This is an optimization exercise on Yosys and OpenROAD, whose aim is small area and a short achievable clock period, not a production implementation. Where RTL was checked, it was by simulation tests only, not by an equivalence proof against the original. Some runs may be left out. An edit can pass the tests and still lose a function that they never use. Only the layout flow was run in runs 1 to 5 and 16 to 22; the RTL was not checked for function there.

==> flow/design.v <==
module fullreg #(  parameter N = 16 )(
    input [N-1:0] d,
    output reg [N-1:0] q,
    input clk,
    input en,
    input clr,  
    input rst   
    );
always @(posedge clk,posedge rst) begin
    if(rst)
        q=0;
    else    
    if(en==1)begin
        if(clr)
            q=0;
        else
            q=d;
    end
end
endmodule
`timescale 1ns / 1ps
module adder
   #(parameter integer N=16)
   (
    input  [N-1:0] x1,
    input  [N-1:0] x2,
    output  [N-1:0] y
    );
    assign y=$unsigned(x1)+$unsigned(x2);
endmodule
module fa_cell(input a, input b, input c, output s, output co);
  assign s = a ^ b ^ c;
  assign co = (a & b) | (a & c) | (b & c);
endmodule
module ha_cell(input a, input b, output s, output co);
  assign s = a ^ b;
  assign co = a & b;
endmodule
`timescale 1ns / 1ps
module mult
   #(parameter integer N=9)
   (
    input  [N-1:0] x1,
    input  [N-1:0] x2,
    output  [2*N-1:0] y
    );
    assign y=$signed(x1)*$signed(x2);
endmodule
module mac(
    input [15:0] x1,
    input [15:0] x2,
    input clk,
    input rst,
    input en,
    output [39:0] y
    );
reg [39:0] S;
reg [39:0] C;
wire s1;
wire c2;
wire s3;
wire c4;
wire s5;
wire c6;
wire s7;
wire c8;
wire s9;
wire c10;
wire s11;
wire c12;
wire s13;
wire c14;
wire s15;
wire c16;
wire s17;
wire c18;
wire s19;
wire c20;
wire s21;
wire c22;
wire s23;
wire c24;
wire s25;
wire c26;
wire s27;
wire c28;
wire s29;
wire c30;
wire s31;
wire c32;
wire s33;
wire c34;
wire s35;
wire c36;
wire s37;
wire c38;
wire s39;
wire c40;
wire s41;
wire c42;
wire s43;
wire c44;
wire s45;
wire c46;
wire s47;
wire c48;
wire s49;
wire c50;
wire s51;
wire c52;
wire s53;
wire c54;
wire s55;
wire c56;
wire s57;
wire c58;
wire s59;
wire c60;
wire s61;
wire c62;
wire s63;
wire c64;
wire s65;
wire c66;
wire s67;
wire c68;
wire s69;
wire c70;
wire s71;
wire c72;
wire s73;
wire c74;
wire s75;
wire c76;
wire s77;
wire c78;
wire s79;
wire c80;
wire s81;
wire c82;
wire s83;
wire c84;
wire s85;
wire c86;
wire s87;
wire c88;
wire s89;
wire c90;
wire s91;
wire c92;
wire s93;
wire c94;
wire s95;
wire c96;
wire s97;
wire c98;
wire s99;
wire c100;
wire s101;
wire c102;
wire s103;
wire c104;
wire s105;
wire c106;
wire s107;
wire c108;
wire s109;
wire c110;
wire s111;
wire c112;
wire s113;
wire c114;
wire s115;
wire c116;
wire s117;
wire c118;
wire s119;
wire c120;
wire s121;
wire c122;
wire s123;
wire c124;
wire s125;
wire c126;
wire s127;
wire c128;
wire s129;
wire c130;
wire s131;
wire c132;
wire s133;
wire c134;
wire s135;
wire c136;
wire s137;
wire c138;
wire s139;
wire c140;
wire s141;
wire c142;
wire s143;
wire c144;
wire s145;
wire c146;
wire s147;
wire c148;
wire s149;
wire c150;
wire s151;
wire c152;
wire s153;
wire c154;
wire s155;
wire c156;
wire s157;
wire c158;
wire s159;
wire c160;
wire s161;
wire c162;
wire s163;
wire c164;
wire s165;
wire c166;
wire s167;
wire c168;
wire s169;
wire c170;
wire s171;
wire c172;
wire s173;
wire c174;
wire s175;
wire c176;
wire s177;
wire c178;
wire s179;
wire c180;
wire s181;
wire c182;
wire s183;
wire c184;
wire s185;
wire c186;
wire s187;
wire c188;
wire s189;
wire c190;
wire s191;
wire c192;
wire s193;
wire c194;
wire s195;
wire c196;
wire s197;
wire c198;
wire s199;
wire c200;
wire s201;
wire c202;
wire s203;
wire c204;
wire s205;
wire c206;
wire s207;
wire c208;
wire s209;
wire c210;
wire s211;
wire c212;
wire s213;
wire c214;
wire s215;
wire c216;
wire s217;
wire c218;
wire s219;
wire c220;
wire s221;
wire c222;
wire s223;
wire c224;
wire s225;
wire c226;
wire s227;
wire c228;
wire s229;
wire c230;
wire s231;
wire c232;
wire s233;
wire c234;
wire s235;
wire c236;
wire s237;
wire c238;
wire s239;
wire c240;
wire s241;
wire c242;
wire s243;
wire c244;
wire s245;
wire c246;
wire s247;
wire c248;
wire s249;
wire c250;
wire s251;
wire c252;
wire s253;
wire c254;
wire s255;
wire c256;
wire s257;
wire c258;
wire s259;
wire c260;
wire s261;
wire c262;
wire s263;
wire c264;
wire s265;
wire c266;
wire s267;
wire c268;
wire s269;
wire c270;
wire s271;
wire c272;
wire s273;
wire c274;
wire s275;
wire c276;
wire s277;
wire c278;
wire s279;
wire c280;
wire s281;
wire c282;
wire s283;
wire c284;
wire s285;
wire c286;
wire s287;
wire c288;
wire s289;
wire c290;
wire s291;
wire c292;
wire s293;
wire c294;
wire s295;
wire c296;
wire s297;
wire c298;
wire s299;
wire c300;
wire s301;
wire c302;
wire s303;
wire c304;
wire one0 = en & (x2[0] ^ 1'b0);
wire two0 = en & ((x2[1] & ~x2[0] & ~1'b0) | (~x2[1] & x2[0] & 1'b0));
wire neg0 = en & x2[1];
wire pp0_0 = ((one0 & x1[0]) | (two0 & 1'b0)) ^ neg0;
wire pp0_1 = ((one0 & x1[1]) | (two0 & x1[0])) ^ neg0;
wire pp0_2 = ((one0 & x1[2]) | (two0 & x1[1])) ^ neg0;
wire pp0_3 = ((one0 & x1[3]) | (two0 & x1[2])) ^ neg0;
wire pp0_4 = ((one0 & x1[4]) | (two0 & x1[3])) ^ neg0;
wire pp0_5 = ((one0 & x1[5]) | (two0 & x1[4])) ^ neg0;
wire pp0_6 = ((one0 & x1[6]) | (two0 & x1[5])) ^ neg0;
wire pp0_7 = ((one0 & x1[7]) | (two0 & x1[6])) ^ neg0;
wire pp0_8 = ((one0 & x1[8]) | (two0 & x1[7])) ^ neg0;
wire pp0_9 = ((one0 & x1[9]) | (two0 & x1[8])) ^ neg0;
wire pp0_10 = ((one0 & x1[10]) | (two0 & x1[9])) ^ neg0;
wire pp0_11 = ((one0 & x1[11]) | (two0 & x1[10])) ^ neg0;
wire pp0_12 = ((one0 & x1[12]) | (two0 & x1[11])) ^ neg0;
wire pp0_13 = ((one0 & x1[13]) | (two0 & x1[12])) ^ neg0;
wire pp0_14 = ((one0 & x1[14]) | (two0 & x1[13])) ^ neg0;
wire pp0_15 = ((one0 & x1[15]) | (two0 & x1[14])) ^ neg0;
wire pp0_16 = ~(((one0 & x1[15]) | (two0 & x1[15])) ^ neg0);
wire one1 = en & (x2[2] ^ x2[1]);
wire two1 = en & ((x2[3] & ~x2[2] & ~x2[1]) | (~x2[3] & x2[2] & x2[1]));
wire neg1 = en & x2[3];
wire pp1_0 = ((one1 & x1[0]) | (two1 & 1'b0)) ^ neg1;
wire pp1_1 = ((one1 & x1[1]) | (two1 & x1[0])) ^ neg1;
wire pp1_2 = ((one1 & x1[2]) | (two1 & x1[1])) ^ neg1;
wire pp1_3 = ((one1 & x1[3]) | (two1 & x1[2])) ^ neg1;
wire pp1_4 = ((one1 & x1[4]) | (two1 & x1[3])) ^ neg1;
wire pp1_5 = ((one1 & x1[5]) | (two1 & x1[4])) ^ neg1;
wire pp1_6 = ((one1 & x1[6]) | (two1 & x1[5])) ^ neg1;
wire pp1_7 = ((one1 & x1[7]) | (two1 & x1[6])) ^ neg1;
wire pp1_8 = ((one1 & x1[8]) | (two1 & x1[7])) ^ neg1;
wire pp1_9 = ((one1 & x1[9]) | (two1 & x1[8])) ^ neg1;
wire pp1_10 = ((one1 & x1[10]) | (two1 & x1[9])) ^ neg1;
wire pp1_11 = ((one1 & x1[11]) | (two1 & x1[10])) ^ neg1;
wire pp1_12 = ((one1 & x1[12]) | (two1 & x1[11])) ^ neg1;
wire pp1_13 = ((one1 & x1[13]) | (two1 & x1[12])) ^ neg1;
wire pp1_14 = ((one1 & x1[14]) | (two1 & x1[13])) ^ neg1;
wire pp1_15 = ((one1 & x1[15]) | (two1 & x1[14])) ^ neg1;
wire pp1_16 = ~(((one1 & x1[15]) | (two1 & x1[15])) ^ neg1);
wire one2 = en & (x2[4] ^ x2[3]);
wire two2 = en & ((x2[5] & ~x2[4] & ~x2[3]) | (~x2[5] & x2[4] & x2[3]));
wire neg2 = en & x2[5];
wire pp2_0 = ((one2 & x1[0]) | (two2 & 1'b0)) ^ neg2;
wire pp2_1 = ((one2 & x1[1]) | (two2 & x1[0])) ^ neg2;
wire pp2_2 = ((one2 & x1[2]) | (two2 & x1[1])) ^ neg2;
wire pp2_3 = ((one2 & x1[3]) | (two2 & x1[2])) ^ neg2;
wire pp2_4 = ((one2 & x1[4]) | (two2 & x1[3])) ^ neg2;
wire pp2_5 = ((one2 & x1[5]) | (two2 & x1[4])) ^ neg2;
wire pp2_6 = ((one2 & x1[6]) | (two2 & x1[5])) ^ neg2;
wire pp2_7 = ((one2 & x1[7]) | (two2 & x1[6])) ^ neg2;
wire pp2_8 = ((one2 & x1[8]) | (two2 & x1[7])) ^ neg2;
wire pp2_9 = ((one2 & x1[9]) | (two2 & x1[8])) ^ neg2;
wire pp2_10 = ((one2 & x1[10]) | (two2 & x1[9])) ^ neg2;
wire pp2_11 = ((one2 & x1[11]) | (two2 & x1[10])) ^ neg2;
wire pp2_12 = ((one2 & x1[12]) | (two2 & x1[11])) ^ neg2;
wire pp2_13 = ((one2 & x1[13]) | (two2 & x1[12])) ^ neg2;
wire pp2_14 = ((one2 & x1[14]) | (two2 & x1[13])) ^ neg2;
wire pp2_15 = ((one2 & x1[15]) | (two2 & x1[14])) ^ neg2;
wire pp2_16 = ~(((one2 & x1[15]) | (two2 & x1[15])) ^ neg2);
wire one3 = en & (x2[6] ^ x2[5]);
wire two3 = en & ((x2[7] & ~x2[6] & ~x2[5]) | (~x2[7] & x2[6] & x2[5]));
wire neg3 = en & x2[7];
wire pp3_0 = ((one3 & x1[0]) | (two3 & 1'b0)) ^ neg3;
wire pp3_1 = ((one3 & x1[1]) | (two3 & x1[0])) ^ neg3;
wire pp3_2 = ((one3 & x1[2]) | (two3 & x1[1])) ^ neg3;
wire pp3_3 = ((one3 & x1[3]) | (two3 & x1[2])) ^ neg3;
wire pp3_4 = ((one3 & x1[4]) | (two3 & x1[3])) ^ neg3;
wire pp3_5 = ((one3 & x1[5]) | (two3 & x1[4])) ^ neg3;
wire pp3_6 = ((one3 & x1[6]) | (two3 & x1[5])) ^ neg3;
wire pp3_7 = ((one3 & x1[7]) | (two3 & x1[6])) ^ neg3;
wire pp3_8 = ((one3 & x1[8]) | (two3 & x1[7])) ^ neg3;
wire pp3_9 = ((one3 & x1[9]) | (two3 & x1[8])) ^ neg3;
wire pp3_10 = ((one3 & x1[10]) | (two3 & x1[9])) ^ neg3;
wire pp3_11 = ((one3 & x1[11]) | (two3 & x1[10])) ^ neg3;
wire pp3_12 = ((one3 & x1[12]) | (two3 & x1[11])) ^ neg3;
wire pp3_13 = ((one3 & x1[13]) | (two3 & x1[12])) ^ neg3;
wire pp3_14 = ((one3 & x1[14]) | (two3 & x1[13])) ^ neg3;
wire pp3_15 = ((one3 & x1[15]) | (two3 & x1[14])) ^ neg3;
wire pp3_16 = ~(((one3 & x1[15]) | (two3 & x1[15])) ^ neg3);
wire one4 = en & (x2[8] ^ x2[7]);
wire two4 = en & ((x2[9] & ~x2[8] & ~x2[7]) | (~x2[9] & x2[8] & x2[7]));
wire neg4 = en & x2[9];
wire pp4_0 = ((one4 & x1[0]) | (two4 & 1'b0)) ^ neg4;
wire pp4_1 = ((one4 & x1[1]) | (two4 & x1[0])) ^ neg4;
wire pp4_2 = ((one4 & x1[2]) | (two4 & x1[1])) ^ neg4;
wire pp4_3 = ((one4 & x1[3]) | (two4 & x1[2])) ^ neg4;
wire pp4_4 = ((one4 & x1[4]) | (two4 & x1[3])) ^ neg4;
wire pp4_5 = ((one4 & x1[5]) | (two4 & x1[4])) ^ neg4;
wire pp4_6 = ((one4 & x1[6]) | (two4 & x1[5])) ^ neg4;
wire pp4_7 = ((one4 & x1[7]) | (two4 & x1[6])) ^ neg4;
wire pp4_8 = ((one4 & x1[8]) | (two4 & x1[7])) ^ neg4;
wire pp4_9 = ((one4 & x1[9]) | (two4 & x1[8])) ^ neg4;
wire pp4_10 = ((one4 & x1[10]) | (two4 & x1[9])) ^ neg4;
wire pp4_11 = ((one4 & x1[11]) | (two4 & x1[10])) ^ neg4;
wire pp4_12 = ((one4 & x1[12]) | (two4 & x1[11])) ^ neg4;
wire pp4_13 = ((one4 & x1[13]) | (two4 & x1[12])) ^ neg4;
wire pp4_14 = ((one4 & x1[14]) | (two4 & x1[13])) ^ neg4;
wire pp4_15 = ((one4 & x1[15]) | (two4 & x1[14])) ^ neg4;
wire pp4_16 = ~(((one4 & x1[15]) | (two4 & x1[15])) ^ neg4);
wire one5 = en & (x2[10] ^ x2[9]);
wire two5 = en & ((x2[11] & ~x2[10] & ~x2[9]) | (~x2[11] & x2[10] & x2[9]));
wire neg5 = en & x2[11];
wire pp5_0 = ((one5 & x1[0]) | (two5 & 1'b0)) ^ neg5;
wire pp5_1 = ((one5 & x1[1]) | (two5 & x1[0])) ^ neg5;
wire pp5_2 = ((one5 & x1[2]) | (two5 & x1[1])) ^ neg5;
wire pp5_3 = ((one5 & x1[3]) | (two5 & x1[2])) ^ neg5;
wire pp5_4 = ((one5 & x1[4]) | (two5 & x1[3])) ^ neg5;
wire pp5_5 = ((one5 & x1[5]) | (two5 & x1[4])) ^ neg5;
wire pp5_6 = ((one5 & x1[6]) | (two5 & x1[5])) ^ neg5;
wire pp5_7 = ((one5 & x1[7]) | (two5 & x1[6])) ^ neg5;
wire pp5_8 = ((one5 & x1[8]) | (two5 & x1[7])) ^ neg5;
wire pp5_9 = ((one5 & x1[9]) | (two5 & x1[8])) ^ neg5;
wire pp5_10 = ((one5 & x1[10]) | (two5 & x1[9])) ^ neg5;
wire pp5_11 = ((one5 & x1[11]) | (two5 & x1[10])) ^ neg5;
wire pp5_12 = ((one5 & x1[12]) | (two5 & x1[11])) ^ neg5;
wire pp5_13 = ((one5 & x1[13]) | (two5 & x1[12])) ^ neg5;
wire pp5_14 = ((one5 & x1[14]) | (two5 & x1[13])) ^ neg5;
wire pp5_15 = ((one5 & x1[15]) | (two5 & x1[14])) ^ neg5;
wire pp5_16 = ~(((one5 & x1[15]) | (two5 & x1[15])) ^ neg5);
wire one6 = en & (x2[12] ^ x2[11]);
wire two6 = en & ((x2[13] & ~x2[12] & ~x2[11]) | (~x2[13] & x2[12] & x2[11]));
wire neg6 = en & x2[13];
wire pp6_0 = ((one6 & x1[0]) | (two6 & 1'b0)) ^ neg6;
wire pp6_1 = ((one6 & x1[1]) | (two6 & x1[0])) ^ neg6;
wire pp6_2 = ((one6 & x1[2]) | (two6 & x1[1])) ^ neg6;
wire pp6_3 = ((one6 & x1[3]) | (two6 & x1[2])) ^ neg6;
wire pp6_4 = ((one6 & x1[4]) | (two6 & x1[3])) ^ neg6;
wire pp6_5 = ((one6 & x1[5]) | (two6 & x1[4])) ^ neg6;
wire pp6_6 = ((one6 & x1[6]) | (two6 & x1[5])) ^ neg6;
wire pp6_7 = ((one6 & x1[7]) | (two6 & x1[6])) ^ neg6;
wire pp6_8 = ((one6 & x1[8]) | (two6 & x1[7])) ^ neg6;
wire pp6_9 = ((one6 & x1[9]) | (two6 & x1[8])) ^ neg6;
wire pp6_10 = ((one6 & x1[10]) | (two6 & x1[9])) ^ neg6;
wire pp6_11 = ((one6 & x1[11]) | (two6 & x1[10])) ^ neg6;
wire pp6_12 = ((one6 & x1[12]) | (two6 & x1[11])) ^ neg6;
wire pp6_13 = ((one6 & x1[13]) | (two6 & x1[12])) ^ neg6;
wire pp6_14 = ((one6 & x1[14]) | (two6 & x1[13])) ^ neg6;
wire pp6_15 = ((one6 & x1[15]) | (two6 & x1[14])) ^ neg6;
wire pp6_16 = ~(((one6 & x1[15]) | (two6 & x1[15])) ^ neg6);
wire one7 = en & (x2[14] ^ x2[13]);
wire two7 = en & ((x2[15] & ~x2[14] & ~x2[13]) | (~x2[15] & x2[14] & x2[13]));
wire neg7 = en & x2[15];
wire pp7_0 = ((one7 & x1[0]) | (two7 & 1'b0)) ^ neg7;
wire pp7_1 = ((one7 & x1[1]) | (two7 & x1[0])) ^ neg7;
wire pp7_2 = ((one7 & x1[2]) | (two7 & x1[1])) ^ neg7;
wire pp7_3 = ((one7 & x1[3]) | (two7 & x1[2])) ^ neg7;
wire pp7_4 = ((one7 & x1[4]) | (two7 & x1[3])) ^ neg7;
wire pp7_5 = ((one7 & x1[5]) | (two7 & x1[4])) ^ neg7;
wire pp7_6 = ((one7 & x1[6]) | (two7 & x1[5])) ^ neg7;
wire pp7_7 = ((one7 & x1[7]) | (two7 & x1[6])) ^ neg7;
wire pp7_8 = ((one7 & x1[8]) | (two7 & x1[7])) ^ neg7;
wire pp7_9 = ((one7 & x1[9]) | (two7 & x1[8])) ^ neg7;
wire pp7_10 = ((one7 & x1[10]) | (two7 & x1[9])) ^ neg7;
wire pp7_11 = ((one7 & x1[11]) | (two7 & x1[10])) ^ neg7;
wire pp7_12 = ((one7 & x1[12]) | (two7 & x1[11])) ^ neg7;
wire pp7_13 = ((one7 & x1[13]) | (two7 & x1[12])) ^ neg7;
wire pp7_14 = ((one7 & x1[14]) | (two7 & x1[13])) ^ neg7;
wire pp7_15 = ((one7 & x1[15]) | (two7 & x1[14])) ^ neg7;
wire pp7_16 = ~(((one7 & x1[15]) | (two7 & x1[15])) ^ neg7);
ha_cell hs1 (.a(y[14]), .b(neg7), .s(s1), .co(c2));
ha_cell hs3 (.a(y[15]), .b(pp0_15), .s(s3), .co(c4));
assign s5 = ~(y[16] ^ pp0_16);
assign c6 = y[16] | pp0_16;
assign s7 = ~y[17];
assign c8 = y[17];
ha_cell hs9 (.a(y[8]), .b(neg4), .s(s9), .co(c10));
ha_cell hs11 (.a(y[9]), .b(pp0_9), .s(s11), .co(c12));
fa_cell fs13 (.a(y[10]), .b(neg5), .c(pp0_10), .s(s13), .co(c14));
ha_cell hs15 (.a(pp1_8), .b(pp2_6), .s(s15), .co(c16));
fa_cell fs17 (.a(y[11]), .b(pp0_11), .c(pp1_9), .s(s17), .co(c18));
ha_cell hs19 (.a(pp2_7), .b(pp3_5), .s(s19), .co(c20));
fa_cell fs21 (.a(y[12]), .b(neg6), .c(pp0_12), .s(s21), .co(c22));
fa_cell fs23 (.a(pp1_10), .b(pp2_8), .c(pp3_6), .s(s23), .co(c24));
ha_cell hs25 (.a(pp4_4), .b(pp5_2), .s(s25), .co(c26));
fa_cell fs27 (.a(y[13]), .b(pp0_13), .c(pp1_11), .s(s27), .co(c28));
fa_cell fs29 (.a(pp2_9), .b(pp3_7), .c(pp4_5), .s(s29), .co(c30));
ha_cell hs31 (.a(pp5_3), .b(pp6_1), .s(s31), .co(c32));
fa_cell fs33 (.a(s1), .b(pp0_14), .c(pp1_12), .s(s33), .co(c34));
fa_cell fs35 (.a(pp2_10), .b(pp3_8), .c(pp4_6), .s(s35), .co(c36));
fa_cell fs37 (.a(pp5_4), .b(pp6_2), .c(pp7_0), .s(s37), .co(c38));
fa_cell fs39 (.a(c2), .b(pp1_13), .c(pp2_11), .s(s39), .co(c40));
fa_cell fs41 (.a(pp3_9), .b(pp4_7), .c(pp5_5), .s(s41), .co(c42));
fa_cell fs43 (.a(pp6_3), .b(pp7_1), .c(s3), .s(s43), .co(c44));
fa_cell fs45 (.a(pp1_14), .b(pp2_12), .c(pp3_10), .s(s45), .co(c46));
fa_cell fs47 (.a(pp4_8), .b(pp5_6), .c(pp6_4), .s(s47), .co(c48));
fa_cell fs49 (.a(pp7_2), .b(c4), .c(s5), .s(s49), .co(c50));
fa_cell fs51 (.a(s7), .b(pp1_15), .c(pp2_13), .s(s51), .co(c52));
fa_cell fs53 (.a(pp3_11), .b(pp4_9), .c(pp5_7), .s(s53), .co(c54));
fa_cell fs55 (.a(pp6_5), .b(pp7_3), .c(c6), .s(s55), .co(c56));
fa_cell fs57 (.a(y[18]), .b(c8), .c(pp1_16), .s(s57), .co(c58));
fa_cell fs59 (.a(pp2_14), .b(pp3_12), .c(pp4_10), .s(s59), .co(c60));
fa_cell fs61 (.a(pp5_8), .b(pp6_6), .c(pp7_4), .s(s61), .co(c62));
assign s63 = ~(y[19] ^ pp2_15);
assign c64 = y[19] | pp2_15;
fa_cell fs65 (.a(pp3_13), .b(pp4_11), .c(pp5_9), .s(s65), .co(c66));
ha_cell hs67 (.a(pp6_7), .b(pp7_5), .s(s67), .co(c68));
fa_cell fs69 (.a(y[20]), .b(pp2_16), .c(pp3_14), .s(s69), .co(c70));
fa_cell fs71 (.a(pp4_12), .b(pp5_10), .c(pp6_8), .s(s71), .co(c72));
assign s73 = ~(y[21] ^ pp3_15);
assign c74 = y[21] | pp3_15;
ha_cell hs75 (.a(pp4_13), .b(pp5_11), .s(s75), .co(c76));
fa_cell fs77 (.a(y[22]), .b(pp3_16), .c(pp4_14), .s(s77), .co(c78));
assign s79 = ~y[23];
assign c80 = y[23];
ha_cell hs81 (.a(y[4]), .b(neg2), .s(s81), .co(c82));
ha_cell hs83 (.a(y[5]), .b(pp0_5), .s(s83), .co(c84));
fa_cell fs85 (.a(y[6]), .b(neg3), .c(pp0_6), .s(s85), .co(c86));
ha_cell hs87 (.a(pp1_4), .b(pp2_2), .s(s87), .co(c88));
fa_cell fs89 (.a(y[7]), .b(pp0_7), .c(pp1_5), .s(s89), .co(c90));
ha_cell hs91 (.a(pp2_3), .b(pp3_1), .s(s91), .co(c92));
fa_cell fs93 (.a(s9), .b(pp0_8), .c(pp1_6), .s(s93), .co(c94));
fa_cell fs95 (.a(pp2_4), .b(pp3_2), .c(pp4_0), .s(s95), .co(c96));
fa_cell fs97 (.a(c10), .b(pp1_7), .c(pp2_5), .s(s97), .co(c98));
fa_cell fs99 (.a(pp3_3), .b(pp4_1), .c(s11), .s(s99), .co(c100));
fa_cell fs101 (.a(pp3_4), .b(pp4_2), .c(pp5_0), .s(s101), .co(c102));
fa_cell fs103 (.a(c12), .b(s15), .c(s13), .s(s103), .co(c104));
fa_cell fs105 (.a(pp4_3), .b(pp5_1), .c(c16), .s(s105), .co(c106));
fa_cell fs107 (.a(s19), .b(c14), .c(s17), .s(s107), .co(c108));
fa_cell fs109 (.a(pp6_0), .b(c20), .c(s25), .s(s109), .co(c110));
fa_cell fs111 (.a(c18), .b(s21), .c(s23), .s(s111), .co(c112));
fa_cell fs113 (.a(c26), .b(s31), .c(c22), .s(s113), .co(c114));
fa_cell fs115 (.a(c24), .b(s27), .c(s29), .s(s115), .co(c116));
fa_cell fs117 (.a(c32), .b(c28), .c(c30), .s(s117), .co(c118));
fa_cell fs119 (.a(s33), .b(s35), .c(s37), .s(s119), .co(c120));
fa_cell fs121 (.a(c34), .b(c36), .c(c38), .s(s121), .co(c122));
fa_cell fs123 (.a(s39), .b(s41), .c(s43), .s(s123), .co(c124));
fa_cell fs125 (.a(c40), .b(c42), .c(s45), .s(s125), .co(c126));
fa_cell fs127 (.a(s47), .b(c44), .c(s49), .s(s127), .co(c128));
fa_cell fs129 (.a(c46), .b(c48), .c(s51), .s(s129), .co(c130));
fa_cell fs131 (.a(s53), .b(c50), .c(s55), .s(s131), .co(c132));
fa_cell fs133 (.a(c52), .b(c54), .c(s57), .s(s133), .co(c134));
fa_cell fs135 (.a(s59), .b(s61), .c(c56), .s(s135), .co(c136));
fa_cell fs137 (.a(s67), .b(c58), .c(c60), .s(s137), .co(c138));
fa_cell fs139 (.a(c62), .b(s63), .c(s65), .s(s139), .co(c140));
fa_cell fs141 (.a(pp7_6), .b(c68), .c(c64), .s(s141), .co(c142));
fa_cell fs143 (.a(c66), .b(s69), .c(s71), .s(s143), .co(c144));
fa_cell fs145 (.a(pp6_9), .b(pp7_7), .c(s75), .s(s145), .co(c146));
fa_cell fs147 (.a(c70), .b(c72), .c(s73), .s(s147), .co(c148));
fa_cell fs149 (.a(pp5_12), .b(pp6_10), .c(pp7_8), .s(s149), .co(c150));
fa_cell fs151 (.a(c76), .b(c74), .c(s77), .s(s151), .co(c152));
fa_cell fs153 (.a(s79), .b(pp4_15), .c(pp5_13), .s(s153), .co(c154));
fa_cell fs155 (.a(pp6_11), .b(pp7_9), .c(c78), .s(s155), .co(c156));
fa_cell fs157 (.a(y[24]), .b(c80), .c(pp4_16), .s(s157), .co(c158));
fa_cell fs159 (.a(pp5_14), .b(pp6_12), .c(pp7_10), .s(s159), .co(c160));
assign s161 = ~(y[25] ^ pp5_15);
assign c162 = y[25] | pp5_15;
ha_cell hs163 (.a(pp6_13), .b(pp7_11), .s(s163), .co(c164));
fa_cell fs165 (.a(y[26]), .b(pp5_16), .c(pp6_14), .s(s165), .co(c166));
assign s167 = ~y[27];
assign c168 = y[27];
ha_cell hs169 (.a(y[2]), .b(neg1), .s(s169), .co(c170));
ha_cell hs171 (.a(y[3]), .b(pp0_3), .s(s171), .co(c172));
fa_cell fs173 (.a(s81), .b(pp0_4), .c(pp1_2), .s(s173), .co(c174));
fa_cell fs175 (.a(c82), .b(pp1_3), .c(pp2_1), .s(s175), .co(c176));
fa_cell fs177 (.a(pp3_0), .b(c84), .c(s87), .s(s177), .co(c178));
fa_cell fs179 (.a(c88), .b(s91), .c(c86), .s(s179), .co(c180));
fa_cell fs181 (.a(c92), .b(c90), .c(s93), .s(s181), .co(c182));
fa_cell fs183 (.a(c94), .b(c96), .c(s97), .s(s183), .co(c184));
fa_cell fs185 (.a(c98), .b(s101), .c(c100), .s(s185), .co(c186));
fa_cell fs187 (.a(c102), .b(s105), .c(c104), .s(s187), .co(c188));
fa_cell fs189 (.a(c106), .b(s109), .c(c108), .s(s189), .co(c190));
fa_cell fs191 (.a(c110), .b(c112), .c(s113), .s(s191), .co(c192));
fa_cell fs193 (.a(c114), .b(c116), .c(s117), .s(s193), .co(c194));
fa_cell fs195 (.a(c118), .b(c120), .c(s121), .s(s195), .co(c196));
fa_cell fs197 (.a(c122), .b(s125), .c(c124), .s(s197), .co(c198));
fa_cell fs199 (.a(c126), .b(s129), .c(c128), .s(s199), .co(c200));
fa_cell fs201 (.a(c130), .b(s133), .c(c132), .s(s201), .co(c202));
fa_cell fs203 (.a(c134), .b(s137), .c(s139), .s(s203), .co(c204));
fa_cell fs205 (.a(c138), .b(c140), .c(s141), .s(s205), .co(c206));
fa_cell fs207 (.a(s145), .b(c142), .c(c144), .s(s207), .co(c208));
fa_cell fs209 (.a(s149), .b(c146), .c(c148), .s(s209), .co(c210));
fa_cell fs211 (.a(c150), .b(s153), .c(c152), .s(s211), .co(c212));
fa_cell fs213 (.a(c154), .b(s157), .c(s159), .s(s213), .co(c214));
fa_cell fs215 (.a(s163), .b(c158), .c(c160), .s(s215), .co(c216));
fa_cell fs217 (.a(pp7_12), .b(c164), .c(c162), .s(s217), .co(c218));
fa_cell fs219 (.a(s167), .b(pp6_15), .c(pp7_13), .s(s219), .co(c220));
fa_cell fs221 (.a(y[28]), .b(c168), .c(pp6_16), .s(s221), .co(c222));
assign s223 = ~y[29];
assign c224 = y[29];
ha_cell hs225 (.a(y[0]), .b(neg0), .s(s225), .co(c226));
ha_cell hs227 (.a(y[1]), .b(pp0_1), .s(s227), .co(c228));
fa_cell fs229 (.a(s169), .b(pp0_2), .c(pp1_0), .s(s229), .co(c230));
fa_cell fs231 (.a(c170), .b(pp1_1), .c(s171), .s(s231), .co(c232));
fa_cell fs233 (.a(pp2_0), .b(c172), .c(s173), .s(s233), .co(c234));
fa_cell fs235 (.a(s83), .b(c174), .c(s175), .s(s235), .co(c236));
fa_cell fs237 (.a(c176), .b(s85), .c(s177), .s(s237), .co(c238));
fa_cell fs239 (.a(s89), .b(c178), .c(s179), .s(s239), .co(c240));
fa_cell fs241 (.a(s95), .b(c180), .c(s181), .s(s241), .co(c242));
fa_cell fs243 (.a(s99), .b(c182), .c(s183), .s(s243), .co(c244));
fa_cell fs245 (.a(c184), .b(s103), .c(s185), .s(s245), .co(c246));
fa_cell fs247 (.a(s107), .b(c186), .c(s187), .s(s247), .co(c248));
fa_cell fs249 (.a(s111), .b(c188), .c(s189), .s(s249), .co(c250));
fa_cell fs251 (.a(s115), .b(c190), .c(s191), .s(s251), .co(c252));
fa_cell fs253 (.a(s119), .b(c192), .c(s193), .s(s253), .co(c254));
fa_cell fs255 (.a(s123), .b(c194), .c(s195), .s(s255), .co(c256));
fa_cell fs257 (.a(c196), .b(s127), .c(s197), .s(s257), .co(c258));
fa_cell fs259 (.a(s131), .b(c198), .c(s199), .s(s259), .co(c260));
fa_cell fs261 (.a(s135), .b(c200), .c(s201), .s(s261), .co(c262));
fa_cell fs263 (.a(c136), .b(s203), .c(c202), .s(s263), .co(c264));
fa_cell fs265 (.a(s143), .b(c204), .c(s205), .s(s265), .co(c266));
fa_cell fs267 (.a(s147), .b(c206), .c(s207), .s(s267), .co(c268));
fa_cell fs269 (.a(s151), .b(c208), .c(s209), .s(s269), .co(c270));
fa_cell fs271 (.a(s155), .b(c210), .c(s211), .s(s271), .co(c272));
fa_cell fs273 (.a(c156), .b(s213), .c(c212), .s(s273), .co(c274));
fa_cell fs275 (.a(s161), .b(c214), .c(s215), .s(s275), .co(c276));
fa_cell fs277 (.a(s165), .b(c216), .c(s217), .s(s277), .co(c278));
fa_cell fs279 (.a(c166), .b(s219), .c(c218), .s(s279), .co(c280));
fa_cell fs281 (.a(pp7_14), .b(c220), .c(s221), .s(s281), .co(c282));
fa_cell fs283 (.a(s223), .b(pp7_15), .c(c222), .s(s283), .co(c284));
fa_cell fs285 (.a(y[30]), .b(c224), .c(pp7_16), .s(s285), .co(c286));
assign s287 = ~y[31];
assign c288 = y[31];
assign s289 = ~y[32];
assign c290 = y[32];
assign s291 = ~y[33];
assign c292 = y[33];
assign s293 = ~y[34];
assign c294 = y[34];
assign s295 = ~y[35];
assign c296 = y[35];
assign s297 = ~y[36];
assign c298 = y[36];
assign s299 = ~y[37];
assign c300 = y[37];
assign s301 = ~y[38];
assign c302 = y[38];
assign s303 = ~y[39];
assign c304 = y[39];
wire [39:0] Sn = {c302, c300, c298, c296, c294, c292, c290, c288, c286, c284, c282, c280, c278, c276, c274, c272, c270, c268, c266, c264, c262, c260, c258, c256, c254, c252, c250, c248, c246, c244, c242, c240, c238, c236, c234, c232, c230, c228, c226, pp0_0};
wire [39:0] Cn = {s303, s301, s299, s297, s295, s293, s291, s289, s287, s285, s283, s281, s279, s277, s275, s273, s271, s269, s267, s265, s263, s261, s259, s257, s255, s253, s251, s249, s247, s245, s243, s241, s239, s237, s235, s233, s231, s229, s227, s225};
always @(posedge clk or posedge rst)
  if (rst) begin
    S <= 40'd0;
    C <= 40'd0;
  end else begin
    S <= Sn;
    C <= Cn;
  end
wire [39:0] ya = S[39:0], yb = C[39:0];
wire [39:0] p0 = ya ^ yb, g0 = ya & yb;
wire bg0_1 = g0[1] | (p0[1] & g0[0]);
wire bp0_1 = p0[1] & p0[0];
wire bg0_3 = g0[3] | (p0[3] & g0[2]);
wire bp0_3 = p0[3] & p0[2];
wire bg0_5 = g0[5] | (p0[5] & g0[4]);
wire bp0_5 = p0[5] & p0[4];
wire bg0_7 = g0[7] | (p0[7] & g0[6]);
wire bp0_7 = p0[7] & p0[6];
wire bg0_9 = g0[9] | (p0[9] & g0[8]);
wire bp0_9 = p0[9] & p0[8];
wire bg0_11 = g0[11] | (p0[11] & g0[10]);
wire bp0_11 = p0[11] & p0[10];
wire bg0_13 = g0[13] | (p0[13] & g0[12]);
wire bp0_13 = p0[13] & p0[12];
wire bg0_15 = g0[15] | (p0[15] & g0[14]);
wire bp0_15 = p0[15] & p0[14];
wire bg0_17 = g0[17] | (p0[17] & g0[16]);
wire bp0_17 = p0[17] & p0[16];
wire bg0_19 = g0[19] | (p0[19] & g0[18]);
wire bp0_19 = p0[19] & p0[18];
wire bg0_21 = g0[21] | (p0[21] & g0[20]);
wire bp0_21 = p0[21] & p0[20];
wire bg0_23 = g0[23] | (p0[23] & g0[22]);
wire bp0_23 = p0[23] & p0[22];
wire bg0_25 = g0[25] | (p0[25] & g0[24]);
wire bp0_25 = p0[25] & p0[24];
wire bg0_27 = g0[27] | (p0[27] & g0[26]);
wire bp0_27 = p0[27] & p0[26];
wire bg0_29 = g0[29] | (p0[29] & g0[28]);
wire bp0_29 = p0[29] & p0[28];
wire bg0_31 = g0[31] | (p0[31] & g0[30]);
wire bp0_31 = p0[31] & p0[30];
wire bg0_33 = g0[33] | (p0[33] & g0[32]);
wire bp0_33 = p0[33] & p0[32];
wire bg0_35 = g0[35] | (p0[35] & g0[34]);
wire bp0_35 = p0[35] & p0[34];
wire bg0_37 = g0[37] | (p0[37] & g0[36]);
wire bp0_37 = p0[37] & p0[36];
wire bg0_39 = g0[39] | (p0[39] & g0[38]);
wire bp0_39 = p0[39] & p0[38];
wire bg1_3 = bg0_3 | (bp0_3 & bg0_1);
wire bp1_3 = bp0_3 & bp0_1;
wire bg1_7 = bg0_7 | (bp0_7 & bg0_5);
wire bp1_7 = bp0_7 & bp0_5;
wire bg1_11 = bg0_11 | (bp0_11 & bg0_9);
wire bp1_11 = bp0_11 & bp0_9;
wire bg1_15 = bg0_15 | (bp0_15 & bg0_13);
wire bp1_15 = bp0_15 & bp0_13;
wire bg1_19 = bg0_19 | (bp0_19 & bg0_17);
wire bp1_19 = bp0_19 & bp0_17;
wire bg1_23 = bg0_23 | (bp0_23 & bg0_21);
wire bp1_23 = bp0_23 & bp0_21;
wire bg1_27 = bg0_27 | (bp0_27 & bg0_25);
wire bp1_27 = bp0_27 & bp0_25;
wire bg1_31 = bg0_31 | (bp0_31 & bg0_29);
wire bp1_31 = bp0_31 & bp0_29;
wire bg1_35 = bg0_35 | (bp0_35 & bg0_33);
wire bp1_35 = bp0_35 & bp0_33;
wire bg1_39 = bg0_39 | (bp0_39 & bg0_37);
wire bp1_39 = bp0_39 & bp0_37;
wire bg2_7 = bg1_7 | (bp1_7 & bg1_3);
wire bp2_7 = bp1_7 & bp1_3;
wire bg2_15 = bg1_15 | (bp1_15 & bg1_11);
wire bp2_15 = bp1_15 & bp1_11;
wire bg2_23 = bg1_23 | (bp1_23 & bg1_19);
wire bp2_23 = bp1_23 & bp1_19;
wire bg2_31 = bg1_31 | (bp1_31 & bg1_27);
wire bp2_31 = bp1_31 & bp1_27;
wire bg2_39 = bg1_39 | (bp1_39 & bg1_35);
wire bp2_39 = bp1_39 & bp1_35;
wire bg3_15 = bg2_15 | (bp2_15 & bg2_7);
wire bp3_15 = bp2_15 & bp2_7;
wire bg3_31 = bg2_31 | (bp2_31 & bg2_23);
wire bp3_31 = bp2_31 & bp2_23;
wire bg4_31 = bg3_31 | (bp3_31 & bg3_15);
wire bp4_31 = bp3_31 & bp3_15;
wire bg8_23 = bg2_23 | (bp2_23 & bg3_15);
wire bp8_23 = bp2_23 & bp3_15;
wire bg8_39 = bg2_39 | (bp2_39 & bg4_31);
wire bp8_39 = bp2_39 & bp4_31;
wire bg9_11 = bg1_11 | (bp1_11 & bg2_7);
wire bp9_11 = bp1_11 & bp2_7;
wire bg9_19 = bg1_19 | (bp1_19 & bg3_15);
wire bp9_19 = bp1_19 & bp3_15;
wire bg9_27 = bg1_27 | (bp1_27 & bg8_23);
wire bp9_27 = bp1_27 & bp8_23;
wire bg9_35 = bg1_35 | (bp1_35 & bg4_31);
wire bp9_35 = bp1_35 & bp4_31;
wire bg10_5 = bg0_5 | (bp0_5 & bg1_3);
wire bp10_5 = bp0_5 & bp1_3;
wire bg10_9 = bg0_9 | (bp0_9 & bg2_7);
wire bp10_9 = bp0_9 & bp2_7;
wire bg10_13 = bg0_13 | (bp0_13 & bg9_11);
wire bp10_13 = bp0_13 & bp9_11;
wire bg10_17 = bg0_17 | (bp0_17 & bg3_15);
wire bp10_17 = bp0_17 & bp3_15;
wire bg10_21 = bg0_21 | (bp0_21 & bg9_19);
wire bp10_21 = bp0_21 & bp9_19;
wire bg10_25 = bg0_25 | (bp0_25 & bg8_23);
wire bp10_25 = bp0_25 & bp8_23;
wire bg10_29 = bg0_29 | (bp0_29 & bg9_27);
wire bp10_29 = bp0_29 & bp9_27;
wire bg10_33 = bg0_33 | (bp0_33 & bg4_31);
wire bp10_33 = bp0_33 & bp4_31;
wire bg10_37 = bg0_37 | (bp0_37 & bg9_35);
wire bp10_37 = bp0_37 & bp9_35;
wire bg11_2 = g0[2] | (p0[2] & bg0_1);
wire bp11_2 = p0[2] & bp0_1;
wire bg11_4 = g0[4] | (p0[4] & bg1_3);
wire bp11_4 = p0[4] & bp1_3;
wire bg11_6 = g0[6] | (p0[6] & bg10_5);
wire bp11_6 = p0[6] & bp10_5;
wire bg11_8 = g0[8] | (p0[8] & bg2_7);
wire bp11_8 = p0[8] & bp2_7;
wire bg11_10 = g0[10] | (p0[10] & bg10_9);
wire bp11_10 = p0[10] & bp10_9;
wire bg11_12 = g0[12] | (p0[12] & bg9_11);
wire bp11_12 = p0[12] & bp9_11;
wire bg11_14 = g0[14] | (p0[14] & bg10_13);
wire bp11_14 = p0[14] & bp10_13;
wire bg11_16 = g0[16] | (p0[16] & bg3_15);
wire bp11_16 = p0[16] & bp3_15;
wire bg11_18 = g0[18] | (p0[18] & bg10_17);
wire bp11_18 = p0[18] & bp10_17;
wire bg11_20 = g0[20] | (p0[20] & bg9_19);
wire bp11_20 = p0[20] & bp9_19;
wire bg11_22 = g0[22] | (p0[22] & bg10_21);
wire bp11_22 = p0[22] & bp10_21;
wire bg11_24 = g0[24] | (p0[24] & bg8_23);
wire bp11_24 = p0[24] & bp8_23;
wire bg11_26 = g0[26] | (p0[26] & bg10_25);
wire bp11_26 = p0[26] & bp10_25;
wire bg11_28 = g0[28] | (p0[28] & bg9_27);
wire bp11_28 = p0[28] & bp9_27;
wire bg11_30 = g0[30] | (p0[30] & bg10_29);
wire bp11_30 = p0[30] & bp10_29;
wire bg11_32 = g0[32] | (p0[32] & bg4_31);
wire bp11_32 = p0[32] & bp4_31;
wire bg11_34 = g0[34] | (p0[34] & bg10_33);
wire bp11_34 = p0[34] & bp10_33;
wire bg11_36 = g0[36] | (p0[36] & bg9_35);
wire bp11_36 = p0[36] & bp9_35;
wire bg11_38 = g0[38] | (p0[38] & bg10_37);
wire bp11_38 = p0[38] & bp10_37;
wire [39:0] cy = {bg11_38, bg10_37, bg11_36, bg9_35, bg11_34, bg10_33, bg11_32, bg4_31, bg11_30, bg10_29, bg11_28, bg9_27, bg11_26, bg10_25, bg11_24, bg8_23, bg11_22, bg10_21, bg11_20, bg9_19, bg11_18, bg10_17, bg11_16, bg3_15, bg11_14, bg10_13, bg11_12, bg9_11, bg11_10, bg10_9, bg11_8, bg2_7, bg11_6, bg10_5, bg11_4, bg1_3, bg11_2, bg0_1, g0[0], 1'b0};
assign y[39:0] = p0 ^ cy;
endmodule
==> flow/flow/run.sh <==
#!/bin/bash
MARGIN=${MARGIN:-6}
bash standard.sh SETUP_SLACK_MARGIN=$MARGIN finish > standard.log 2>&1
==> flow/standard.sh <==
#!/bin/bash
# synth_recipe.tcl (not shown) runs the flow's synth.tcl, then flattens the netlist and writes it again
# the make line also repeats each setting of config.mk as NAME=value (left out here)
make -C /OpenROAD-flow-scripts/flow DESIGN_CONFIG=/design/flow/config.mk WORK_HOME=/design/flow/orfs CLKGATE_MAP_FILE= SYNTH_SCRIPT=/design/flow/synth_recipe.tcl "${@:-finish}"
==> flow/config.mk <==
export PLATFORM = sky130hd
export DESIGN_NAME = mac
export DESIGN_NICKNAME = mac
export VERILOG_FILES = /design/flow/design.v
export SDC_FILE = /design/flow/constraint.sdc
export NUM_CORES = 4
export LEC_CHECK = 0
export ABC_AREA = 1
export CAP_MARGIN = 20
export CORE_MARGIN = 2
export CORE_UTILIZATION = 40
export SETUP_SLACK_MARGIN = 5
export SLEW_MARGIN = 20
export SYNTH_HIERARCHICAL = 1
==> flow/constraint.sdc <==
create_clock -name core_clock -period 12.0 [get_ports {clk}]
set_input_delay 2.4000 -clock core_clock [delete_from_list [all_inputs] [get_ports {clk}]]
set_output_delay 2.4000 -clock core_clock [all_outputs]
set_load 0.01 [all_outputs]
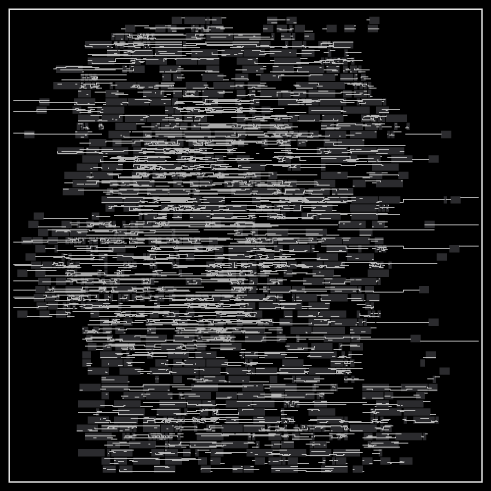
Figure 1: run 1, the metal 1 layer.
(3 px per µm)
The layer carries 10400 µm of wire. The wires run mostly horizontal.

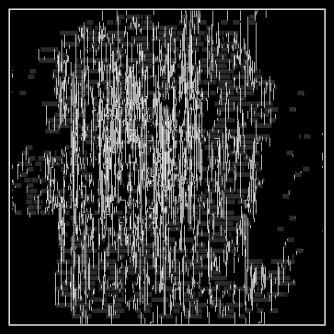
Figure 2: run 1, signal wires on met2.
(2 px per µm)
The longest straight run is 53.4 µm. 1004 nets have wire on it. The layer holds 46% of the routed length. The layer carries 10300 µm of wire. The wires run mostly vertical.

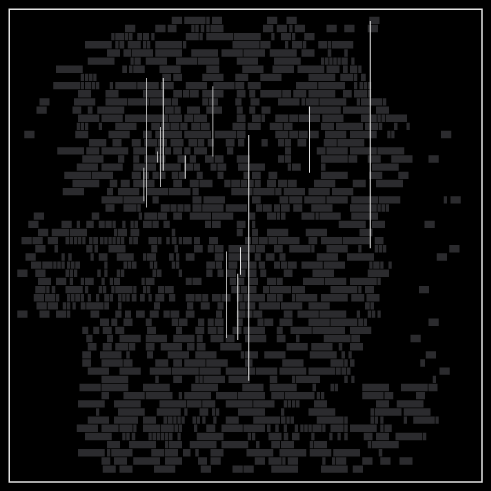
Figure 3: run 1, M4 wires.
(3 px per µm)
The wires run mostly vertical. The layer holds 1.7% of the routed length. 12 nets have wire on it. The layer carries 376 µm of wire.

==> Implementation_results.wiki, run 1 <==
{| class="wikitable"
! Metric !! Value
|-
| Maximum clock rate || about 170 MHz
|-
| Root buffer cell || sky130_fd_sc_hd__clkbuf_16
|-
| Worst setup SP type || register
|-
| Avg Vias per Cell || ~5.1
|-
| Primary flip-flop cell chosen by synthesis mapping || sky130_fd_sc_hd__dfrtp_1
|-
| Number of max-cap violations || 0
|-
| Vert. Die Dim || around 160 µm
|-
| Antenna violations before repair || 0
|-
| Starting density of the core || 40.31%
|-
| Area Overhead vs Synth || 13.21%
|-
| Dominant cell type by area after synthesis || sky130_fd_sc_hd__fa_1
|-
| Antenna violation net count after detailed routing || 0
|-
| Mapped Area || ~0.0094 mm²
|-
| Total of buffers placed on input and output ports || 74
|-
| CTS tree || yes
|-
| Outcome || complete, no violations
|-
| Worst-margin pin slew || approximately 0.75 ns
|-
| Pin count of the biggest net entering global routing || 45
|-
| Max-slew headroom || between 40% and 50%
|-
| Area of the die || around 0.025 mm²
|-
| Synth Register Bits || 80
|-
| Routed Wire Length || 22630 µm
|-
| TritonCTS buffer count || 9
|-
| Proportion of netlist area held by the largest area contributor || 29.03%
|-
| Most used cells in the layout excluding fill and tap cells || sky130_fd_sc_hd__xor2_1 (142), sky130_fd_sc_hd__fa_1 (133), sky130_fd_sc_hd__inv_1 (116), sky130_fd_sc_hd__o22ai_1 (108), sky130_fd_sc_hd__nand2_1 (92)
|-
| Total grt overflow || 0
|-
| Die Width || ~160 µm
|-
| Maximum count of clock buffers along a single path || 2
|-
| N_diodes || 0
|-
| First-pass GRT wire length || roughly 37000 µm
|-
| Leading cell type in the layout, fill and taps excluded || sky130_fd_sc_hd__xor2_1
|-
| Biggest area contributors in the synthesized netlist || sky130_fd_sc_hd__fa_1 (29%), sky130_fd_sc_hd__dfrtp_1 (21%), sky130_fd_sc_hd__xor2_1 (13%)
|-
| Post-synth EDFFs || 0
|-
| Finish-stage setup viols || 0
|-
| Data required time at the worst endpoint || approximately 9.6 ns
|-
| Aggregate global-route resource usage || 19.41%
|-
| Final TNS setup || 0 ns
|-
| Number of warnings printed during yosys synthesis || 7
|-
| Top Layer Used || met4
|-
| Routed len/inst || between 15 and 20 µm
|-
| Post-layout instance count excluding filler cells || about 1300
|-
| Met3 wire length || between 1500 and 2000 µm
|-
| CTS sink count || 80
|-
| Period utilisation layout || 48.13%
|-
| Critical path start-end classification || register to primary output
|-
| Routed wl met2 || just over 10000 µm
|-
| Final layout net count || 1187
|-
| Yosys cell types || 32
|-
| CTS HTree Levels || 3
|-
| Min Clock Period, post-route || ~5.8 ns
|-
| Most used standard cell by instance count after synthesis || sky130_fd_sc_hd__xor2_1
|-
| Share of flip-flops with an asynchronous set or reset || 100.0%
|-
| Worst endpoint data arrival time || approximately 3.4 ns
|-
| Number of DRC violations after detailed routing || 0
|-
| RePlAce Congestion || roughly 0.91
|-
| Largest incremental delay on the critical path || just over 0.6 ns
|-
| Detailed-placement wirelength estimate || 17430 µm
|-
| Endpoint type of the worst setup path || primary output
|-
| Number of top-level pins || between 70 and 80
|-
| Clock transition at the registers of the reported paths || ~0.07 ns
|-
| Gate count of the mapped netlist || approximately 900
|}
-- run 1: worst max-delay path: cells and delay by family, from the launching register on --
family	cells	cell delay, ns
simple gates	4	0.44
xor+xnor	1	0.35
buf+inv	2	0.72
flops	1	0.36
compound gates	2	0.39
fa+ha+maj	2	0.76
-- run 1: kinds of logic (layout without fill, tap and decap cells) --
group | after synthesis | count (layout) | share of synthesized area (%)
compound gates | 154 | 154 | 10.87
xor+xnor | 155 | 155 | 14.48
fa+ha+maj | 196 | 196 | 37.04
buf+inv | 193 | 235 | 9.526
flops | 80 | 80 | 21.35
simple gates | 141 | 141 | 6.738
-- run 1: state kept, by name (all words and copies together), names as in the netlist --
name / count
S: 40
C: 40
-- run 1: cell type report --
cell class | count | area [µm²]
clock buffers | 10 | 239.0
clock inverters | 6 | 90.09
fillers | 2213 | 12650
inverters | 139 | 525.5
multi-input cells | 646 | 6558
flip-flops and latches | 80 | 2002
well taps | 319 | 399.1
repair buffers | 80 | 803.3
-- run 1: per-stage QoR --
step | setup WS, ns | util [%] | hold WS (ns) | instance area (µm²)
finish | 6.225 | 45.64 | 0.6031 | 10620
global route | 6.019 | 45.64 | 0.6310 | 10620
CTS | 5.987 | 45.30 | 0.6105 | 10540
detailed placement | 5.529 | 43.65 | 0.5967 | 10150
global placement | 5.605 | 43.65 | 0.5938 | 10150
floorplan | 6.672 | - | 0.5609 | 9378
-- run 1: worst paths after layout --
path | from | end | slack [ns]
min reg2reg | C[39] | C[39] | 0.60
max in group asynchronous | rst | C[8] | 8.53
min | C[39] | C[39] | 0.60
max | C[7] | y[15] | 6.22
min in group asynchronous | rst | C[39] | 2.43
max reg2reg | C[0] | C[16] | 7.26
-- run 1: modules after synthesis, one instance, submodules excluded --
module,area [µm²],copies in the design,cells
mac,6818,1,784
fa_cell,20.02,116,1
ha_cell,12.51,19,1
-- run 1: layer usage --
metal	GRT usage, %	vias up
met1	28.09	3243
met3	4.295	30
li1	-	3021
met5	0	-
met4	4.502	0
met2	29.85	214
-- run 1: what timing repair did --
action,CTS,global route
setup buffers,3,2
setup endpoints to repair,27,34
gates resized for setup,10,18
hold buffers,0,0
pin swaps,4,3
Figure 4. Track usage over the die (run 1).
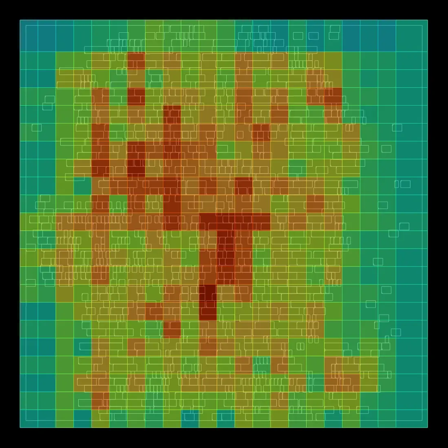

--- run 2 (diff from run 1) ---
==> flow/flow/run.sh (replaced) <==
#!/bin/bash
MARGIN=${MARGIN:-6}
bash standard.sh SETUP_SLACK_MARGIN=$MARGIN "BUFFER_PORTS_ARGS=-buffer_cell sky130_fd_sc_hd__buf_2" finish > standard.log 2>&1
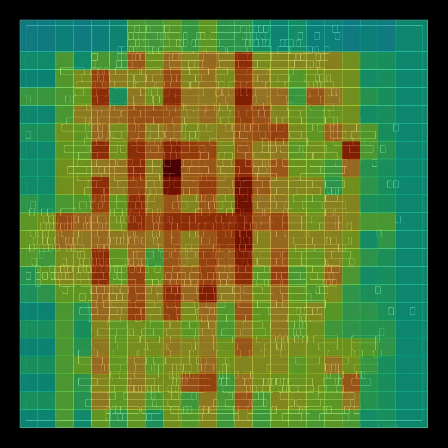
Figure 5: run 2, track usage over the die.
met1 demand-to-capacity share in global routing: 27.89%
layer carrying the most global-route usage: met2
global-route met2 utilization: 30.56%

==> Implementation_results.wiki, run 2 <==
{| class="wikitable"
! Metric !! Value
|-
| Endpoint of the lowest-slack register-to-register path || C[16]
|-
| Multi-input gate area || 0.006505 mm² (-0.80%)
|-
| Clock transition at the registers of the reported paths || 0.06 ns (about the same)
|-
| Worst-margin pin slew || 0.8002 ns (+0.05088 ns)
|-
| Pin count of the biggest net entering global routing || 47 (+4.4%)
|-
| Worst endpoint data arrival time || 3.28 ns (-0.10 ns)
|-
| Starting density of the core || 40.31% (unchanged)
|-
| Finish-stage setup viols || 0 (unchanged)
|-
| Buffering stage count on the worst path with inverters included || 2 (unchanged)
|-
| Most used standard cell by instance count after synthesis || sky130_fd_sc_hd__xor2_1
|-
| Critical path start-end classification || register to primary output
|-
| Final layout net count || 1183 (-0.34%)
|-
| Number of DRC violations after detailed routing || 0 (unchanged)
|-
| Avg Vias per Cell || 5.106 (+0.42%)
|-
| Outcome || complete, no violations
|-
| Worst Slack Setup Final || 6.319 ns (+0.09447 ns)
|-
| Filler cell count || 2286 (+3.3%)
|-
| Share of flip-flops with an asynchronous set or reset || 100.0% (unchanged)
|-
| Sequential standard cell area || 0.002002 mm² (unchanged)
|-
| Total grt overflow || 0 (unchanged)
|-
| Yosys cell types || 32 (unchanged)
|-
| Worst setup path startpoint || C[0]
|-
| Worst setup path endpoint || y[29]
|-
| CTS tree || yes
|-
| Largest incremental delay on the critical path || 0.39 ns (-0.23 ns)
|-
| Pre-CTS setup slack || 6.062 ns (+0.5329 ns)
|-
| Number of max-cap violations || 0 (unchanged)
|-
| Min Clock Period, post-route || 5.681 ns (-0.09447 ns)
|-
| Detailed-placement wirelength estimate || 17540 µm (+0.64%)
|-
| Routed len/inst || 17.96 µm (+1.6%)
|-
| Max-slew headroom || 46.66% (-3.3 points)
|-
| Worst setup SP type || register
|-
| Mapped Area || 0.009378 mm² (unchanged)
|-
| Endpoint type of the worst setup path || primary output
|-
| Largest registers || C x40, S x40
|-
| Vert. Die Dim || 157.1 µm (unchanged)
|-
| Number of warnings printed during yosys synthesis || 7 (unchanged)
|-
| Path length in cells of the critical path || 16 (+5)
|-
| Primary flip-flop cell chosen by synthesis mapping || sky130_fd_sc_hd__dfrtp_1
|-
| Area Overhead vs Synth || 8.473%
|}
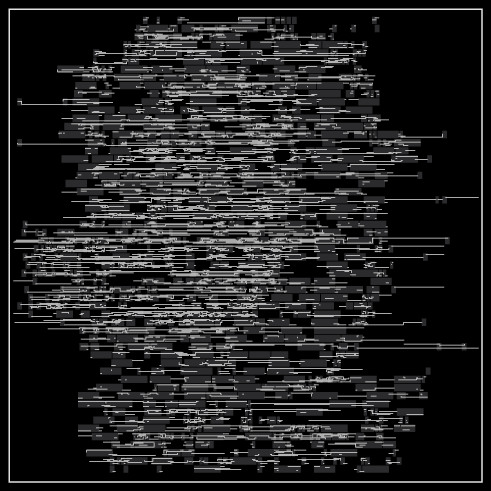
Figure 6: run 2, the metal 1 layer.
(3 px per µm)
The wires run mostly horizontal. The layer holds 45% of the routed length.

run 2: cell counts after synthesis:
Identical to the previous run, type by type.
run 2: area by class of cell:
cell class                      count  area share [%]
Sequential cell                    80           19.68
Timing Repair Buffer               76           3.788
Clock buffer                       10           2.251
Tap cell                          319           3.924
Inverter                          139           5.141
Clock inverter                      5           1.267
Multi-Input combinational cell    646           63.95
run 2: cells by family (layout without fill, tap and decap cells):
kind of cell / after synthesis / after routing / synth area share, %
flip-flops: 80 / 80 / 21.35
buffers and inverters: 193 / 230 / 9.526
AO/OA/AOI/OAI: 154 / 154 / 10.87
AND/OR/NAND/NOR: 141 / 141 / 6.738
XOR/XNOR: 155 / 155 / 14.48
adder cells (fa/ha/maj): 196 / 196 / 37.04
run 2: stage by stage:
step | util (%) | hold WS, ns | cells
final | 43.73 | 0.5949 | 1275
after global routing | 43.73 | 0.6523 | 1275
after CTS | 43.61 | 0.6082 | 1274
after detailed placement | 42.06 | 0.5962 | 1259
after global placement | 42.06 | 0.5936 | 1259
after floorplan | - | 0.5609 | 919
run 2: worst min-delay path by stage:
stage | startpoint | to | slack [ns] | cells after the start
after floorplan | S[39] | C[39] | 0.56 | 2
after global placement | S[39] | C[39] | 0.59 | 2
after detailed placement | S[39] | C[39] | 0.60 | 2
after CTS | S[39] | C[39] | 0.61 | 2
after global routing | S[39] | C[39] | 0.65 | 2
final | S[39] | C[39] | 0.59 | 2
run 2: Yosys stat by module (local to each module, per instance):
module   cell area (µm²)  flops+latches  cells
ha_cell            12.51              0      1
fa_cell            20.02              0      1
mac                 6818             80    784
run 2: repair_timing:
item                                   in CTS  in global routing
endpoints found under the hold margin       0                  0
pin swaps                                   0                  2
buffers inserted                            0                  1
gates resized for setup                     1                  3
hold buffers                                0                  0
setup endpoints to repair                   2                  4
run 2: per-layer routing:
layer  vias up  GRT usage [%]  routed length, µm
met4         0          5.887                453
met1      3223          27.89              10220
met3        32          4.626               1724
met5         -              0                  0
li1       3010              -                  -
met2       245          30.56              10500
Figure 7. Signal wires on met2 (run 2).
(2 px per µm)
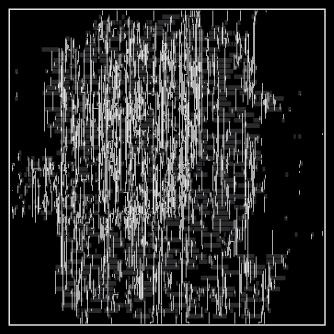

--- run 3 (diff from run 2) ---
==> flow/flow/run.sh (replaced) <==
#!/bin/bash
MARGIN=${MARGIN:-6.5}
bash standard.sh SETUP_SLACK_MARGIN=$MARGIN "BUFFER_PORTS_ARGS=-buffer_cell sky130_fd_sc_hd__buf_2" finish > standard.log 2>&1
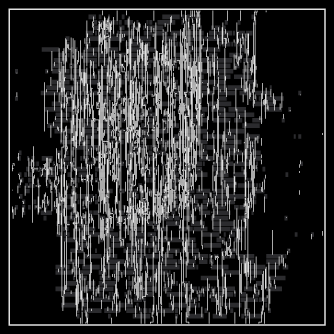
Figure 8: run 3, signal wires on met2.
(2 px per µm)
1000 nets have wire on it. The longest straight run is 61.5 µm.

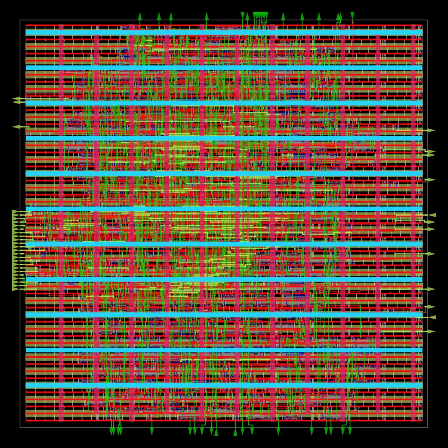
Figure 9: run 3, final layout.
Die Width: 157.1 µm
post-layout instance count excluding filler cells: 1282
post-layout instance area: 0.01040 mm²
Routed Wire Length: 23220 µm

==> Implementation_results.wiki, run 3 <==
{| class="wikitable"
! Metric !! Value
|-
| Synth Register Bits || 80
|-
| Global-route met2 utilization || 30.70% (+0.15 points)
|-
| Ranking of synthesized cells by instance count || sky130_fd_sc_hd__xor2_1 (142), sky130_fd_sc_hd__fa_1 (136), sky130_fd_sc_hd__inv_1 (119)
|-
| Post-synthesis compound-gate area fraction || 10.87% (unchanged)
|-
| Basic-gate share of the synthesized area counting and, or, nand and nor cells || 6.738% (unchanged)
|-
| Count of routing violations after the opening detailed-route iteration || around 420
|-
| Share of flip-flops with an asynchronous set or reset || 100.0% (unchanged)
|-
| Worst-margin pin slew || 0.7990 ns (-0.001138 ns)
|-
| Number of hold violations in the final report || 0
|-
| TritonCTS buffer count || 9
|-
| Number of warnings printed during yosys synthesis || 7 (unchanged)
|-
| Count of hold-fix buffers inserted at cts || 0 (unchanged)
|-
| Post-Syn Area per Cell || between 10 and 15 µm²
|-
| Yosys cell types || 32 (unchanged)
|-
| Area of the die || roughly 0.025 mm²
|-
| Worst Path Max Fanout || 15
|-
| Period utilisation layout || 44.98%
|-
| Most used standard cell by instance count after synthesis || sky130_fd_sc_hd__xor2_1
|-
| Startpoint of the lowest-slack register-to-register path || C[0]
|-
| Min Clock Period, post-route || 5.398 ns (-0.2831 ns)
|-
| Mapped Area || 0.009378 mm² (unchanged)
|-
| Hold slack || 0.6100 ns (+0.01509 ns)
|-
| Worst endpoint data arrival time || 5.61 ns (+2.33 ns)
|-
| Cell Rows || between 50 and 60
|-
| N_diodes || 0
|-
| Finish-stage setup viols || 0 (unchanged)
|-
| Proportion of netlist area held by the largest area contributor || approximately 29%
|-
| Critical path start-end classification || primary input to register
|-
| Data required time at the worst endpoint || approximately 12 ns
|-
| Pin count of the biggest net entering global routing || 47 (unchanged)
|-
| Endpoint of the lowest-slack register-to-register path || C[16]
|-
| Multi-input gate area || 0.006665 mm² (+2.5%)
|-
| Filler cell count || 2256 (-1.3%)
|-
| Detailed-placement wirelength estimate || 17540 µm (unchanged)
|-
| Adder-cell share of the synthesized area || 37.04% (unchanged)
|-
| Hold/Removal Path Class || register to register
|-
| Layer carrying the most global-route usage || met2
|-
| Number of DRC violations after detailed routing || 0 (unchanged)
|-
| Max-slew headroom || 46.73% (+0.076 points)
|-
| Total grt overflow || 0 (unchanged)
|-
| Post-CTS setup buffer count || 5 (+5)
|-
| Fraction of final layout cells with drive strength greater than 1 || between 10% and 20%
|-
| XOR/XNOR share of the synthesized area || 14.48% (unchanged)
|-
| Top Layer Used || met4
|-
| Outcome || complete, no violations
|-
| RePlAce Congestion || ~0.92
|-
| Leading cell type in the layout, fill and taps excluded || sky130_fd_sc_hd__xor2_1
|-
| Final TNS setup || 0 ns
|-
| Routed wl met2 || 10730 µm (+2.2%)
|-
| Number of top-level pins || between 70 and 80
|-
| Worst setup path endpoint || C[19]
|-
| Starting density of the core || 40.31% (unchanged)
|-
| Met1 demand-to-capacity share in global routing || 28.02% (+0.12 points)
|-
| Gate count of the mapped netlist || 919
|-
| Sequential standard cell area || 0.002002 mm² (unchanged)
|-
| Endpoint type of the worst setup path || register
|-
| DR vias || approximately 6600
|-
| Maximum count of clock buffers along a single path || 2
|-
| Worst setup SP type || primary input
|-
| Final layout net count || 1190 (+0.59%)
|-
| Post-synth EDFFs || 0
|-
| Most used cells in the layout excluding fill and tap cells || sky130_fd_sc_hd__xor2_1 (142), sky130_fd_sc_hd__fa_1 (131), sky130_fd_sc_hd__inv_1 (113), sky130_fd_sc_hd__o22ai_1 (108), sky130_fd_sc_hd__nand2_1 (87)
|-
| Area Overhead vs Synth || 10.90%
|-
| Final standard cell utilization of the core || 44.71% (+0.98 points)
|-
| Vias in the first global route || between 6000 and 7000
|-
| Setup repair after global routing missed its margin || yes
|-
| Maximum clock rate || 185.3 MHz
|-
| Post-route met1 wirelength || 10360 µm (+1.3%)
|-
| R2R cell count || 16
|-
| Global-route met3 utilization || 4.626% (unchanged)
|-
| CTS tree || yes
|-
| Flop-to-flop setup slack || 7.36 ns
|-
| Worst setup path startpoint || en
|-
| Largest registers || C x40, S x40
|-
| Met3 wire length || 1696 µm (-1.6%)
|-
| Number of detailed-route iterations in the first pass || 5
|-
| First-pass GRT wire length || 37250 µm
|-
| Routed len/inst || 18.12 µm (+0.84%)
|-
| Combinational family with the most area after synthesis || adder cells
|-
| Number of max-cap violations || 0 (unchanged)
|-
| Count of cells resized by post-cts repair || 14 (+13)
|-
| Clock transition at the registers of the reported paths || 0.06 ns (about the same)
|-
| Root buffer cell || sky130_fd_sc_hd__clkbuf_16
|-
| Total of buffers placed on input and output ports || between 70 and 80
|-
| Std-Cell Core Area || about 0.023 mm²
|-
| Insertion delay to the later sink of the worst-skew pair || between 0.3 and 0.4 ns
|-
| Primary flip-flop cell chosen by synthesis mapping || sky130_fd_sc_hd__dfrtp_1
|-
| Antenna violations before repair || 0
|-
| Dominant cell type by area after synthesis || sky130_fd_sc_hd__fa_1
|-
| Final Max Tran Viols || 0
|-
| Antenna violation net count after detailed routing || 0
|-
| Mux contribution to synthesized area || 0% (unchanged)
|-
| Avg Vias per Cell || 5.136 (+0.58%)
|-
| CTS sink count || 80
|-
| Aggregate global-route resource usage || ~20%
|}
run 3: cell counts after synthesis:
Identical to the previous run, type by type.
run 3: logic make-up after synthesis:
kind of cell             Yosys count
AO/OA/AOI/OAI                    154
XOR/XNOR                         155
buffers and inverters            193
adder cells (fa/ha/maj)          196
flip-flops                        80
AND/OR/NAND/NOR                  141
run 3: per-stage QoR:
stage | setup WS [ns] | std cells | instance area (µm²)
2_1_floorplan | 6.672 | 919 | 9378
3_3_place_gp | 6.128 | 1259 | 9784
3_5_place_dp | 6.062 | 1259 | 9784
4_1_cts | 6.455 | 1279 | 10230
5_1_grt | 6.477 | 1282 | 10400
6_report | 6.602 | 1282 | 10400
run 3: modules after synthesis (local to each module, per instance):
| module | times used | flops+latches | cell area (µm²) | cells |
|---|---|---|---|---|
| ha_cell | 19 | 0 | 12.51 | 1 |
| fa_cell | 116 | 0 | 20.02 | 1 |
| mac | 1 | 80 | 6818 | 784 |
run 3: how the worst min path moves through the flow:
stage	start	end	slack, ns	depth (start not counted)
6_report	S[39]	C[39]	0.61	2
2_1_floorplan	S[39]	C[39]	0.56	2
3_3_place_gp	S[39]	C[39]	0.59	2
5_1_grt	S[39]	C[39]	0.65	2
3_5_place_dp	S[39]	C[39]	0.60	2
4_1_cts	S[39]	C[39]	0.61	2
run 3: area by class of cell:
type                    instances  share of cell area (%)
multi-input cells             646                   64.09
clock inverters                 5                   1.239
well taps                     319                   3.838
flip-flops and latches         80                   19.25
clock buffers                  10                   2.202
repair buffers                 83                   4.235
inverters                     139                   5.149
run 3: worst max-delay path, stage by stage:
cell and delay (ns):
sky130_fd_sc_hd__clkbuf_4 0.18, sky130_fd_sc_hd__inv_4 0.24, sky130_fd_sc_hd__nor2_1 0.07, sky130_fd_sc_hd__nand2_1 0.08, sky130_fd_sc_hd__o21ai_2 0.08, sky130_fd_sc_hd__inv_2 0.28, sky130_fd_sc_hd__o22ai_1 0.15, sky130_fd_sc_hd__xor2_1 0.21
sky130_fd_sc_hd__fa_1 0.57, sky130_fd_sc_hd__fa_1 0.42, sky130_fd_sc_hd__fa_1 0.52, sky130_fd_sc_hd__fa_1 0.41
Figure 10. Track usage over the die (run 3).
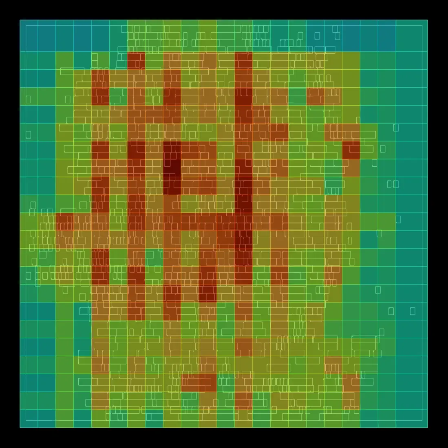

--- run 4 (diff from run 3) ---
==> flow/flow/run.sh (replaced) <==
#!/bin/bash
MARGIN=${MARGIN:-6}
bash standard.sh SETUP_SLACK_MARGIN=$MARGIN "BUFFER_PORTS_ARGS=-buffer_cell sky130_fd_sc_hd__buf_1" finish > standard.log 2>&1
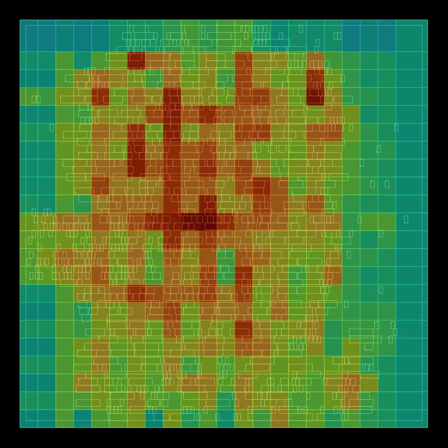
Figure 11: run 4, track usage over the die.
global-route met3 utilization: 4.323%
aggregate global-route resource usage: 19.56%

==> Implementation_results.wiki, run 4 <==
{| class="wikitable"
! Metric !! Value
|-
| Outcome || complete, no violations
|-
| Number of top-level pins || 75 (unchanged)
|-
| Post-layout instance area || 0.01004 mm² (-3.4%)
|-
| Worst Path Max Fanout || 5 (-10)
|-
| Buffering stage count on the worst path with inverters included || 2 (-1)
|-
| Worst setup SP type || register
|-
| Proportion of netlist area held by the largest area contributor || 29.03% (unchanged)
|-
| Largest incremental delay on the critical path || 0.41 ns (-0.16 ns)
|-
| Final layout net count || 1187 (-0.25%)
|-
| Met3 wire length || 1821 µm (+7.4%)
|-
| Total placed instance area || 0.009692 mm² (-0.95%)
|-
| Area Overhead vs Synth || 7.084%
|-
| CTS sink count || 80 (unchanged)
|-
| Routed Wire Length || 23080 µm (-0.61%)
|-
| Worst-margin pin slew || 0.7411 ns (-0.05795 ns)
|-
| CTS tree || yes
|-
| TritonCTS buffer count || 9 (unchanged)
|-
| Final standard cell utilization of the core || 43.17% (-1.5 points)
|-
| Endpoint type of the worst setup path || primary output
|-
| Most used cells in the layout excluding fill and tap cells || sky130_fd_sc_hd__xor2_1 (142), sky130_fd_sc_hd__fa_1 (136), sky130_fd_sc_hd__inv_1 (118), sky130_fd_sc_hd__o22ai_1 (108), sky130_fd_sc_hd__nand2_1 (95)
|-
| Antenna violation net count after detailed routing || 0 (unchanged)
|-
| Leading cell type in the layout, fill and taps excluded || sky130_fd_sc_hd__xor2_1
|-
| Insertion delay to the later sink of the worst-skew pair || 0.36 ns (about the same)
|-
| Antenna violations before repair || 0 (unchanged)
|-
| Share of flip-flops with an asynchronous set or reset || 100.0% (unchanged)
|-
| Maximum clock rate || 174.6 MHz (-5.8%)
|-
| Cell type with the highest occurrence count on the critical path || sky130_fd_sc_hd__nand2_1
|-
| Min Clock Period, post-route || 5.727 ns (+0.3297 ns)
|-
| Post-synth EDFFs || 0 (unchanged)
|-
| Die Width || 157.1 µm (unchanged)
|-
| Hold/Removal Path Class || register to register
|-
| Synth Register Bits || 80 (unchanged)
|-
| Max-slew headroom || 50.54% (+3.8 points)
|-
| Number of DRC violations after detailed routing || 0 (unchanged)
|-
| Filler cell count || 2356 (+4.4%)
|-
| Data required time at the worst endpoint || 9.60 ns (-2.62 ns)
|-
| Worst endpoint data arrival time || 3.33 ns (-2.28 ns)
|-
| Path length in cells of the critical path || 15 (+3)
|-
| Detailed-placement wirelength estimate || 17630 µm (+0.51%)
|-
| N_diodes || 0 (unchanged)
|-
| Mapped Area || 0.009378 mm² (unchanged)
|-
| Family with the most delay on the worst path || adder cells
|-
| Setup repair after global routing missed its margin || no
|-
| Final Max Tran Viols || 0 (unchanged)
|-
| Routed len/inst || 18.03 µm (-0.46%)
|-
| Most used standard cell by instance count after synthesis || sky130_fd_sc_hd__xor2_1
|-
| Final TNS setup || 0 ns (unchanged)
|-
| Ranking of synthesized cells by instance count || sky130_fd_sc_hd__xor2_1 (142), sky130_fd_sc_hd__fa_1 (136), sky130_fd_sc_hd__inv_1 (119)
|}
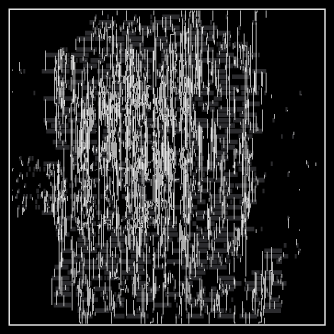
Figure 12: run 4, signal wires on met2.
(2 px per µm)
996 nets have wire on it. The wires run mostly vertical.

-- run 4: logic make-up (layout without fill, tap and decap cells) --
logic type | Yosys count | in the layout | share of synthesized area, %
buffers and inverters | 193 | 235 | 9.526
AND/OR/NAND/NOR | 141 | 141 | 6.738
flip-flops | 80 | 80 | 21.35
AO/OA/AOI/OAI | 154 | 154 | 10.87
adder cells (fa/ha/maj) | 196 | 196 | 37.04
XOR/XNOR | 155 | 155 | 14.48
-- run 4: cell type report --
class	count	area, µm²	share of cell area, %
Timing Repair Buffer	80	324.1	3.227
Tap cell	319	399.1	3.975
Clock inverter	7	61.31	0.6105
Inverter	139	523.0	5.208
Multi-Input combinational cell	646	6507	64.80
Sequential cell	80	2002	19.94
Clock buffer	9	225.2	2.243
-- run 4: per-stage QoR --
step           worst slack [ns]  instances  hold WS [ns]
3_5_place_dp              5.785       1259        0.5962
6_report                  6.273       1280        0.6021
4_1_cts                   6.133       1275        0.6102
2_1_floorplan             6.672        919        0.5609
3_3_place_gp              5.970       1259        0.5970
5_1_grt                   6.030       1280        0.6419
-- run 4: routing by layer --
layer	up-vias	GRT usage, %
met2	272	30.62
met3	34	4.323
met1	3273	27.63
met5	-	0
li1	3022	-
met4	0	5.152
-- run 4: final timing paths --
check / start / slack [ns] / end
max: C[0] / 6.27 / y[27]
max in group asynchronous: rst / 8.87 / C[15]
min reg2reg: S[39] / 0.60 / C[39]
min: S[39] / 0.60 / C[39]
min in group asynchronous: rst / 2.09 / S[39]
max reg2reg: C[7] / 7.18 / C[16]
-- run 4: repair_timing --
action | in CTS | in global routing
buffers inserted | 0 | 5
endpoints found under the setup margin | 2 | 6
pin swaps | 0 | 2
resized for setup | 2 | 3
-- run 4: per-module statistics from Yosys, one instance, submodules excluded --
module,copies in the design,cells inside
fa_cell,116,1
ha_cell,19,1
mac,1,784
Figure 13. M4 wires (run 4).
(3 px per µm)
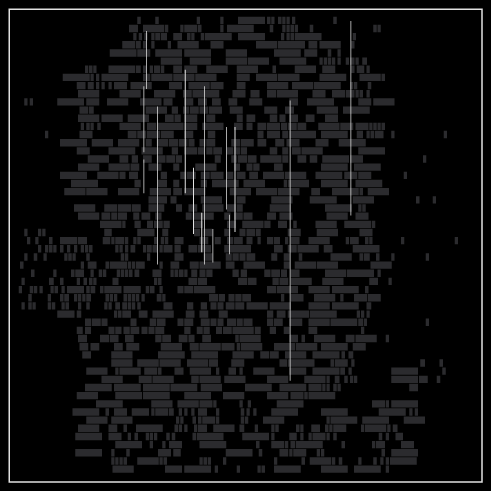

--- run 5 (diff from run 4) ---
==> flow/flow/run.sh (replaced) <==
#!/bin/bash
# The standard layout (standard.sh: ORFS synthesis to final layout) with a
# few extra ORFS settings; the clock, constraints and synthesis script are
# unchanged. Settings come from flow/params.sh:
#   MARGIN      setup slack that repair_timing aims for (ns)
#   PORTBUF     cell used to buffer every input and output port
#   EXTRA       further ORFS make variables
set -u
. flow/params.sh
bash standard.sh SETUP_SLACK_MARGIN=$MARGIN "BUFFER_PORTS_ARGS=-buffer_cell $PORTBUF" $EXTRA finish > standard.log 2>&1
==> flow/flow/params.sh (new file) <==
MARGIN=7
PORTBUF=sky130_fd_sc_hd__buf_2
EXTRA=""
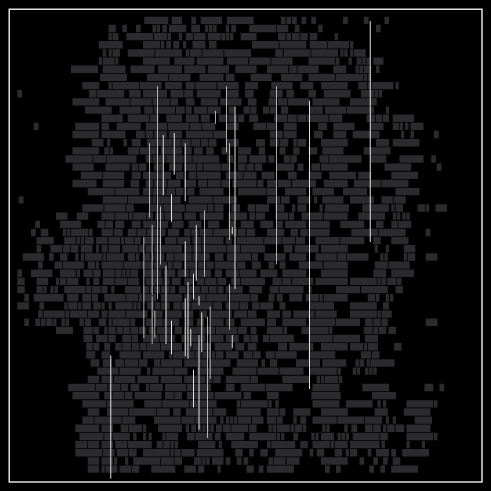
Figure 14: run 5, M4 wires.
(3 px per µm)
The layer carries 934 µm of wire. The wires run mostly vertical. The longest straight run is 95.9 µm. The layer holds 3.4% of the routed length. 34 nets have wire on it.

==> Implementation_results.wiki, run 5 <==
{| class="wikitable"
! Metric !! Value
|-
| Endpoint of the lowest-slack register-to-register path || C[28]
|-
| Top Layer Used || met4
|-
| Die Width || 157.1 µm (unchanged)
|-
| Sequential cell area fraction in the yosys report || 21.35%
|-
| Startpoint of the lowest-slack register-to-register path || S[0]
|-
| Cell Rows || 56
|-
| Max-slew headroom || 55.19% (+4.7 points)
|-
| Setup repair after global routing missed its margin || yes
|-
| Routed Wire Length || 27630 µm (+20%)
|-
| Number of max-cap violations || 0
|-
| Final Max Tran Viols || 0 (unchanged)
|-
| Outcome || complete, no violations
|-
| Period utilisation layout || approximately 44%
|-
| Yosys cell types || 32
|-
| Mapped Area || 0.009378 mm² (unchanged)
|-
| Final standard cell utilization of the core || 57.58% (+14 points)
|-
| Starting density of the core || 40.31%
|-
| Synth Register Bits || 80 (unchanged)
|-
| Std-Cell Core Area || approximately 0.023 mm²
|-
| Data required time at the worst endpoint || 9.60 ns (about the same)
|-
| Area of the die || 0.02469 mm²
|-
| Worst-margin pin slew || 0.6711 ns (-0.06997 ns)
|-
| Leading cell type in the layout, fill and taps excluded || sky130_fd_sc_hd__xor2_1
|-
| Number of hold violations in the final report || 0
|-
| Fraction of final layout cells with drive strength greater than 1 || about half
|-
| CTS sink count || 80 (unchanged)
|-
| Hold/Removal Path Class || register to register
|-
| Finish-stage setup viols || 0
|-
| Global-route met2 utilization || 34.31% (+3.7 points)
|-
| TritonCTS buffer count || 9 (unchanged)
|-
| Detailed-placement wirelength estimate || 17500 µm (-0.76%)
|-
| Cell-by-cell trace of the critical path || ha_2 -> fa_2 -> nand2_2 -> nand2_2 -> nand3_2 -> nand2_4 -> nand2_4 -> nand2_8 -> nand2_4 -> nand2_4 -> nand2_2 -> nand2_2 -> buf_6 -> fa_2 -> xnor2_2 -> inv_2 -> buf_6
|-
| Aggregate global-route resource usage || 22.05% (+2.5 points)
|-
| Min Clock Period, post-route || 5.338 ns (-0.3896 ns)
|-
| Total grt overflow || 0
|-
| Root buffer cell || sky130_fd_sc_hd__clkbuf_16
|-
| Layer carrying the most global-route usage || met2
|-
| Area Overhead vs Synth || 42.84%
|-
| Count of routing violations after the opening detailed-route iteration || between 600 and 700
|-
| Worst Path Max Fanout || 4 (-1)
|-
| Endpoint with the worst hold slack || C[31]
|-
| Worst endpoint data arrival time || 2.94 ns (-0.39 ns)
|-
| Insertion delay to the later sink of the worst-skew pair || 0.36 ns (about the same)
|-
| Global-route met3 utilization || 4.405% (+0.083 points)
|-
| Worst hold path cell count || 2
|-
| Avg Vias per Cell || around 5.2
|-
| Post-Syn Area per Cell || a little over 10 µm²
|-
| Pin count of the biggest net entering global routing || 74
|-
| Filler cell count || 1900 (-19%)
|-
| Routed wl met2 || ~13000 µm
|-
| Post-synth EDFFs || 0 (unchanged)
|-
| Antenna violations before repair || 0 (unchanged)
|-
| Number of DRC violations after detailed routing || 0 (unchanged)
|-
| DR vias || 7452
|-
| CP max-delay cell || sky130_fd_sc_hd__dfrtp_1
|-
| Worst Skew || between 0.015 and 0.02 ns
|-
| Vias in the first global route || approximately 7600
|-
| RePlAce Congestion || 0.9312
|-
| Final TNS setup || 0 ns (unchanged)
|-
| Flop-to-flop setup slack || 6.74 ns (-0.44 ns)
|-
| Placed instance count || 1259 (unchanged)
|-
| Met3 wire length || 2115 µm (+16%)
|-
| CTS tree || yes
|-
| Worst setup SP type || register
|-
| Clock transition at the registers of the reported paths || roughly 0.070 ns
|-
| Hold slack || 0.6446 ns (+0.04244 ns)
|-
| First-pass GRT wire length || 41370 µm
|-
| Largest registers || C x40, S x40
|-
| Ranking of synthesized cells by instance count || sky130_fd_sc_hd__xor2_1 (142), sky130_fd_sc_hd__fa_1 (136), sky130_fd_sc_hd__inv_1 (119)
|-
| CTS HTree Levels || 3
|-
| Maximum count of clock buffers along a single path || 2
|-
| Dominant cell type by area after synthesis || sky130_fd_sc_hd__fa_1
|-
| Count of hold-fix buffers inserted at cts || 0
|-
| Most used standard cell by instance count after synthesis || sky130_fd_sc_hd__xor2_1
|-
| Proportion of netlist area held by the largest area contributor || 29.03% (unchanged)
|-
| Primary flip-flop cell chosen by synthesis mapping || sky130_fd_sc_hd__dfrtp_1
|-
| Endpoint type of the worst setup path || primary output
|-
| Total of buffers placed on input and output ports || between 70 and 80
|-
| Largest incremental delay on the critical path || 0.37 ns (-0.04 ns)
|-
| Gate count of the mapped netlist || approximately 900
|-
| Most used cells in the layout excluding fill and tap cells || sky130_fd_sc_hd__xor2_1 (116), sky130_fd_sc_hd__buf_4 (100), sky130_fd_sc_hd__dfrtp_1 (79), sky130_fd_sc_hd__inv_1 (75), sky130_fd_sc_hd__fa_2 (73)
|-
| Number of detailed-route iterations in the first pass || 6
|-
| Final layout net count || 1342 (+13%)
|-
| Met1 demand-to-capacity share in global routing || 31.08% (+3.5 points)
|-
| Critical path start-end classification || register to primary output
|-
| Hold_sp || S[31]
|-
| Post-layout instance count excluding filler cells || 1435 (+12%)
|-
| Routed len/inst || 19.25 µm (+6.8%)
|-
| Maximum clock rate || 187.3 MHz (+7.3%)
|-
| Number of top-level pins || 75 (unchanged)
|-
| Antenna violation net count after detailed routing || 0 (unchanged)
|-
| Post-route met1 wirelength || approximately 11000 µm
|-
| N_diodes || 0 (unchanged)
|-
| Number of warnings printed during yosys synthesis || 7
|-
| Share of flip-flops with an asynchronous set or reset || 100.0% (unchanged)
|-
| Vert. Die Dim || about 160 µm
|-
| R2R cell count || 32
|-
| Biggest area contributors in the synthesized netlist || sky130_fd_sc_hd__fa_1 (29%), sky130_fd_sc_hd__dfrtp_1 (21%), sky130_fd_sc_hd__xor2_1 (13%)
|}
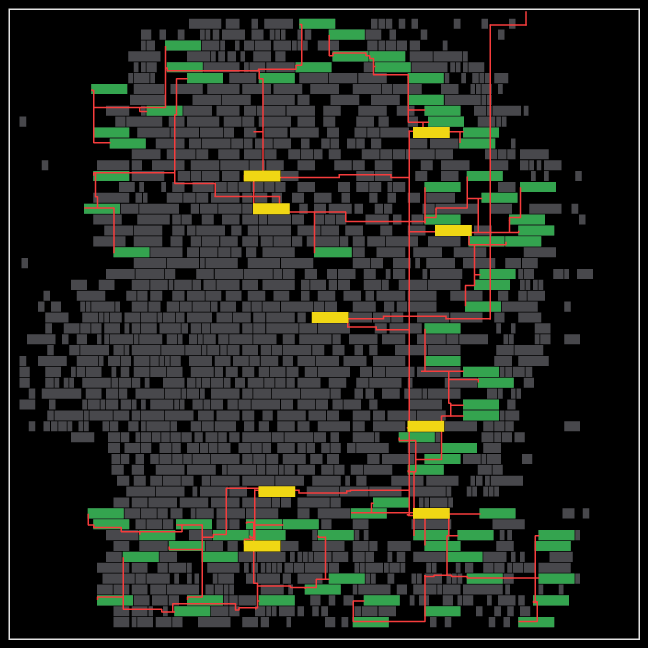
Figure 15: run 5, clock network drawn from the DEF.
(4 px per µm)
Key: red = clock wires [length 1300 µm]; green = flip-flops [count 80]; yellow = cells driving clock nets [count 9]
There are 10 routed clock nets.

## run 5: cell types whose count changed in the layout (fill, tap and decap cells not counted), sizes merged
cell and change:
buf +147, clkinvlp +22, inv -21, bufinv +3
clkinv +3, clkbuf +1
## run 5: what timing repair did
| item | CTS | global route |
|---|---|---|
| pin swaps | 84 | 91 |
| gates resized for setup | 205 | 175 |
| gates cloned | 7 | 0 |
| buffers inserted | 100 | 52 |
| endpoints found under the setup margin | 62 | 68 |
## run 5: kinds of logic after synthesis
| logic type | synth area share, % |
|---|---|
| adders and majority gates | 37.04 |
| buffers and inverters | 9.526 |
| xor gates and xnor gates | 14.48 |
| AOI/OAI and AO/OA | 10.87 |
| and+or+nand+nor | 6.738 |
| DFF | 21.35 |
## run 5: layout make-up
type	instances	area, µm²	area share [%]
Clock inverter	7	103.9	0.7753
Timing Repair inverter	7	52.55	0.3923
Timing Repair Buffer	228	2001	14.94
Clock buffer	9	225.2	1.681
Tap cell	319	399.1	2.980
Multi-Input combinational cell	646	7946	59.32
Inverter	139	664.4	4.960
Sequential cell	80	2003	14.95
## run 5: how the worst max path moves through the flow
stage          start    end
2_1_floorplan     en  C[19]
3_3_place_gp      en  C[17]
3_5_place_dp      en  C[16]
4_1_cts         C[0]  y[31]
5_1_grt         S[0]  y[29]
6_report        S[0]  y[29]
## run 5: worst max-delay path: cells and delay by family (launching register included)
| family | cells | cell delay (ns) |
|---|---|---|
| buffers and inverters | 3 | 0.34 |
| flip-flops | 1 | 0.37 |
| adder cells (fa/ha/maj) | 3 | 0.88 |
| AND/OR/NAND/NOR | 10 | 0.74 |
| XOR/XNOR | 1 | 0.23 |
## run 5: stage by stage
stage | instance area (µm²) | worst slack (ns)
CTS | 12150 | 6.642
floorplan | 9723 | 6.799
finish | 13400 | 6.662
detailed placement | 10060 | 5.932
global placement | 10060 | 6.003
global route | 13400 | 6.551
## run 5: per-module statistics from Yosys (local to each module, per instance)
module,flip-flops and latches,cells inside,area [µm²],copies in the design
fa_cell,0,1,20.02,116
ha_cell,0,1,12.51,19
mac,80,784,6818,1
Figure 16. Track usage over the die (run 5).
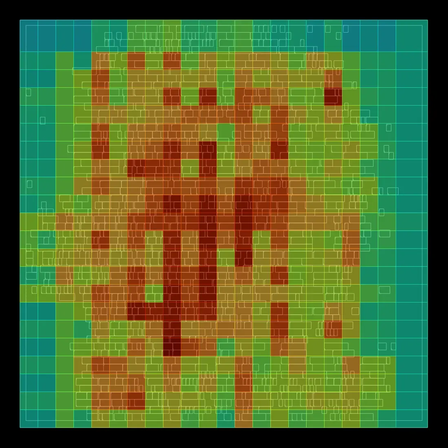

--- run 6 (diff from run 5) ---
--- a/flow/design.v
+++ b/flow/design.v
@@ -55,7 +55,7 @@
     output [39:0] y
     );
 reg [39:0] S;
-reg [39:0] C;
+reg [31:0] C;
 wire s1;
 wire c2;
 wire s3;
@@ -689,17 +689,18 @@
 assign c302 = y[38];
 assign s303 = ~y[39];
 assign c304 = y[39];
-wire [39:0] Sn = {c302, c300, c298, c296, c294, c292, c290, c288, c286, c284, c282, c280, c278, c276, c274, c272, c270, c268, c266, c264, c262, c260, c258, c256, c254, c252, c250, c248, c246, c244, c242, c240, c238, c236, c234, c232, c230, c228, c226, pp0_0};
-wire [39:0] Cn = {s303, s301, s299, s297, s295, s293, s291, s289, s287, s285, s283, s281, s279, s277, s275, s273, s271, s269, s267, s265, s263, s261, s259, s257, s255, s253, s251, s249, s247, s245, s243, s241, s239, s237, s235, s233, s231, s229, s227, s225};
+wire [7:0] hs = {c302, c300, c298, c296, c294, c292, c290, c288} + {s303, s301, s299, s297, s295, s293, s291, s289};
+wire [39:0] Sn = {hs[7], hs[6], hs[5], hs[4], hs[3], hs[2], hs[1], hs[0], c286, c284, c282, c280, c278, c276, c274, c272, c270, c268, c266, c264, c262, c260, c258, c256, c254, c252, c250, c248, c246, c244, c242, c240, c238, c236, c234, c232, c230, c228, c226, pp0_0};
+wire [31:0] Cn = {s287, s285, s283, s281, s279, s277, s275, s273, s271, s269, s267, s265, s263, s261, s259, s257, s255, s253, s251, s249, s247, s245, s243, s241, s239, s237, s235, s233, s231, s229, s227, s225};
 always @(posedge clk or posedge rst)
   if (rst) begin
     S <= 40'd0;
-    C <= 40'd0;
+    C <= 32'd0;
   end else begin
     S <= Sn;
     C <= Cn;
   end
-wire [39:0] ya = S[39:0], yb = C[39:0];
+wire [39:0] ya = S[39:0], yb = {8'd0, C};
 wire [39:0] p0 = ya ^ yb, g0 = ya & yb;
 wire bg0_1 = g0[1] | (p0[1] & g0[0]);
 wire bp0_1 = p0[1] & p0[0];
==> flow/flow/params.sh (replaced) <==
MARGIN=6.5
PORTBUF=sky130_fd_sc_hd__buf_2
EXTRA="ABC_LOAD_IN_FF=2"
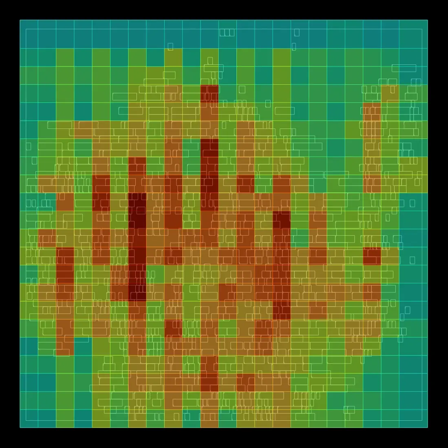
Figure 17: run 6, track usage over the die.
routed len/inst: 18.62 µm
final standard cell utilization of the core: 44.54%
global-route met2 utilization: 33.54%
aggregate global-route resource usage: 20.25%
met1 demand-to-capacity share in global routing: 27.74%

==> Implementation_results.wiki, run 6 <==
{| class="wikitable"
! Metric !! Value
|-
| Outcome || complete, no violations
|-
| Total of buffers placed on input and output ports || 74 (unchanged)
|-
| CTS sink count || 72 (-10%)
|-
| Post-layout instance area || 0.01008 mm² (-25%)
|-
| Worst Skew || 0.008929 ns (-0.008648 ns)
|-
| Detailed-placement wirelength estimate || 17700 µm (+1.2%)
|-
| Final layout net count || 1177 (-12%)
|-
| CTS tree || yes
|-
| Mapped Area || 0.009214 mm² (-1.7%)
|-
| Max-slew headroom || 37.41% (-18 points)
|-
| Synth Register Bits || 72 (-10%)
|-
| Flop-to-flop setup slack || 7.39 ns (+0.65 ns)
|-
| Total placed instance area || 0.009587 mm² (-4.7%)
|-
| Area Overhead vs Synth || 9.452%
|-
| Post-layout instance count excluding filler cells || 1233 (-14%)
|-
| Starting density of the core || 40.70% (+0.38 points)
|-
| Post-synth EDFFs || 0 (unchanged)
|-
| Pin count of the biggest net entering global routing || 73 (-1.4%)
|-
| Cell-by-cell trace of the critical path || ha_2 -> fa_2 -> nand2_1 -> nand2_2 -> nand3_2 -> nand2_2 -> nand2_2 -> nand2_4 -> nand2_4 -> nand2_4 -> nand2_1 -> nand2_2 -> nand2_1 -> nand2_1 -> fa_2 -> xnor2_4 -> inv_2 -> buf_2
|-
| CTS HTree Levels || 3 (unchanged)
|-
| CP max-delay cell || sky130_fd_sc_hd__fa_2
|-
| First-pass GRT wire length || 37850 µm (-8.5%)
|-
| Number of DRC violations after detailed routing || 0 (unchanged)
|-
| Worst Slack Setup Final || 6.537 ns (-0.1256 ns)
|-
| Antenna violation net count after detailed routing || 0 (unchanged)
|-
| Setup repair after global routing missed its margin || yes
|-
| Family with the most delay on the worst path || adder cells
|-
| Count of hold-fix buffers inserted at cts || 0 (unchanged)
|-
| Final TNS setup || 0 ns (unchanged)
|-
| Largest incremental delay on the critical path || 0.38 ns (about the same)
|-
| Placed instance count || 1212 (-3.7%)
|-
| Count of routing violations after the opening detailed-route iteration || 567 (-5.7%)
|-
| Most used cells in the layout excluding fill and tap cells || sky130_fd_sc_hd__xor2_1 (145), sky130_fd_sc_hd__fa_1 (130), sky130_fd_sc_hd__o22ai_1 (108), sky130_fd_sc_hd__inv_1 (103), sky130_fd_sc_hd__buf_2 (73)
|-
| Number of hold violations in the final report || 0 (unchanged)
|-
| Fraction of final layout cells with drive strength greater than 1 || 17.83% (-34 points)
|-
| Clock transition at the registers of the reported paths || 0.06 ns (about the same)
|-
| Area of the die || 0.02426 mm² (-1.7%)
|-
| Gate count of the mapped netlist || 906 (-1.4%)
|-
| Finish-stage setup viols || 0 (unchanged)
|-
| Std-Cell Core Area || 0.02264 mm² (-2.7%)
|-
| Antenna violations before repair || 0 (unchanged)
|-
| Period utilisation layout || 45.53% (+1.0 points)
|-
| Pre-CTS setup slack || 5.987 ns (+0.05504 ns)
|-
| Root buffer cell || sky130_fd_sc_hd__clkbuf_16
|-
| Primary flip-flop cell chosen by synthesis mapping || sky130_fd_sc_hd__dfrtp_1
|-
| Dominant cell type by area after synthesis || sky130_fd_sc_hd__fa_1
|-
| Cell Rows || 55 (-1.8%)
|-
| Proportion of netlist area held by the largest area contributor || 28.90% (-0.14 points)
|-
| Buffering stage count on the worst path with inverters included || 2 (-1)
|-
| Ranking of synthesized cells by instance count || sky130_fd_sc_hd__xor2_1 (145), sky130_fd_sc_hd__fa_1 (133), sky130_fd_sc_hd__inv_1 (110)
|-
| Insertion delay to the later sink of the worst-skew pair || 0.35 ns (about the same)
|-
| Biggest area contributors in the synthesized netlist || sky130_fd_sc_hd__fa_1 (29%), sky130_fd_sc_hd__dfrtp_1 (20%), sky130_fd_sc_hd__xor2_1 (14%)
|-
| Routed Wire Length || 22960 µm (-17%)
|-
| Maximum clock rate || 183.0 MHz (-2.3%)
|-
| Worst setup SP type || register
|-
| Sequential cell area fraction in the yosys report || 19.55% (-1.8 points)
|-
| Share of flip-flops with an asynchronous set or reset || 100.0% (unchanged)
|-
| Filler cell count || 2196 (+16%)
|-
| Yosys cell types || 33 (+3.1%)
|-
| Post-Syn Area per Cell || 10.17 µm² (-0.34%)
|-
| Vert. Die Dim || 155.8 µm (-0.86%)
|-
| Data required time at the worst endpoint || 9.60 ns (about the same)
|-
| DR vias || 6582 (-12%)
|-
| Worst endpoint data arrival time || 3.06 ns (+0.12 ns)
|-
| Number of top-level pins || 75 (unchanged)
|-
| RePlAce Congestion || 0.8900 (-4.4%)
|-
| Critical path start-end classification || register to primary output
|-
| Final Max Tran Viols || 0 (unchanged)
|-
| Leading cell type in the layout, fill and taps excluded || sky130_fd_sc_hd__xor2_1
|-
| Total grt overflow || 0 (unchanged)
|-
| Largest registers || S x40, C x32
|}
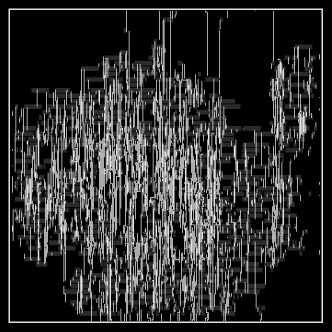
Figure 18: run 6, signal wires on met2.
(2 px per µm)
The layer carries 11100 µm of wire. The layer holds 48% of the routed length. 999 nets have wire on it. The wires run mostly vertical.

-- run 6: cell types whose count changed after synthesis, moves of 5 or more --
cell	change
sky130_fd_sc_hd__dfrtp_1	-8
sky130_fd_sc_hd__ha_1	+5
sky130_fd_sc_hd__inv_1	-9
sky130_fd_sc_hd__nand2_1	-18
sky130_fd_sc_hd__nor2_1	-6
-- run 6: timing repair --
action | in CTS | in global routing
pin swaps | 6 | 4
gates cloned | 0 | 0
endpoints found under the setup margin | 27 | 27
gates resized for setup | 18 | 26
setup buffers | 5 | 1
-- run 6: area by class of cell --
type	instances	area, µm²	area share [%]
flip-flops and latches	72	1802	17.87
repair buffers	81	425.4	4.218
well taps	285	356.6	3.536
inverters	130	500.5	4.963
multi-input cells	650	6690	66.34
clock inverters	6	85.08	0.8437
clock buffers	9	225.2	2.233
-- run 6: cells by family after synthesis --
group           share of synthesized area [%]
simple gates                            6.423
flops                                   19.55
buf+inv                                 9.221
xor+xnor                                15.30
fa+ha+maj                               37.72
compound gates                          11.77
-- run 6: layer usage --
| layer | vias up | share of wire [%] | routed length (µm) | GRT usage, % |
|---|---|---|---|---|
| met1 | 3293 | 44 | 9995 | 27.74 |
| met4 | 0 | 1.9 | 436 | 5.242 |
| met2 | 240 | 48 | 11060 | 33.54 |
| met5 | - | 0 | 0 | 0 |
| li1 | 3016 | - | - | - |
| met3 | 33 | 6.4 | 1472 | 3.361 |
-- run 6: metrics by stage --
step,hold slack (ns)
finish,0.6389
global route,0.6621
CTS,0.6408
detailed placement,0.6255
global placement,0.6194
floorplan,0.6085
-- run 6: final timing paths --
path / start / to / depth (start not counted)
max in group asynchronous: rst / S[22] / 3
hold reg to reg: S[0] / C[0] / 2
setup / recovery: C[0] / y[31] / 18
min in group asynchronous: rst / C[7] / 3
hold / removal: S[0] / C[0] / 2
setup reg to reg: C[0] / C[16] / 17
-- run 6: Yosys stat by module, one instance, submodules excluded --
module	cells	copies in the design
fa_cell	1	116
ha_cell	1	19
mac	771	1
Figure 19. Clock network drawn from the DEF (run 6).
(4 px per µm)
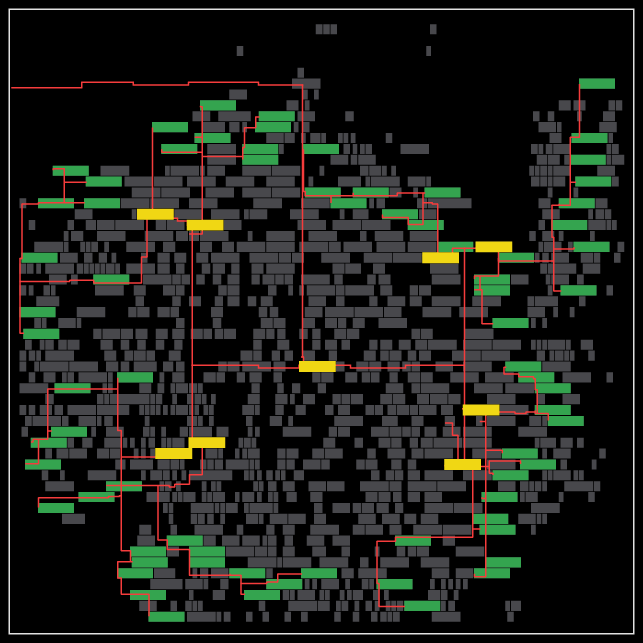

--- run 7 (diff from run 6) ---
--- a/flow/config.mk
+++ b/flow/config.mk
@@ -8,7 +8,8 @@
 export ABC_AREA = 1
 export CAP_MARGIN = 20
 export CORE_MARGIN = 2
-export CORE_UTILIZATION = 40
+export CORE_UTILIZATION = 60
+export CTS_BUF_LIST = sky130_fd_sc_hd__clkbuf_4 sky130_fd_sc_hd__clkbuf_8
 export SETUP_SLACK_MARGIN = 5
 export SLEW_MARGIN = 20
 export SYNTH_HIERARCHICAL = 1
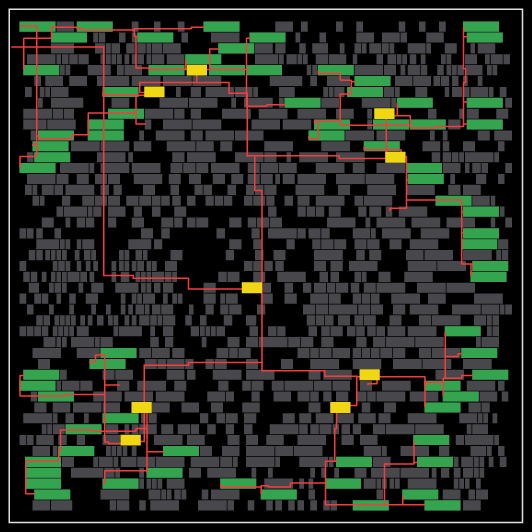
Figure 20: run 7, clock network drawn from the DEF.
(4 px per µm)
Key: green = flip-flops [count 72]; yellow = cells driving clock nets [count 9]; red = clock wires [length 1110 µm]
Position of the flops: spread over the die. There are 10 routed clock nets.

==> Implementation_results.wiki, run 7 <==
{| class="wikitable"
! Metric !! Value
|-
| Mapped Area || 0.009214 mm² (unchanged)
|-
| Period utilisation layout || 45.12% (-0.41 points)
|-
| Number of top-level pins || 75 (unchanged)
|-
| Worst hold path cell count || 2 (unchanged)
|-
| Number of DRC violations after detailed routing || 0 (unchanged)
|-
| Worst setup SP type || primary input
|-
| Total grt overflow || 0 (unchanged)
|-
| Worst endpoint data arrival time || 5.66 ns (+2.60 ns)
|-
| Finish-stage setup viols || 0 (unchanged)
|-
| Gate count of the mapped netlist || 906 (unchanged)
|-
| Endpoint of the lowest-slack register-to-register path || C[15]
|-
| Basic-gate share of the synthesized area counting and, or, nand and nor cells || 6.423% (unchanged)
|-
| CTS HTree Levels || 3 (unchanged)
|-
| Area of the die || 0.01636 mm² (-33%)
|-
| DR vias || 6686 (+1.6%)
|-
| Mux contribution to synthesized area || 0% (unchanged)
|-
| Clock transition at the registers of the reported paths || 0.08 ns (+0.02 ns)
|-
| Final TNS setup || 0 ns (unchanged)
|-
| Data required time at the worst endpoint || 12.24 ns (+2.64 ns)
|-
| Most used cells in the layout excluding fill and tap cells || sky130_fd_sc_hd__xor2_1 (145), sky130_fd_sc_hd__fa_1 (129), sky130_fd_sc_hd__o22ai_1 (108), sky130_fd_sc_hd__inv_1 (102), sky130_fd_sc_hd__buf_2 (73)
|-
| Hold_sp || S[31]
|-
| Sequential standard cell area || 0.001802 mm² (unchanged)
|-
| Ranking of synthesized cells by instance count || sky130_fd_sc_hd__xor2_1 (145), sky130_fd_sc_hd__fa_1 (133), sky130_fd_sc_hd__inv_1 (110)
|-
| Worst Skew || 0.01476 ns (+0.005833 ns)
|-
| CTS tree || yes
|-
| First-pass GRT wire length || 36600 µm (-3.3%)
|-
| Count of routing violations after the opening detailed-route iteration || 533 (-6.0%)
|-
| Flop-to-flop setup slack || 7.41 ns (+0.02 ns)
|-
| Fraction of final layout cells with drive strength greater than 1 || 18.74% (+0.92 points)
|-
| Routed len/inst || 19.53 µm (+4.9%)
|-
| Worst Slack Setup Final || 6.586 ns (+0.04912 ns)
|-
| Count of hold-fix buffers inserted at cts || 0 (unchanged)
|-
| Synth Register Bits || 72 (unchanged)
|-
| Outcome || complete, no violations
|-
| Sequential cell area fraction in the yosys report || 19.55% (unchanged)
|-
| Cell Rows || 45 (-18%)
|-
| Dominant cell type by area after synthesis || sky130_fd_sc_hd__fa_1
|-
| Insertion delay to the later sink of the worst-skew pair || 0.38 ns (+0.03 ns)
|-
| R2R cell count || 17 (unchanged)
|-
| RePlAce Congestion || 0.9557 (+7.4%)
|-
| CTS sink count || 72 (unchanged)
|-
| Filler cell count || 1287 (-41%)
|-
| Number of hold violations in the final report || 0 (unchanged)
|-
| Pre-CTS setup slack || 5.987 ns (-0.0003600 ns)
|-
| Vert. Die Dim || 127.9 µm (-18%)
|-
| Post-Syn Area per Cell || 10.17 µm² (unchanged)
|-
| Std-Cell Core Area || 0.01509 mm² (-33%)
|-
| Total of buffers placed on input and output ports || 74 (unchanged)
|-
| Worst setup path endpoint || C[18]
|-
| Leading cell type in the layout, fill and taps excluded || sky130_fd_sc_hd__xor2_1
|-
| Final Max Tran Viols || 0 (unchanged)
|-
| Multi-input gate area || 0.006688 mm² (about the same)
|-
| Biggest area contributors in the synthesized netlist || sky130_fd_sc_hd__fa_1 (29%), sky130_fd_sc_hd__dfrtp_1 (20%), sky130_fd_sc_hd__xor2_1 (14%)
|-
| Final layout net count || 1184 (+0.59%)
|-
| Post-layout instance area || 0.009867 mm² (-2.2%)
|-
| Area Overhead vs Synth || 7.089%
|-
| XOR/XNOR share of the synthesized area || 15.30% (unchanged)
|}
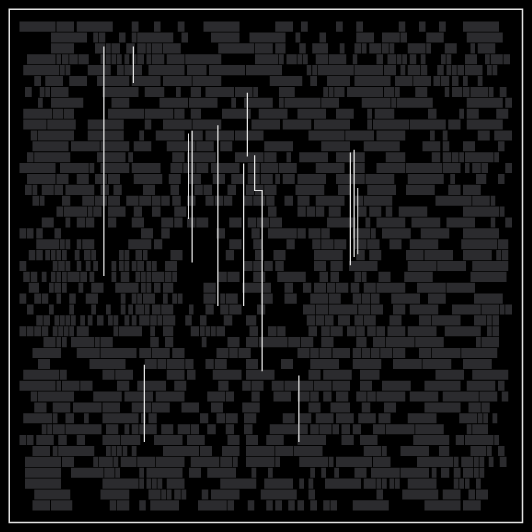
Figure 21: run 7, M4 wires.
(4 px per µm)
The layer holds 1.7% of the routed length. The longest straight run is 57.1 µm. 11 nets have wire on it. The wires run mostly vertical.

run 7: logic make-up (layout without fill, tap and decap cells):
kind of cell    after synthesis  count (layout)
buf+inv                     184             233
simple gates                126             126
flops                        72              72
fa+ha+maj                   198             198
compound gates              165             165
xor+xnor                    161             161
run 7: per-layer routing:
metal / share of wire [%] / global-route usage [%]
met1: 45 / 42.27
met2: 47 / 45.96
met3: 6.2 / 5.217
met4: 1.7 / 8.016
met5: 0 / 0
run 7: cell type report:
cell class / instances / share of cell area (%)
Multi-Input combinational cell: 650 / 67.78
Sequential cell: 72 / 18.26
Inverter: 130 / 5.098
Timing Repair Buffer: 88 / 4.844
Tap cell: 188 / 2.384
Clock buffer: 9 / 1.255
Clock inverter: 6 / 0.3804
run 7: per-stage QoR:
| stage | utilization, % | cells |
|---|---|---|
| after floorplan | - | 906 |
| after global placement | 62.73 | 1115 |
| after detailed placement | 62.73 | 1115 |
| after CTS | 64.23 | 1132 |
| after global routing | 65.39 | 1143 |
| final | 65.39 | 1143 |
run 7: worst max-delay path, stage by stage:
cell and delay, ns:
sky130_fd_sc_hd__clkbuf_4 0.21, sky130_fd_sc_hd__nand2_1 0.15, sky130_fd_sc_hd__inv_2 0.43, sky130_fd_sc_hd__xor2_1 0.45, sky130_fd_sc_hd__fa_1 0.52, sky130_fd_sc_hd__fa_1 0.49
sky130_fd_sc_hd__fa_1 0.57, sky130_fd_sc_hd__fa_1 0.42
run 7: what timing repair did:
| action | 4_1_cts | 5_1_grt |
|---|---|---|
| hold endpoints to repair | 0 | 0 |
| pin swaps | 5 | 11 |
| buffers inserted | 2 | 11 |
| setup endpoints to repair | 18 | 17 |
| resized for setup | 15 | 34 |
run 7: Yosys stat by module, one instance, submodules excluded:
module,area (µm²),times used,cells inside,flip-flops and latches
fa_cell,20.02,116,1,0
ha_cell,12.51,19,1,0
mac,6654,1,771,72
Figure 22. Track usage over the die (run 7).
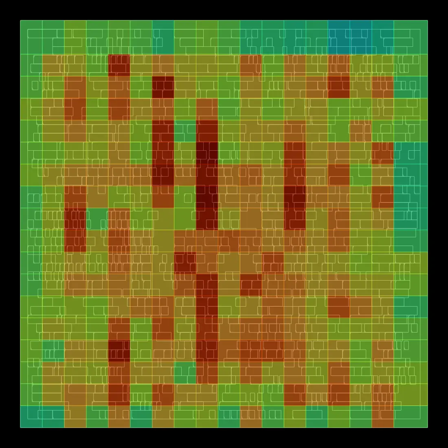

--- run 8 (diff from run 7) ---
==> flow/flow/params.sh (replaced) <==
MARGIN=6.7
PORTBUF=sky130_fd_sc_hd__buf_2
EXTRA="ABC_LOAD_IN_FF=2"
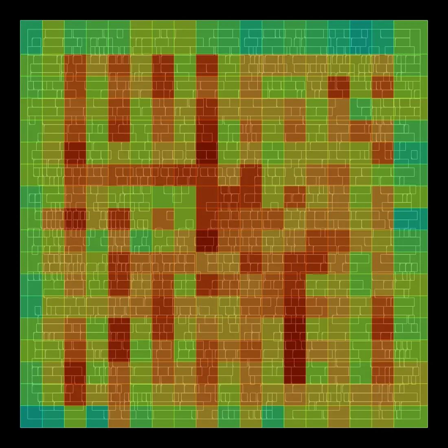
Figure 23: run 8, track usage over the die.
aggregate global-route resource usage: 29.20%
met1 demand-to-capacity share in global routing: 41.05%

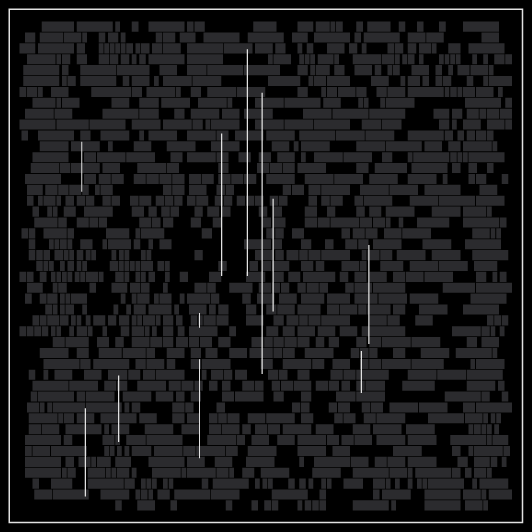
Figure 24: run 8, M4 wires.
(4 px per µm)
The layer carries 303 µm of wire. The wires run mostly vertical. The longest straight run is 70.0 µm.

==> Implementation_results.wiki, run 8 <==
{| class="wikitable"
! Metric !! Value
|-
| Gate count of the mapped netlist || 906 (unchanged)
|-
| Worst Skew || 0.01717 ns (+0.002412 ns)
|-
| Largest incremental delay on the critical path || 0.54 ns (-0.03 ns)
|-
| Leading cell type in the layout, fill and taps excluded || sky130_fd_sc_hd__xor2_1
|-
| Data required time at the worst endpoint || 12.25 ns (about the same)
|-
| Number of tap cells inserted || 188 (unchanged)
|-
| Number of ordinary inverters in the final layout || 132 (+1.5%)
|-
| Filler cell count || 1173 (-8.9%)
|-
| Buffering stage count on the worst path with inverters included || 4 (+2)
|-
| Family with the most delay on the worst path || adder cells
|-
| CTS tree || yes
|-
| Cell Rows || 45 (unchanged)
|-
| FF+latch count || 72 (unchanged)
|-
| Number of hold violations in the final report || 0 (unchanged)
|-
| CTS HTree Levels || 3 (unchanged)
|-
| Count of cells resized by post-cts repair || 44 (+29)
|-
| Most used cells in the layout excluding fill and tap cells || sky130_fd_sc_hd__xor2_1 (134), sky130_fd_sc_hd__fa_1 (120), sky130_fd_sc_hd__inv_1 (100), sky130_fd_sc_hd__o22ai_1 (94), sky130_fd_sc_hd__dfrtp_1 (72)
|-
| Dominant cell type by area after synthesis || sky130_fd_sc_hd__fa_1
|-
| DR vias || 6923 (+3.5%)
|-
| Sequential cell area fraction in the yosys report || 19.55% (unchanged)
|-
| First-pass GRT wire length || 36490 µm (-0.32%)
|-
| Period utilisation layout || 44.30% (-0.82 points)
|-
| Worst endpoint data arrival time || 5.57 ns (-0.09 ns)
|-
| CP max-delay cell || sky130_fd_sc_hd__fa_2
|-
| Total of buffers placed on input and output ports || 74 (unchanged)
|-
| Area Overhead vs Synth || 15.45%
|-
| Area of the die || 0.01636 mm² (unchanged)
|-
| Sequential standard cell area || 0.001802 mm² (unchanged)
|-
| Insertion delay to the later sink of the worst-skew pair || 0.38 ns (about the same)
|-
| Non-clock buffer share || 7.516% (+2.7 points)
|-
| Final TNS setup || 0 ns (unchanged)
|-
| Non-clock buffers || 126 (+43%)
|-
| Number of top-level pins || 75 (unchanged)
|-
| Routed len/inst || 19.62 µm (+0.46%)
|-
| Number of multi-input combinational cells in the layout || 650 (unchanged)
|-
| Outcome || complete, no violations
|-
| Placed instance count || 1115 (unchanged)
|-
| Dominant kind of cell by area || multi-input gates
|-
| Mapped Area || 0.009214 mm² (unchanged)
|-
| Biggest area contributors in the synthesized netlist || sky130_fd_sc_hd__fa_1 (29%), sky130_fd_sc_hd__dfrtp_1 (20%), sky130_fd_sc_hd__xor2_1 (14%)
|-
| Fraction of area in registers || 16.94% (-1.3 points)
|-
| Count of hold-fix buffers inserted at cts || 0 (unchanged)
|-
| Final Max Tran Viols || 0 (unchanged)
|-
| Post-Syn Area per Cell || 10.17 µm² (unchanged)
|-
| Std-Cell Core Area || 0.01509 mm² (unchanged)
|-
| CTS sink count || 72 (unchanged)
|-
| Final standard cell utilization of the core || 70.50% (+5.1 points)
|-
| Cell-by-cell trace of the critical path || buf_2 -> nand2_1 -> inv_1 -> nor3_4 -> clkinv_4 -> buf_2 -> o22ai_1 -> xor2_1 -> fa_2 -> fa_2 -> fa_2 -> fa_1
|-
| Synth Register Bits || 72 (unchanged)
|-
| Cell type with the highest occurrence count on the critical path || sky130_fd_sc_hd__fa_2
|-
| CLK BUF || 13 (+4)
|-
| Post-CTS setup buffer count || 10 (+8)
|}
-- run 8: worst reg2reg max path: stages (launching register included) --
cell	delay (ns)
sky130_fd_sc_hd__dfrtp_1	0.41
sky130_fd_sc_hd__ha_4	0.28
sky130_fd_sc_hd__nand2_1	0.07
sky130_fd_sc_hd__nor2_1	0.13
sky130_fd_sc_hd__nand3_2	0.11
sky130_fd_sc_hd__nand2_4	0.12
sky130_fd_sc_hd__inv_1	0.09
sky130_fd_sc_hd__o21bai_1	0.23
sky130_fd_sc_hd__a31oi_1	0.14
sky130_fd_sc_hd__fa_1	0.50
sky130_fd_sc_hd__inv_1	0.06
sky130_fd_sc_hd__ha_1	0.31
sky130_fd_sc_hd__fa_1	0.46
sky130_fd_sc_hd__fa_1	0.46
sky130_fd_sc_hd__fa_1	0.58
sky130_fd_sc_hd__fa_1	0.42
-- run 8: kinds of logic (layout without fill, tap and decap cells) --
kind of cell,count (synthesis),count (layout),share of synthesized area (%)
buffers and inverters,184,273,9.221
xor gates and xnor gates,161,161,15.30
adders and majority gates,198,198,37.72
AOI/OAI and AO/OA,165,165,11.77
and+or+nand+nor,126,126,6.423
DFF,72,72,19.55
-- run 8: metrics by stage --
stage,worst slack [ns],area (µm²)
after floorplan,6.702,9224
after global placement,6.131,9473
after detailed placement,5.971,9473
after CTS,6.590,9902
after global routing,6.551,10640
final,6.684,10640
-- run 8: per-layer routing --
metal	global-route usage (%)	wire, µm	share of wire [%]	vias up
li1	-	-	-	3104
met1	41.05	9795	42	3482
met2	47.69	11280	49	312
met3	5.509	1830	7.9	25
met4	6.658	302	1.3	0
met5	0	0	0	-
-- run 8: modules after synthesis (local to each module, per instance) --
module | times used | flops+latches | cell area (µm²)
mac | 1 | 72 | 6654
fa_cell | 116 | 0 | 20.02
ha_cell | 19 | 0 | 12.51
-- run 8: path summary, 6_finish.rpt --
check,from,to,slack (ns),depth (start not counted)
min in group asynchronous,rst,S[15],2.31,3
min reg2reg,S[0],C[0],0.65,2
max,x2[5],C[13],6.68,12
min,S[0],C[0],0.65,2
max reg2reg,C[7],C[16],7.50,15
max in group asynchronous,rst,C[2],9.08,3
Figure 25. The metal 1 layer (run 8).
(4 px per µm)
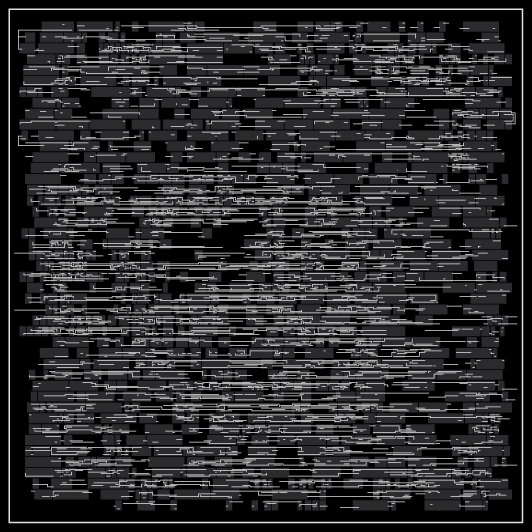

--- run 9 (diff from run 8) ---
==> flow/flow/params.sh (replaced) <==
MARGIN=6.5
PORTBUF=sky130_fd_sc_hd__buf_2
EXTRA="ABC_LOAD_IN_FF=2"
--- a/flow/config.mk
+++ b/flow/config.mk
@@ -8,7 +8,7 @@
 export ABC_AREA = 1
 export CAP_MARGIN = 20
 export CORE_MARGIN = 2
-export CORE_UTILIZATION = 60
+export CORE_UTILIZATION = 75
 export CTS_BUF_LIST = sky130_fd_sc_hd__clkbuf_4 sky130_fd_sc_hd__clkbuf_8
 export SETUP_SLACK_MARGIN = 5
 export SLEW_MARGIN = 20
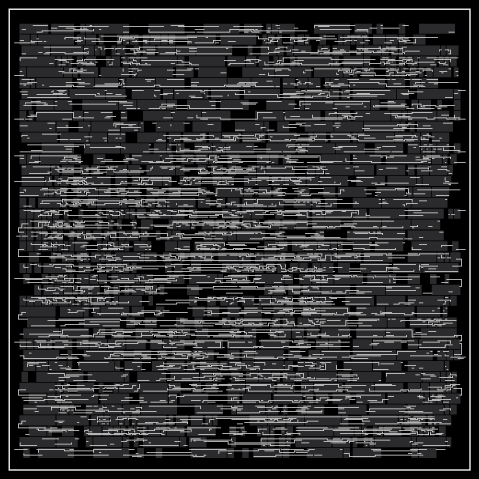
Figure 26: run 9, the metal 1 layer.
(4 px per µm)
The longest straight run is 73.1 µm. The layer carries 9020 µm of wire. The wires run mostly horizontal.

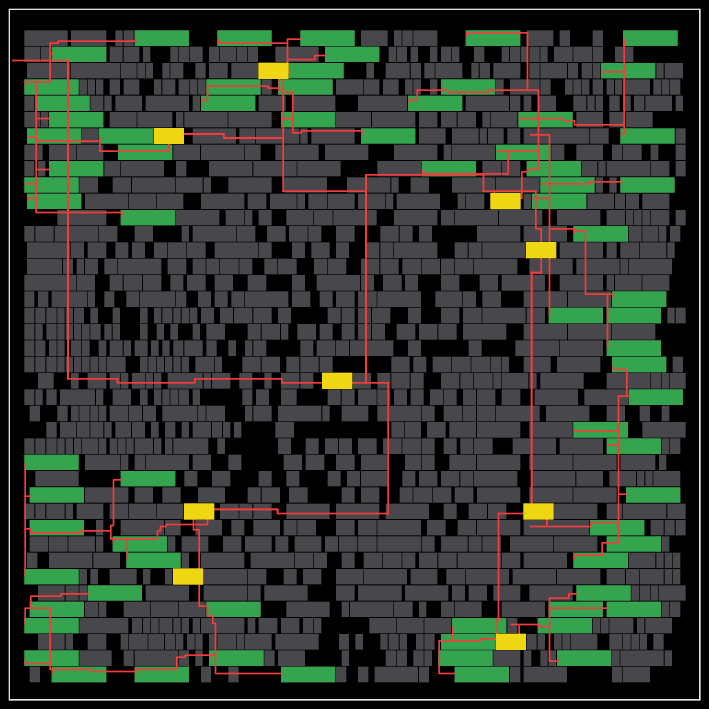
Figure 27: run 9, clock network drawn from the DEF.
(6 px per µm)
Key: red = clock wires [length 1090 µm]; yellow = cells driving clock nets [count 9]; green = flip-flops [count 72]
Position of the flops: spread over the die.

==> Implementation_results.wiki, run 9 <==
{| class="wikitable"
! Metric !! Value
|-
| First-pass GRT wire length || 36020 µm (-1.3%)
|-
| Worst setup path endpoint || y[23]
|-
| Worst Slack Setup Final || 6.550 ns (-0.1348 ns)
|-
| CTS sink count || 72 (unchanged)
|-
| TritonCTS buffer count || 9
|-
| Post-layout instance area || 0.009868 mm² (-7.2%)
|-
| Met1 demand-to-capacity share in global routing || 48.80% (+7.7 points)
|-
| Total of buffers placed on input and output ports || 74 (unchanged)
|-
| Outcome || complete, no violations
|-
| CTS HTree Levels || 3 (unchanged)
|-
| Clock transition at the registers of the reported paths || 0.08 ns
|-
| Post-synth EDFFs || 0
|-
| Hold/Removal Path Class || register to register
|-
| Count of routing violations after the opening detailed-route iteration || between 700 and 800
|-
| Met3 wire length || 2148 µm (+17%)
|-
| Worst-margin pin slew || approximately 0.92 ns
|-
| DR vias || 6955 (+0.46%)
|-
| Vias in the first global route || 7146
|-
| Flop-to-flop setup slack || 7.30 ns (-0.20 ns)
|-
| Std-Cell Core Area || 0.01201 mm² (-20%)
|-
| Cell Rows || 40 (-11%)
|-
| Largest registers || S x40, C x32
|-
| Worst hold path cell count || 2 (unchanged)
|-
| Filler cell count || 719 (-39%)
|-
| Proportion of netlist area held by the largest area contributor || 28.90%
|-
| Endpoint of the lowest-slack register-to-register path || C[16]
|-
| Total placed instance area || 0.009414 mm² (-0.62%)
|-
| Global-route met3 utilization || 9.436% (+3.9 points)
|-
| Post-route met1 wirelength || 9024 µm (-7.9%)
|-
| Routed wl met2 || 10690 µm (-5.2%)
|-
| Period utilisation layout || 45.42% (+1.1 points)
|-
| Number of DRC violations after detailed routing || 0
|-
| Top Layer Used || met4
|-
| Vert. Die Dim || 114.8 µm
|-
| Gate count of the mapped netlist || 906 (unchanged)
|-
| Final standard cell utilization of the core || 82.16% (+12 points)
|-
| Startpoint of the lowest-slack register-to-register path || C[7]
|-
| Avg Vias per Cell || roughly 6.3
|-
| N_diodes || 0
|-
| Post-Syn Area per Cell || 10.17 µm² (unchanged)
|-
| Number of hold violations in the final report || 0 (unchanged)
|-
| Post-layout instance count excluding filler cells || 1105
|-
| Biggest area contributors in the synthesized netlist || sky130_fd_sc_hd__fa_1 (29%), sky130_fd_sc_hd__dfrtp_1 (20%), sky130_fd_sc_hd__xor2_1 (14%)
|-
| Critical path start-end classification || register to primary output
|-
| Finish-stage setup viols || 0
|-
| Worst endpoint data arrival time || 3.05 ns (-2.52 ns)
|-
| CTS tree || yes
|-
| Max-slew headroom || between 30% and 40%
|-
| Global-route met2 utilization || 57.14% (+9.4 points)
|-
| Dominant cell type by area after synthesis || sky130_fd_sc_hd__fa_1
|-
| Area of the die || 0.01319 mm² (-19%)
|-
| R2R cell count || 16 (+1)
|-
| Min Clock Period, post-route || ~5.5 ns
|-
| Ranking of synthesized cells by instance count || sky130_fd_sc_hd__xor2_1 (145), sky130_fd_sc_hd__fa_1 (133), sky130_fd_sc_hd__inv_1 (110)
|-
| Insertion delay to the later sink of the worst-skew pair || 0.39 ns (about the same)
|-
| Aggregate global-route resource usage || 35.80% (+6.6 points)
|-
| Most used cells in the layout excluding fill and tap cells || sky130_fd_sc_hd__xor2_1 (145), sky130_fd_sc_hd__fa_1 (129), sky130_fd_sc_hd__o22ai_1 (107), sky130_fd_sc_hd__inv_1 (103), sky130_fd_sc_hd__buf_2 (73)
|-
| Root buffer cell || sky130_fd_sc_hd__clkbuf_8
|-
| Area Overhead vs Synth || 7.102%
|-
| Hold_sp || S[0]
|-
| Die Width || roughly 110 µm
|-
| Share of flip-flops with an asynchronous set or reset || 100.0%
|-
| Fraction of final layout cells with drive strength greater than 1 || around a fifth
|-
| Starting density of the core || approximately three quarters
|-
| Count of hold-fix buffers inserted at cts || 0 (unchanged)
|-
| Flip-flop count of the largest register after layout || 40
|-
| Number of top-level pins || 75 (unchanged)
|-
| Worst Skew || 0.01605 ns (-0.001128 ns)
|-
| Layer carrying the most global-route usage || met2
|-
| Number of warnings printed during yosys synthesis || 7
|-
| Placed instance count || 1074 (-3.7%)
|-
| Routed Wire Length || ~23000 µm
|-
| Yosys cell types || 33
|-
| Data required time at the worst endpoint || 9.60 ns (-2.65 ns)
|-
| Synth Register Bits || 72 (unchanged)
|-
| Sequential standard cell area || 0.001802 mm² (unchanged)
|-
| Detailed-placement wirelength estimate || around 17000 µm
|-
| Endpoint with the worst hold slack || C[0]
|-
| Number of detailed-route iterations in the first pass || 8
|-
| Sequential cell area fraction in the yosys report || 19.55% (unchanged)
|-
| Leading cell type in the layout, fill and taps excluded || sky130_fd_sc_hd__xor2_1
|-
| Worst setup path startpoint || C[0]
|-
| Pre-CTS setup slack || 6.027 ns (+0.05587 ns)
|-
| Final TNS setup || 0 ns (unchanged)
|-
| Antenna violations before repair || 0
|-
| Mapped Area || 0.009214 mm² (unchanged)
|-
| Maximum count of clock buffers along a single path || 2
|-
| Multi-input gate area || 0.006671 mm²
|-
| Routed len/inst || 20.43 µm (+4.1%)
|-
| Final Max Tran Viols || 0 (unchanged)
|-
| Maximum clock rate || 183.5 MHz
|}
==> run 9: cell counts after synthesis <==
Identical to the previous run, type by type.
==> run 9: cell families (layout without fill, tap and decap cells) <==
logic type	after synthesis	in the layout	synth area share (%)
buffers and inverters	184	236	9.221
and+or+nand+nor	126	126	6.423
xor gates and xnor gates	161	161	15.30
adders and majority gates	198	198	37.72
AOI/OAI and AO/OA	165	165	11.77
DFF	72	72	19.55
==> run 9: worst max-delay path, cell delays in order, from the launching register on <==
cell and delay, ns:
sky130_fd_sc_hd__dfrtp_1 0.37, sky130_fd_sc_hd__ha_2 0.18, sky130_fd_sc_hd__fa_2 0.34, sky130_fd_sc_hd__nand2_2 0.06, sky130_fd_sc_hd__nand2_1 0.06, sky130_fd_sc_hd__nand3_1 0.10, sky130_fd_sc_hd__nand2_2 0.12, sky130_fd_sc_hd__nand2_2 0.11
sky130_fd_sc_hd__nand2_4 0.09, sky130_fd_sc_hd__inv_2 0.08, sky130_fd_sc_hd__nor2_1 0.05, sky130_fd_sc_hd__nor2_2 0.17, sky130_fd_sc_hd__o21ai_2 0.09, sky130_fd_sc_hd__fa_2 0.37, sky130_fd_sc_hd__xnor2_2 0.24, sky130_fd_sc_hd__inv_2 0.07
sky130_fd_sc_hd__buf_2 0.14
==> run 9: cell type report <==
| cell class | count | share of cell area (%) |
|---|---|---|
| well taps | 147 | 1.864 |
| multi-input cells | 650 | 67.60 |
| clock inverters | 6 | 0.8368 |
| clock buffers | 10 | 1.395 |
| repair buffers | 90 | 4.996 |
| inverters | 130 | 5.046 |
| flip-flops and latches | 72 | 18.26 |
==> run 9: timing repair <==
action | CTS | global route
resized for setup | 12 | 30
gates cloned | 0 | 0
setup buffers | 5 | 10
setup endpoints to repair | 17 | 22
pin swaps | 5 | 11
==> run 9: modules after synthesis (local to each module, per instance) <==
module | cell area [µm²] | copies in the design | cells | flops+latches
fa_cell | 20.02 | 116 | 1 | 0
ha_cell | 12.51 | 19 | 1 | 0
mac | 6654 | 1 | 771 | 72
Figure 28. Signal wires on met2 (run 9).
(3 px per µm)
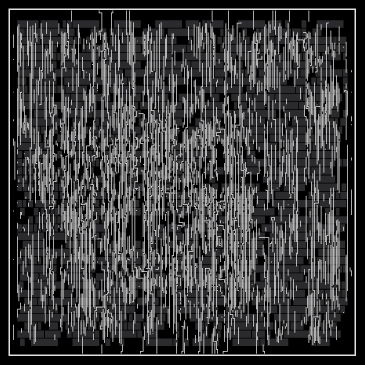

--- run 10 (diff from run 9) ---
==> flow/flow/params.sh (replaced) <==
MARGIN=6.5
PORTBUF=sky130_fd_sc_hd__buf_2
EXTRA="ABC_LOAD_IN_FF=1"
--- a/flow/config.mk
+++ b/flow/config.mk
@@ -8,7 +8,7 @@
 export ABC_AREA = 1
 export CAP_MARGIN = 20
 export CORE_MARGIN = 2
-export CORE_UTILIZATION = 75
+export CORE_UTILIZATION = 60
 export CTS_BUF_LIST = sky130_fd_sc_hd__clkbuf_4 sky130_fd_sc_hd__clkbuf_8
 export SETUP_SLACK_MARGIN = 5
 export SLEW_MARGIN = 20
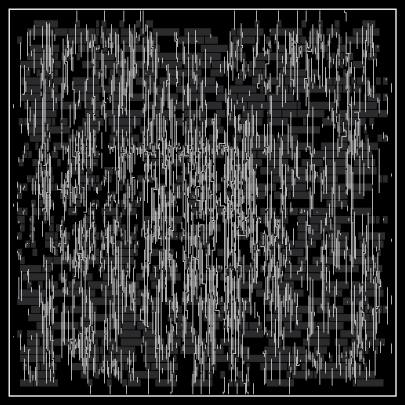
Figure 29: run 10, signal wires on met2.
(3 px per µm)
The layer carries 10100 µm of wire. The wires run mostly vertical.

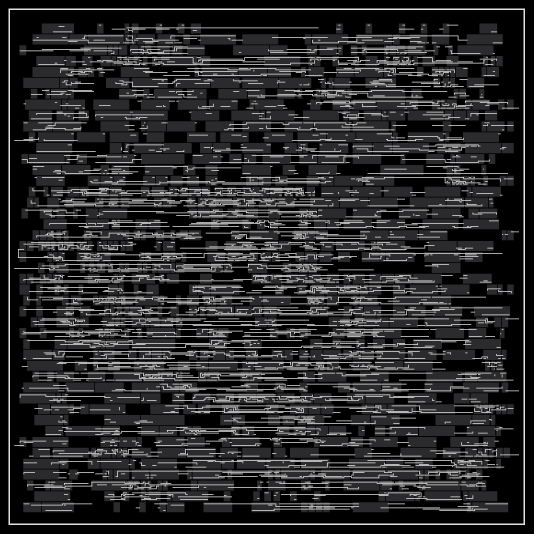
Figure 30: run 10, the metal 1 layer.
(4 px per µm)
The longest straight run is 66.7 µm. The layer carries 9710 µm of wire. The wires run mostly horizontal. 1067 nets have wire on it.

==> Implementation_results.wiki, run 10 <==
{| class="wikitable"
! Metric !! Value
|-
| Antenna violations before repair || 0 (unchanged)
|-
| Root buffer cell || sky130_fd_sc_hd__clkbuf_8
|-
| Dominant cell type by area after synthesis || sky130_fd_sc_hd__fa_1
|-
| Starting density of the core || 61.29% (-15 points)
|-
| Hold/Removal Path Class || register to register
|-
| Insertion delay to the later sink of the worst-skew pair || 0.38 ns (about the same)
|-
| Routed Wire Length || 21640 µm (-4.1%)
|-
| Aggregate global-route resource usage || 28.51% (-7.3 points)
|-
| Met3 wire length || 1433 µm (-33%)
|-
| Met1 demand-to-capacity share in global routing || 40.77% (-8.0 points)
|-
| CTS HTree Levels || 3 (unchanged)
|-
| Largest incremental delay on the critical path || 0.38 ns (about the same)
|-
| Cell Rows || 45 (+13%)
|-
| Top Layer Used || met4
|-
| Count of routing violations after the opening detailed-route iteration || 509 (-35%)
|-
| Post-layout instance count excluding filler cells || 1144 (+3.5%)
|-
| Routed len/inst || 18.91 µm (-7.4%)
|-
| Number of DRC violations after detailed routing || 0 (unchanged)
|-
| Share of flip-flops with an asynchronous set or reset || 100.0% (unchanged)
|-
| Proportion of netlist area held by the largest area contributor || 28.68% (-0.21 points)
|-
| Area of the die || 0.01648 mm² (+25%)
|-
| Maximum count of clock buffers along a single path || 2 (unchanged)
|-
| Pre-CTS setup slack || 5.888 ns (-0.1391 ns)
|-
| Number of detailed-route iterations in the first pass || 5 (-3)
|-
| Global-route met3 utilization || 5.198% (-4.2 points)
|-
| Global-route met2 utilization || 45.59% (-12 points)
|-
| Avg Vias per Cell || 5.774 (-8.3%)
|-
| Worst Slack Setup Final || 6.631 ns (+0.08154 ns)
|-
| CTS tree || yes
|-
| Worst-margin pin slew || 0.9309 ns (+0.01010 ns)
|-
| N_diodes || 0 (unchanged)
|-
| Mapped Area || 0.009283 mm² (+0.75%)
|-
| Flip-flop count of the largest register after layout || 40 (unchanged)
|-
| Leading cell type in the layout, fill and taps excluded || sky130_fd_sc_hd__xor2_1
|-
| Ranking of synthesized cells by instance count || sky130_fd_sc_hd__xor2_1 (145), sky130_fd_sc_hd__fa_1 (133), sky130_fd_sc_hd__inv_1 (111)
|-
| Cell type with the highest occurrence count on the critical path || sky130_fd_sc_hd__nand2_2
|-
| Post-Syn Area per Cell || 10.25 µm² (+0.75%)
|-
| Number of hold violations in the final report || 0 (unchanged)
|-
| Std-Cell Core Area || 0.01515 mm² (+26%)
|-
| Worst endpoint data arrival time || 2.97 ns (-0.08 ns)
|-
| DR vias || 6606 (-5.0%)
|-
| Placed instance count || 1115 (+3.8%)
|-
| Outcome || complete, no violations
|-
| Finish-stage setup viols || 0 (unchanged)
|-
| CP max-delay cell || sky130_fd_sc_hd__fa_2
|-
| Detailed-placement wirelength estimate || 16860 µm (+0.29%)
|-
| Number of top-level pins || 75 (unchanged)
|-
| Largest registers || S x40, C x32
|-
| Routed wl met2 || 10110 µm (-5.5%)
|-
| Final standard cell utilization of the core || 66.57% (-16 points)
|-
| Gate count of the mapped netlist || 906 (unchanged)
|-
| Period utilisation layout || 44.74% (-0.68 points)
|-
| Post-synth EDFFs || 0 (unchanged)
|-
| Total of buffers placed on input and output ports || 74 (unchanged)
|-
| CTS sink count || 72 (unchanged)
|-
| TritonCTS buffer count || 9 (unchanged)
|-
| Worst Skew || 0.01640 ns (+0.0003553 ns)
|-
| First-pass GRT wire length || 36120 µm (+0.27%)
|-
| Min Clock Period, post-route || 5.369 ns (-0.08154 ns)
|-
| Family with the most delay on the worst path || simple AND/OR/NAND/NOR gates
|-
| Vert. Die Dim || 128.4 µm (+12%)
|-
| Yosys cell types || 33 (unchanged)
|-
| Biggest area contributors in the synthesized netlist || sky130_fd_sc_hd__fa_1 (29%), sky130_fd_sc_hd__dfrtp_1 (19%), sky130_fd_sc_hd__xor2_1 (14%)
|-
| Sequential cell area fraction in the yosys report || 19.41% (-0.14 points)
|}
run 10: changes by cell type after synthesis:
cell                       change
sky130_fd_sc_hd__o21ai_2       +1
sky130_fd_sc_hd__buf_1         -2
sky130_fd_sc_hd__inv_2         -1
sky130_fd_sc_hd__o22ai_1       -8
sky130_fd_sc_hd__clkbuf_1      -7
sky130_fd_sc_hd__buf_4         -1
sky130_fd_sc_hd__o22ai_2       +8
sky130_fd_sc_hd__o21ai_1       -1
sky130_fd_sc_hd__inv_1         +1
sky130_fd_sc_hd__buf_6         +1
sky130_fd_sc_hd__buf_2         +9
run 10: stage by stage:
stage               area, µm²
global placement         9519
global route            10080
finish                  10080
CTS                      9918
detailed placement       9519
floorplan                9283
run 10: logic make-up (layout without fill, tap and decap cells):
logic type               Yosys count  after routing  share of synthesized area [%]
AO/OA/AOI/OAI                    165            165                          12.27
XOR/XNOR                         161            161                          15.19
adder cells (fa/ha/maj)          198            198                          37.44
buffers and inverters            184            234                          9.314
flip-flops                        72             72                          19.41
AND/OR/NAND/NOR                  126            126                          6.376
run 10: worst paths after layout:
kind / cells past startpoint / endpoint / slack [ns] / startpoint
min in group asynchronous: 3 / S[36] / 2.31 / rst
worst min-delay path: 2 / C[0] / 0.65 / S[0]
worst max-delay path: 18 / y[31] / 6.63 / C[0]
worst max register to register: 15 / C[15] / 7.41 / C[7]
worst min register to register: 2 / C[0] / 0.65 / S[0]
max in group asynchronous: 3 / S[29] / 9.09 / rst
run 10: timing repair:
item / CTS / global route
hold buffers: 0 / 0
gates resized for setup: 19 / 31
pin swaps: 5 / 12
setup endpoints to repair: 25 / 19
buffers inserted: 7 / 7
run 10: modules after synthesis, one instance, submodules excluded:
module,flip-flops and latches,area [µm²],cells inside,copies in the design
fa_cell,0,20.02,1,116
ha_cell,0,12.51,1,19
mac,72,6723,771,1
run 10: layout make-up:
class	count	area, µm²
fillers	1255	5064
well taps	188	235.2
clock inverters	6	132.6
repair buffers	89	510.5
flip-flops and latches	72	1802
multi-input cells	650	6770
inverters	130	508.0
clock buffers	9	123.9
Figure 31. Final layout (run 10).
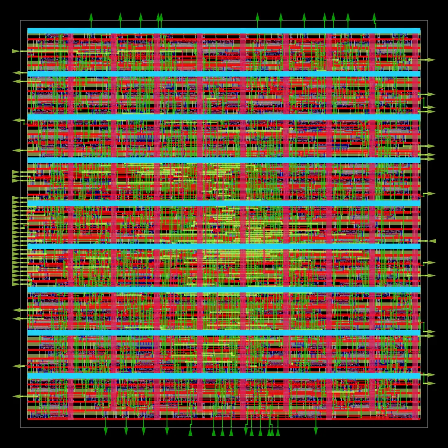

--- run 11 (diff from run 10) ---
==> flow/flow/params.sh (replaced) <==
MARGIN=6.5
PORTBUF=sky130_fd_sc_hd__buf_2
EXTRA="ABC_LOAD_IN_FF=2 RECOVER_POWER=30"
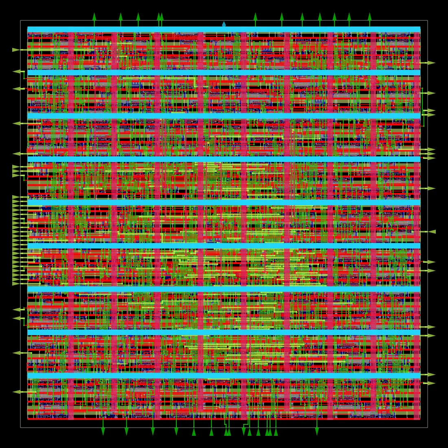
Figure 32: run 11, final layout.
Routed Wire Length: 22230 µm
Die Width: 127.9 µm
Cell Rows: 45
Vert. Die Dim: 127.9 µm
number of top-level pins: 75

==> Implementation_results.wiki, run 11 <==
{| class="wikitable"
! Metric !! Value
|-
| Largest registers || S x40, C x32
|-
| Pin count of the biggest net entering global routing || between 70 and 80
|-
| Final standard cell utilization of the core || 65.35% (-1.2 points)
|-
| Worst-margin pin slew || 3.909 ns (+2.978 ns)
|-
| Hold_sp || S[31]
|-
| Final Max Tran Viols || between 70 and 80
|-
| Max-slew headroom || -160.6%
|-
| Most used cells in the layout excluding fill and tap cells || sky130_fd_sc_hd__xor2_1 (145), sky130_fd_sc_hd__fa_1 (130), sky130_fd_sc_hd__o22ai_1 (108), sky130_fd_sc_hd__inv_1 (103), sky130_fd_sc_hd__buf_2 (73)
|-
| Post-layout instance area || 0.009861 mm² (-2.2%)
|-
| RePlAce Congestion || ~0.96
|-
| Number of max-cap violations || 1
|-
| Worst endpoint data arrival time || 5.31 ns (+2.34 ns)
|-
| First-pass GRT wire length || 36600 µm (+1.3%)
|-
| Hold/Removal Path Class || register to register
|-
| Dominant cell type by area after synthesis || sky130_fd_sc_hd__fa_1
|-
| Synth Register Bits || 72
|-
| Count of routing violations after the opening detailed-route iteration || 534 (+4.9%)
|-
| Total grt overflow || 0
|-
| Biggest area contributors in the synthesized netlist || sky130_fd_sc_hd__fa_1 (29%), sky130_fd_sc_hd__dfrtp_1 (20%), sky130_fd_sc_hd__xor2_1 (14%)
|-
| DR vias || 6650 (+0.67%)
|-
| Post-Syn Area per Cell || 10.17 µm² (-0.74%)
|-
| Gate count of the mapped netlist || 906 (unchanged)
|-
| Avg Vias per Cell || 5.818 (+0.75%)
|-
| Insertion delay to the later sink of the worst-skew pair || 0.38 ns (about the same)
|-
| Starting density of the core || 61.06% (-0.23 points)
|-
| Root buffer cell || sky130_fd_sc_hd__clkbuf_8
|-
| Std-Cell Core Area || 0.01509 mm² (-0.37%)
|-
| Worst Skew || 0.01515 ns (-0.001253 ns)
|-
| Endpoint type of the worst setup path || async pin
|-
| Leading cell type in the layout, fill and taps excluded || sky130_fd_sc_hd__xor2_1
|-
| Number of detailed-route iterations in the first pass || 5 (unchanged)
|-
| Flip-flop count of the largest register after layout || 40 (unchanged)
|-
| Most used standard cell by instance count after synthesis || sky130_fd_sc_hd__xor2_1
|-
| Checks that blocked a clean result || max-capacitance violations, max-slew violations
|-
| Fraction of final layout cells with drive strength greater than 1 || a little under a fifth
|-
| Maximum clock rate || 174.4 MHz
|-
| Mapped Area || 0.009214 mm² (-0.74%)
|-
| Aggregate global-route resource usage || 29.22% (+0.71 points)
|-
| Finish-stage setup viols || 0 (unchanged)
|-
| Most flops, register || S
|-
| Area of the die || 0.01636 mm² (-0.72%)
|-
| Sequential cell area fraction in the yosys report || 19.55% (+0.14 points)
|-
| Share of flip-flops with an asynchronous set or reset || 100.0% (unchanged)
|-
| Filler cell count || 1287 (+2.5%)
|-
| Maximum count of clock buffers along a single path || 2 (unchanged)
|-
| Vias in the first global route || about 7000
|-
| Data required time at the worst endpoint || about 12 ns
|-
| Critical path start-end classification || primary input to async pin
|-
| CTS sink count || 72 (unchanged)
|-
| Post-synth EDFFs || 0 (unchanged)
|-
| Worst setup path startpoint || rst
|-
| Antenna violation net count after detailed routing || 0
|-
| Routed len/inst || 19.45 µm (+2.8%)
|-
| N_diodes || 0 (unchanged)
|-
| Total placed instance area || 0.009465 mm² (-0.57%)
|-
| Period utilisation layout || 47.78% (+3.0 points)
|-
| CTS tree || yes
|-
| Global-route met2 utilization || 45.96% (+0.37 points)
|-
| Final layout net count || approximately 1200
|-
| CTS HTree Levels || 3 (unchanged)
|-
| Met1 demand-to-capacity share in global routing || 42.27% (+1.5 points)
|-
| Detailed-placement wirelength estimate || 17350 µm (+3.0%)
|-
| TritonCTS buffer count || 9 (unchanged)
|-
| Layer carrying the most global-route usage || met2
|-
| Area Overhead vs Synth || 7.021%
|-
| Number of warnings printed during yosys synthesis || 7
|-
| Worst setup SP type || primary input
|-
| Total of buffers placed on input and output ports || 74 (unchanged)
|-
| Proportion of netlist area held by the largest area contributor || 28.90% (+0.21 points)
|-
| Hold slack || around 0.66 ns
|-
| Primary flip-flop cell chosen by synthesis mapping || sky130_fd_sc_hd__dfrtp_1
|-
| Worst Path Max Fanout || between 70 and 80
|-
| Yosys cell types || 33 (unchanged)
|-
| Antenna violations before repair || 0 (unchanged)
|-
| Ranking of synthesized cells by instance count || sky130_fd_sc_hd__xor2_1 (145), sky130_fd_sc_hd__fa_1 (133), sky130_fd_sc_hd__inv_1 (110)
|-
| Number of DRC violations after detailed routing || 0 (unchanged)
|-
| Final TNS setup || 0 ns
|-
| Min Clock Period, post-route || 5.733 ns (+0.3646 ns)
|-
| Outcome || finished with violations
|-
| Clock transition at the registers of the reported paths || about 0.090 ns
|-
| Global-route met3 utilization || 5.217% (+0.020 points)
|-
| Setup repair after global routing missed its margin || yes
|-
| Number of hold violations in the final report || 0 (unchanged)
|-
| Count of hold-fix buffers inserted at cts || 0 (unchanged)
|-
| Startpoint of the lowest-slack register-to-register path || S[0]
|}
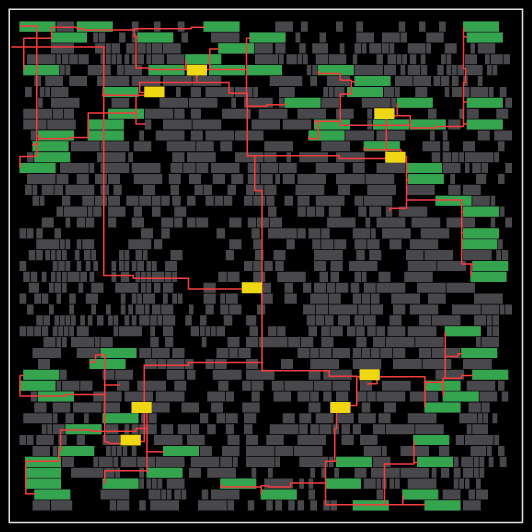
Figure 33: run 11, clock network drawn from the DEF.
(4 px per µm)
Key: red = clock wires [length 1110 µm]; green = flip-flops [count 72]; yellow = cells driving clock nets [count 9]
Position of the flops: spread over the die.

-- run 11: Yosys stat by module (local to each module, per instance) --
module / cell area [µm²] / cells / flip-flops and latches
fa_cell: 20.02 / 1 / 0
ha_cell: 12.51 / 1 / 0
mac: 6654 / 771 / 72
-- run 11: cell type report --
cell class	instances	area [µm²]	area share [%]
inverter	130	503.0	5.101
clock inverter	6	37.54	0.3807
sequential	72	1802	18.27
timing repair buffer	88	474.2	4.809
multi-input combinational	650	6685	67.80
clock buffer	9	123.9	1.256
tap	188	235.2	2.385
-- run 11: worst max-delay path, stage by stage --
cell and delay [ns]:
sky130_fd_sc_hd__buf_2 0.09, sky130_fd_sc_hd__inv_1 0.04, sky130_fd_sc_hd__clkbuf_1 2.74
-- run 11: worst paths after layout --
| kind | to | slack (ns) | depth (start not counted) |
|---|---|---|---|
| max | C[5] | 6.27 | 3 |
| min | C[31] | 0.66 | 2 |
| max reg2reg | C[15] | 7.41 | 17 |
| min reg2reg | C[31] | 0.66 | 2 |
| max in group core_clock | C[18] | 6.58 | 8 |
| min in group asynchronous | C[16] | 3.55 | 3 |
-- run 11: what timing repair did --
item	CTS	global route
endpoints found under the hold margin	0	0
setup endpoints to repair	18	17
resized for setup	15	34
pin swaps	5	11
setup buffers	2	11
-- run 11: layer usage --
layer	wire (µm)	share of wire, %
met1	9798	44
met2	10540	47
met3	1517	6.8
met4	369	1.7
met5	0	0
-- run 11: cell families (layout without fill, tap and decap cells) --
| kind of cell | Yosys count | count (layout) | synth area share [%] |
|---|---|---|---|
| adders and majority gates | 198 | 198 | 37.72 |
| buffers and inverters | 184 | 233 | 9.221 |
| AOI/OAI and AO/OA | 165 | 165 | 11.77 |
| xor gates and xnor gates | 161 | 161 | 15.30 |
| and+or+nand+nor | 126 | 126 | 6.423 |
| DFF | 72 | 72 | 19.55 |
-- run 11: per-stage QoR --
step | setup WS [ns] | cells
finish | 6.267 | 1143
CTS | 6.462 | 1132
global route | 5.332 | 1143
global placement | 6.086 | 1115
detailed placement | 5.987 | 1115
floorplan | 6.672 | 906
Figure 34. Signal wires on met2 (run 11).
(3 px per µm)
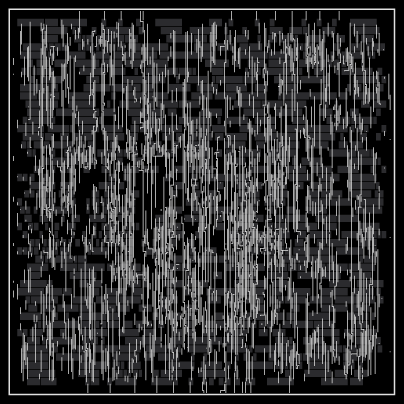

--- run 12 (diff from run 11) ---
==> flow/flow/params.sh (replaced) <==
MARGIN=6.5
PORTBUF=sky130_fd_sc_hd__buf_2
EXTRA="ABC_LOAD_IN_FF=2"
--- a/flow/config.mk
+++ b/flow/config.mk
@@ -10,6 +10,7 @@
 export CORE_MARGIN = 2
 export CORE_UTILIZATION = 60
 export CTS_BUF_LIST = sky130_fd_sc_hd__clkbuf_4 sky130_fd_sc_hd__clkbuf_8
+export PLACE_DENSITY = 0.8
 export SETUP_SLACK_MARGIN = 5
 export SLEW_MARGIN = 20
 export SYNTH_HIERARCHICAL = 1
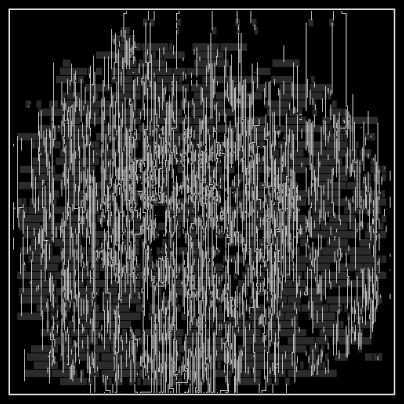
Figure 35: run 12, signal wires on met2.
(3 px per µm)
The wires run mostly vertical. The layer carries 10500 µm of wire. The longest straight run is 51.0 µm.

==> Implementation_results.wiki, run 12 <==
{| class="wikitable"
! Metric !! Value
|-
| Outcome || complete, no violations
|-
| Largest incremental delay on the critical path || 0.38 ns (-2.36 ns)
|-
| Total grt overflow || 0 (unchanged)
|-
| N_diodes || 0 (unchanged)
|-
| RePlAce Congestion || 0.9322 (-2.5%)
|-
| Total of buffers placed on input and output ports || 74 (unchanged)
|-
| CTS tree || yes
|-
| Buffering stage count on the worst path with inverters included || 4 (+1)
|-
| Path length in cells of the critical path || 14 (+11)
|-
| Area of the die || 0.01636 mm² (unchanged)
|-
| Data required time at the worst endpoint || 9.60 ns (-1.97 ns)
|-
| Dominant cell type by area after synthesis || sky130_fd_sc_hd__fa_1
|-
| Post-Syn Area per Cell || 10.17 µm² (unchanged)
|-
| CP max-delay cell || sky130_fd_sc_hd__fa_1
|-
| Setup repair after global routing missed its margin || yes
|-
| Primary flip-flop cell chosen by synthesis mapping || sky130_fd_sc_hd__dfrtp_1
|-
| Std-Cell Core Area || 0.01509 mm² (unchanged)
|-
| Detailed-placement wirelength estimate || 16450 µm (-5.2%)
|-
| Final layout net count || 1181 (-0.25%)
|-
| Max-slew headroom || 39.71% (+200 points)
|-
| First-pass GRT wire length || 35530 µm (-2.9%)
|-
| Filler cell count || 1163 (-9.6%)
|-
| Final Max Tran Viols || 0 (-100%)
|-
| Vias in the first global route || 6910 (-1.4%)
|-
| Synth Register Bits || 72 (unchanged)
|-
| Hold slack || 0.6543 ns (-0.004667 ns)
|-
| Multi-input gate area || 0.006696 mm² (+0.17%)
|-
| Worst endpoint data arrival time || 2.98 ns (-2.33 ns)
|-
| Worst-margin pin slew || 0.9043 ns (-3.004 ns)
|-
| Insertion delay to the later sink of the worst-skew pair || 0.38 ns (about the same)
|-
| Most used standard cell by instance count after synthesis || sky130_fd_sc_hd__xor2_1
|-
| DR vias || 6746 (+1.4%)
|-
| Yosys cell types || 33 (unchanged)
|-
| Cell Rows || 45 (unchanged)
|-
| Family with the most delay on the worst path || simple AND/OR/NAND/NOR gates
|-
| Count of routing violations after the opening detailed-route iteration || 502 (-6.0%)
|-
| Number of DRC violations after detailed routing || 0 (unchanged)
|-
| Clock transition at the registers of the reported paths || 0.08 ns (about the same)
|-
| Number of max-cap violations || 0 (-1)
|-
| Routed Wire Length || 21540 µm (-3.1%)
|-
| Aggregate global-route resource usage || 28.32% (-0.90 points)
|-
| Avg Vias per Cell || 5.912 (+1.6%)
|-
| Cell type with the highest occurrence count on the critical path || sky130_fd_sc_hd__nor2_1
|-
| Sequential cell area fraction in the yosys report || 19.55% (unchanged)
|-
| Die Width || 127.9 µm (unchanged)
|-
| Most flops, register || S
|-
| Maximum clock rate || 185.8 MHz (+6.5%)
|-
| Worst Skew || 0.009574 ns (-0.005573 ns)
|-
| Number of hold violations in the final report || 0 (unchanged)
|-
| Min Clock Period, post-route || 5.383 ns (-0.3506 ns)
|-
| Worst Path Max Fanout || 4 (-94%)
|-
| Cell-by-cell trace of the critical path || ha_1 -> nand2_1 -> nor2_1 -> inv_1 -> nor2_1 -> nand2_4 -> nand2_8 -> inv_4 -> nor2_1 -> nor2_2 -> buf_4 -> fa_1 -> xnor2_1 -> buf_2
|-
| Flip-flop count of the largest register after layout || 40 (unchanged)
|-
| Biggest area contributors in the synthesized netlist || sky130_fd_sc_hd__fa_1 (29%), sky130_fd_sc_hd__dfrtp_1 (20%), sky130_fd_sc_hd__xor2_1 (14%)
|-
| Worst setup SP type || register
|-
| Critical path start-end classification || register to primary output
|-
| Most used cells in the layout excluding fill and tap cells || sky130_fd_sc_hd__xor2_1 (145), sky130_fd_sc_hd__fa_1 (130), sky130_fd_sc_hd__o22ai_1 (107), sky130_fd_sc_hd__inv_1 (103), sky130_fd_sc_hd__buf_2 (73)
|-
| Antenna violation net count after detailed routing || 0 (unchanged)
|-
| Number of detailed-route iterations in the first pass || 5 (unchanged)
|-
| Mapped Area || 0.009214 mm² (unchanged)
|-
| Worst hold path cell count || 2 (unchanged)
|-
| Period utilisation layout || 44.86% (-2.9 points)
|-
| Root buffer cell || sky130_fd_sc_hd__clkbuf_8
|-
| Maximum count of clock buffers along a single path || 2 (unchanged)
|-
| Gate count of the mapped netlist || 906 (unchanged)
|-
| Antenna violations before repair || 0 (unchanged)
|-
| Routed len/inst || 18.88 µm (-2.9%)
|-
| Share of flip-flops with an asynchronous set or reset || 100.0% (unchanged)
|-
| Sequential standard cell area || 0.001802 mm² (unchanged)
|-
| Ranking of synthesized cells by instance count || sky130_fd_sc_hd__xor2_1 (145), sky130_fd_sc_hd__fa_1 (133), sky130_fd_sc_hd__inv_1 (110)
|-
| Area Overhead vs Synth || 7.089% (about the same)
|-
| Pin count of the biggest net entering global routing || 73 (unchanged)
|-
| CTS HTree Levels || 3 (unchanged)
|-
| Post-synth EDFFs || 0 (unchanged)
|}
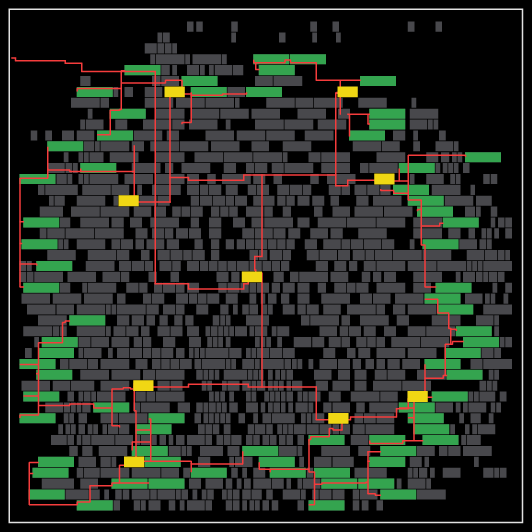
Figure 36: run 12, clock network drawn from the DEF.
(4 px per µm)
Key: yellow = cells driving clock nets [count 9]; red = clock wires [length 1070 µm]; green = flip-flops [count 72]
There are 10 routed clock nets.

[run 12: kinds of logic (layout without fill, tap and decap cells)]
logic type | count (synthesis) | in the layout | share of synthesized area (%)
adders and majority gates | 198 | 198 | 37.72
buffers and inverters | 184 | 231 | 9.221
AOI/OAI and AO/OA | 165 | 165 | 11.77
xor gates and xnor gates | 161 | 161 | 15.30
and+or+nand+nor | 126 | 126 | 6.423
DFF | 72 | 72 | 19.55
[run 12: area by class of cell]
cell class	instances	share of cell area [%]
Inverter	130	5.072
Clock buffer	10	1.331
Multi-Input combinational cell	650	67.87
Tap cell	188	2.384
Timing Repair Buffer	85	4.616
Clock inverter	6	0.4692
Sequential cell	72	18.26
[run 12: final timing paths]
path,startpoint,to,slack [ns]
min in group asynchronous,rst,S[3],2.29
worst min-delay path,S[0],C[0],0.65
worst max register to register,C[0],C[15],7.45
max in group asynchronous,rst,C[21],9.13
worst min register to register,S[0],C[0],0.65
worst max-delay path,C[15],y[21],6.62
[run 12: metal layers]
metal	part of all wire, %	up-vias	GRT usage, %
li1	-	3029	-
met1	40	3342	37.00
met2	49	314	45.83
met3	7.4	61	7.053
met4	3.5	0	11.18
met5	0	-	0
[run 12: through the flow]
step	worst slack (ns)	utilization [%]	area [µm²]	instances
global route	6.400	65.39	9867	1141
floorplan	6.672	-	9214	906
finish	6.617	65.39	9867	1141
CTS	6.478	64.40	9718	1134
detailed placement	6.021	62.73	9465	1115
global placement	6.113	62.73	9465	1115
[run 12: Yosys stat by module, one instance, submodules excluded]
module | times used | cell area (µm²)
fa_cell | 116 | 20.02
mac | 1 | 6654
ha_cell | 19 | 12.51
[run 12: timing repair]
item                       CTS  global route
setup endpoints to repair   20            29
resized for setup           14            34
pin swaps                    5            11
buffers inserted             3             7
Figure 37. The metal 1 layer (run 12).
(4 px per µm)
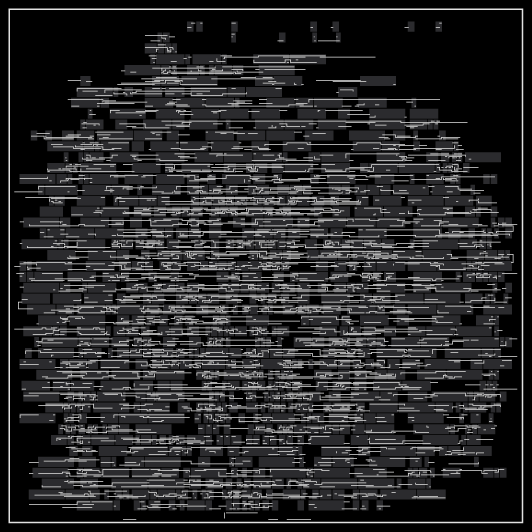

--- run 13 (diff from run 12) ---
==> flow/flow/params.sh (replaced) <==
MARGIN=6.5
PORTBUF=sky130_fd_sc_hd__buf_1
EXTRA="ABC_LOAD_IN_FF=2"
--- a/flow/config.mk
+++ b/flow/config.mk
@@ -10,7 +10,6 @@
 export CORE_MARGIN = 2
 export CORE_UTILIZATION = 60
 export CTS_BUF_LIST = sky130_fd_sc_hd__clkbuf_4 sky130_fd_sc_hd__clkbuf_8
-export PLACE_DENSITY = 0.8
 export SETUP_SLACK_MARGIN = 5
 export SLEW_MARGIN = 20
 export SYNTH_HIERARCHICAL = 1
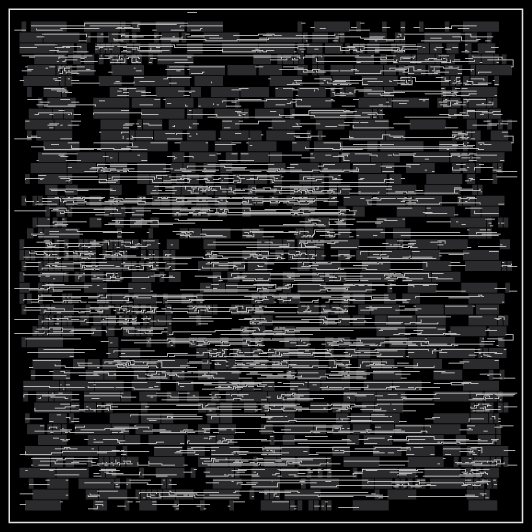
Figure 38: run 13, the metal 1 layer.
(4 px per µm)
The wires run mostly horizontal. The layer holds 45% of the routed length. 1066 nets have wire on it. The longest straight run is 70.4 µm.

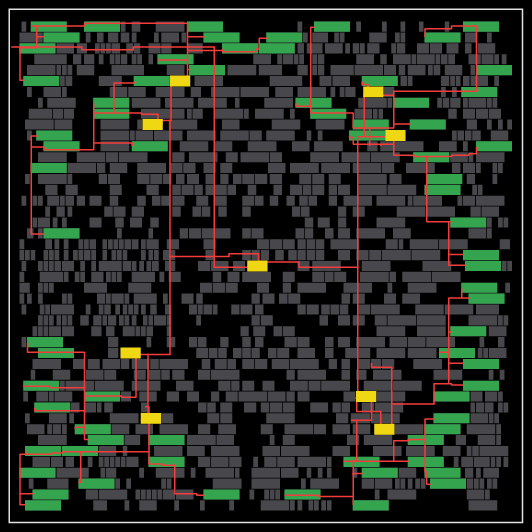
Figure 39: run 13, clock network drawn from the DEF.
(4 px per µm)
Key: yellow = cells driving clock nets [count 9]; red = clock wires [length 1180 µm]; green = flip-flops [count 72]
Position of the flops: spread over the die. There are 10 routed clock nets.

==> Implementation_results.wiki, run 13 <==
{| class="wikitable"
! Metric !! Value
|-
| Final standard cell utilization of the core || 65.27% (-0.12 points)
|-
| Count of routing violations after the opening detailed-route iteration || 493 (-1.8%)
|-
| Avg Vias per Cell || 5.820 (-1.6%)
|-
| Worst-margin pin slew || 0.9480 ns (+0.04369 ns)
|-
| N_diodes || 0 (unchanged)
|-
| Synth Register Bits || 72 (unchanged)
|-
| Gate count of the mapped netlist || 906 (unchanged)
|-
| Outcome || complete, no violations
|-
| Post-layout instance count excluding filler cells || 1142 (+0.088%)
|-
| Maximum count of clock buffers along a single path || 2 (unchanged)
|-
| Pre-CTS setup slack || 5.883 ns (-0.1383 ns)
|-
| Global-route met2 utilization || 44.92% (-0.91 points)
|-
| Worst Slack Setup Final || 6.597 ns (-0.02048 ns)
|-
| Worst Path Max Fanout || 4 (unchanged)
|-
| Total placed instance area || 0.009373 mm² (-0.98%)
|-
| Worst setup SP type || register
|-
| Post-route met1 wirelength || 9708 µm (+12%)
|-
| Most used standard cell by instance count after synthesis || sky130_fd_sc_hd__xor2_1
|-
| Pin count of the biggest net entering global routing || 73 (unchanged)
|-
| RePlAce Congestion || 0.9564 (+2.6%)
|-
| Area of the die || 0.01636 mm² (unchanged)
|-
| Number of detailed-route iterations in the first pass || 5 (unchanged)
|-
| Share of flip-flops with an asynchronous set or reset || 100.0% (unchanged)
|-
| First-pass GRT wire length || 35740 µm (+0.60%)
|-
| Antenna violations before repair || 0 (unchanged)
|-
| Antenna violation net count after detailed routing || 0 (unchanged)
|-
| Period utilisation layout || 45.03% (+0.17 points)
|-
| Filler cell count || 1256 (+8.0%)
|-
| Number of DRC violations after detailed routing || 0 (unchanged)
|-
| Post-layout instance area || 0.009848 mm² (-0.19%)
|-
| Setup repair after global routing missed its margin || yes
|-
| Routed Wire Length || 21640 µm (+0.45%)
|-
| Area Overhead vs Synth || 6.885%
|-
| Layer carrying the most global-route usage || met2
|-
| Total of buffers placed on input and output ports || 74 (unchanged)
|-
| Die Width || 127.9 µm (unchanged)
|-
| DR vias || 6647 (-1.5%)
|}
## run 13: cell families after synthesis
kind of cell / count (synthesis) / synth area share (%)
fa+ha+maj: 198 / 37.72
buf+inv: 184 / 9.221
compound gates: 165 / 11.77
xor+xnor: 161 / 15.30
simple gates: 126 / 6.423
flops: 72 / 19.55
## run 13: worst paths after layout
kind                       depth (start not counted)  from  slack, ns  endpoint
max in group asynchronous                          3   rst       9.09     S[27]
setup / recovery                                  16  C[0]       6.60     y[23]
hold reg to reg                                    2  S[0]       0.64      C[0]
min in group asynchronous                          3   rst       2.29     C[19]
hold / removal                                     2  S[0]       0.64      C[0]
setup reg to reg                                  17  C[0]       7.28     C[15]
## run 13: worst max-delay path, stage by stage (launching register included)
cell and delay (ns):
sky130_fd_sc_hd__dfrtp_1 0.37, sky130_fd_sc_hd__ha_2 0.19, sky130_fd_sc_hd__fa_2 0.39, sky130_fd_sc_hd__nand2_2 0.07, sky130_fd_sc_hd__nand2_2 0.06, sky130_fd_sc_hd__nand3_2 0.10
sky130_fd_sc_hd__nand2_4 0.09, sky130_fd_sc_hd__nand2_4 0.10, sky130_fd_sc_hd__nand2_8 0.08, sky130_fd_sc_hd__inv_4 0.07, sky130_fd_sc_hd__nor2_1 0.04, sky130_fd_sc_hd__nor2_2 0.16
sky130_fd_sc_hd__o21ai_2 0.10, sky130_fd_sc_hd__fa_2 0.37, sky130_fd_sc_hd__xnor2_2 0.23, sky130_fd_sc_hd__inv_2 0.07, sky130_fd_sc_hd__buf_6 0.12
## run 13: what timing repair did
action                     in CTS  in global routing
setup endpoints to repair      34                 20
hold buffers                    0                  0
pin swaps                       6                 13
setup buffers                   2                  9
resized for setup              24                 32
## run 13: area by class of cell
type | instances | area (µm²) | share of cell area (%)
clock inverter | 5 | 80.08 | 0.8131
clock buffer | 11 | 145.1 | 1.474
timing repair buffer | 86 | 381.6 | 3.875
tap | 188 | 235.2 | 2.389
inverter | 130 | 498.0 | 5.057
sequential | 72 | 1802 | 18.30
multi-input combinational | 650 | 6706 | 68.10
Figure 40. Final layout (run 13).
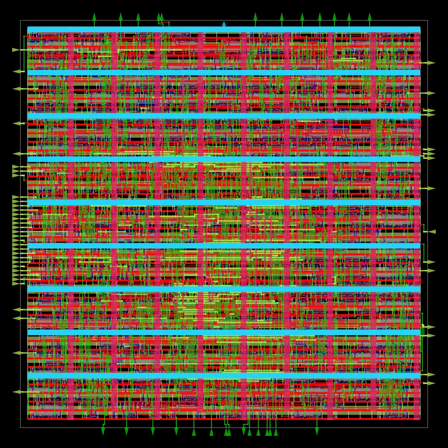

--- run 14 (diff from run 13) ---
==> flow/flow/params.sh (replaced) <==
MARGIN=6.5
PORTBUF=sky130_fd_sc_hd__buf_1
EXTRA="ABC_LOAD_IN_FF=2 SETUP_MOVE_SEQUENCE=unbuffer,sizeup,swap"
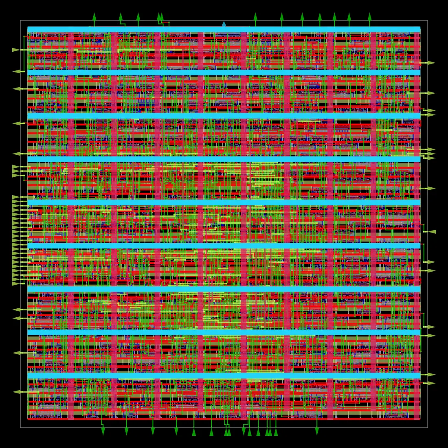
Figure 41: run 14, final layout.
final standard cell utilization of the core: 65.00%
post-layout instance count excluding filler cells: 1131
post-layout instance area: 0.009808 mm²

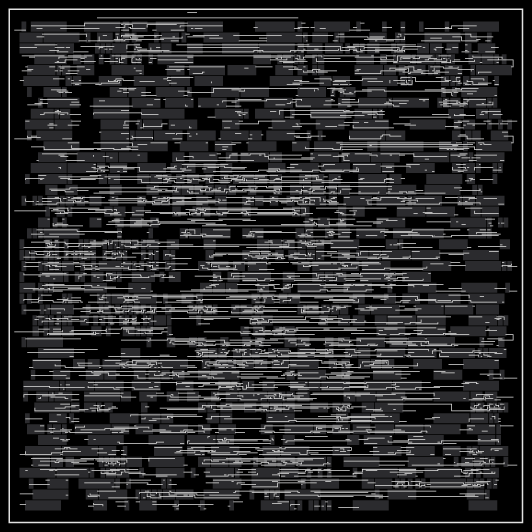
Figure 42: run 14, the metal 1 layer.
(4 px per µm)
The wires run mostly horizontal. The longest straight run is 71.3 µm. The layer carries 9660 µm of wire. The layer holds 45% of the routed length.

==> Implementation_results.wiki, run 14 <==
{| class="wikitable"
! Metric !! Value
|-
| Number of top-level pins || 75
|-
| Routed len/inst || 19.15 µm
|-
| Worst endpoint data arrival time || 3.01 ns
|-
| Proportion of netlist area held by the largest area contributor || 28.90%
|-
| Critical path start-end classification || register to primary output
|-
| Largest incremental delay on the critical path || 0.39 ns (about the same)
|-
| Count of routing violations after the opening detailed-route iteration || 558 (+13%)
|-
| Antenna violation net count after detailed routing || 0 (unchanged)
|-
| TritonCTS buffer count || 9
|-
| Detailed-placement wirelength estimate || approximately 17000 µm
|-
| Endpoint type of the worst setup path || primary output
|-
| Starting density of the core || 61.06%
|-
| N_diodes || 0 (unchanged)
|-
| DR vias || 6615 (-0.48%)
|-
| Aggregate global-route resource usage || roughly 29%
|-
| Post-CTS setup buffer count || 0 (-2)
|-
| Sequential cell area fraction in the yosys report || a little under 20%
|-
| Number of max-cap violations || 0
|-
| Max-slew headroom || approximately 37%
|-
| Count of hold-fix buffers inserted at cts || 0 (unchanged)
|-
| First-pass GRT wire length || 35750 µm (about the same)
|-
| Area of the die || 0.01636 mm² (unchanged)
|-
| Pin count of the biggest net entering global routing || 73 (unchanged)
|-
| Mapped Area || 0.009214 mm²
|-
| Primary flip-flop cell chosen by synthesis mapping || sky130_fd_sc_hd__dfrtp_1
|-
| Period utilisation layout || 45.09% (+0.059 points)
|-
| Final TNS setup || 0 ns
|-
| Buffering stage count on the worst path with inverters included || 2 (-1)
|-
| Vert. Die Dim || 127.9 µm
|-
| CP max-delay cell || sky130_fd_sc_hd__fa_2
|-
| Most flops, register || S
|-
| Hold/Removal Path Class || register to register
|-
| Clock transition at the registers of the reported paths || ~0.08 ns
|-
| Dominant cell type by area after synthesis || sky130_fd_sc_hd__fa_1
|-
| Synth Register Bits || 72 (unchanged)
|-
| Insertion delay to the later sink of the worst-skew pair || 0.38 ns
|-
| Maximum clock rate || 184.8 MHz
|-
| Flip-flop count of the largest register after layout || 40
|-
| Most used cells in the layout excluding fill and tap cells || sky130_fd_sc_hd__xor2_1 (145), sky130_fd_sc_hd__fa_1 (126), sky130_fd_sc_hd__o22ai_1 (106), sky130_fd_sc_hd__inv_1 (102), sky130_fd_sc_hd__dfrtp_1 (72)
|-
| Maximum count of clock buffers along a single path || 2 (unchanged)
|-
| Number of detailed-route iterations in the first pass || 5 (unchanged)
|-
| Std-Cell Core Area || 0.01509 mm²
|-
| Routed Wire Length || 21660 µm (about the same)
|-
| Post-synth EDFFs || 0
|-
| Area Overhead vs Synth || 6.450%
|-
| Worst setup SP type || register
|-
| Cell type with the highest occurrence count on the critical path || sky130_fd_sc_hd__nand2_4
|-
| Total of buffers placed on input and output ports || 74 (unchanged)
|-
| Worst Path Max Fanout || 4 (unchanged)
|-
| RePlAce Congestion || 0.9564 (unchanged)
|-
| Antenna violations before repair || 0 (unchanged)
|-
| Avg Vias per Cell || 5.849 (+0.49%)
|-
| Vias in the first global route || 6843
|-
| Post-Syn Area per Cell || 10.17 µm²
|-
| Setup repair after global routing missed its margin || yes
|-
| Share of flip-flops with an asynchronous set or reset || 100.0% (unchanged)
|-
| Die Width || 127.9 µm (unchanged)
|-
| Outcome || complete, no violations
|-
| Path length in cells of the critical path || 18 (+2)
|-
| Total grt overflow || 0
|-
| CTS sink count || between 70 and 80
|-
| Final layout net count || about 1200
|-
| CTS tree || yes
|-
| Biggest area contributors in the synthesized netlist || sky130_fd_sc_hd__fa_1 (29%), sky130_fd_sc_hd__dfrtp_1 (20%), sky130_fd_sc_hd__xor2_1 (14%)
|-
| Number of warnings printed during yosys synthesis || 7
|-
| Largest registers || S x40, C x32
|-
| Worst Skew || 0.01055 ns
|-
| Ranking of synthesized cells by instance count || sky130_fd_sc_hd__xor2_1 (145), sky130_fd_sc_hd__fa_1 (133), sky130_fd_sc_hd__inv_1 (110)
|-
| Min Clock Period, post-route || 5.410 ns
|-
| Cell Rows || 45
|-
| Worst hold path cell count || 2 (unchanged)
|-
| Number of hold violations in the final report || 0
|-
| Gate count of the mapped netlist || 906 (unchanged)
|-
| Yosys cell types || 33
|-
| R2R cell count || 16 (-1)
|-
| Most used standard cell by instance count after synthesis || sky130_fd_sc_hd__xor2_1
|-
| Data required time at the worst endpoint || around 9.6 ns
|-
| Finish-stage setup viols || 0
|-
| Family with the most delay on the worst path || adder cells
|-
| Number of DRC violations after detailed routing || 0 (unchanged)
|-
| Final Max Tran Viols || 0
|-
| Cell-by-cell trace of the critical path || ha_2 -> fa_2 -> nand2_2 -> nand2_2 -> nand3_2 -> nand2_4 -> nand2_4 -> nand2_8 -> nand2_4 -> nand2_4 -> nand2_4 -> nand2_4 -> nand2_2 -> nand2_2 -> fa_2 -> xnor2_2 -> inv_2 -> buf_6
|-
| Placed instance count || ~1100
|-
| CTS HTree Levels || 3
|-
| Leading cell type in the layout, fill and taps excluded || sky130_fd_sc_hd__xor2_1
|-
| Fraction of final layout cells with drive strength greater than 1 || around 11%
|-
| Worst-margin pin slew || 0.9432 ns (-0.004881 ns)
|-
| Root buffer cell || sky130_fd_sc_hd__clkbuf_8
|}
run 14: cell counts after synthesis:
Identical to the previous run, type by type.
run 14: routing by layer:
layer / global-route usage, % / vias to the layer above / part of all wire [%]
met5: 0 / - / 0
met4: 8.662 / 0 / 1.8
met3: 4.758 / 27 / 6.4
met2: 44.98 / 256 / 47
met1: 41.11 / 3328 / 45
li1: - / 3004 / -
run 14: final cells by class:
class,count,area [µm²]
Timing Repair Buffer,75,309.0
Inverter,130,493.0
Sequential cell,72,1802
Multi-Input combinational cell,650,6744
Clock buffer,11,145.1
Clock inverter,5,80.08
Fill cell,1250,5281
Tap cell,188,235.2
run 14: repair_timing:
| item | 4_1_cts | 5_1_grt |
|---|---|---|
| pin swaps | 9 | 16 |
| gates resized for setup | 27 | 35 |
| endpoints found under the setup margin | 34 | 17 |
run 14: path summary, 6_finish.rpt:
check                      startpoint    end  slack, ns
setup / recovery                 S[0]  y[31]       6.59
hold / removal                   C[0]   C[0]       0.64
setup reg to reg                 S[0]  C[15]       7.37
hold reg to reg                  C[0]   C[0]       0.64
max in group asynchronous         rst  S[27]       9.10
min in group asynchronous         rst  C[19]       2.29
run 14: cells by family (layout without fill, tap and decap cells):
group	after synthesis	in the layout	synth area share [%]
flops	72	72	19.55
buf+inv	184	221	9.221
compound gates	165	165	11.77
simple gates	126	126	6.423
fa+ha+maj	198	198	37.72
xor+xnor	161	161	15.30
run 14: metrics by stage:
stage | setup WS, ns | hold slack, ns | cell area [µm²]
4_1_cts | 6.503 | 0.6509 | 9684
5_1_grt | 6.452 | 0.6809 | 9808
2_1_floorplan | 6.672 | 0.6085 | 9214
6_report | 6.590 | 0.6408 | 9808
3_5_place_dp | 5.883 | 0.6315 | 9373
3_3_place_gp | 5.944 | 0.5995 | 9373
run 14: modules after synthesis (local to each module, per instance):
module | flops+latches | cells inside | cell area [µm²]
mac | 72 | 771 | 6654
fa_cell | 0 | 1 | 20.02
ha_cell | 0 | 1 | 12.51
Figure 43. Signal wires on met2 (run 14).
(3 px per µm)
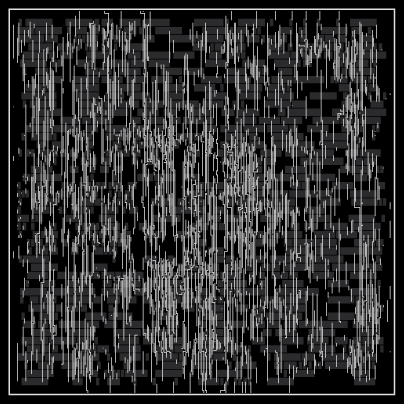

--- run 15 (diff from run 14) ---
==> flow/flow/params.sh (replaced) <==
MARGIN=6.5
PORTBUF=sky130_fd_sc_hd__buf_1
EXTRA="ABC_LOAD_IN_FF=2 SKIP_GATE_CLONING=1"
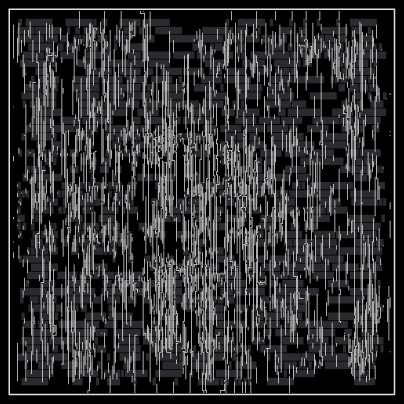
Figure 44: run 15, signal wires on met2.
(3 px per µm)
The layer carries 10100 µm of wire. 1026 nets have wire on it. The wires run mostly vertical. The layer holds 47% of the routed length.

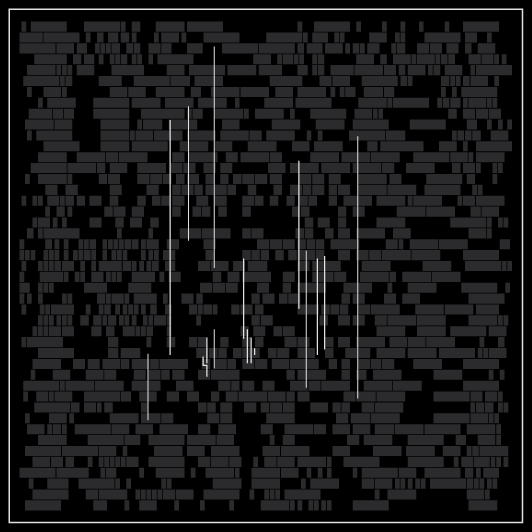
Figure 45: run 15, M4 wires.
(4 px per µm)
The wires run mostly vertical. The layer carries 403 µm of wire. The longest straight run is 65.3 µm. The layer holds 1.9% of the routed length. 13 nets have wire on it.

==> Implementation_results.wiki, run 15 <==
{| class="wikitable"
! Metric !! Value
|-
| Post-layout instance area || 0.009848 mm² (+0.41%)
|-
| R2R cell count || 17 (+1)
|-
| Final TNS setup || 0 ns (unchanged)
|-
| Worst endpoint data arrival time || 3.00 ns (about the same)
|-
| Most used standard cell by instance count after synthesis || sky130_fd_sc_hd__xor2_1
|-
| Hold slack || 0.6430 ns (+0.002172 ns)
|-
| Vias in the first global route || 6852 (+0.13%)
|-
| Largest registers || S x40, C x32
|-
| Maximum count of clock buffers along a single path || 2 (unchanged)
|-
| Final Max Tran Viols || 0 (unchanged)
|-
| Antenna violations before repair || 0 (unchanged)
|-
| Final standard cell utilization of the core || 65.27% (+0.27 points)
|-
| Hold/Removal Path Class || register to register
|-
| Dominant cell type by area after synthesis || sky130_fd_sc_hd__fa_1
|-
| Count of cells resized by post-cts repair || 24 (-11%)
|-
| Number of hold violations in the final report || 0 (unchanged)
|-
| Leading cell type in the layout, fill and taps excluded || sky130_fd_sc_hd__xor2_1
|-
| Primary flip-flop cell chosen by synthesis mapping || sky130_fd_sc_hd__dfrtp_1
|-
| Startpoint of the lowest-slack register-to-register path || C[0]
|-
| Ranking of synthesized cells by instance count || sky130_fd_sc_hd__xor2_1 (145), sky130_fd_sc_hd__fa_1 (133), sky130_fd_sc_hd__inv_1 (110)
|-
| Total grt overflow || 0 (unchanged)
|-
| Routed Wire Length || 21640 µm (about the same)
|-
| RePlAce Congestion || 0.9564 (unchanged)
|-
| Std-Cell Core Area || 0.01509 mm² (unchanged)
|-
| TritonCTS buffer count || 9 (unchanged)
|-
| Worst Slack Setup Final || 6.597 ns (+0.007100 ns)
|-
| Antenna violation net count after detailed routing || 0 (unchanged)
|-
| Sequential cell area fraction in the yosys report || 19.55% (unchanged)
|-
| Count of routing violations after the opening detailed-route iteration || 493 (-12%)
|-
| Outcome || complete, no violations
|-
| N_diodes || 0 (unchanged)
|-
| Pre-CTS setup slack || 5.883 ns (unchanged)
|-
| Root buffer cell || sky130_fd_sc_hd__clkbuf_8
|-
| Number of warnings printed during yosys synthesis || 7 (unchanged)
|-
| Worst setup SP type || register
|-
| Post-CTS setup buffer count || 2 (+2)
|-
| Number of detailed-route iterations in the first pass || 5 (unchanged)
|-
| Total of buffers placed on input and output ports || 74 (unchanged)
|-
| Post-layout instance count excluding filler cells || 1142 (+0.97%)
|-
| Worst setup path startpoint || C[0]
|-
| Max-slew headroom || 36.80% (-0.33 points)
|-
| Critical path start-end classification || register to primary output
|-
| Routed len/inst || 18.95 µm (-1.0%)
|-
| Share of flip-flops with an asynchronous set or reset || 100.0% (unchanged)
|-
| Clock transition at the registers of the reported paths || 0.08 ns (about the same)
|-
| Mapped Area || 0.009214 mm² (unchanged)
|-
| Final layout net count || 1182 (+0.94%)
|-
| Data required time at the worst endpoint || 9.60 ns (about the same)
|-
| Filler cell count || 1256 (+0.48%)
|-
| Gate count of the mapped netlist || 906 (unchanged)
|-
| Cell Rows || 45 (unchanged)
|-
| Biggest area contributors in the synthesized netlist || sky130_fd_sc_hd__fa_1 (29%), sky130_fd_sc_hd__dfrtp_1 (20%), sky130_fd_sc_hd__xor2_1 (14%)
|-
| CTS tree || yes
|-
| Min Clock Period, post-route || 5.403 ns (-0.007100 ns)
|-
| CTS sink count || 72 (unchanged)
|-
| Die Width || 127.9 µm (unchanged)
|-
| Number of DRC violations after detailed routing || 0 (unchanged)
|-
| Worst Path Max Fanout || 4 (unchanged)
|-
| Hold_sp || S[0]
|-
| Setup repair after global routing missed its margin || yes
|-
| Period utilisation layout || 45.03% (-0.059 points)
|-
| Endpoint of the lowest-slack register-to-register path || C[15]
|-
| Number of max-cap violations || 0 (unchanged)
|-
| Worst setup path endpoint || y[23]
|-
| Finish-stage setup viols || 0 (unchanged)
|-
| Avg Vias per Cell || 5.820 (-0.48%)
|-
| Aggregate global-route resource usage || 28.54% (about the same)
|-
| Fraction of final layout cells with drive strength greater than 1 || 11.64% (+0.71 points)
|-
| Worst Skew || 0.01025 ns (-0.0003034 ns)
|-
| Post-Syn Area per Cell || 10.17 µm² (unchanged)
|-
| Flip-flop count of the largest register after layout || 40 (unchanged)
|-
| Vert. Die Dim || 127.9 µm (unchanged)
|-
| Starting density of the core || 61.06% (unchanged)
|-
| CTS HTree Levels || 3 (unchanged)
|-
| Detailed-placement wirelength estimate || 16870 µm (unchanged)
|-
| Yosys cell types || 33 (unchanged)
|-
| Most flops, register || S
|-
| Endpoint type of the worst setup path || primary output
|-
| Placed instance count || 1115 (unchanged)
|-
| Insertion delay to the later sink of the worst-skew pair || 0.38 ns (about the same)
|-
| Synth Register Bits || 72 (unchanged)
|-
| Flop-to-flop setup slack || 7.28 ns (-0.09 ns)
|-
| Total placed instance area || 0.009373 mm² (unchanged)
|-
| Area of the die || 0.01636 mm² (unchanged)
|-
| Area Overhead vs Synth || 6.885%
|-
| DR vias || 6647 (+0.48%)
|-
| Count of hold-fix buffers inserted at cts || 0 (unchanged)
|-
| Most used cells in the layout excluding fill and tap cells || sky130_fd_sc_hd__xor2_1 (145), sky130_fd_sc_hd__fa_1 (129), sky130_fd_sc_hd__o22ai_1 (108), sky130_fd_sc_hd__inv_1 (101), sky130_fd_sc_hd__dfrtp_1 (72)
|-
| Pin count of the biggest net entering global routing || 73 (unchanged)
|-
| Worst-margin pin slew || 0.9480 ns (+0.004881 ns)
|-
| Number of top-level pins || 75 (unchanged)
|}
[run 15: cell counts after synthesis]
Identical to the previous run, type by type.
[run 15: area by class of cell]
| cell class | instances | area [µm²] | share of cell area [%] |
|---|---|---|---|
| well taps | 188 | 235.2 | 2.389 |
| flip-flops and latches | 72 | 1802 | 18.30 |
| repair buffers | 86 | 381.6 | 3.875 |
| clock buffers | 11 | 145.1 | 1.474 |
| clock inverters | 5 | 80.08 | 0.8131 |
| multi-input cells | 650 | 6706 | 68.10 |
| inverters | 130 | 498.0 | 5.057 |
[run 15: worst min-delay path by stage]
stage | endpoint | slack [ns] | cells after the start
after global routing | C[0] | 0.68 | 2
after detailed placement | C[0] | 0.63 | 2
after CTS | C[0] | 0.65 | 2
after floorplan | C[31] | 0.61 | 2
final | C[0] | 0.64 | 2
after global placement | C[0] | 0.60 | 2
[run 15: Yosys stat by module, one instance, submodules excluded]
module   flip-flops and latches  copies in the design
mac                          72                     1
fa_cell                       0                   116
ha_cell                       0                    19
[run 15: kinds of logic after synthesis]
group | synth area share, %
and+or+nand+nor | 6.423
xor gates and xnor gates | 15.30
DFF | 19.55
buffers and inverters | 9.221
AOI/OAI and AO/OA | 11.77
adders and majority gates | 37.72
[run 15: metal layers]
| layer | up-vias | share of wire (%) | GRT usage, % |
|---|---|---|---|
| li1 | 3025 | - | - |
| met1 | 3304 | 45 | 41.41 |
| met2 | 284 | 47 | 44.92 |
| met3 | 34 | 6.6 | 4.299 |
| met4 | 0 | 1.9 | 8.662 |
| met5 | - | 0 | 0 |
[run 15: worst max-delay path: stages (launching register included)]
cell and delay, ns:
sky130_fd_sc_hd__dfrtp_1 0.37, sky130_fd_sc_hd__ha_2 0.19, sky130_fd_sc_hd__fa_2 0.39, sky130_fd_sc_hd__nand2_2 0.07, sky130_fd_sc_hd__nand2_2 0.06, sky130_fd_sc_hd__nand3_2 0.10
sky130_fd_sc_hd__nand2_4 0.09, sky130_fd_sc_hd__nand2_4 0.10, sky130_fd_sc_hd__nand2_8 0.08, sky130_fd_sc_hd__inv_4 0.07, sky130_fd_sc_hd__nor2_1 0.04, sky130_fd_sc_hd__nor2_2 0.16
sky130_fd_sc_hd__o21ai_2 0.10, sky130_fd_sc_hd__fa_2 0.37, sky130_fd_sc_hd__xnor2_2 0.23, sky130_fd_sc_hd__inv_2 0.07, sky130_fd_sc_hd__buf_6 0.12
Figure 46. Track usage over the die (run 15).
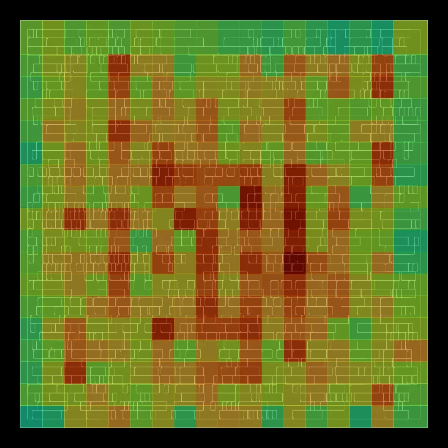

--- run 16 (diff from run 15) ---
--- a/flow/design.v
+++ b/flow/design.v
@@ -701,7 +701,11 @@
     C <= Cn;
   end
 wire [39:0] ya = S[39:0], yb = {8'd0, C};
-wire [39:0] p0 = ya ^ yb, g0 = ya & yb;
+wire [39:0] p0, g0;
+genvar gi;
+generate for (gi = 0; gi < 40; gi = gi + 1) begin : pg
+  ha_cell h (.a(ya[gi]), .b(yb[gi]), .s(p0[gi]), .co(g0[gi]));
+end endgenerate
 wire bg0_1 = g0[1] | (p0[1] & g0[0]);
 wire bp0_1 = p0[1] & p0[0];
 wire bg0_3 = g0[3] | (p0[3] & g0[2]);
==> flow/flow/params.sh (replaced) <==
MARGIN=6.5
PORTBUF=sky130_fd_sc_hd__buf_1
EXTRA="ABC_LOAD_IN_FF=2"
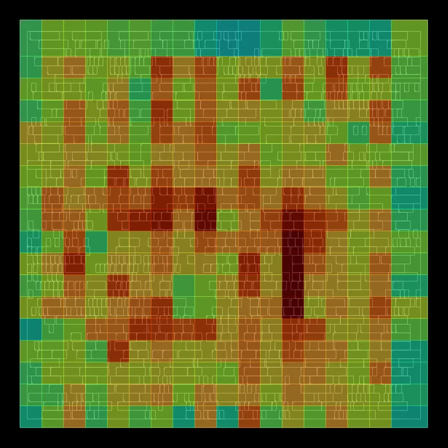
Figure 47: run 16, track usage over the die.
aggregate global-route resource usage: 28.05%
final standard cell utilization of the core: 65.65%
global-route met2 utilization: 44.23%
met1 demand-to-capacity share in global routing: 39.96%

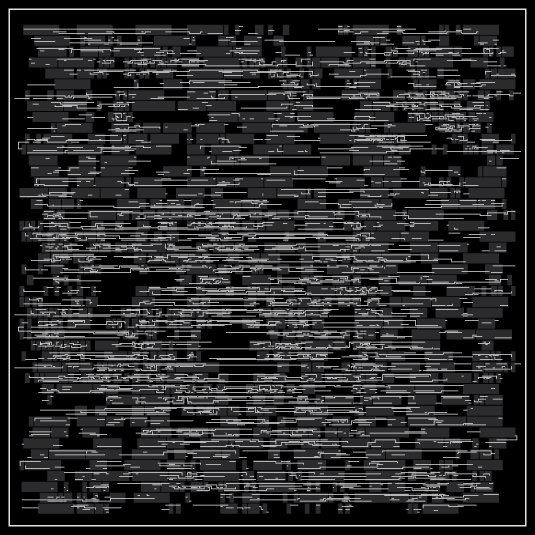
Figure 48: run 16, the metal 1 layer.
(4 px per µm)
The wires run mostly horizontal. The layer holds 43% of the routed length. 1123 nets have wire on it. The layer carries 9450 µm of wire. The longest straight run is 44.2 µm.

==> Implementation_results.wiki, run 16 <==
{| class="wikitable"
! Metric !! Value
|-
| Insertion delay to the later sink of the worst-skew pair || 0.40 ns (+0.02 ns)
|-
| Biggest area contributors in the synthesized netlist || sky130_fd_sc_hd__fa_1 (25%), sky130_fd_sc_hd__dfrtp_1 (19%), sky130_fd_sc_hd__xor2_1 (13%)
|-
| Outcome || complete, no violations
|-
| RePlAce Congestion || 0.9568 (about the same)
|-
| Antenna violation net count after detailed routing || 0 (unchanged)
|-
| Largest registers || S x40, C x32
|-
| Period utilisation layout || 44.71% (-0.32 points)
|-
| Pin count of the biggest net entering global routing || 73 (unchanged)
|-
| Min Clock Period, post-route || 5.365 ns (-0.03816 ns)
|-
| Post-layout instance count excluding filler cells || 1203 (+5.3%)
|-
| Yosys cell types || 34 (+3.0%)
|-
| Most used standard cell by instance count after synthesis || sky130_fd_sc_hd__xor2_1
|-
| Primary flip-flop cell chosen by synthesis mapping || sky130_fd_sc_hd__dfrtp_1
|-
| CTS tree || yes
|-
| TritonCTS buffer count || 9 (unchanged)
|-
| Sequential cell area fraction in the yosys report || 19.30% (-0.25 points)
|-
| Worst endpoint data arrival time || 5.63 ns (+2.63 ns)
|-
| Std-Cell Core Area || 0.01520 mm² (+0.75%)
|-
| Number of warnings printed during yosys synthesis || 7 (unchanged)
|-
| Worst Skew || 0.01594 ns (+0.005693 ns)
|-
| Worst-margin pin slew || 0.9258 ns (-0.02220 ns)
|-
| Final Max Tran Viols || 0 (unchanged)
|-
| Post-Syn Area per Cell || 9.724 µm² (-4.4%)
|-
| Hold/Removal Path Class || register to register
|-
| Number of DRC violations after detailed routing || 0 (unchanged)
|-
| Finish-stage setup viols || 0 (unchanged)
|-
| Vert. Die Dim || 128.7 µm (+0.64%)
|-
| Critical path start-end classification || primary input to register
|-
| Routed len/inst || 18.18 µm (-4.0%)
|-
| Mapped Area || 0.009335 mm² (+1.3%)
|-
| Final layout net count || 1250 (+5.8%)
|-
| Most flops, register || S
|-
| Filler cell count || 1297 (+3.3%)
|-
| Leading cell type in the layout, fill and taps excluded || sky130_fd_sc_hd__xor2_1
|-
| Total placed instance area || 0.009510 mm² (+1.5%)
|-
| Total grt overflow || 0 (unchanged)
|-
| Flip-flop count of the largest register after layout || 40 (unchanged)
|-
| Setup repair after global routing missed its margin || yes
|}
==> run 16: repair_timing <==
item	in CTS	in global routing
buffers inserted	0	12
endpoints found under the setup margin	35	34
hold buffers	0	0
pin swaps	0	9
gates resized for setup	10	36
==> run 16: routing by layer <==
metal  GRT usage, %  wire length [µm]  vias to the layer above
li1               -                 -                     3235
met1          39.96              9446                     3344
met2          44.23             10400                      327
met3          4.116              1550                       38
met4          10.10               476                        0
met5              0                 0                        -
==> run 16: path summary, 6_finish.rpt <==
| check | start | end | slack, ns | cells past startpoint |
|---|---|---|---|---|
| min reg2reg | C[0] | C[0] | 0.62 | 2 |
| max reg2reg | S[1] | C[16] | 7.48 | 18 |
| min in group asynchronous | rst | S[36] | 2.27 | 3 |
| min | C[0] | C[0] | 0.62 | 2 |
| max | en | C[17] | 6.63 | 12 |
| max in group asynchronous | rst | S[2] | 9.13 | 3 |
==> run 16: worst max-delay path: stages <==
cell,delay (ns)
sky130_fd_sc_hd__clkbuf_4,0.18
sky130_fd_sc_hd__inv_4,0.24
sky130_fd_sc_hd__nor2_1,0.08
sky130_fd_sc_hd__nand2_1,0.06
sky130_fd_sc_hd__o21ai_1,0.08
sky130_fd_sc_hd__inv_2,0.26
sky130_fd_sc_hd__o22ai_1,0.16
sky130_fd_sc_hd__xor2_1,0.21
sky130_fd_sc_hd__fa_1,0.54
sky130_fd_sc_hd__fa_1,0.47
sky130_fd_sc_hd__fa_1,0.52
sky130_fd_sc_hd__fa_1,0.40
==> run 16: layout make-up <==
cell class | count | area, µm² | area share [%]
inverters | 118 | 447.9 | 4.488
clock inverters | 6 | 115.1 | 1.153
well taps | 188 | 235.2 | 2.357
clock buffers | 10 | 137.6 | 1.379
repair buffers | 87 | 385.4 | 3.862
flip-flops and latches | 72 | 1802 | 18.05
multi-input cells | 722 | 6857 | 68.71
==> run 16: Yosys stat by module, one instance, submodules excluded <==
module,flip-flops and latches,cells,cell area (µm²)
fa_cell,0,1,20.02
ha_cell,0,1,12.51
mac,72,785,6275
Figure 49. M4 wires (run 16).
(4 px per µm)
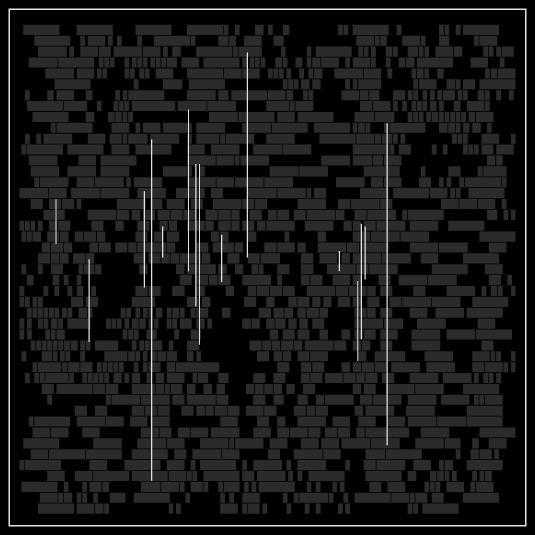

--- run 17 (diff from run 16) ---
==> flow/flow/params.sh (replaced) <==
MARGIN=6.8
PORTBUF=sky130_fd_sc_hd__buf_1
EXTRA="ABC_LOAD_IN_FF=2"
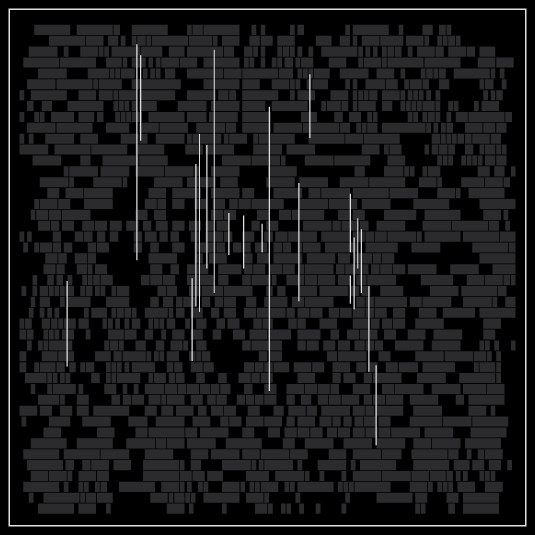
Figure 50: run 17, M4 wires.
(4 px per µm)
The layer holds 2.4% of the routed length. The layer carries 540 µm of wire.

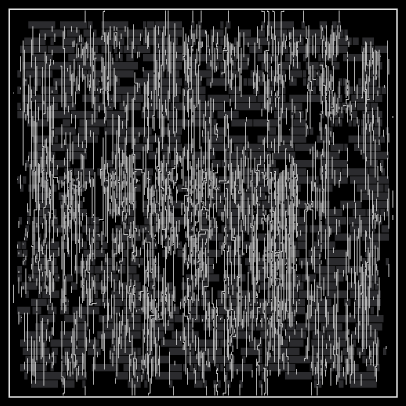
Figure 51: run 17, signal wires on met2.
(3 px per µm)
The layer holds 48% of the routed length. The layer carries 10900 µm of wire. The wires run mostly vertical.

==> Implementation_results.wiki, run 17 <==
{| class="wikitable"
! Metric !! Value
|-
| Outcome || complete, no violations
|-
| Adder-cell share of the synthesized area || a little under two fifths
|-
| Global-route met3 utilization || 6.528% (+2.4 points)
|-
| Antenna violation net count after detailed routing || 0 (unchanged)
|-
| Mapped Area || 0.009335 mm² (unchanged)
|-
| Worst setup SP type || register
|-
| Worst endpoint data arrival time || 2.78 ns (-2.85 ns)
|-
| Layer carrying the most global-route usage || met2
|-
| Filler cell count || 1171 (-9.7%)
|-
| Post-synthesis compound-gate area fraction || between 10% and 20%
|-
| Aggregate global-route resource usage || 28.44% (+0.38 points)
|-
| Avg Vias per Cell || ~5.8
|-
| Synth Register Bits || approximately 70
|-
| Final layout net count || 1287 (+3.0%)
|-
| Period utilisation layout || 43.15% (-1.6 points)
|-
| CTS sink count || 72
|-
| DR vias || slightly above 7000
|-
| Largest incremental delay on the critical path || 0.37 ns (-0.17 ns)
|-
| Cell type with the highest occurrence count on the critical path || sky130_fd_sc_hd__nand2_4
|-
| Pre-CTS setup slack || 5.791 ns
|-
| Share of flip-flops with an asynchronous set or reset || 100.0%
|-
| Worst Skew || 0.01014 ns (-0.005801 ns)
|-
| Cell-by-cell trace of the critical path || ha_1 -> ha_2 -> inv_2 -> nand2_2 -> nand2_2 -> nand2_4 -> nand2_4 -> nand2_4 -> nand2_4 -> nand2_8 -> nand2_4 -> nand2_4 -> nand2_2 -> nand2_2 -> nand2_2 -> nand2_1 -> ha_2 -> nor2_4 -> xnor2_2 -> buf_2
|-
| Sequential cell area fraction in the yosys report || 19.30% (unchanged)
|-
| Vias in the first global route || about 7200
|-
| Dominant cell type by area after synthesis || sky130_fd_sc_hd__fa_1
|-
| Flop-to-flop setup slack || 7.51 ns (+0.03 ns)
|-
| First-pass GRT wire length || around 36000 µm
|-
| Fraction of final layout cells with drive strength greater than 1 || approximately 22%
|-
| Setup repair after global routing missed its margin || yes
|-
| Area of the die || 0.01657 mm²
|-
| Number of top-level pins || 75
|-
| Basic-gate share of the synthesized area counting and, or, nand and nor cells || 8.926%
|-
| Pin count of the biggest net entering global routing || 73 (unchanged)
|-
| Total of buffers placed on input and output ports || 74
|-
| Number of DRC violations after detailed routing || 0 (unchanged)
|-
| Number of warnings printed during yosys synthesis || 7 (unchanged)
|-
| Final standard cell utilization of the core || 70.92% (+5.3 points)
|-
| Largest registers || S x40, C x32
|-
| CTS tree || yes
|-
| Proportion of netlist area held by the largest area contributor || between 20% and 30%
|-
| Primary flip-flop cell chosen by synthesis mapping || sky130_fd_sc_hd__dfrtp_1
|-
| Worst-margin pin slew || 0.9316 ns (+0.005718 ns)
|-
| Sequential standard cell area || 0.001802 mm² (unchanged)
|-
| Area Overhead vs Synth || 15.49%
|-
| Number of max-cap violations || 0
|-
| XOR/XNOR share of the synthesized area || roughly 15%
|-
| Total grt overflow || 0 (unchanged)
|-
| Post-Syn Area per Cell || 9.724 µm² (unchanged)
|-
| Count of routing violations after the opening detailed-route iteration || between 500 and 600
|-
| Most flops, register || S
|-
| CP max-delay cell || sky130_fd_sc_hd__dfrtp_1
|-
| Total placed instance area || 0.009603 mm² (+0.97%)
|-
| Endpoint type of the worst setup path || primary output
|-
| Worst Slack Setup Final || about 6.8 ns
|-
| Cell Rows || 45
|-
| Buffering stage count on the worst path with inverters included || 2 (-1)
|-
| Biggest area contributors in the synthesized netlist || sky130_fd_sc_hd__fa_1 (25%), sky130_fd_sc_hd__dfrtp_1 (19%), sky130_fd_sc_hd__xor2_1 (13%)
|-
| Maximum clock rate || just under 200 MHz
|-
| Clock transition at the registers of the reported paths || ~0.09 ns
|-
| Detailed-placement wirelength estimate || roughly 17000 µm
|-
| TritonCTS buffer count || 9 (unchanged)
|-
| Ranking of synthesized cells by instance count || sky130_fd_sc_hd__xor2_1 (142), sky130_fd_sc_hd__nand2_1 (120), sky130_fd_sc_hd__fa_1 (117)
|-
| Final Max Tran Viols || 0 (unchanged)
|-
| Hold/Removal Path Class || register to register
|-
| N_diodes || 0
|-
| Leading cell type in the layout, fill and taps excluded || sky130_fd_sc_hd__xor2_1
|-
| Critical path start-end classification || register to primary output
|-
| Routed len/inst || 18.37 µm (+1.0%)
|-
| Post-layout instance area || ~0.011 mm²
|-
| Yosys cell types || 34 (unchanged)
|-
| Starting density of the core || between 60% and 70%
|-
| RePlAce Congestion || 0.9318 (-2.6%)
|-
| Final TNS setup || 0 ns
|-
| Routed Wire Length || 22780 µm
|-
| Combinational family with the most area after synthesis || adder cells
|-
| CTS HTree Levels || 3
|-
| Family with the most delay on the worst path || simple AND/OR/NAND/NOR gates
|-
| Std-Cell Core Area || 0.01520 mm² (unchanged)
|-
| Met1 demand-to-capacity share in global routing || 39.04% (-0.91 points)
|-
| Min Clock Period, post-route || 5.179 ns (-0.1867 ns)
|-
| Vert. Die Dim || 128.7 µm (unchanged)
|-
| Worst Path Max Fanout || 5
|-
| Mux contribution to synthesized area || 0%
|-
| Maximum count of clock buffers along a single path || 2
|-
| Most used cells in the layout excluding fill and tap cells || sky130_fd_sc_hd__xor2_1 (134), sky130_fd_sc_hd__fa_1 (107), sky130_fd_sc_hd__o22ai_1 (95), sky130_fd_sc_hd__nand2_1 (94), sky130_fd_sc_hd__inv_1 (88)
|-
| Finish-stage setup viols || 0 (unchanged)
|-
| Number of hold violations in the final report || 0
|-
| Root buffer cell || sky130_fd_sc_hd__clkbuf_8
|-
| Multi-input gate area || 0.007313 mm² (+6.7%)
|-
| Insertion delay to the later sink of the worst-skew pair || 0.39 ns (about the same)
|-
| Die Width || ~130 µm
|-
| Global-route met2 utilization || 45.94% (+1.7 points)
|-
| Antenna violations before repair || 0
|-
| Max-slew headroom || a little under two fifths
|-
| Data required time at the worst endpoint || 9.60 ns
|-
| Flip-flop count of the largest register after layout || 40 (unchanged)
|-
| Post-synth EDFFs || 0
|-
| Most used standard cell by instance count after synthesis || sky130_fd_sc_hd__xor2_1
|-
| Gate count of the mapped netlist || between 900 and 1000
|-
| Number of detailed-route iterations in the first pass || 5
|}
[run 17: kinds of logic after synthesis]
kind of cell	Yosys count
fa+ha+maj	205
compound gates	160
flops	72
other cells	1
buf+inv	173
simple gates	191
xor+xnor	158
[run 17: layout make-up]
cell class | count | share of cell area [%]
timing repair buffer | 124 | 6.580
multi-input combinational | 722 | 67.83
inverter | 118 | 4.607
clock buffer | 9 | 1.149
tap | 188 | 2.182
clock inverter | 7 | 0.9400
sequential | 72 | 16.71
[run 17: Yosys stat by module, one instance, submodules excluded]
module	area (µm²)	times used	cells	flip-flops and latches
fa_cell	20.02	116	1	0
mac	6275	1	785	72
ha_cell	12.51	59	1	0
[run 17: timing repair]
| action | CTS | global route |
|---|---|---|
| gates resized for setup | 62 | 105 |
| hold buffers | 0 | 0 |
| setup endpoints to repair | 56 | 40 |
| pin swaps | 27 | 44 |
| setup buffers | 18 | 31 |
[run 17: metal layers]
metal  vias to the layer above  share of wire [%]  wire length [µm]
li1                       3304                  -                 -
met1                      3552                 42              9541
met2                       307                 48             10910
met3                        47                7.8              1787
met4                         0                2.4               539
met5                         -                  0                 0
[run 17: path summary, 6_finish.rpt]
kind / start / end / cells after the start
worst max register to register: S[1] / C[17] / 19
min in group asynchronous: rst / C[15] / 3
worst min register to register: S[0] / C[0] / 2
worst min-delay path: S[0] / C[0] / 2
max in group asynchronous: rst / C[25] / 3
worst max-delay path: S[1] / y[31] / 20
[run 17: tightest hold or removal path: stages (launching register included)]
cell                      delay [ns]
sky130_fd_sc_hd__dfrtp_1        0.33
sky130_fd_sc_hd__ha_1           0.15
sky130_fd_sc_hd__ha_1           0.14
[run 17: per-stage QoR]
| step | hold slack (ns) | instances |
|---|---|---|
| finish | 0.6446 | 1240 |
| CTS | 0.6529 | 1209 |
| global placement | 0.5966 | 1175 |
| global route | 0.6837 | 1240 |
| detailed placement | 0.6317 | 1175 |
| floorplan | 0.5889 | 967 |
Figure 52. The metal 1 layer (run 17).
(4 px per µm)
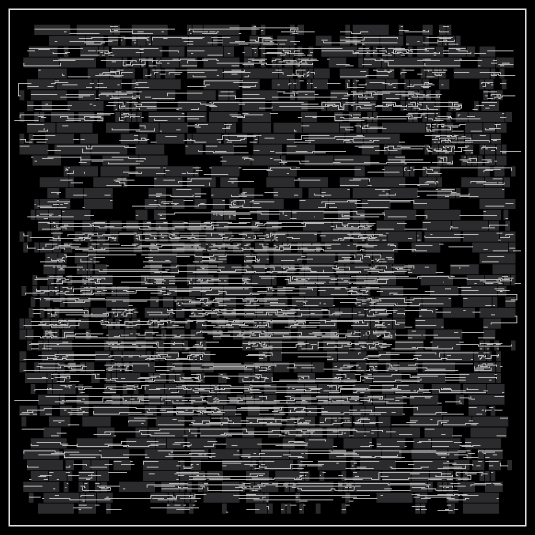

--- run 18 (diff from run 17) ---
==> flow/flow/params.sh (replaced) <==
MARGIN=7.0
PORTBUF=sky130_fd_sc_hd__buf_1
EXTRA="ABC_LOAD_IN_FF=2"
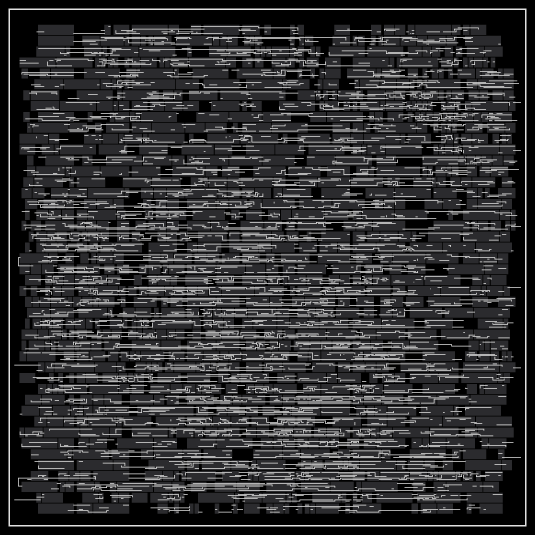
Figure 53: run 18, the metal 1 layer.
(4 px per µm)
The longest straight run is 38.2 µm. The wires run mostly horizontal. 1259 nets have wire on it. The layer carries 10800 µm of wire.

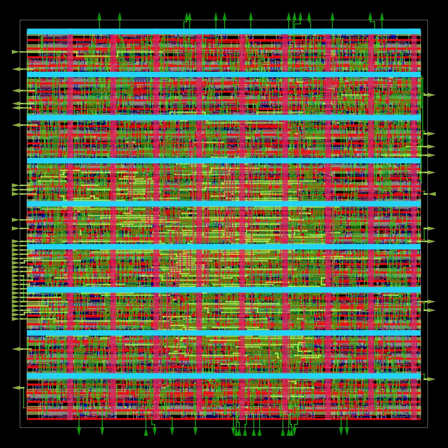
Figure 54: run 18, final layout.
area of the die: 0.01657 mm²
Routed Wire Length: 28500 µm
post-layout instance area: 0.01292 mm²
Vert. Die Dim: 128.7 µm
final standard cell utilization of the core: 84.97%

==> Implementation_results.wiki, run 18 <==
{| class="wikitable"
! Metric !! Value
|-
| Outcome || complete, no violations
|-
| Root buffer cell || sky130_fd_sc_hd__clkbuf_8
|-
| Worst endpoint data arrival time || 2.88 ns (+0.10 ns)
|-
| Ranking of synthesized cells by instance count || sky130_fd_sc_hd__xor2_1 (142), sky130_fd_sc_hd__nand2_1 (120), sky130_fd_sc_hd__fa_1 (117)
|-
| Antenna violations before repair || 0 (unchanged)
|-
| Worst Path Max Fanout || 2 (-3)
|-
| CTS tree || yes
|-
| Number of max-cap violations || 0 (unchanged)
|-
| Finish-stage setup viols || 0 (unchanged)
|-
| Routed len/inst || 21.20 µm (+15%)
|-
| Leading cell type in the layout, fill and taps excluded || sky130_fd_sc_hd__buf_4
|-
| Gate count of the mapped netlist || 960 (unchanged)
|-
| Std-Cell Core Area || 0.01520 mm² (unchanged)
|-
| TritonCTS buffer count || 9 (unchanged)
|-
| Min Clock Period, post-route || 5.278 ns (+0.09979 ns)
|-
| Number of hold violations in the final report || 0 (unchanged)
|-
| Hold slack || 0.6357 ns (-0.008947 ns)
|-
| Dominant cell type by area after synthesis || sky130_fd_sc_hd__fa_1
|-
| Cell-by-cell trace of the critical path || ha_1 -> ha_2 -> inv_2 -> nand2_2 -> buf_4 -> buf_6 -> buf_4 -> buf_4 -> buf_4 -> buf_4 -> buf_4 -> buf_6 -> ha_4 -> nor2_4 -> xnor2_2 -> buf_2
|-
| Critical path start-end classification || register to primary output
|-
| Worst setup SP type || register
|-
| Number of DRC violations after detailed routing || 0 (unchanged)
|-
| Placed instance count || 1175 (unchanged)
|-
| Sequential cell area fraction in the yosys report || 19.30% (unchanged)
|-
| Detailed-placement wirelength estimate || 17210 µm (+1.3%)
|-
| Primary flip-flop cell chosen by synthesis mapping || sky130_fd_sc_hd__dfrtp_1
|-
| Cell type with the highest occurrence count on the critical path || sky130_fd_sc_hd__buf_4
|-
| First-pass GRT wire length || 40300 µm (+12%)
|-
| Worst Skew || 0.01299 ns (+0.002849 ns)
|-
| Family with the most delay on the worst path || buffers and inverters
|-
| Mapped Area || 0.009335 mm² (unchanged)
|-
| Fraction of final layout cells with drive strength greater than 1 || 44.90% (+23 points)
|-
| Die Width || 128.7 µm (unchanged)
|-
| Vias in the first global route || 7983 (+11%)
|-
| Count of routing violations after the opening detailed-route iteration || 643 (+9.5%)
|-
| Post-Syn Area per Cell || 9.724 µm² (unchanged)
|-
| RePlAce Congestion || 0.9137 (-1.9%)
|-
| Data required time at the worst endpoint || 9.60 ns (about the same)
|-
| Period utilisation layout || 43.99% (+0.83 points)
|-
| Proportion of netlist area held by the largest area contributor || 25.09% (unchanged)
|-
| Pin count of the biggest net entering global routing || 73 (unchanged)
|-
| Yosys cell types || 34 (unchanged)
|-
| Antenna violation net count after detailed routing || 0 (unchanged)
|-
| DR vias || 8061 (+12%)
|-
| Synth Register Bits || 72 (unchanged)
|-
| Aggregate global-route resource usage || 31.64% (+3.2 points)
|-
| Post-layout instance count excluding filler cells || 1344 (+8.4%)
|-
| CTS sink count || 72 (unchanged)
|-
| Starting density of the core || 61.41% (unchanged)
|-
| Hold/Removal Path Class || register to register
|-
| Number of warnings printed during yosys synthesis || 7 (unchanged)
|-
| Most used cells in the layout excluding fill and tap cells || sky130_fd_sc_hd__buf_4 (122), sky130_fd_sc_hd__xor2_1 (114), sky130_fd_sc_hd__nand2_1 (87), sky130_fd_sc_hd__fa_1 (73), sky130_fd_sc_hd__dfrtp_1 (72)
|-
| Final layout net count || 1391 (+8.1%)
|-
| Area Overhead vs Synth || 38.37%
|-
| Count of hold-fix buffers inserted at cts || 0 (unchanged)
|-
| Final Max Tran Viols || 0 (unchanged)
|-
| Largest incremental delay on the critical path || 0.38 ns (about the same)
|-
| Worst Slack Setup Final || 6.722 ns (-0.09979 ns)
|-
| Insertion delay to the later sink of the worst-skew pair || 0.39 ns (about the same)
|-
| Total of buffers placed on input and output ports || 74 (unchanged)
|-
| Biggest area contributors in the synthesized netlist || sky130_fd_sc_hd__fa_1 (25%), sky130_fd_sc_hd__dfrtp_1 (19%), sky130_fd_sc_hd__xor2_1 (13%)
|-
| Endpoint type of the worst setup path || primary output
|-
| N_diodes || 0 (unchanged)
|-
| Most flops, register || S
|-
| Number of detailed-route iterations in the first pass || 5 (unchanged)
|-
| Largest registers || S x40, C x32
|-
| Clock transition at the registers of the reported paths || 0.08 ns (about the same)
|-
| Setup repair after global routing missed its margin || yes
|-
| Filler cell count || 787 (-33%)
|-
| Post-synth EDFFs || 0 (unchanged)
|-
| Maximum count of clock buffers along a single path || 2 (unchanged)
|-
| Number of top-level pins || 75 (unchanged)
|-
| CP max-delay cell || sky130_fd_sc_hd__dfrtp_1
|-
| Final TNS setup || 0 ns (unchanged)
|-
| Buffering stage count on the worst path with inverters included || 10 (+8)
|-
| Total placed instance area || 0.009759 mm² (+1.6%)
|-
| Most used standard cell by instance count after synthesis || sky130_fd_sc_hd__xor2_1
|-
| Max-slew headroom || 35.86% (-2.0 points)
|-
| Share of flip-flops with an asynchronous set or reset || 100.0% (unchanged)
|-
| Pre-CTS setup slack || 5.524 ns (-0.2673 ns)
|-
| Total grt overflow || 0 (unchanged)
|-
| Flip-flop count of the largest register after layout || 40 (unchanged)
|-
| Worst-margin pin slew || 0.9621 ns (+0.03050 ns)
|-
| CTS HTree Levels || 3 (unchanged)
|-
| Maximum clock rate || 189.5 MHz (-1.9%)
|-
| Avg Vias per Cell || 5.998 (+3.2%)
|-
| Cell Rows || 45 (unchanged)
|}
-- run 18: repair_timing --
action	4_1_cts	5_1_grt
setup endpoints to repair	71	60
gates cloned	3	0
gates resized for setup	176	234
pin swaps	70	83
setup buffers	91	59
-- run 18: logic make-up after synthesis --
| family | count (synthesis) | share of synthesized area, % |
|---|---|---|
| DFF | 72 | 19.30 |
| AOI/OAI and AO/OA | 160 | 11.30 |
| adders and majority gates | 205 | 36.89 |
| and+or+nand+nor | 191 | 8.926 |
| xor gates and xnor gates | 158 | 14.82 |
| other | 1 | 0.04017 |
| buffers and inverters | 173 | 8.725 |
-- run 18: metal layers --
metal	wire length [µm]	part of all wire [%]	up-vias	track usage, %
li1	-	-	3503	-
met1	10810	38	4022	43.24
met2	14250	50	434	52.23
met3	2331	8.2	102	5.114
met4	1105	3.9	0	10.17
met5	0	0	-	0
-- run 18: path summary, 6_finish.rpt --
| check | start | to | slack, ns | depth (start not counted) |
|---|---|---|---|---|
| worst max-delay path | S[1] | y[3] | 6.72 | 16 |
| worst min-delay path | C[0] | C[0] | 0.64 | 2 |
| worst max register to register | S[1] | S[39] | 6.79 | 44 |
| worst min register to register | C[0] | C[0] | 0.64 | 2 |
| max in group asynchronous | rst | C[29] | 9.07 | 3 |
| min in group asynchronous | rst | S[12] | 2.30 | 3 |
-- run 18: cell type report --
cell class,count,area (µm²),share of cell area (%)
Tap cell,188,235.2,1.821
Clock inverter,6,112.6,0.8718
Multi-Input combinational cell,722,8235,63.75
Timing Repair inverter,2,15.01,0.1162
Clock buffer,10,137.6,1.065
Inverter,118,559.3,4.330
Timing Repair Buffer,226,1821,14.09
Sequential cell,72,1802,13.95
-- run 18: worst min-delay path: cells and delay by family (launching register included) --
kind / cells / cell delay [ns]
flip-flops: 1 / 0.34
adder cells (fa/ha/maj): 2 / 0.27
-- run 18: modules after synthesis, one instance, submodules excluded --
module	cells	area (µm²)
mac	785	6275
fa_cell	1	20.02
ha_cell	1	12.51
Figure 55. Signal wires on met2 (run 18).
(3 px per µm)
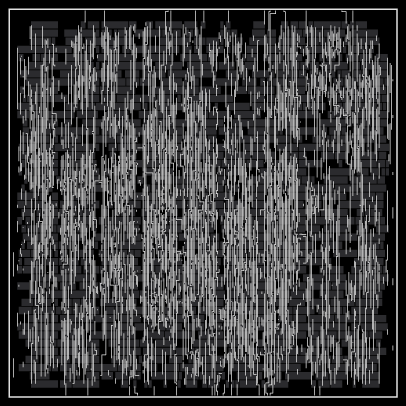

--- run 19: outline of the changes from run 18 ---
flow/design.v: 855 -> 839 lines; modules unchanged: 5
  mac: edited, 807 -> 791 lines
==> flow/flow/run.sh (replaced) <==
#!/bin/bash
MARGIN=${MARGIN:-6}
bash standard.sh SETUP_SLACK_MARGIN=$MARGIN finish > standard.log 2>&1
--- a/flow/config.mk
+++ b/flow/config.mk
@@ -9,6 +9,5 @@
 export CAP_MARGIN = 20
 export CORE_MARGIN = 2
-export CORE_UTILIZATION = 60
-export CTS_BUF_LIST = sky130_fd_sc_hd__clkbuf_4 sky130_fd_sc_hd__clkbuf_8
+export CORE_UTILIZATION = 40
 export SETUP_SLACK_MARGIN = 5
 export SLEW_MARGIN = 20
removed: flow/flow/params.sh
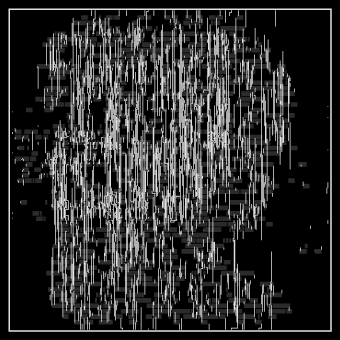
Figure 56: run 19, signal wires on met2.
(2 px per µm)
The layer holds 47% of the routed length. The longest straight run is 91.5 µm. 992 nets have wire on it.

==> Implementation_results.wiki, run 19 <==
{| class="wikitable"
! Metric !! Value
|-
| Worst Skew || 0.01204 ns (-0.0009519 ns)
|-
| Clock transition at the registers of the reported paths || 0.07 ns (about the same)
|-
| Die Width || 160.1 µm (+24%)
|-
| Maximum count of clock buffers along a single path || 2 (unchanged)
|-
| Dominant cell type by area after synthesis || sky130_fd_sc_hd__fa_1
|-
| CTS sink count || 80 (+11%)
|-
| Fraction of final layout cells with drive strength greater than 1 || 14.94% (-30 points)
|-
| Hold_sp || S[39]
|-
| Met1 demand-to-capacity share in global routing || 26.17% (-17 points)
|-
| Worst setup SP type || primary input
|-
| Worst hold path cell count || 2 (unchanged)
|-
| Most used standard cell by instance count after synthesis || sky130_fd_sc_hd__xor2_1
|-
| Most used cells in the layout excluding fill and tap cells || sky130_fd_sc_hd__xor2_1 (144), sky130_fd_sc_hd__fa_1 (134), sky130_fd_sc_hd__inv_1 (105), sky130_fd_sc_hd__nand2_1 (88), sky130_fd_sc_hd__dfrtp_1 (80)
|-
| Root buffer cell || sky130_fd_sc_hd__clkbuf_16
|-
| Number of detailed-route iterations in the first pass || 5 (unchanged)
|-
| Detailed-placement wirelength estimate || 17690 µm (+2.8%)
|-
| Placed instance count || 1263 (+7.5%)
|-
| Final Max Tran Viols || 0 (unchanged)
|-
| Max-slew headroom || 39.57% (+3.7 points)
|-
| DR vias || 6507 (-19%)
|-
| Maximum clock rate || 167.9 MHz (-11%)
|-
| Hold/Removal Path Class || register to register
|-
| RePlAce Congestion || 0.8602 (-5.9%)
|-
| Total grt overflow || 0 (unchanged)
|-
| Total placed instance area || 0.01055 mm² (+8.1%)
|-
| Finish-stage setup viols || 0 (unchanged)
|-
| Proportion of netlist area held by the largest area contributor || 28.12% (+3.0 points)
|-
| Cell Rows || 57 (+27%)
|-
| Final layout net count || 1182 (-15%)
|-
| Setup repair after global routing missed its margin || yes
|-
| Endpoint type of the worst setup path || register
|-
| Cell type with the highest occurrence count on the critical path || sky130_fd_sc_hd__fa_1
|-
| Endpoint of the lowest-slack register-to-register path || C[19]
|-
| Critical path start-end classification || primary input to register
|-
| Layer carrying the most global-route usage || met2
|-
| Aggregate global-route resource usage || 18.71% (-13 points)
|-
| Min Clock Period, post-route || 5.958 ns (+0.6794 ns)
|-
| Worst Path Max Fanout || 10 (+8)
|-
| Combinational family with the most area after synthesis || adder cells
|-
| Starting density of the core || 40.45% (-21 points)
|-
| Largest registers || C x40, S x40
|-
| Post-layout instance area || 0.01095 mm² (-15%)
|-
| Post-synthesis compound-gate area fraction || 14.31% (+3.0 points)
|-
| Share of flip-flops with an asynchronous set or reset || 100.0% (unchanged)
|-
| Total of buffers placed on input and output ports || 74 (unchanged)
|-
| Sequential cell area fraction in the yosys report || 20.53% (+1.2 points)
|-
| Top Layer Used || met4
|-
| Biggest area contributors in the synthesized netlist || sky130_fd_sc_hd__fa_1 (28%), sky130_fd_sc_hd__dfrtp_1 (21%), sky130_fd_sc_hd__xor2_1 (13%)
|-
| Adder-cell share of the synthesized area || 35.57% (-1.3 points)
|-
| Global-route met2 utilization || 30.22% (-22 points)
|-
| Area Overhead vs Synth || 12.32%
|-
| Pin count of the biggest net entering global routing || 81 (+11%)
|-
| Mux contribution to synthesized area || 0% (unchanged)
|-
| Period utilisation layout || 49.65% (+5.7 points)
|-
| Routed Wire Length || 23050 µm (-19%)
|-
| Worst Slack Setup Final || 6.042 ns (-0.6794 ns)
|-
| Primary flip-flop cell chosen by synthesis mapping || sky130_fd_sc_hd__dfrtp_1
|-
| Routed wl met2 || 10920 µm (-23%)
|-
| Startpoint of the lowest-slack register-to-register path || C[0]
|-
| Number of DRC violations after detailed routing || 0 (unchanged)
|-
| Worst endpoint data arrival time || 6.19 ns (+3.31 ns)
|-
| Post-Syn Area per Cell || 10.63 µm² (+9.4%)
|-
| Area of the die || 0.02564 mm² (+55%)
|-
| Vias in the first global route || 6811 (-15%)
|-
| Flop-to-flop setup slack || 6.78 ns (about the same)
|-
| Leading cell type in the layout, fill and taps excluded || sky130_fd_sc_hd__xor2_1
|-
| Final TNS setup || 0 ns (unchanged)
|-
| CP max-delay cell || sky130_fd_sc_hd__clkdlybuf4s50_1
|-
| Ranking of synthesized cells by instance count || sky130_fd_sc_hd__xor2_1 (145), sky130_fd_sc_hd__fa_1 (137), sky130_fd_sc_hd__inv_1 (106)
|-
| Count of routing violations after the opening detailed-route iteration || 437 (-32%)
|-
| Cell-by-cell trace of the critical path || clkdlybuf4s50_1 -> clkinv_1 -> nor3_1 -> o21bai_1 -> fa_1 -> fa_1 -> fa_1 -> fa_1
|-
| Outcome || complete, no violations
|-
| Routed len/inst || 17.99 µm (-15%)
|-
| Vert. Die Dim || 160.1 µm (+24%)
|-
| Std-Cell Core Area || 0.02411 mm² (+59%)
|-
| Pre-CTS setup slack || 5.508 ns (-0.01583 ns)
|-
| N_diodes || 0 (unchanged)
|-
| Final standard cell utilization of the core || 45.44% (-40 points)
|-
| Data required time at the worst endpoint || 12.23 ns (+2.63 ns)
|-
| Endpoint with the worst hold slack || C[39]
|-
| Hold slack || 0.6042 ns (-0.03144 ns)
|-
| CTS tree || yes
|-
| Worst-margin pin slew || 0.9054 ns (-0.05662 ns)
|-
| First-pass GRT wire length || 37470 µm (-7.0%)
|-
| Largest incremental delay on the critical path || 0.67 ns (+0.29 ns)
|-
| Post-route met1 wirelength || 10400 µm (-3.8%)
|-
| Number of warnings printed during yosys synthesis || 7 (unchanged)
|-
| Mapped Area || 0.009752 mm² (+4.5%)
|-
| R2R cell count || 17 (-61%)
|-
| CTS HTree Levels || 3 (unchanged)
|-
| Number of top-level pins || 75 (unchanged)
|-
| Antenna violations before repair || 0 (unchanged)
|}
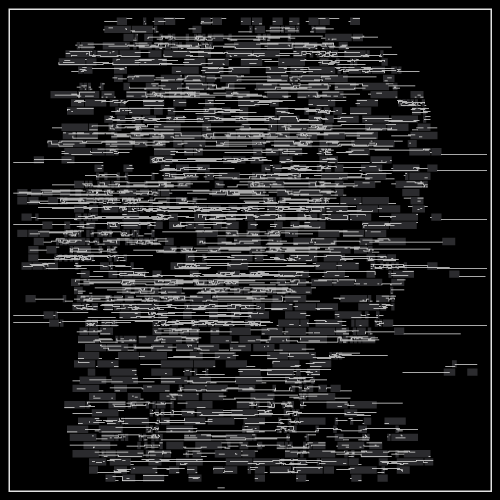
Figure 57: run 19, the metal 1 layer.
(3 px per µm)
The wires run mostly horizontal. The layer carries 10400 µm of wire. The layer holds 45% of the routed length. 1086 nets have wire on it. The longest straight run is 46.5 µm.

[run 19: cell count changes after synthesis, moves of 4 or more]
cell,previous run,this run
sky130_fd_sc_hd__o22ai_1,108,49
sky130_fd_sc_hd__o22ai_2,12,70
sky130_fd_sc_hd__ha_1,88,58
sky130_fd_sc_hd__nand2_1,120,93
sky130_fd_sc_hd__fa_1,117,137
sky130_fd_sc_hd__nor2_1,47,31
sky130_fd_sc_hd__dfrtp_1,72,80
sky130_fd_sc_hd__inv_1,98,106
sky130_fd_sc_hd__buf_2,14,8
sky130_fd_sc_hd__buf_4,15,20
sky130_fd_sc_hd__inv_2,19,23
sky130_fd_sc_hd__xnor2_1,16,12
[run 19: worst max-delay path, delay by kind of cell]
family | cells | cell delay (ns)
AO/OA/AOI/OAI | 1 | 0.29
AND/OR/NAND/NOR | 1 | 0.46
adder cells (fa/ha/maj) | 4 | 1.90
buffers and inverters | 2 | 1.13
[run 19: worst max path at each step]
| stage | from | end | slack [ns] |
|---|---|---|---|
| 6_report | x1[15] | C[16] | 6.04 |
| 5_1_grt | C[0] | y[29] | 5.96 |
| 4_1_cts | C[0] | y[31] | 6.00 |
| 3_5_place_dp | en | C[19] | 5.51 |
| 3_3_place_gp | en | C[19] | 5.58 |
| 2_1_floorplan | en | C[19] | 6.34 |
[run 19: area by class of cell]
type | count | area, µm²
multi-input cells | 652 | 6967
fillers | 2323 | 13150
repair buffers | 77 | 779.5
well taps | 324 | 405.4
flip-flops and latches | 80 | 2002
clock inverters | 6 | 68.82
inverters | 132 | 501.7
clock buffers | 10 | 229.0
[run 19: what timing repair did]
item / in CTS / in global routing
resized for setup: 15 / 14
pin swaps: 3 / 2
buffers inserted: 2 / 0
endpoints found under the setup margin: 28 / 8
[run 19: logic make-up after synthesis]
group | after synthesis
adder cells (fa/ha/maj) | 195
buffers and inverters | 185
XOR/XNOR | 157
AO/OA/AOI/OAI | 155
AND/OR/NAND/NOR | 145
flip-flops | 80
[run 19: modules after synthesis, one instance, submodules excluded]
module,cells,flip-flops and latches
mac,784,80
ha_cell,1,0
fa_cell,1,0
Figure 58. Clock network drawn from the DEF (run 19).
(4 px per µm)
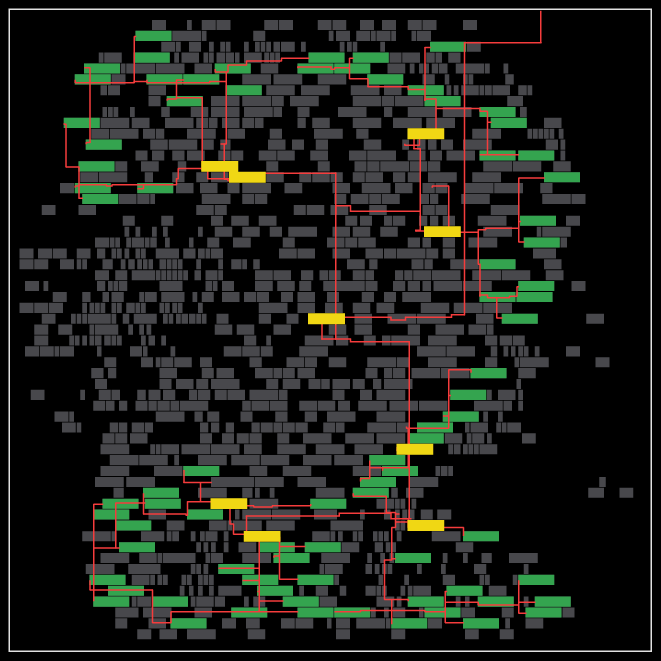

--- run 20 (diff from run 19) ---
==> flow/flow/run.sh (replaced) <==
#!/bin/bash
MARGIN=${MARGIN:-6}
bash standard.sh SETUP_SLACK_MARGIN=$MARGIN "BUFFER_PORTS_ARGS=-buffer_cell sky130_fd_sc_hd__buf_2" finish > standard.log 2>&1
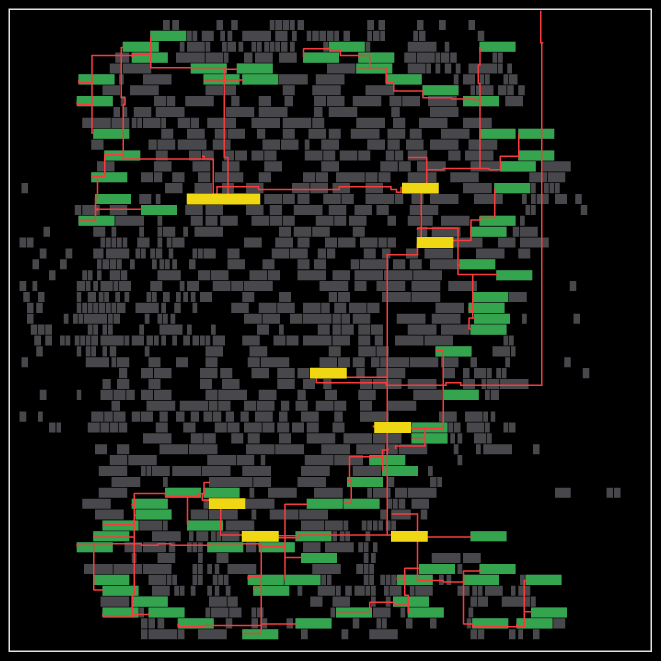
Figure 59: run 20, clock network drawn from the DEF.
(4 px per µm)
Key: yellow = cells driving clock nets [count 9]; green = flip-flops [count 80]; red = clock wires [length 1310 µm]
Position of the flops: spread over the die. There are 10 routed clock nets.

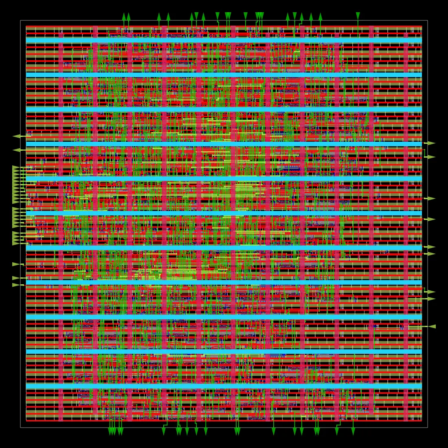
Figure 60: run 20, final layout.
post-layout instance area: 0.01054 mm²
post-layout instance count excluding filler cells: 1280
Routed Wire Length: 22920 µm
final standard cell utilization of the core: 43.71%
Cell Rows: 57

==> Implementation_results.wiki, run 20 <==
{| class="wikitable"
! Metric !! Value
|-
| Critical path start-end classification || register to primary output
|-
| Final Max Tran Viols || 0 (unchanged)
|-
| Worst Skew || 0.01247 ns (+0.0004336 ns)
|-
| Clock transition at the registers of the reported paths || 0.06 ns (about the same)
|-
| DR vias || 6465 (-0.65%)
|-
| Largest incremental delay on the critical path || 0.40 ns (-0.27 ns)
|-
| Worst setup SP type || register
|-
| First-pass GRT wire length || 37600 µm (+0.35%)
|-
| Die Width || 160.1 µm (unchanged)
|-
| Pin count of the biggest net entering global routing || 81 (unchanged)
|-
| Total grt overflow || 0 (unchanged)
|-
| N_diodes || 0 (unchanged)
|-
| Largest registers || C x40, S x40
|-
| CTS tree || yes
|-
| Leading cell type in the layout, fill and taps excluded || sky130_fd_sc_hd__xor2_1
|-
| Share of flip-flops with an asynchronous set or reset || 100.0% (unchanged)
|-
| Outcome || complete, no violations
|-
| CTS HTree Levels || 3 (unchanged)
|-
| Period utilisation layout || 47.93% (-1.7 points)
|-
| Detailed-placement wirelength estimate || 17870 µm (+1.0%)
|-
| Maximum clock rate || 173.9 MHz (+3.6%)
|-
| Area of the die || 0.02564 mm² (unchanged)
|-
| Area Overhead vs Synth || 8.045%
|-
| Maximum count of clock buffers along a single path || 2 (unchanged)
|-
| Proportion of netlist area held by the largest area contributor || 28.12% (unchanged)
|-
| Max-slew headroom || 41.34% (+1.8 points)
|-
| Data required time at the worst endpoint || 9.60 ns (-2.63 ns)
|-
| Hold slack || 0.6086 ns (+0.004390 ns)
|-
| RePlAce Congestion || 0.8776 (+2.0%)
|-
| Hold/Removal Path Class || register to register
|-
| Cell-by-cell trace of the critical path || ha_1 -> fa_1 -> nand3_1 -> nand3_2 -> nand2_2 -> nand2_1 -> nand2_1 -> nand2_2 -> nand2_1 -> nand2_1 -> a31o_2 -> fa_1 -> xnor2_2 -> inv_1 -> buf_2
|-
| Total placed instance area || 0.01018 mm² (-3.5%)
|-
| Final layout net count || 1181 (-0.085%)
|-
| Worst Path Max Fanout || 5 (-5)
|-
| Aggregate global-route resource usage || 18.74% (+0.028 points)
|-
| Finish-stage setup viols || 0 (unchanged)
|-
| Cell type with the highest occurrence count on the critical path || sky130_fd_sc_hd__nand2_1
|-
| Std-Cell Core Area || 0.02411 mm² (unchanged)
|-
| CTS sink count || 80 (unchanged)
|-
| Sequential cell area fraction in the yosys report || 20.53% (unchanged)
|}
[run 20: cell counts after synthesis]
No cell type changed its count.
[run 20: stage by stage]
stage | cells | util, % | worst slack, ns
after floorplan | 917 | - | 6.341
after global placement | 1263 | 42.22 | 6.151
after detailed placement | 1263 | 42.22 | 6.069
after CTS | 1279 | 43.57 | 6.025
after global routing | 1280 | 43.71 | 6.013
final | 1280 | 43.71 | 6.248
[run 20: logic make-up after synthesis]
group / Yosys count / synth area share, %
AO/OA/AOI/OAI: 155 / 14.31
XOR/XNOR: 157 / 14.10
adder cells (fa/ha/maj): 195 / 35.57
buffers and inverters: 185 / 8.763
flip-flops: 80 / 20.53
AND/OR/NAND/NOR: 145 / 6.736
[run 20: area by class of cell]
| class | instances | area, µm² |
|---|---|---|
| fill | 2385 | 13570 |
| multi-input combinational | 652 | 6928 |
| sequential | 80 | 2002 |
| inverter | 132 | 496.7 |
| tap | 324 | 405.4 |
| timing repair buffer | 76 | 389.1 |
| clock buffer | 11 | 252.7 |
| clock inverter | 5 | 62.56 |
[run 20: what timing repair did]
| action | in CTS | in global routing |
|---|---|---|
| pin swaps | 1 | 2 |
| buffers inserted | 0 | 1 |
| gates resized for setup | 2 | 4 |
| endpoints found under the setup margin | 2 | 4 |
[run 20: worst max-delay path: cells and delay by family, from the launching register on]
family	cells	cell delay, ns
adder cells (fa/ha/maj)	3	1.00
buffers and inverters	2	0.26
flip-flops	1	0.37
AND/OR/NAND/NOR	8	0.92
AO/OA/AOI/OAI	1	0.24
XOR/XNOR	1	0.21
[run 20: per-layer routing]
metal	GRT usage, %	up-vias	part of all wire (%)
li1	-	3013	-
met1	26.61	3232	46
met2	30.20	200	48
met3	3.688	20	5.2
met4	3.481	0	1.0
met5	0	-	0
[run 20: path summary, 6_finish.rpt]
check	from	to	slack, ns	cells past startpoint
max	C[0]	y[27]	6.25	15
min	S[39]	C[39]	0.61	2
max reg2reg	C[0]	C[19]	6.69	17
min reg2reg	S[39]	C[39]	0.61	2
max in group asynchronous	rst	C[0]	9.22	3
min in group asynchronous	rst	C[37]	2.21	3
Figure 61. The metal 1 layer (run 20).
(3 px per µm)
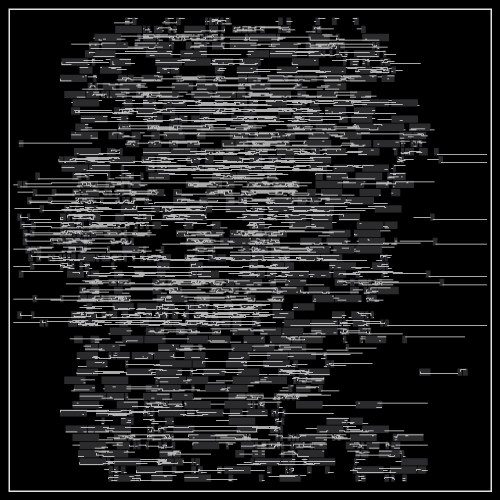

--- run 21 (diff from run 20) ---
--- a/flow/design.v
+++ b/flow/design.v
@@ -55,7 +55,7 @@
     output [39:0] y
     );
 reg [39:0] S;
-reg [39:0] C;
+reg [31:0] C;
 wire s1;
 wire c2;
 wire s3;
@@ -678,18 +678,23 @@
 assign c294 = y[38];
 assign s295 = ~y[39];
 assign c296 = y[39];
-wire [39:0] Sn = {c294, c292, c290, c288, c286, c284, c282, c280, c278, c276, c274, c272, c270, c268, c266, c264, c262, c260, c258, c256, c254, c252, c250, c248, c246, c244, c242, c240, c238, c236, c234, c232, c230, c228, c226, c224, c222, c220, c218, pp0_0};
-wire [39:0] Cn = {s295, s293, s291, s289, s287, s285, s283, s281, s279, s277, s275, s273, s271, s269, s267, s265, s263, s261, s259, s257, s255, s253, s251, s249, s247, s245, s243, s241, s239, s237, s235, s233, s231, s229, s227, s225, s223, s221, s219, s217};
+wire [7:0] hs = {c294, c292, c290, c288, c286, c284, c282, c280} + {s295, s293, s291, s289, s287, s285, s283, s281};
+wire [39:0] Sn = {hs[7], hs[6], hs[5], hs[4], hs[3], hs[2], hs[1], hs[0], c278, c276, c274, c272, c270, c268, c266, c264, c262, c260, c258, c256, c254, c252, c250, c248, c246, c244, c242, c240, c238, c236, c234, c232, c230, c228, c226, c224, c222, c220, c218, pp0_0};
+wire [31:0] Cn = {s279, s277, s275, s273, s271, s269, s267, s265, s263, s261, s259, s257, s255, s253, s251, s249, s247, s245, s243, s241, s239, s237, s235, s233, s231, s229, s227, s225, s223, s221, s219, s217};
 always @(posedge clk or posedge rst)
   if (rst) begin
     S <= 40'd0;
-    C <= 40'd0;
+    C <= 32'd0;
   end else begin
     S <= Sn;
     C <= Cn;
   end
-wire [39:0] ya = S[39:0], yb = C[39:0];
-wire [39:0] p0 = ya ^ yb, g0 = ya & yb;
+wire [39:0] ya = S[39:0], yb = {8'd0, C};
+wire [39:0] p0, g0;
+genvar gi;
+generate for (gi = 0; gi < 40; gi = gi + 1) begin : pg
+  ha_cell h (.a(ya[gi]), .b(yb[gi]), .s(p0[gi]), .co(g0[gi]));
+end endgenerate
 wire bg0_1 = g0[1] | (p0[1] & g0[0]);
 wire bp0_1 = p0[1] & p0[0];
 wire bg0_3 = g0[3] | (p0[3] & g0[2]);
==> flow/flow/run.sh (replaced) <==
#!/bin/bash
# The standard layout (standard.sh: ORFS synthesis to final layout) with a
# few extra ORFS settings; the clock, constraints and synthesis script are
# unchanged. Settings come from flow/params.sh:
#   MARGIN      setup slack that repair_timing aims for (ns)
#   PORTBUF     cell used to buffer every input and output port
#   EXTRA       further ORFS make variables
set -u
. flow/params.sh
bash standard.sh SETUP_SLACK_MARGIN=$MARGIN "BUFFER_PORTS_ARGS=-buffer_cell $PORTBUF" $EXTRA finish > standard.log 2>&1
==> flow/flow/params.sh (new file) <==
MARGIN=6.5
PORTBUF=sky130_fd_sc_hd__buf_1
EXTRA="ABC_LOAD_IN_FF=2"
--- a/flow/config.mk
+++ b/flow/config.mk
@@ -8,7 +8,8 @@
 export ABC_AREA = 1
 export CAP_MARGIN = 20
 export CORE_MARGIN = 2
-export CORE_UTILIZATION = 40
+export CORE_UTILIZATION = 60
+export CTS_BUF_LIST = sky130_fd_sc_hd__clkbuf_4 sky130_fd_sc_hd__clkbuf_8
 export SETUP_SLACK_MARGIN = 5
 export SLEW_MARGIN = 20
 export SYNTH_HIERARCHICAL = 1
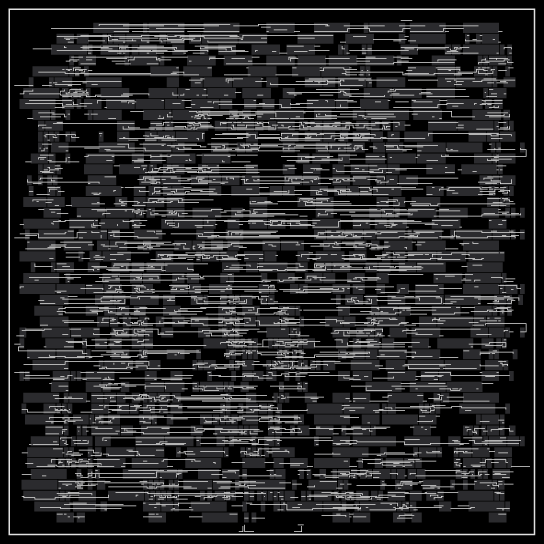
Figure 62: run 21, the metal 1 layer.
(4 px per µm)
The wires run mostly horizontal. The layer carries 9850 µm of wire.

==> Implementation_results.wiki, run 21 <==
{| class="wikitable"
! Metric !! Value
|-
| Worst setup path startpoint || en
|-
| Post-CTS setup buffer count || 0 (unchanged)
|-
| Multi-input gate area || 0.007281 mm² (+5.1%)
|-
| Primary flip-flop cell chosen by synthesis mapping || sky130_fd_sc_hd__dfrtp_1
|-
| Worst setup path endpoint || C[19]
|-
| Finish-stage setup viols || 0 (unchanged)
|-
| Biggest area contributors in the synthesized netlist || sky130_fd_sc_hd__fa_1 (24%), sky130_fd_sc_hd__dfrtp_1 (19%), sky130_fd_sc_hd__xor2_1 (13%)
|-
| Routed wl met2 || 11360 µm (+4.2%)
|-
| Fraction of area in registers || 17.43% (-1.6 points)
|-
| Maximum count of clock buffers along a single path || 2 (unchanged)
|-
| Adder-cell share of the synthesized area || 35.82% (+0.25 points)
|-
| CTS sink count || 72 (-10%)
|-
| Avg Vias per Cell || between 5 and 6
|-
| Count of cells resized by post-cts repair || 11 (+9)
|-
| Aggregate global-route resource usage || 28.65% (+9.9 points)
|-
| DR vias || 6898 (+6.7%)
|-
| Clock network contribution to total cell area || 2.166% (-0.83 points)
|-
| Critical path start-end classification || primary input to register
|-
| Endpoint of the lowest-slack register-to-register path || C[19]
|-
| Pin count of the biggest net entering global routing || 73 (-9.9%)
|-
| Sequential standard cell area || 0.001802 mm² (-10%)
|-
| Area Overhead vs Synth || 6.923%
|-
| Std-Cell Core Area || 0.01583 mm² (-34%)
|-
| Post-route met1 wirelength || 9847 µm (-7.1%)
|-
| Worst Skew || 0.01426 ns (+0.001788 ns)
|-
| Setup repair after global routing missed its margin || yes
|-
| FF+latch count || 72 (-10%)
|-
| Combinational family with the most area after synthesis || adder cells
|-
| Largest registers || S x40, C x32
|-
| Period utilisation layout || 44.97% (-3.0 points)
|-
| Antenna violations before repair || 0
|-
| Final TNS setup || 0 ns
|-
| Maximum clock rate || 185.3 MHz (+6.6%)
|-
| Filler cell count || 1307 (-45%)
|-
| Yosys cell types || 33
|-
| Sequential cell area fraction in the yosys report || 18.63% (-1.9 points)
|-
| Met3 wire length || 1069 µm (-9.9%)
|-
| Worst setup SP type || primary input
|-
| Data required time at the worst endpoint || 12.25 ns (+2.65 ns)
|-
| R2R cell count || 20 (+3)
|-
| Number of max-cap violations || 0
|-
| Basic-gate share of the synthesized area counting and, or, nand and nor cells || 7.997% (+1.3 points)
|-
| Non-clock buffer share || 3.231% (-0.46 points)
|-
| RePlAce Congestion || 0.9189 (+4.7%)
|-
| N_diodes || 0 (unchanged)
|-
| Number of ordinary inverters in the final layout || 107 (-19%)
|-
| Worst Path Max Fanout || 15 (+10)
|-
| Placed instance count || 1183 (-6.3%)
|-
| Synth Register Bits || 72
|-
| Number of multi-input combinational cells in the layout || 713 (+9.4%)
|-
| Die Width || 130.9 µm (-18%)
|-
| Total grt overflow || 0 (unchanged)
|-
| Detailed-placement wirelength estimate || 17830 µm (-0.21%)
|-
| Top Layer Used || met4
|-
| Max-slew headroom || 39.08% (-2.3 points)
|-
| Number of tap cells inserted || 216 (-33%)
|-
| Number of warnings printed during yosys synthesis || 7
|-
| Proportion of netlist area held by the largest area contributor || 24.43% (-3.7 points)
|-
| Cell Rows || 46 (-19%)
|-
| Post-layout instance count excluding filler cells || 1204 (-5.9%)
|-
| Mux contribution to synthesized area || 0% (unchanged)
|-
| Clock transition at the registers of the reported paths || 0.09 ns (+0.03 ns)
|-
| Final Max Tran Viols || 0 (unchanged)
|-
| Post-synthesis compound-gate area fraction || 14.88% (+0.58 points)
|-
| Hold/Removal Path Class || register to register
|-
| First-pass GRT wire length || 37240 µm (-0.95%)
|-
| Share of flip-flops with an asynchronous set or reset || 100.0% (unchanged)
|-
| Non-clock buffers || 80 (+5.3%)
|-
| CLK BUF || 9 (-2)
|-
| Flop-to-flop setup slack || 7.03 ns (+0.34 ns)
|-
| CTS HTree Levels || 3 (unchanged)
|-
| Outcome || complete, no violations
|-
| Multi-input combinational area share || 70.42% (+4.7 points)
|-
| CTS tree || yes
|-
| XOR/XNOR share of the synthesized area || 14.76% (+0.66 points)
|-
| Vert. Die Dim || approximately 130 µm
|-
| Final layout net count || 1224 (+3.6%)
|-
| Dominant kind of cell by area || multi-input gates
|-
| Leading cell type in the layout, fill and taps excluded || sky130_fd_sc_hd__xor2_1
|-
| Antenna violation net count after detailed routing || 0
|-
| Startpoint of the lowest-slack register-to-register path || C[1]
|}
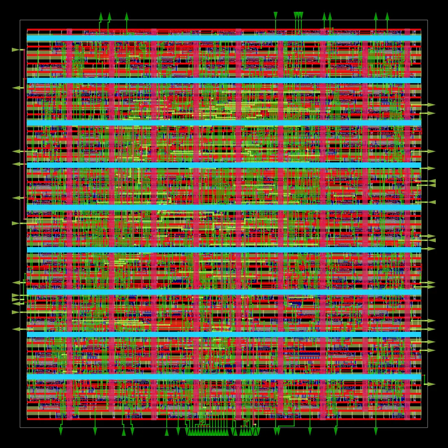
Figure 63: run 21, final layout.
Routed Wire Length: 23010 µm
post-layout instance area: 0.01034 mm²
area of the die: 0.01715 mm²
final standard cell utilization of the core: 65.32%

run 21: cell types whose count changed in the layout (fill, tap and decap cells not counted), moves of 9 or more:
cell,before,now
sky130_fd_sc_hd__buf_1,0,67
sky130_fd_sc_hd__ha_1,58,87
sky130_fd_sc_hd__fa_1,137,118
sky130_fd_sc_hd__nor2_1,31,40
sky130_fd_sc_hd__clkbuf_16,9,0
sky130_fd_sc_hd__inv_1,105,79
sky130_fd_sc_hd__buf_2,74,4
run 21: stage by stage:
stage	util (%)	hold WS, ns	instance area, µm²	worst slack (ns)
after floorplan	-	0.5889	9704	6.527
after global placement	62.51	0.6003	9894	5.979
after detailed placement	62.51	0.6244	9894	5.891
after CTS	64.13	0.6478	10150	6.491
after global routing	65.32	0.6776	10340	6.485
final	65.32	0.6374	10340	6.603
run 21: worst min path at each step:
| stage | startpoint | endpoint | cells past startpoint |
|---|---|---|---|
| after floorplan | C[0] | C[0] | 2 |
| after CTS | C[0] | C[0] | 2 |
| after global placement | C[0] | C[0] | 2 |
| final | C[0] | C[0] | 2 |
| after global routing | S[0] | C[0] | 2 |
| after detailed placement | C[0] | C[0] | 2 |
run 21: per-module statistics from Yosys (local to each module, per instance):
| module | cells | area (µm²) | flip-flops and latches | times used |
|---|---|---|---|---|
| fa_cell | 1 | 20.02 | 0 | 117 |
| ha_cell | 1 | 12.51 | 0 | 56 |
| mac | 766 | 6626 | 72 | 1 |
run 21: metal layers:
| layer | vias up | global-route usage [%] |
|---|---|---|
| li1 | 3163 | - |
| met1 | 3455 | 38.56 |
| met2 | 231 | 47.39 |
| met3 | 49 | 3.339 |
| met4 | 0 | 11.95 |
| met5 | - | 0 |
run 21: worst max-delay path: stages:
cell and delay [ns]:
sky130_fd_sc_hd__clkbuf_4 0.18, sky130_fd_sc_hd__inv_4 0.24, sky130_fd_sc_hd__nor2_1 0.07, sky130_fd_sc_hd__nand2_1 0.06, sky130_fd_sc_hd__o21ai_1 0.08, sky130_fd_sc_hd__inv_2 0.34
sky130_fd_sc_hd__o22ai_2 0.12, sky130_fd_sc_hd__xor2_1 0.20, sky130_fd_sc_hd__fa_1 0.58, sky130_fd_sc_hd__fa_1 0.41, sky130_fd_sc_hd__fa_1 0.53, sky130_fd_sc_hd__fa_1 0.42
Figure 64. M4 wires (run 21).
(4 px per µm)
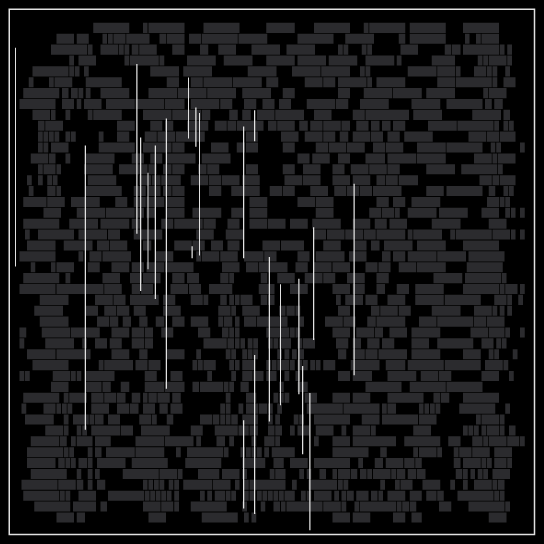

## Run 22: large edit since run 21, in outline
flow/design.v: 844 -> 844 lines; modules unchanged: 5
  mac: edited, 796 -> 796 lines
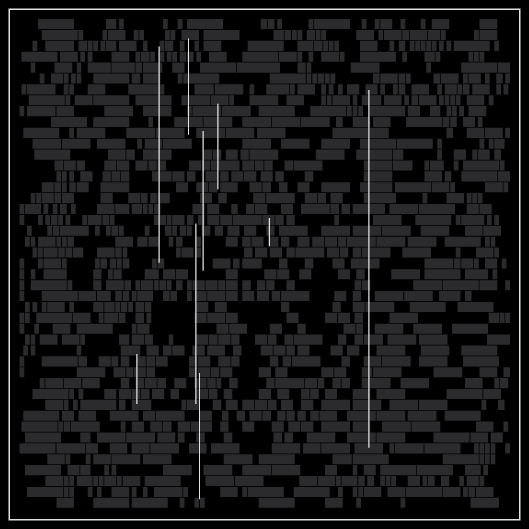
Figure 65: run 22, M4 wires.
(4 px per µm)
The layer carries 318 µm of wire. 8 nets have wire on it. The longest straight run is 89.1 µm. The wires run mostly vertical. The layer holds 1.5% of the routed length.

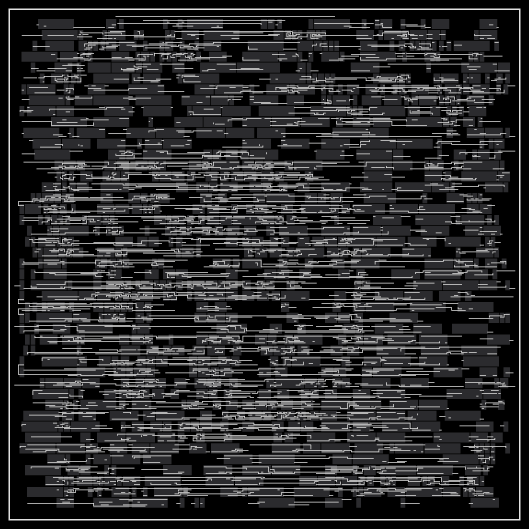
Figure 66: run 22, the metal 1 layer.
(4 px per µm)
The layer carries 10100 µm of wire. 1100 nets have wire on it. The wires run mostly horizontal. The longest straight run is 56.6 µm. The layer holds 47% of the routed length.

==> Implementation_results.wiki, run 22 <==
{| class="wikitable"
! Metric !! Value
|-
| Share of flip-flops with an asynchronous set or reset || 100.0% (unchanged)
|-
| Maximum clock rate || 186.3 MHz (+0.54%)
|-
| Vert. Die Dim || 127.3 µm (-2.8%)
|-
| Hold/Removal Path Class || register to register
|-
| Placed instance count || 1139 (-3.7%)
|-
| Multi-input gate area || 0.006920 mm² (-4.9%)
|-
| Period utilisation layout || 44.73% (-0.24 points)
|-
| Finish-stage setup viols || 0 (unchanged)
|-
| Layer carrying the most global-route usage || met2
|-
| Area of the die || 0.01620 mm² (-5.5%)
|-
| Number of max-cap violations || 0 (unchanged)
|-
| Outcome || complete, no violations
|-
| Antenna violations before repair || 0 (unchanged)
|-
| Aggregate global-route resource usage || 28.45% (-0.20 points)
|-
| Clock transition at the registers of the reported paths || 0.08 ns (about the same)
|-
| Worst Slack Setup Final || 6.632 ns (+0.02884 ns)
|-
| RePlAce Congestion || 0.9117 (-0.78%)
|-
| Worst setup SP type || primary input
|-
| Hold_sp || C[0]
|-
| Met1 demand-to-capacity share in global routing || 42.18% (+3.6 points)
|-
| Total grt overflow || 0 (unchanged)
|-
| Worst hold path cell count || 2 (unchanged)
|-
| Leading cell type in the layout, fill and taps excluded || sky130_fd_sc_hd__xnor2_1
|-
| Total placed instance area || 0.009383 mm² (-5.2%)
|-
| Sequential standard cell area || 0.001802 mm² (unchanged)
|-
| DR vias || 6867 (-0.45%)
|-
| Yosys cell types || 28 (-15%)
|-
| Std-Cell Core Area || 0.01503 mm² (-5.0%)
|-
| Pre-CTS setup slack || 5.454 ns (-0.4367 ns)
|-
| Mux contribution to synthesized area || 0% (unchanged)
|-
| Primary flip-flop cell chosen by synthesis mapping || sky130_fd_sc_hd__dfrtp_1
|-
| Post-synthesis compound-gate area fraction || 11.25% (-3.6 points)
|-
| Endpoint of the lowest-slack register-to-register path || C[19]
|-
| CTS sink count || 72 (unchanged)
|-
| Worst Path Max Fanout || 17 (+2)
|-
| Endpoint with the worst hold slack || C[0]
|-
| Post-layout instance count excluding filler cells || 1159 (-3.7%)
|}
-- run 22: cell count changes after synthesis, moves of 9 or more --
| cell | previous run | this run |
|---|---|---|
| sky130_fd_sc_hd__inv_1 | 80 | 68 |
| sky130_fd_sc_hd__o22ai_1 | 49 | 110 |
| sky130_fd_sc_hd__xor2_1 | 146 | 35 |
| sky130_fd_sc_hd__o21ai_0 | 10 | 26 |
| sky130_fd_sc_hd__a21oi_1 | 17 | 30 |
| sky130_fd_sc_hd__o22ai_2 | 70 | 0 |
| sky130_fd_sc_hd__xnor2_1 | 17 | 121 |
| sky130_fd_sc_hd__nand3_1 | 10 | 19 |
| sky130_fd_sc_hd__inv_2 | 23 | 1 |
-- run 22: worst max-delay path by stage --
stage	from	endpoint	slack (ns)	cells after the start
floorplan	en	C[17]	6.52	12
finish	x2[1]	C[14]	6.63	8
global placement	en	C[20]	5.51	9
CTS	en	C[15]	6.48	8
detailed placement	en	C[20]	5.45	9
global route	S[1]	y[39]	6.46	20
-- run 22: worst max-delay path: stages --
cell,delay [ns]
sky130_fd_sc_hd__buf_1,0.28
sky130_fd_sc_hd__nand2_4,0.23
sky130_fd_sc_hd__or2_2,0.48
sky130_fd_sc_hd__o22ai_1,0.34
sky130_fd_sc_hd__fa_1,0.51
sky130_fd_sc_hd__fa_1,0.45
sky130_fd_sc_hd__fa_1,0.53
sky130_fd_sc_hd__fa_1,0.40
-- run 22: timing repair --
action,CTS,global route
resized for setup,20,36
setup buffers,1,4
setup endpoints to repair,45,35
cloned,0,0
pin swaps,2,8
-- run 22: logic make-up after synthesis --
| kind of cell | Yosys count |
|---|---|
| adders and majority gates | 213 |
| buffers and inverters | 132 |
| and+or+nand+nor | 178 |
| other | 1 |
| DFF | 72 |
| AOI/OAI and AO/OA | 173 |
| xor gates and xnor gates | 156 |
-- run 22: metal layers --
layer / up-vias / share of wire [%]
met1: 3458 / 47
met5: - / 0
li1: 3166 / -
met4: 0 / 1.5
met2: 222 / 46
met3: 21 / 6.0
-- run 22: layout make-up --
cell class	instances	share of cell area [%]
timing repair buffer	87	4.080
clock inverter	5	0.5864
sequential	72	18.36
clock buffer	10	1.402
multi-input combinational	728	70.51
tap	188	2.397
inverter	69	2.664
-- run 22: Yosys stat by module (local to each module, per instance) --
module   flops+latches  area, µm²  copies in the design  cells
ha_cell              0      12.51                    56      1
fa_cell              0      20.02                   117      1
mac                 72       6076                     1    752

==> notes/layouts.md <==
Pictures saved along the way, in no particular order.

The metal 1 layer.
shot_01.png
(3 px per µm)
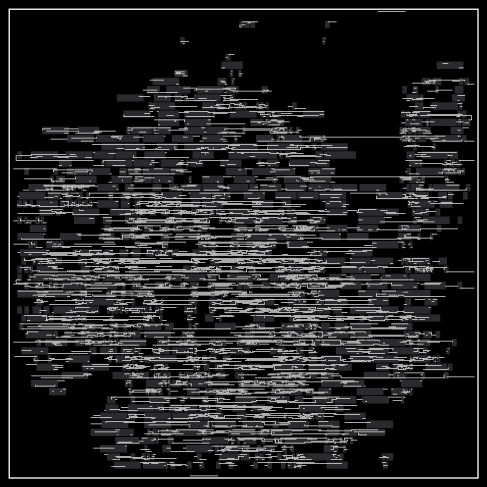
shot_02.png
(3 px per µm)
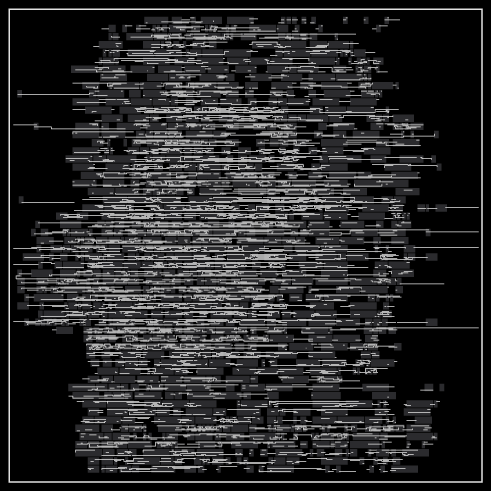
shot_03.png
(3 px per µm)
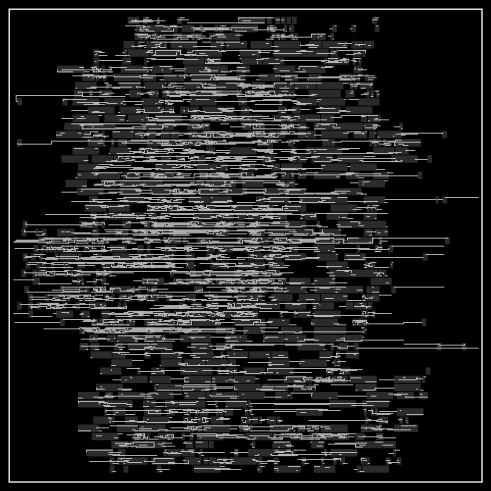
shot_04.png
(4 px per µm)
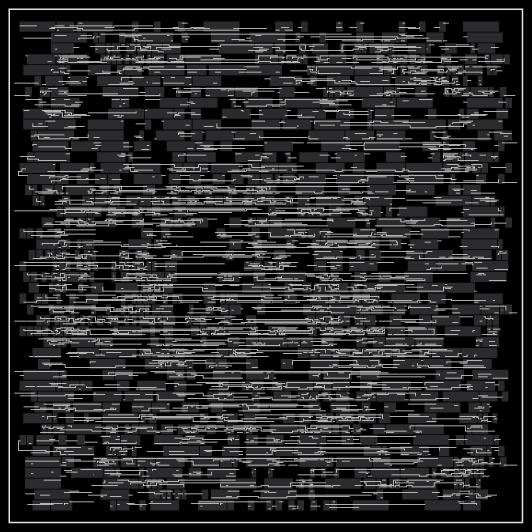
shot_03.png comes from run 3.
shot_04.png comes from run 11.
shot_01.png comes from run 6.
shot_02.png comes from run 5.
- smallest die: shot_04.png

port drivers added, routing unchanged:
How much do the figures lean on ideal ports? The routed layouts below were timed once more, with nothing changed but the port constraints.
Step 1 (the two cells are an assumption about what drives the block):
set clk [get_ports {clk}]
set_driving_cell -lib_cell sky130_fd_sc_hd__clkbuf_16 $clk
set_driving_cell -lib_cell sky130_fd_sc_hd__buf_2 [delete_from_list [all_inputs] $clk]
Step 2 also shifts input and output timing later by t, the mid clock arrival at the registers, as if the neighbouring blocks saw the same clock.
a / b / c = no drivers / after step 1 / after step 2; a / b = the first two.
run	t, ns	setup slack, ns	clock arrival spread, ns	worst register clock-pin slew, ns
run 1	0.394	6.225 / 6.179 / 5.873	0.011 / 0.012	0.07 / 0.07
run 2	0.389	6.319 / 6.275 / 6.020	0.008 / 0.009	0.07 / 0.07
run 3	0.388	6.602 / 6.620 / 6.236	0.009 / 0.008	0.07 / 0.07
run 4	0.398	6.273 / 6.225 / 5.936	0.015 / 0.014	0.07 / 0.07
run 5	0.394	6.662 / 6.618 / 6.286	0.017 / 0.018	0.08 / 0.08
run 6	0.392	6.537 / 6.489 / 6.232	0.009 / 0.009	0.06 / 0.06
run 7	0.408	6.586 / 6.570 / 6.192	0.015 / 0.014	0.08 / 0.08
run 8	0.410	6.684 / 6.662 / 6.293	0.017 / 0.018	0.08 / 0.08
run 9	0.425	6.550 / 6.511 / 6.177	0.016 / 0.016	0.09 / 0.09
run 10	0.408	6.631 / 6.591 / 6.270	0.016 / 0.017	0.09 / 0.09
run 11	0.407	6.267 / 6.283 / 5.876	0.015 / 0.015	0.09 / 0.09
run 12	0.420	6.617 / 6.577 / 6.250	0.009 / 0.010	0.08 / 0.08
run 13	0.411	6.597 / 6.556 / 6.259	0.010 / 0.011	0.08 / 0.08
run 14	0.412	6.590 / 6.550 / 6.234	0.011 / 0.011	0.09 / 0.09
run 15	0.411	6.597 / 6.556 / 6.259	0.010 / 0.011	0.08 / 0.08
run 16	0.426	6.635 / 6.610 / 6.223	0.016 / 0.016	0.09 / 0.09
run 17	0.423	6.821 / 6.781 / 6.402	0.010 / 0.010	0.09 / 0.09
run 18	0.420	6.722 / 6.680 / 6.260	0.013 / 0.013	0.09 / 0.09
run 19	0.399	6.042 / 6.059 / 5.660	0.012 / 0.012	0.07 / 0.07
run 20	0.389	6.248 / 6.201 / 6.058	0.013 / 0.012	0.07 / 0.07
run 21	0.403	6.603 / 6.606 / 6.203	0.014 / 0.014	0.09 / 0.09
run 22	0.419	6.632 / 6.603 / 6.226	0.011 / 0.011	0.08 / 0.08
For run 18, which loses most, drivers alone change the setup slack by -0.042 ns; drivers and shift together by -0.462 ns. Setup slack includes reset recovery checks.
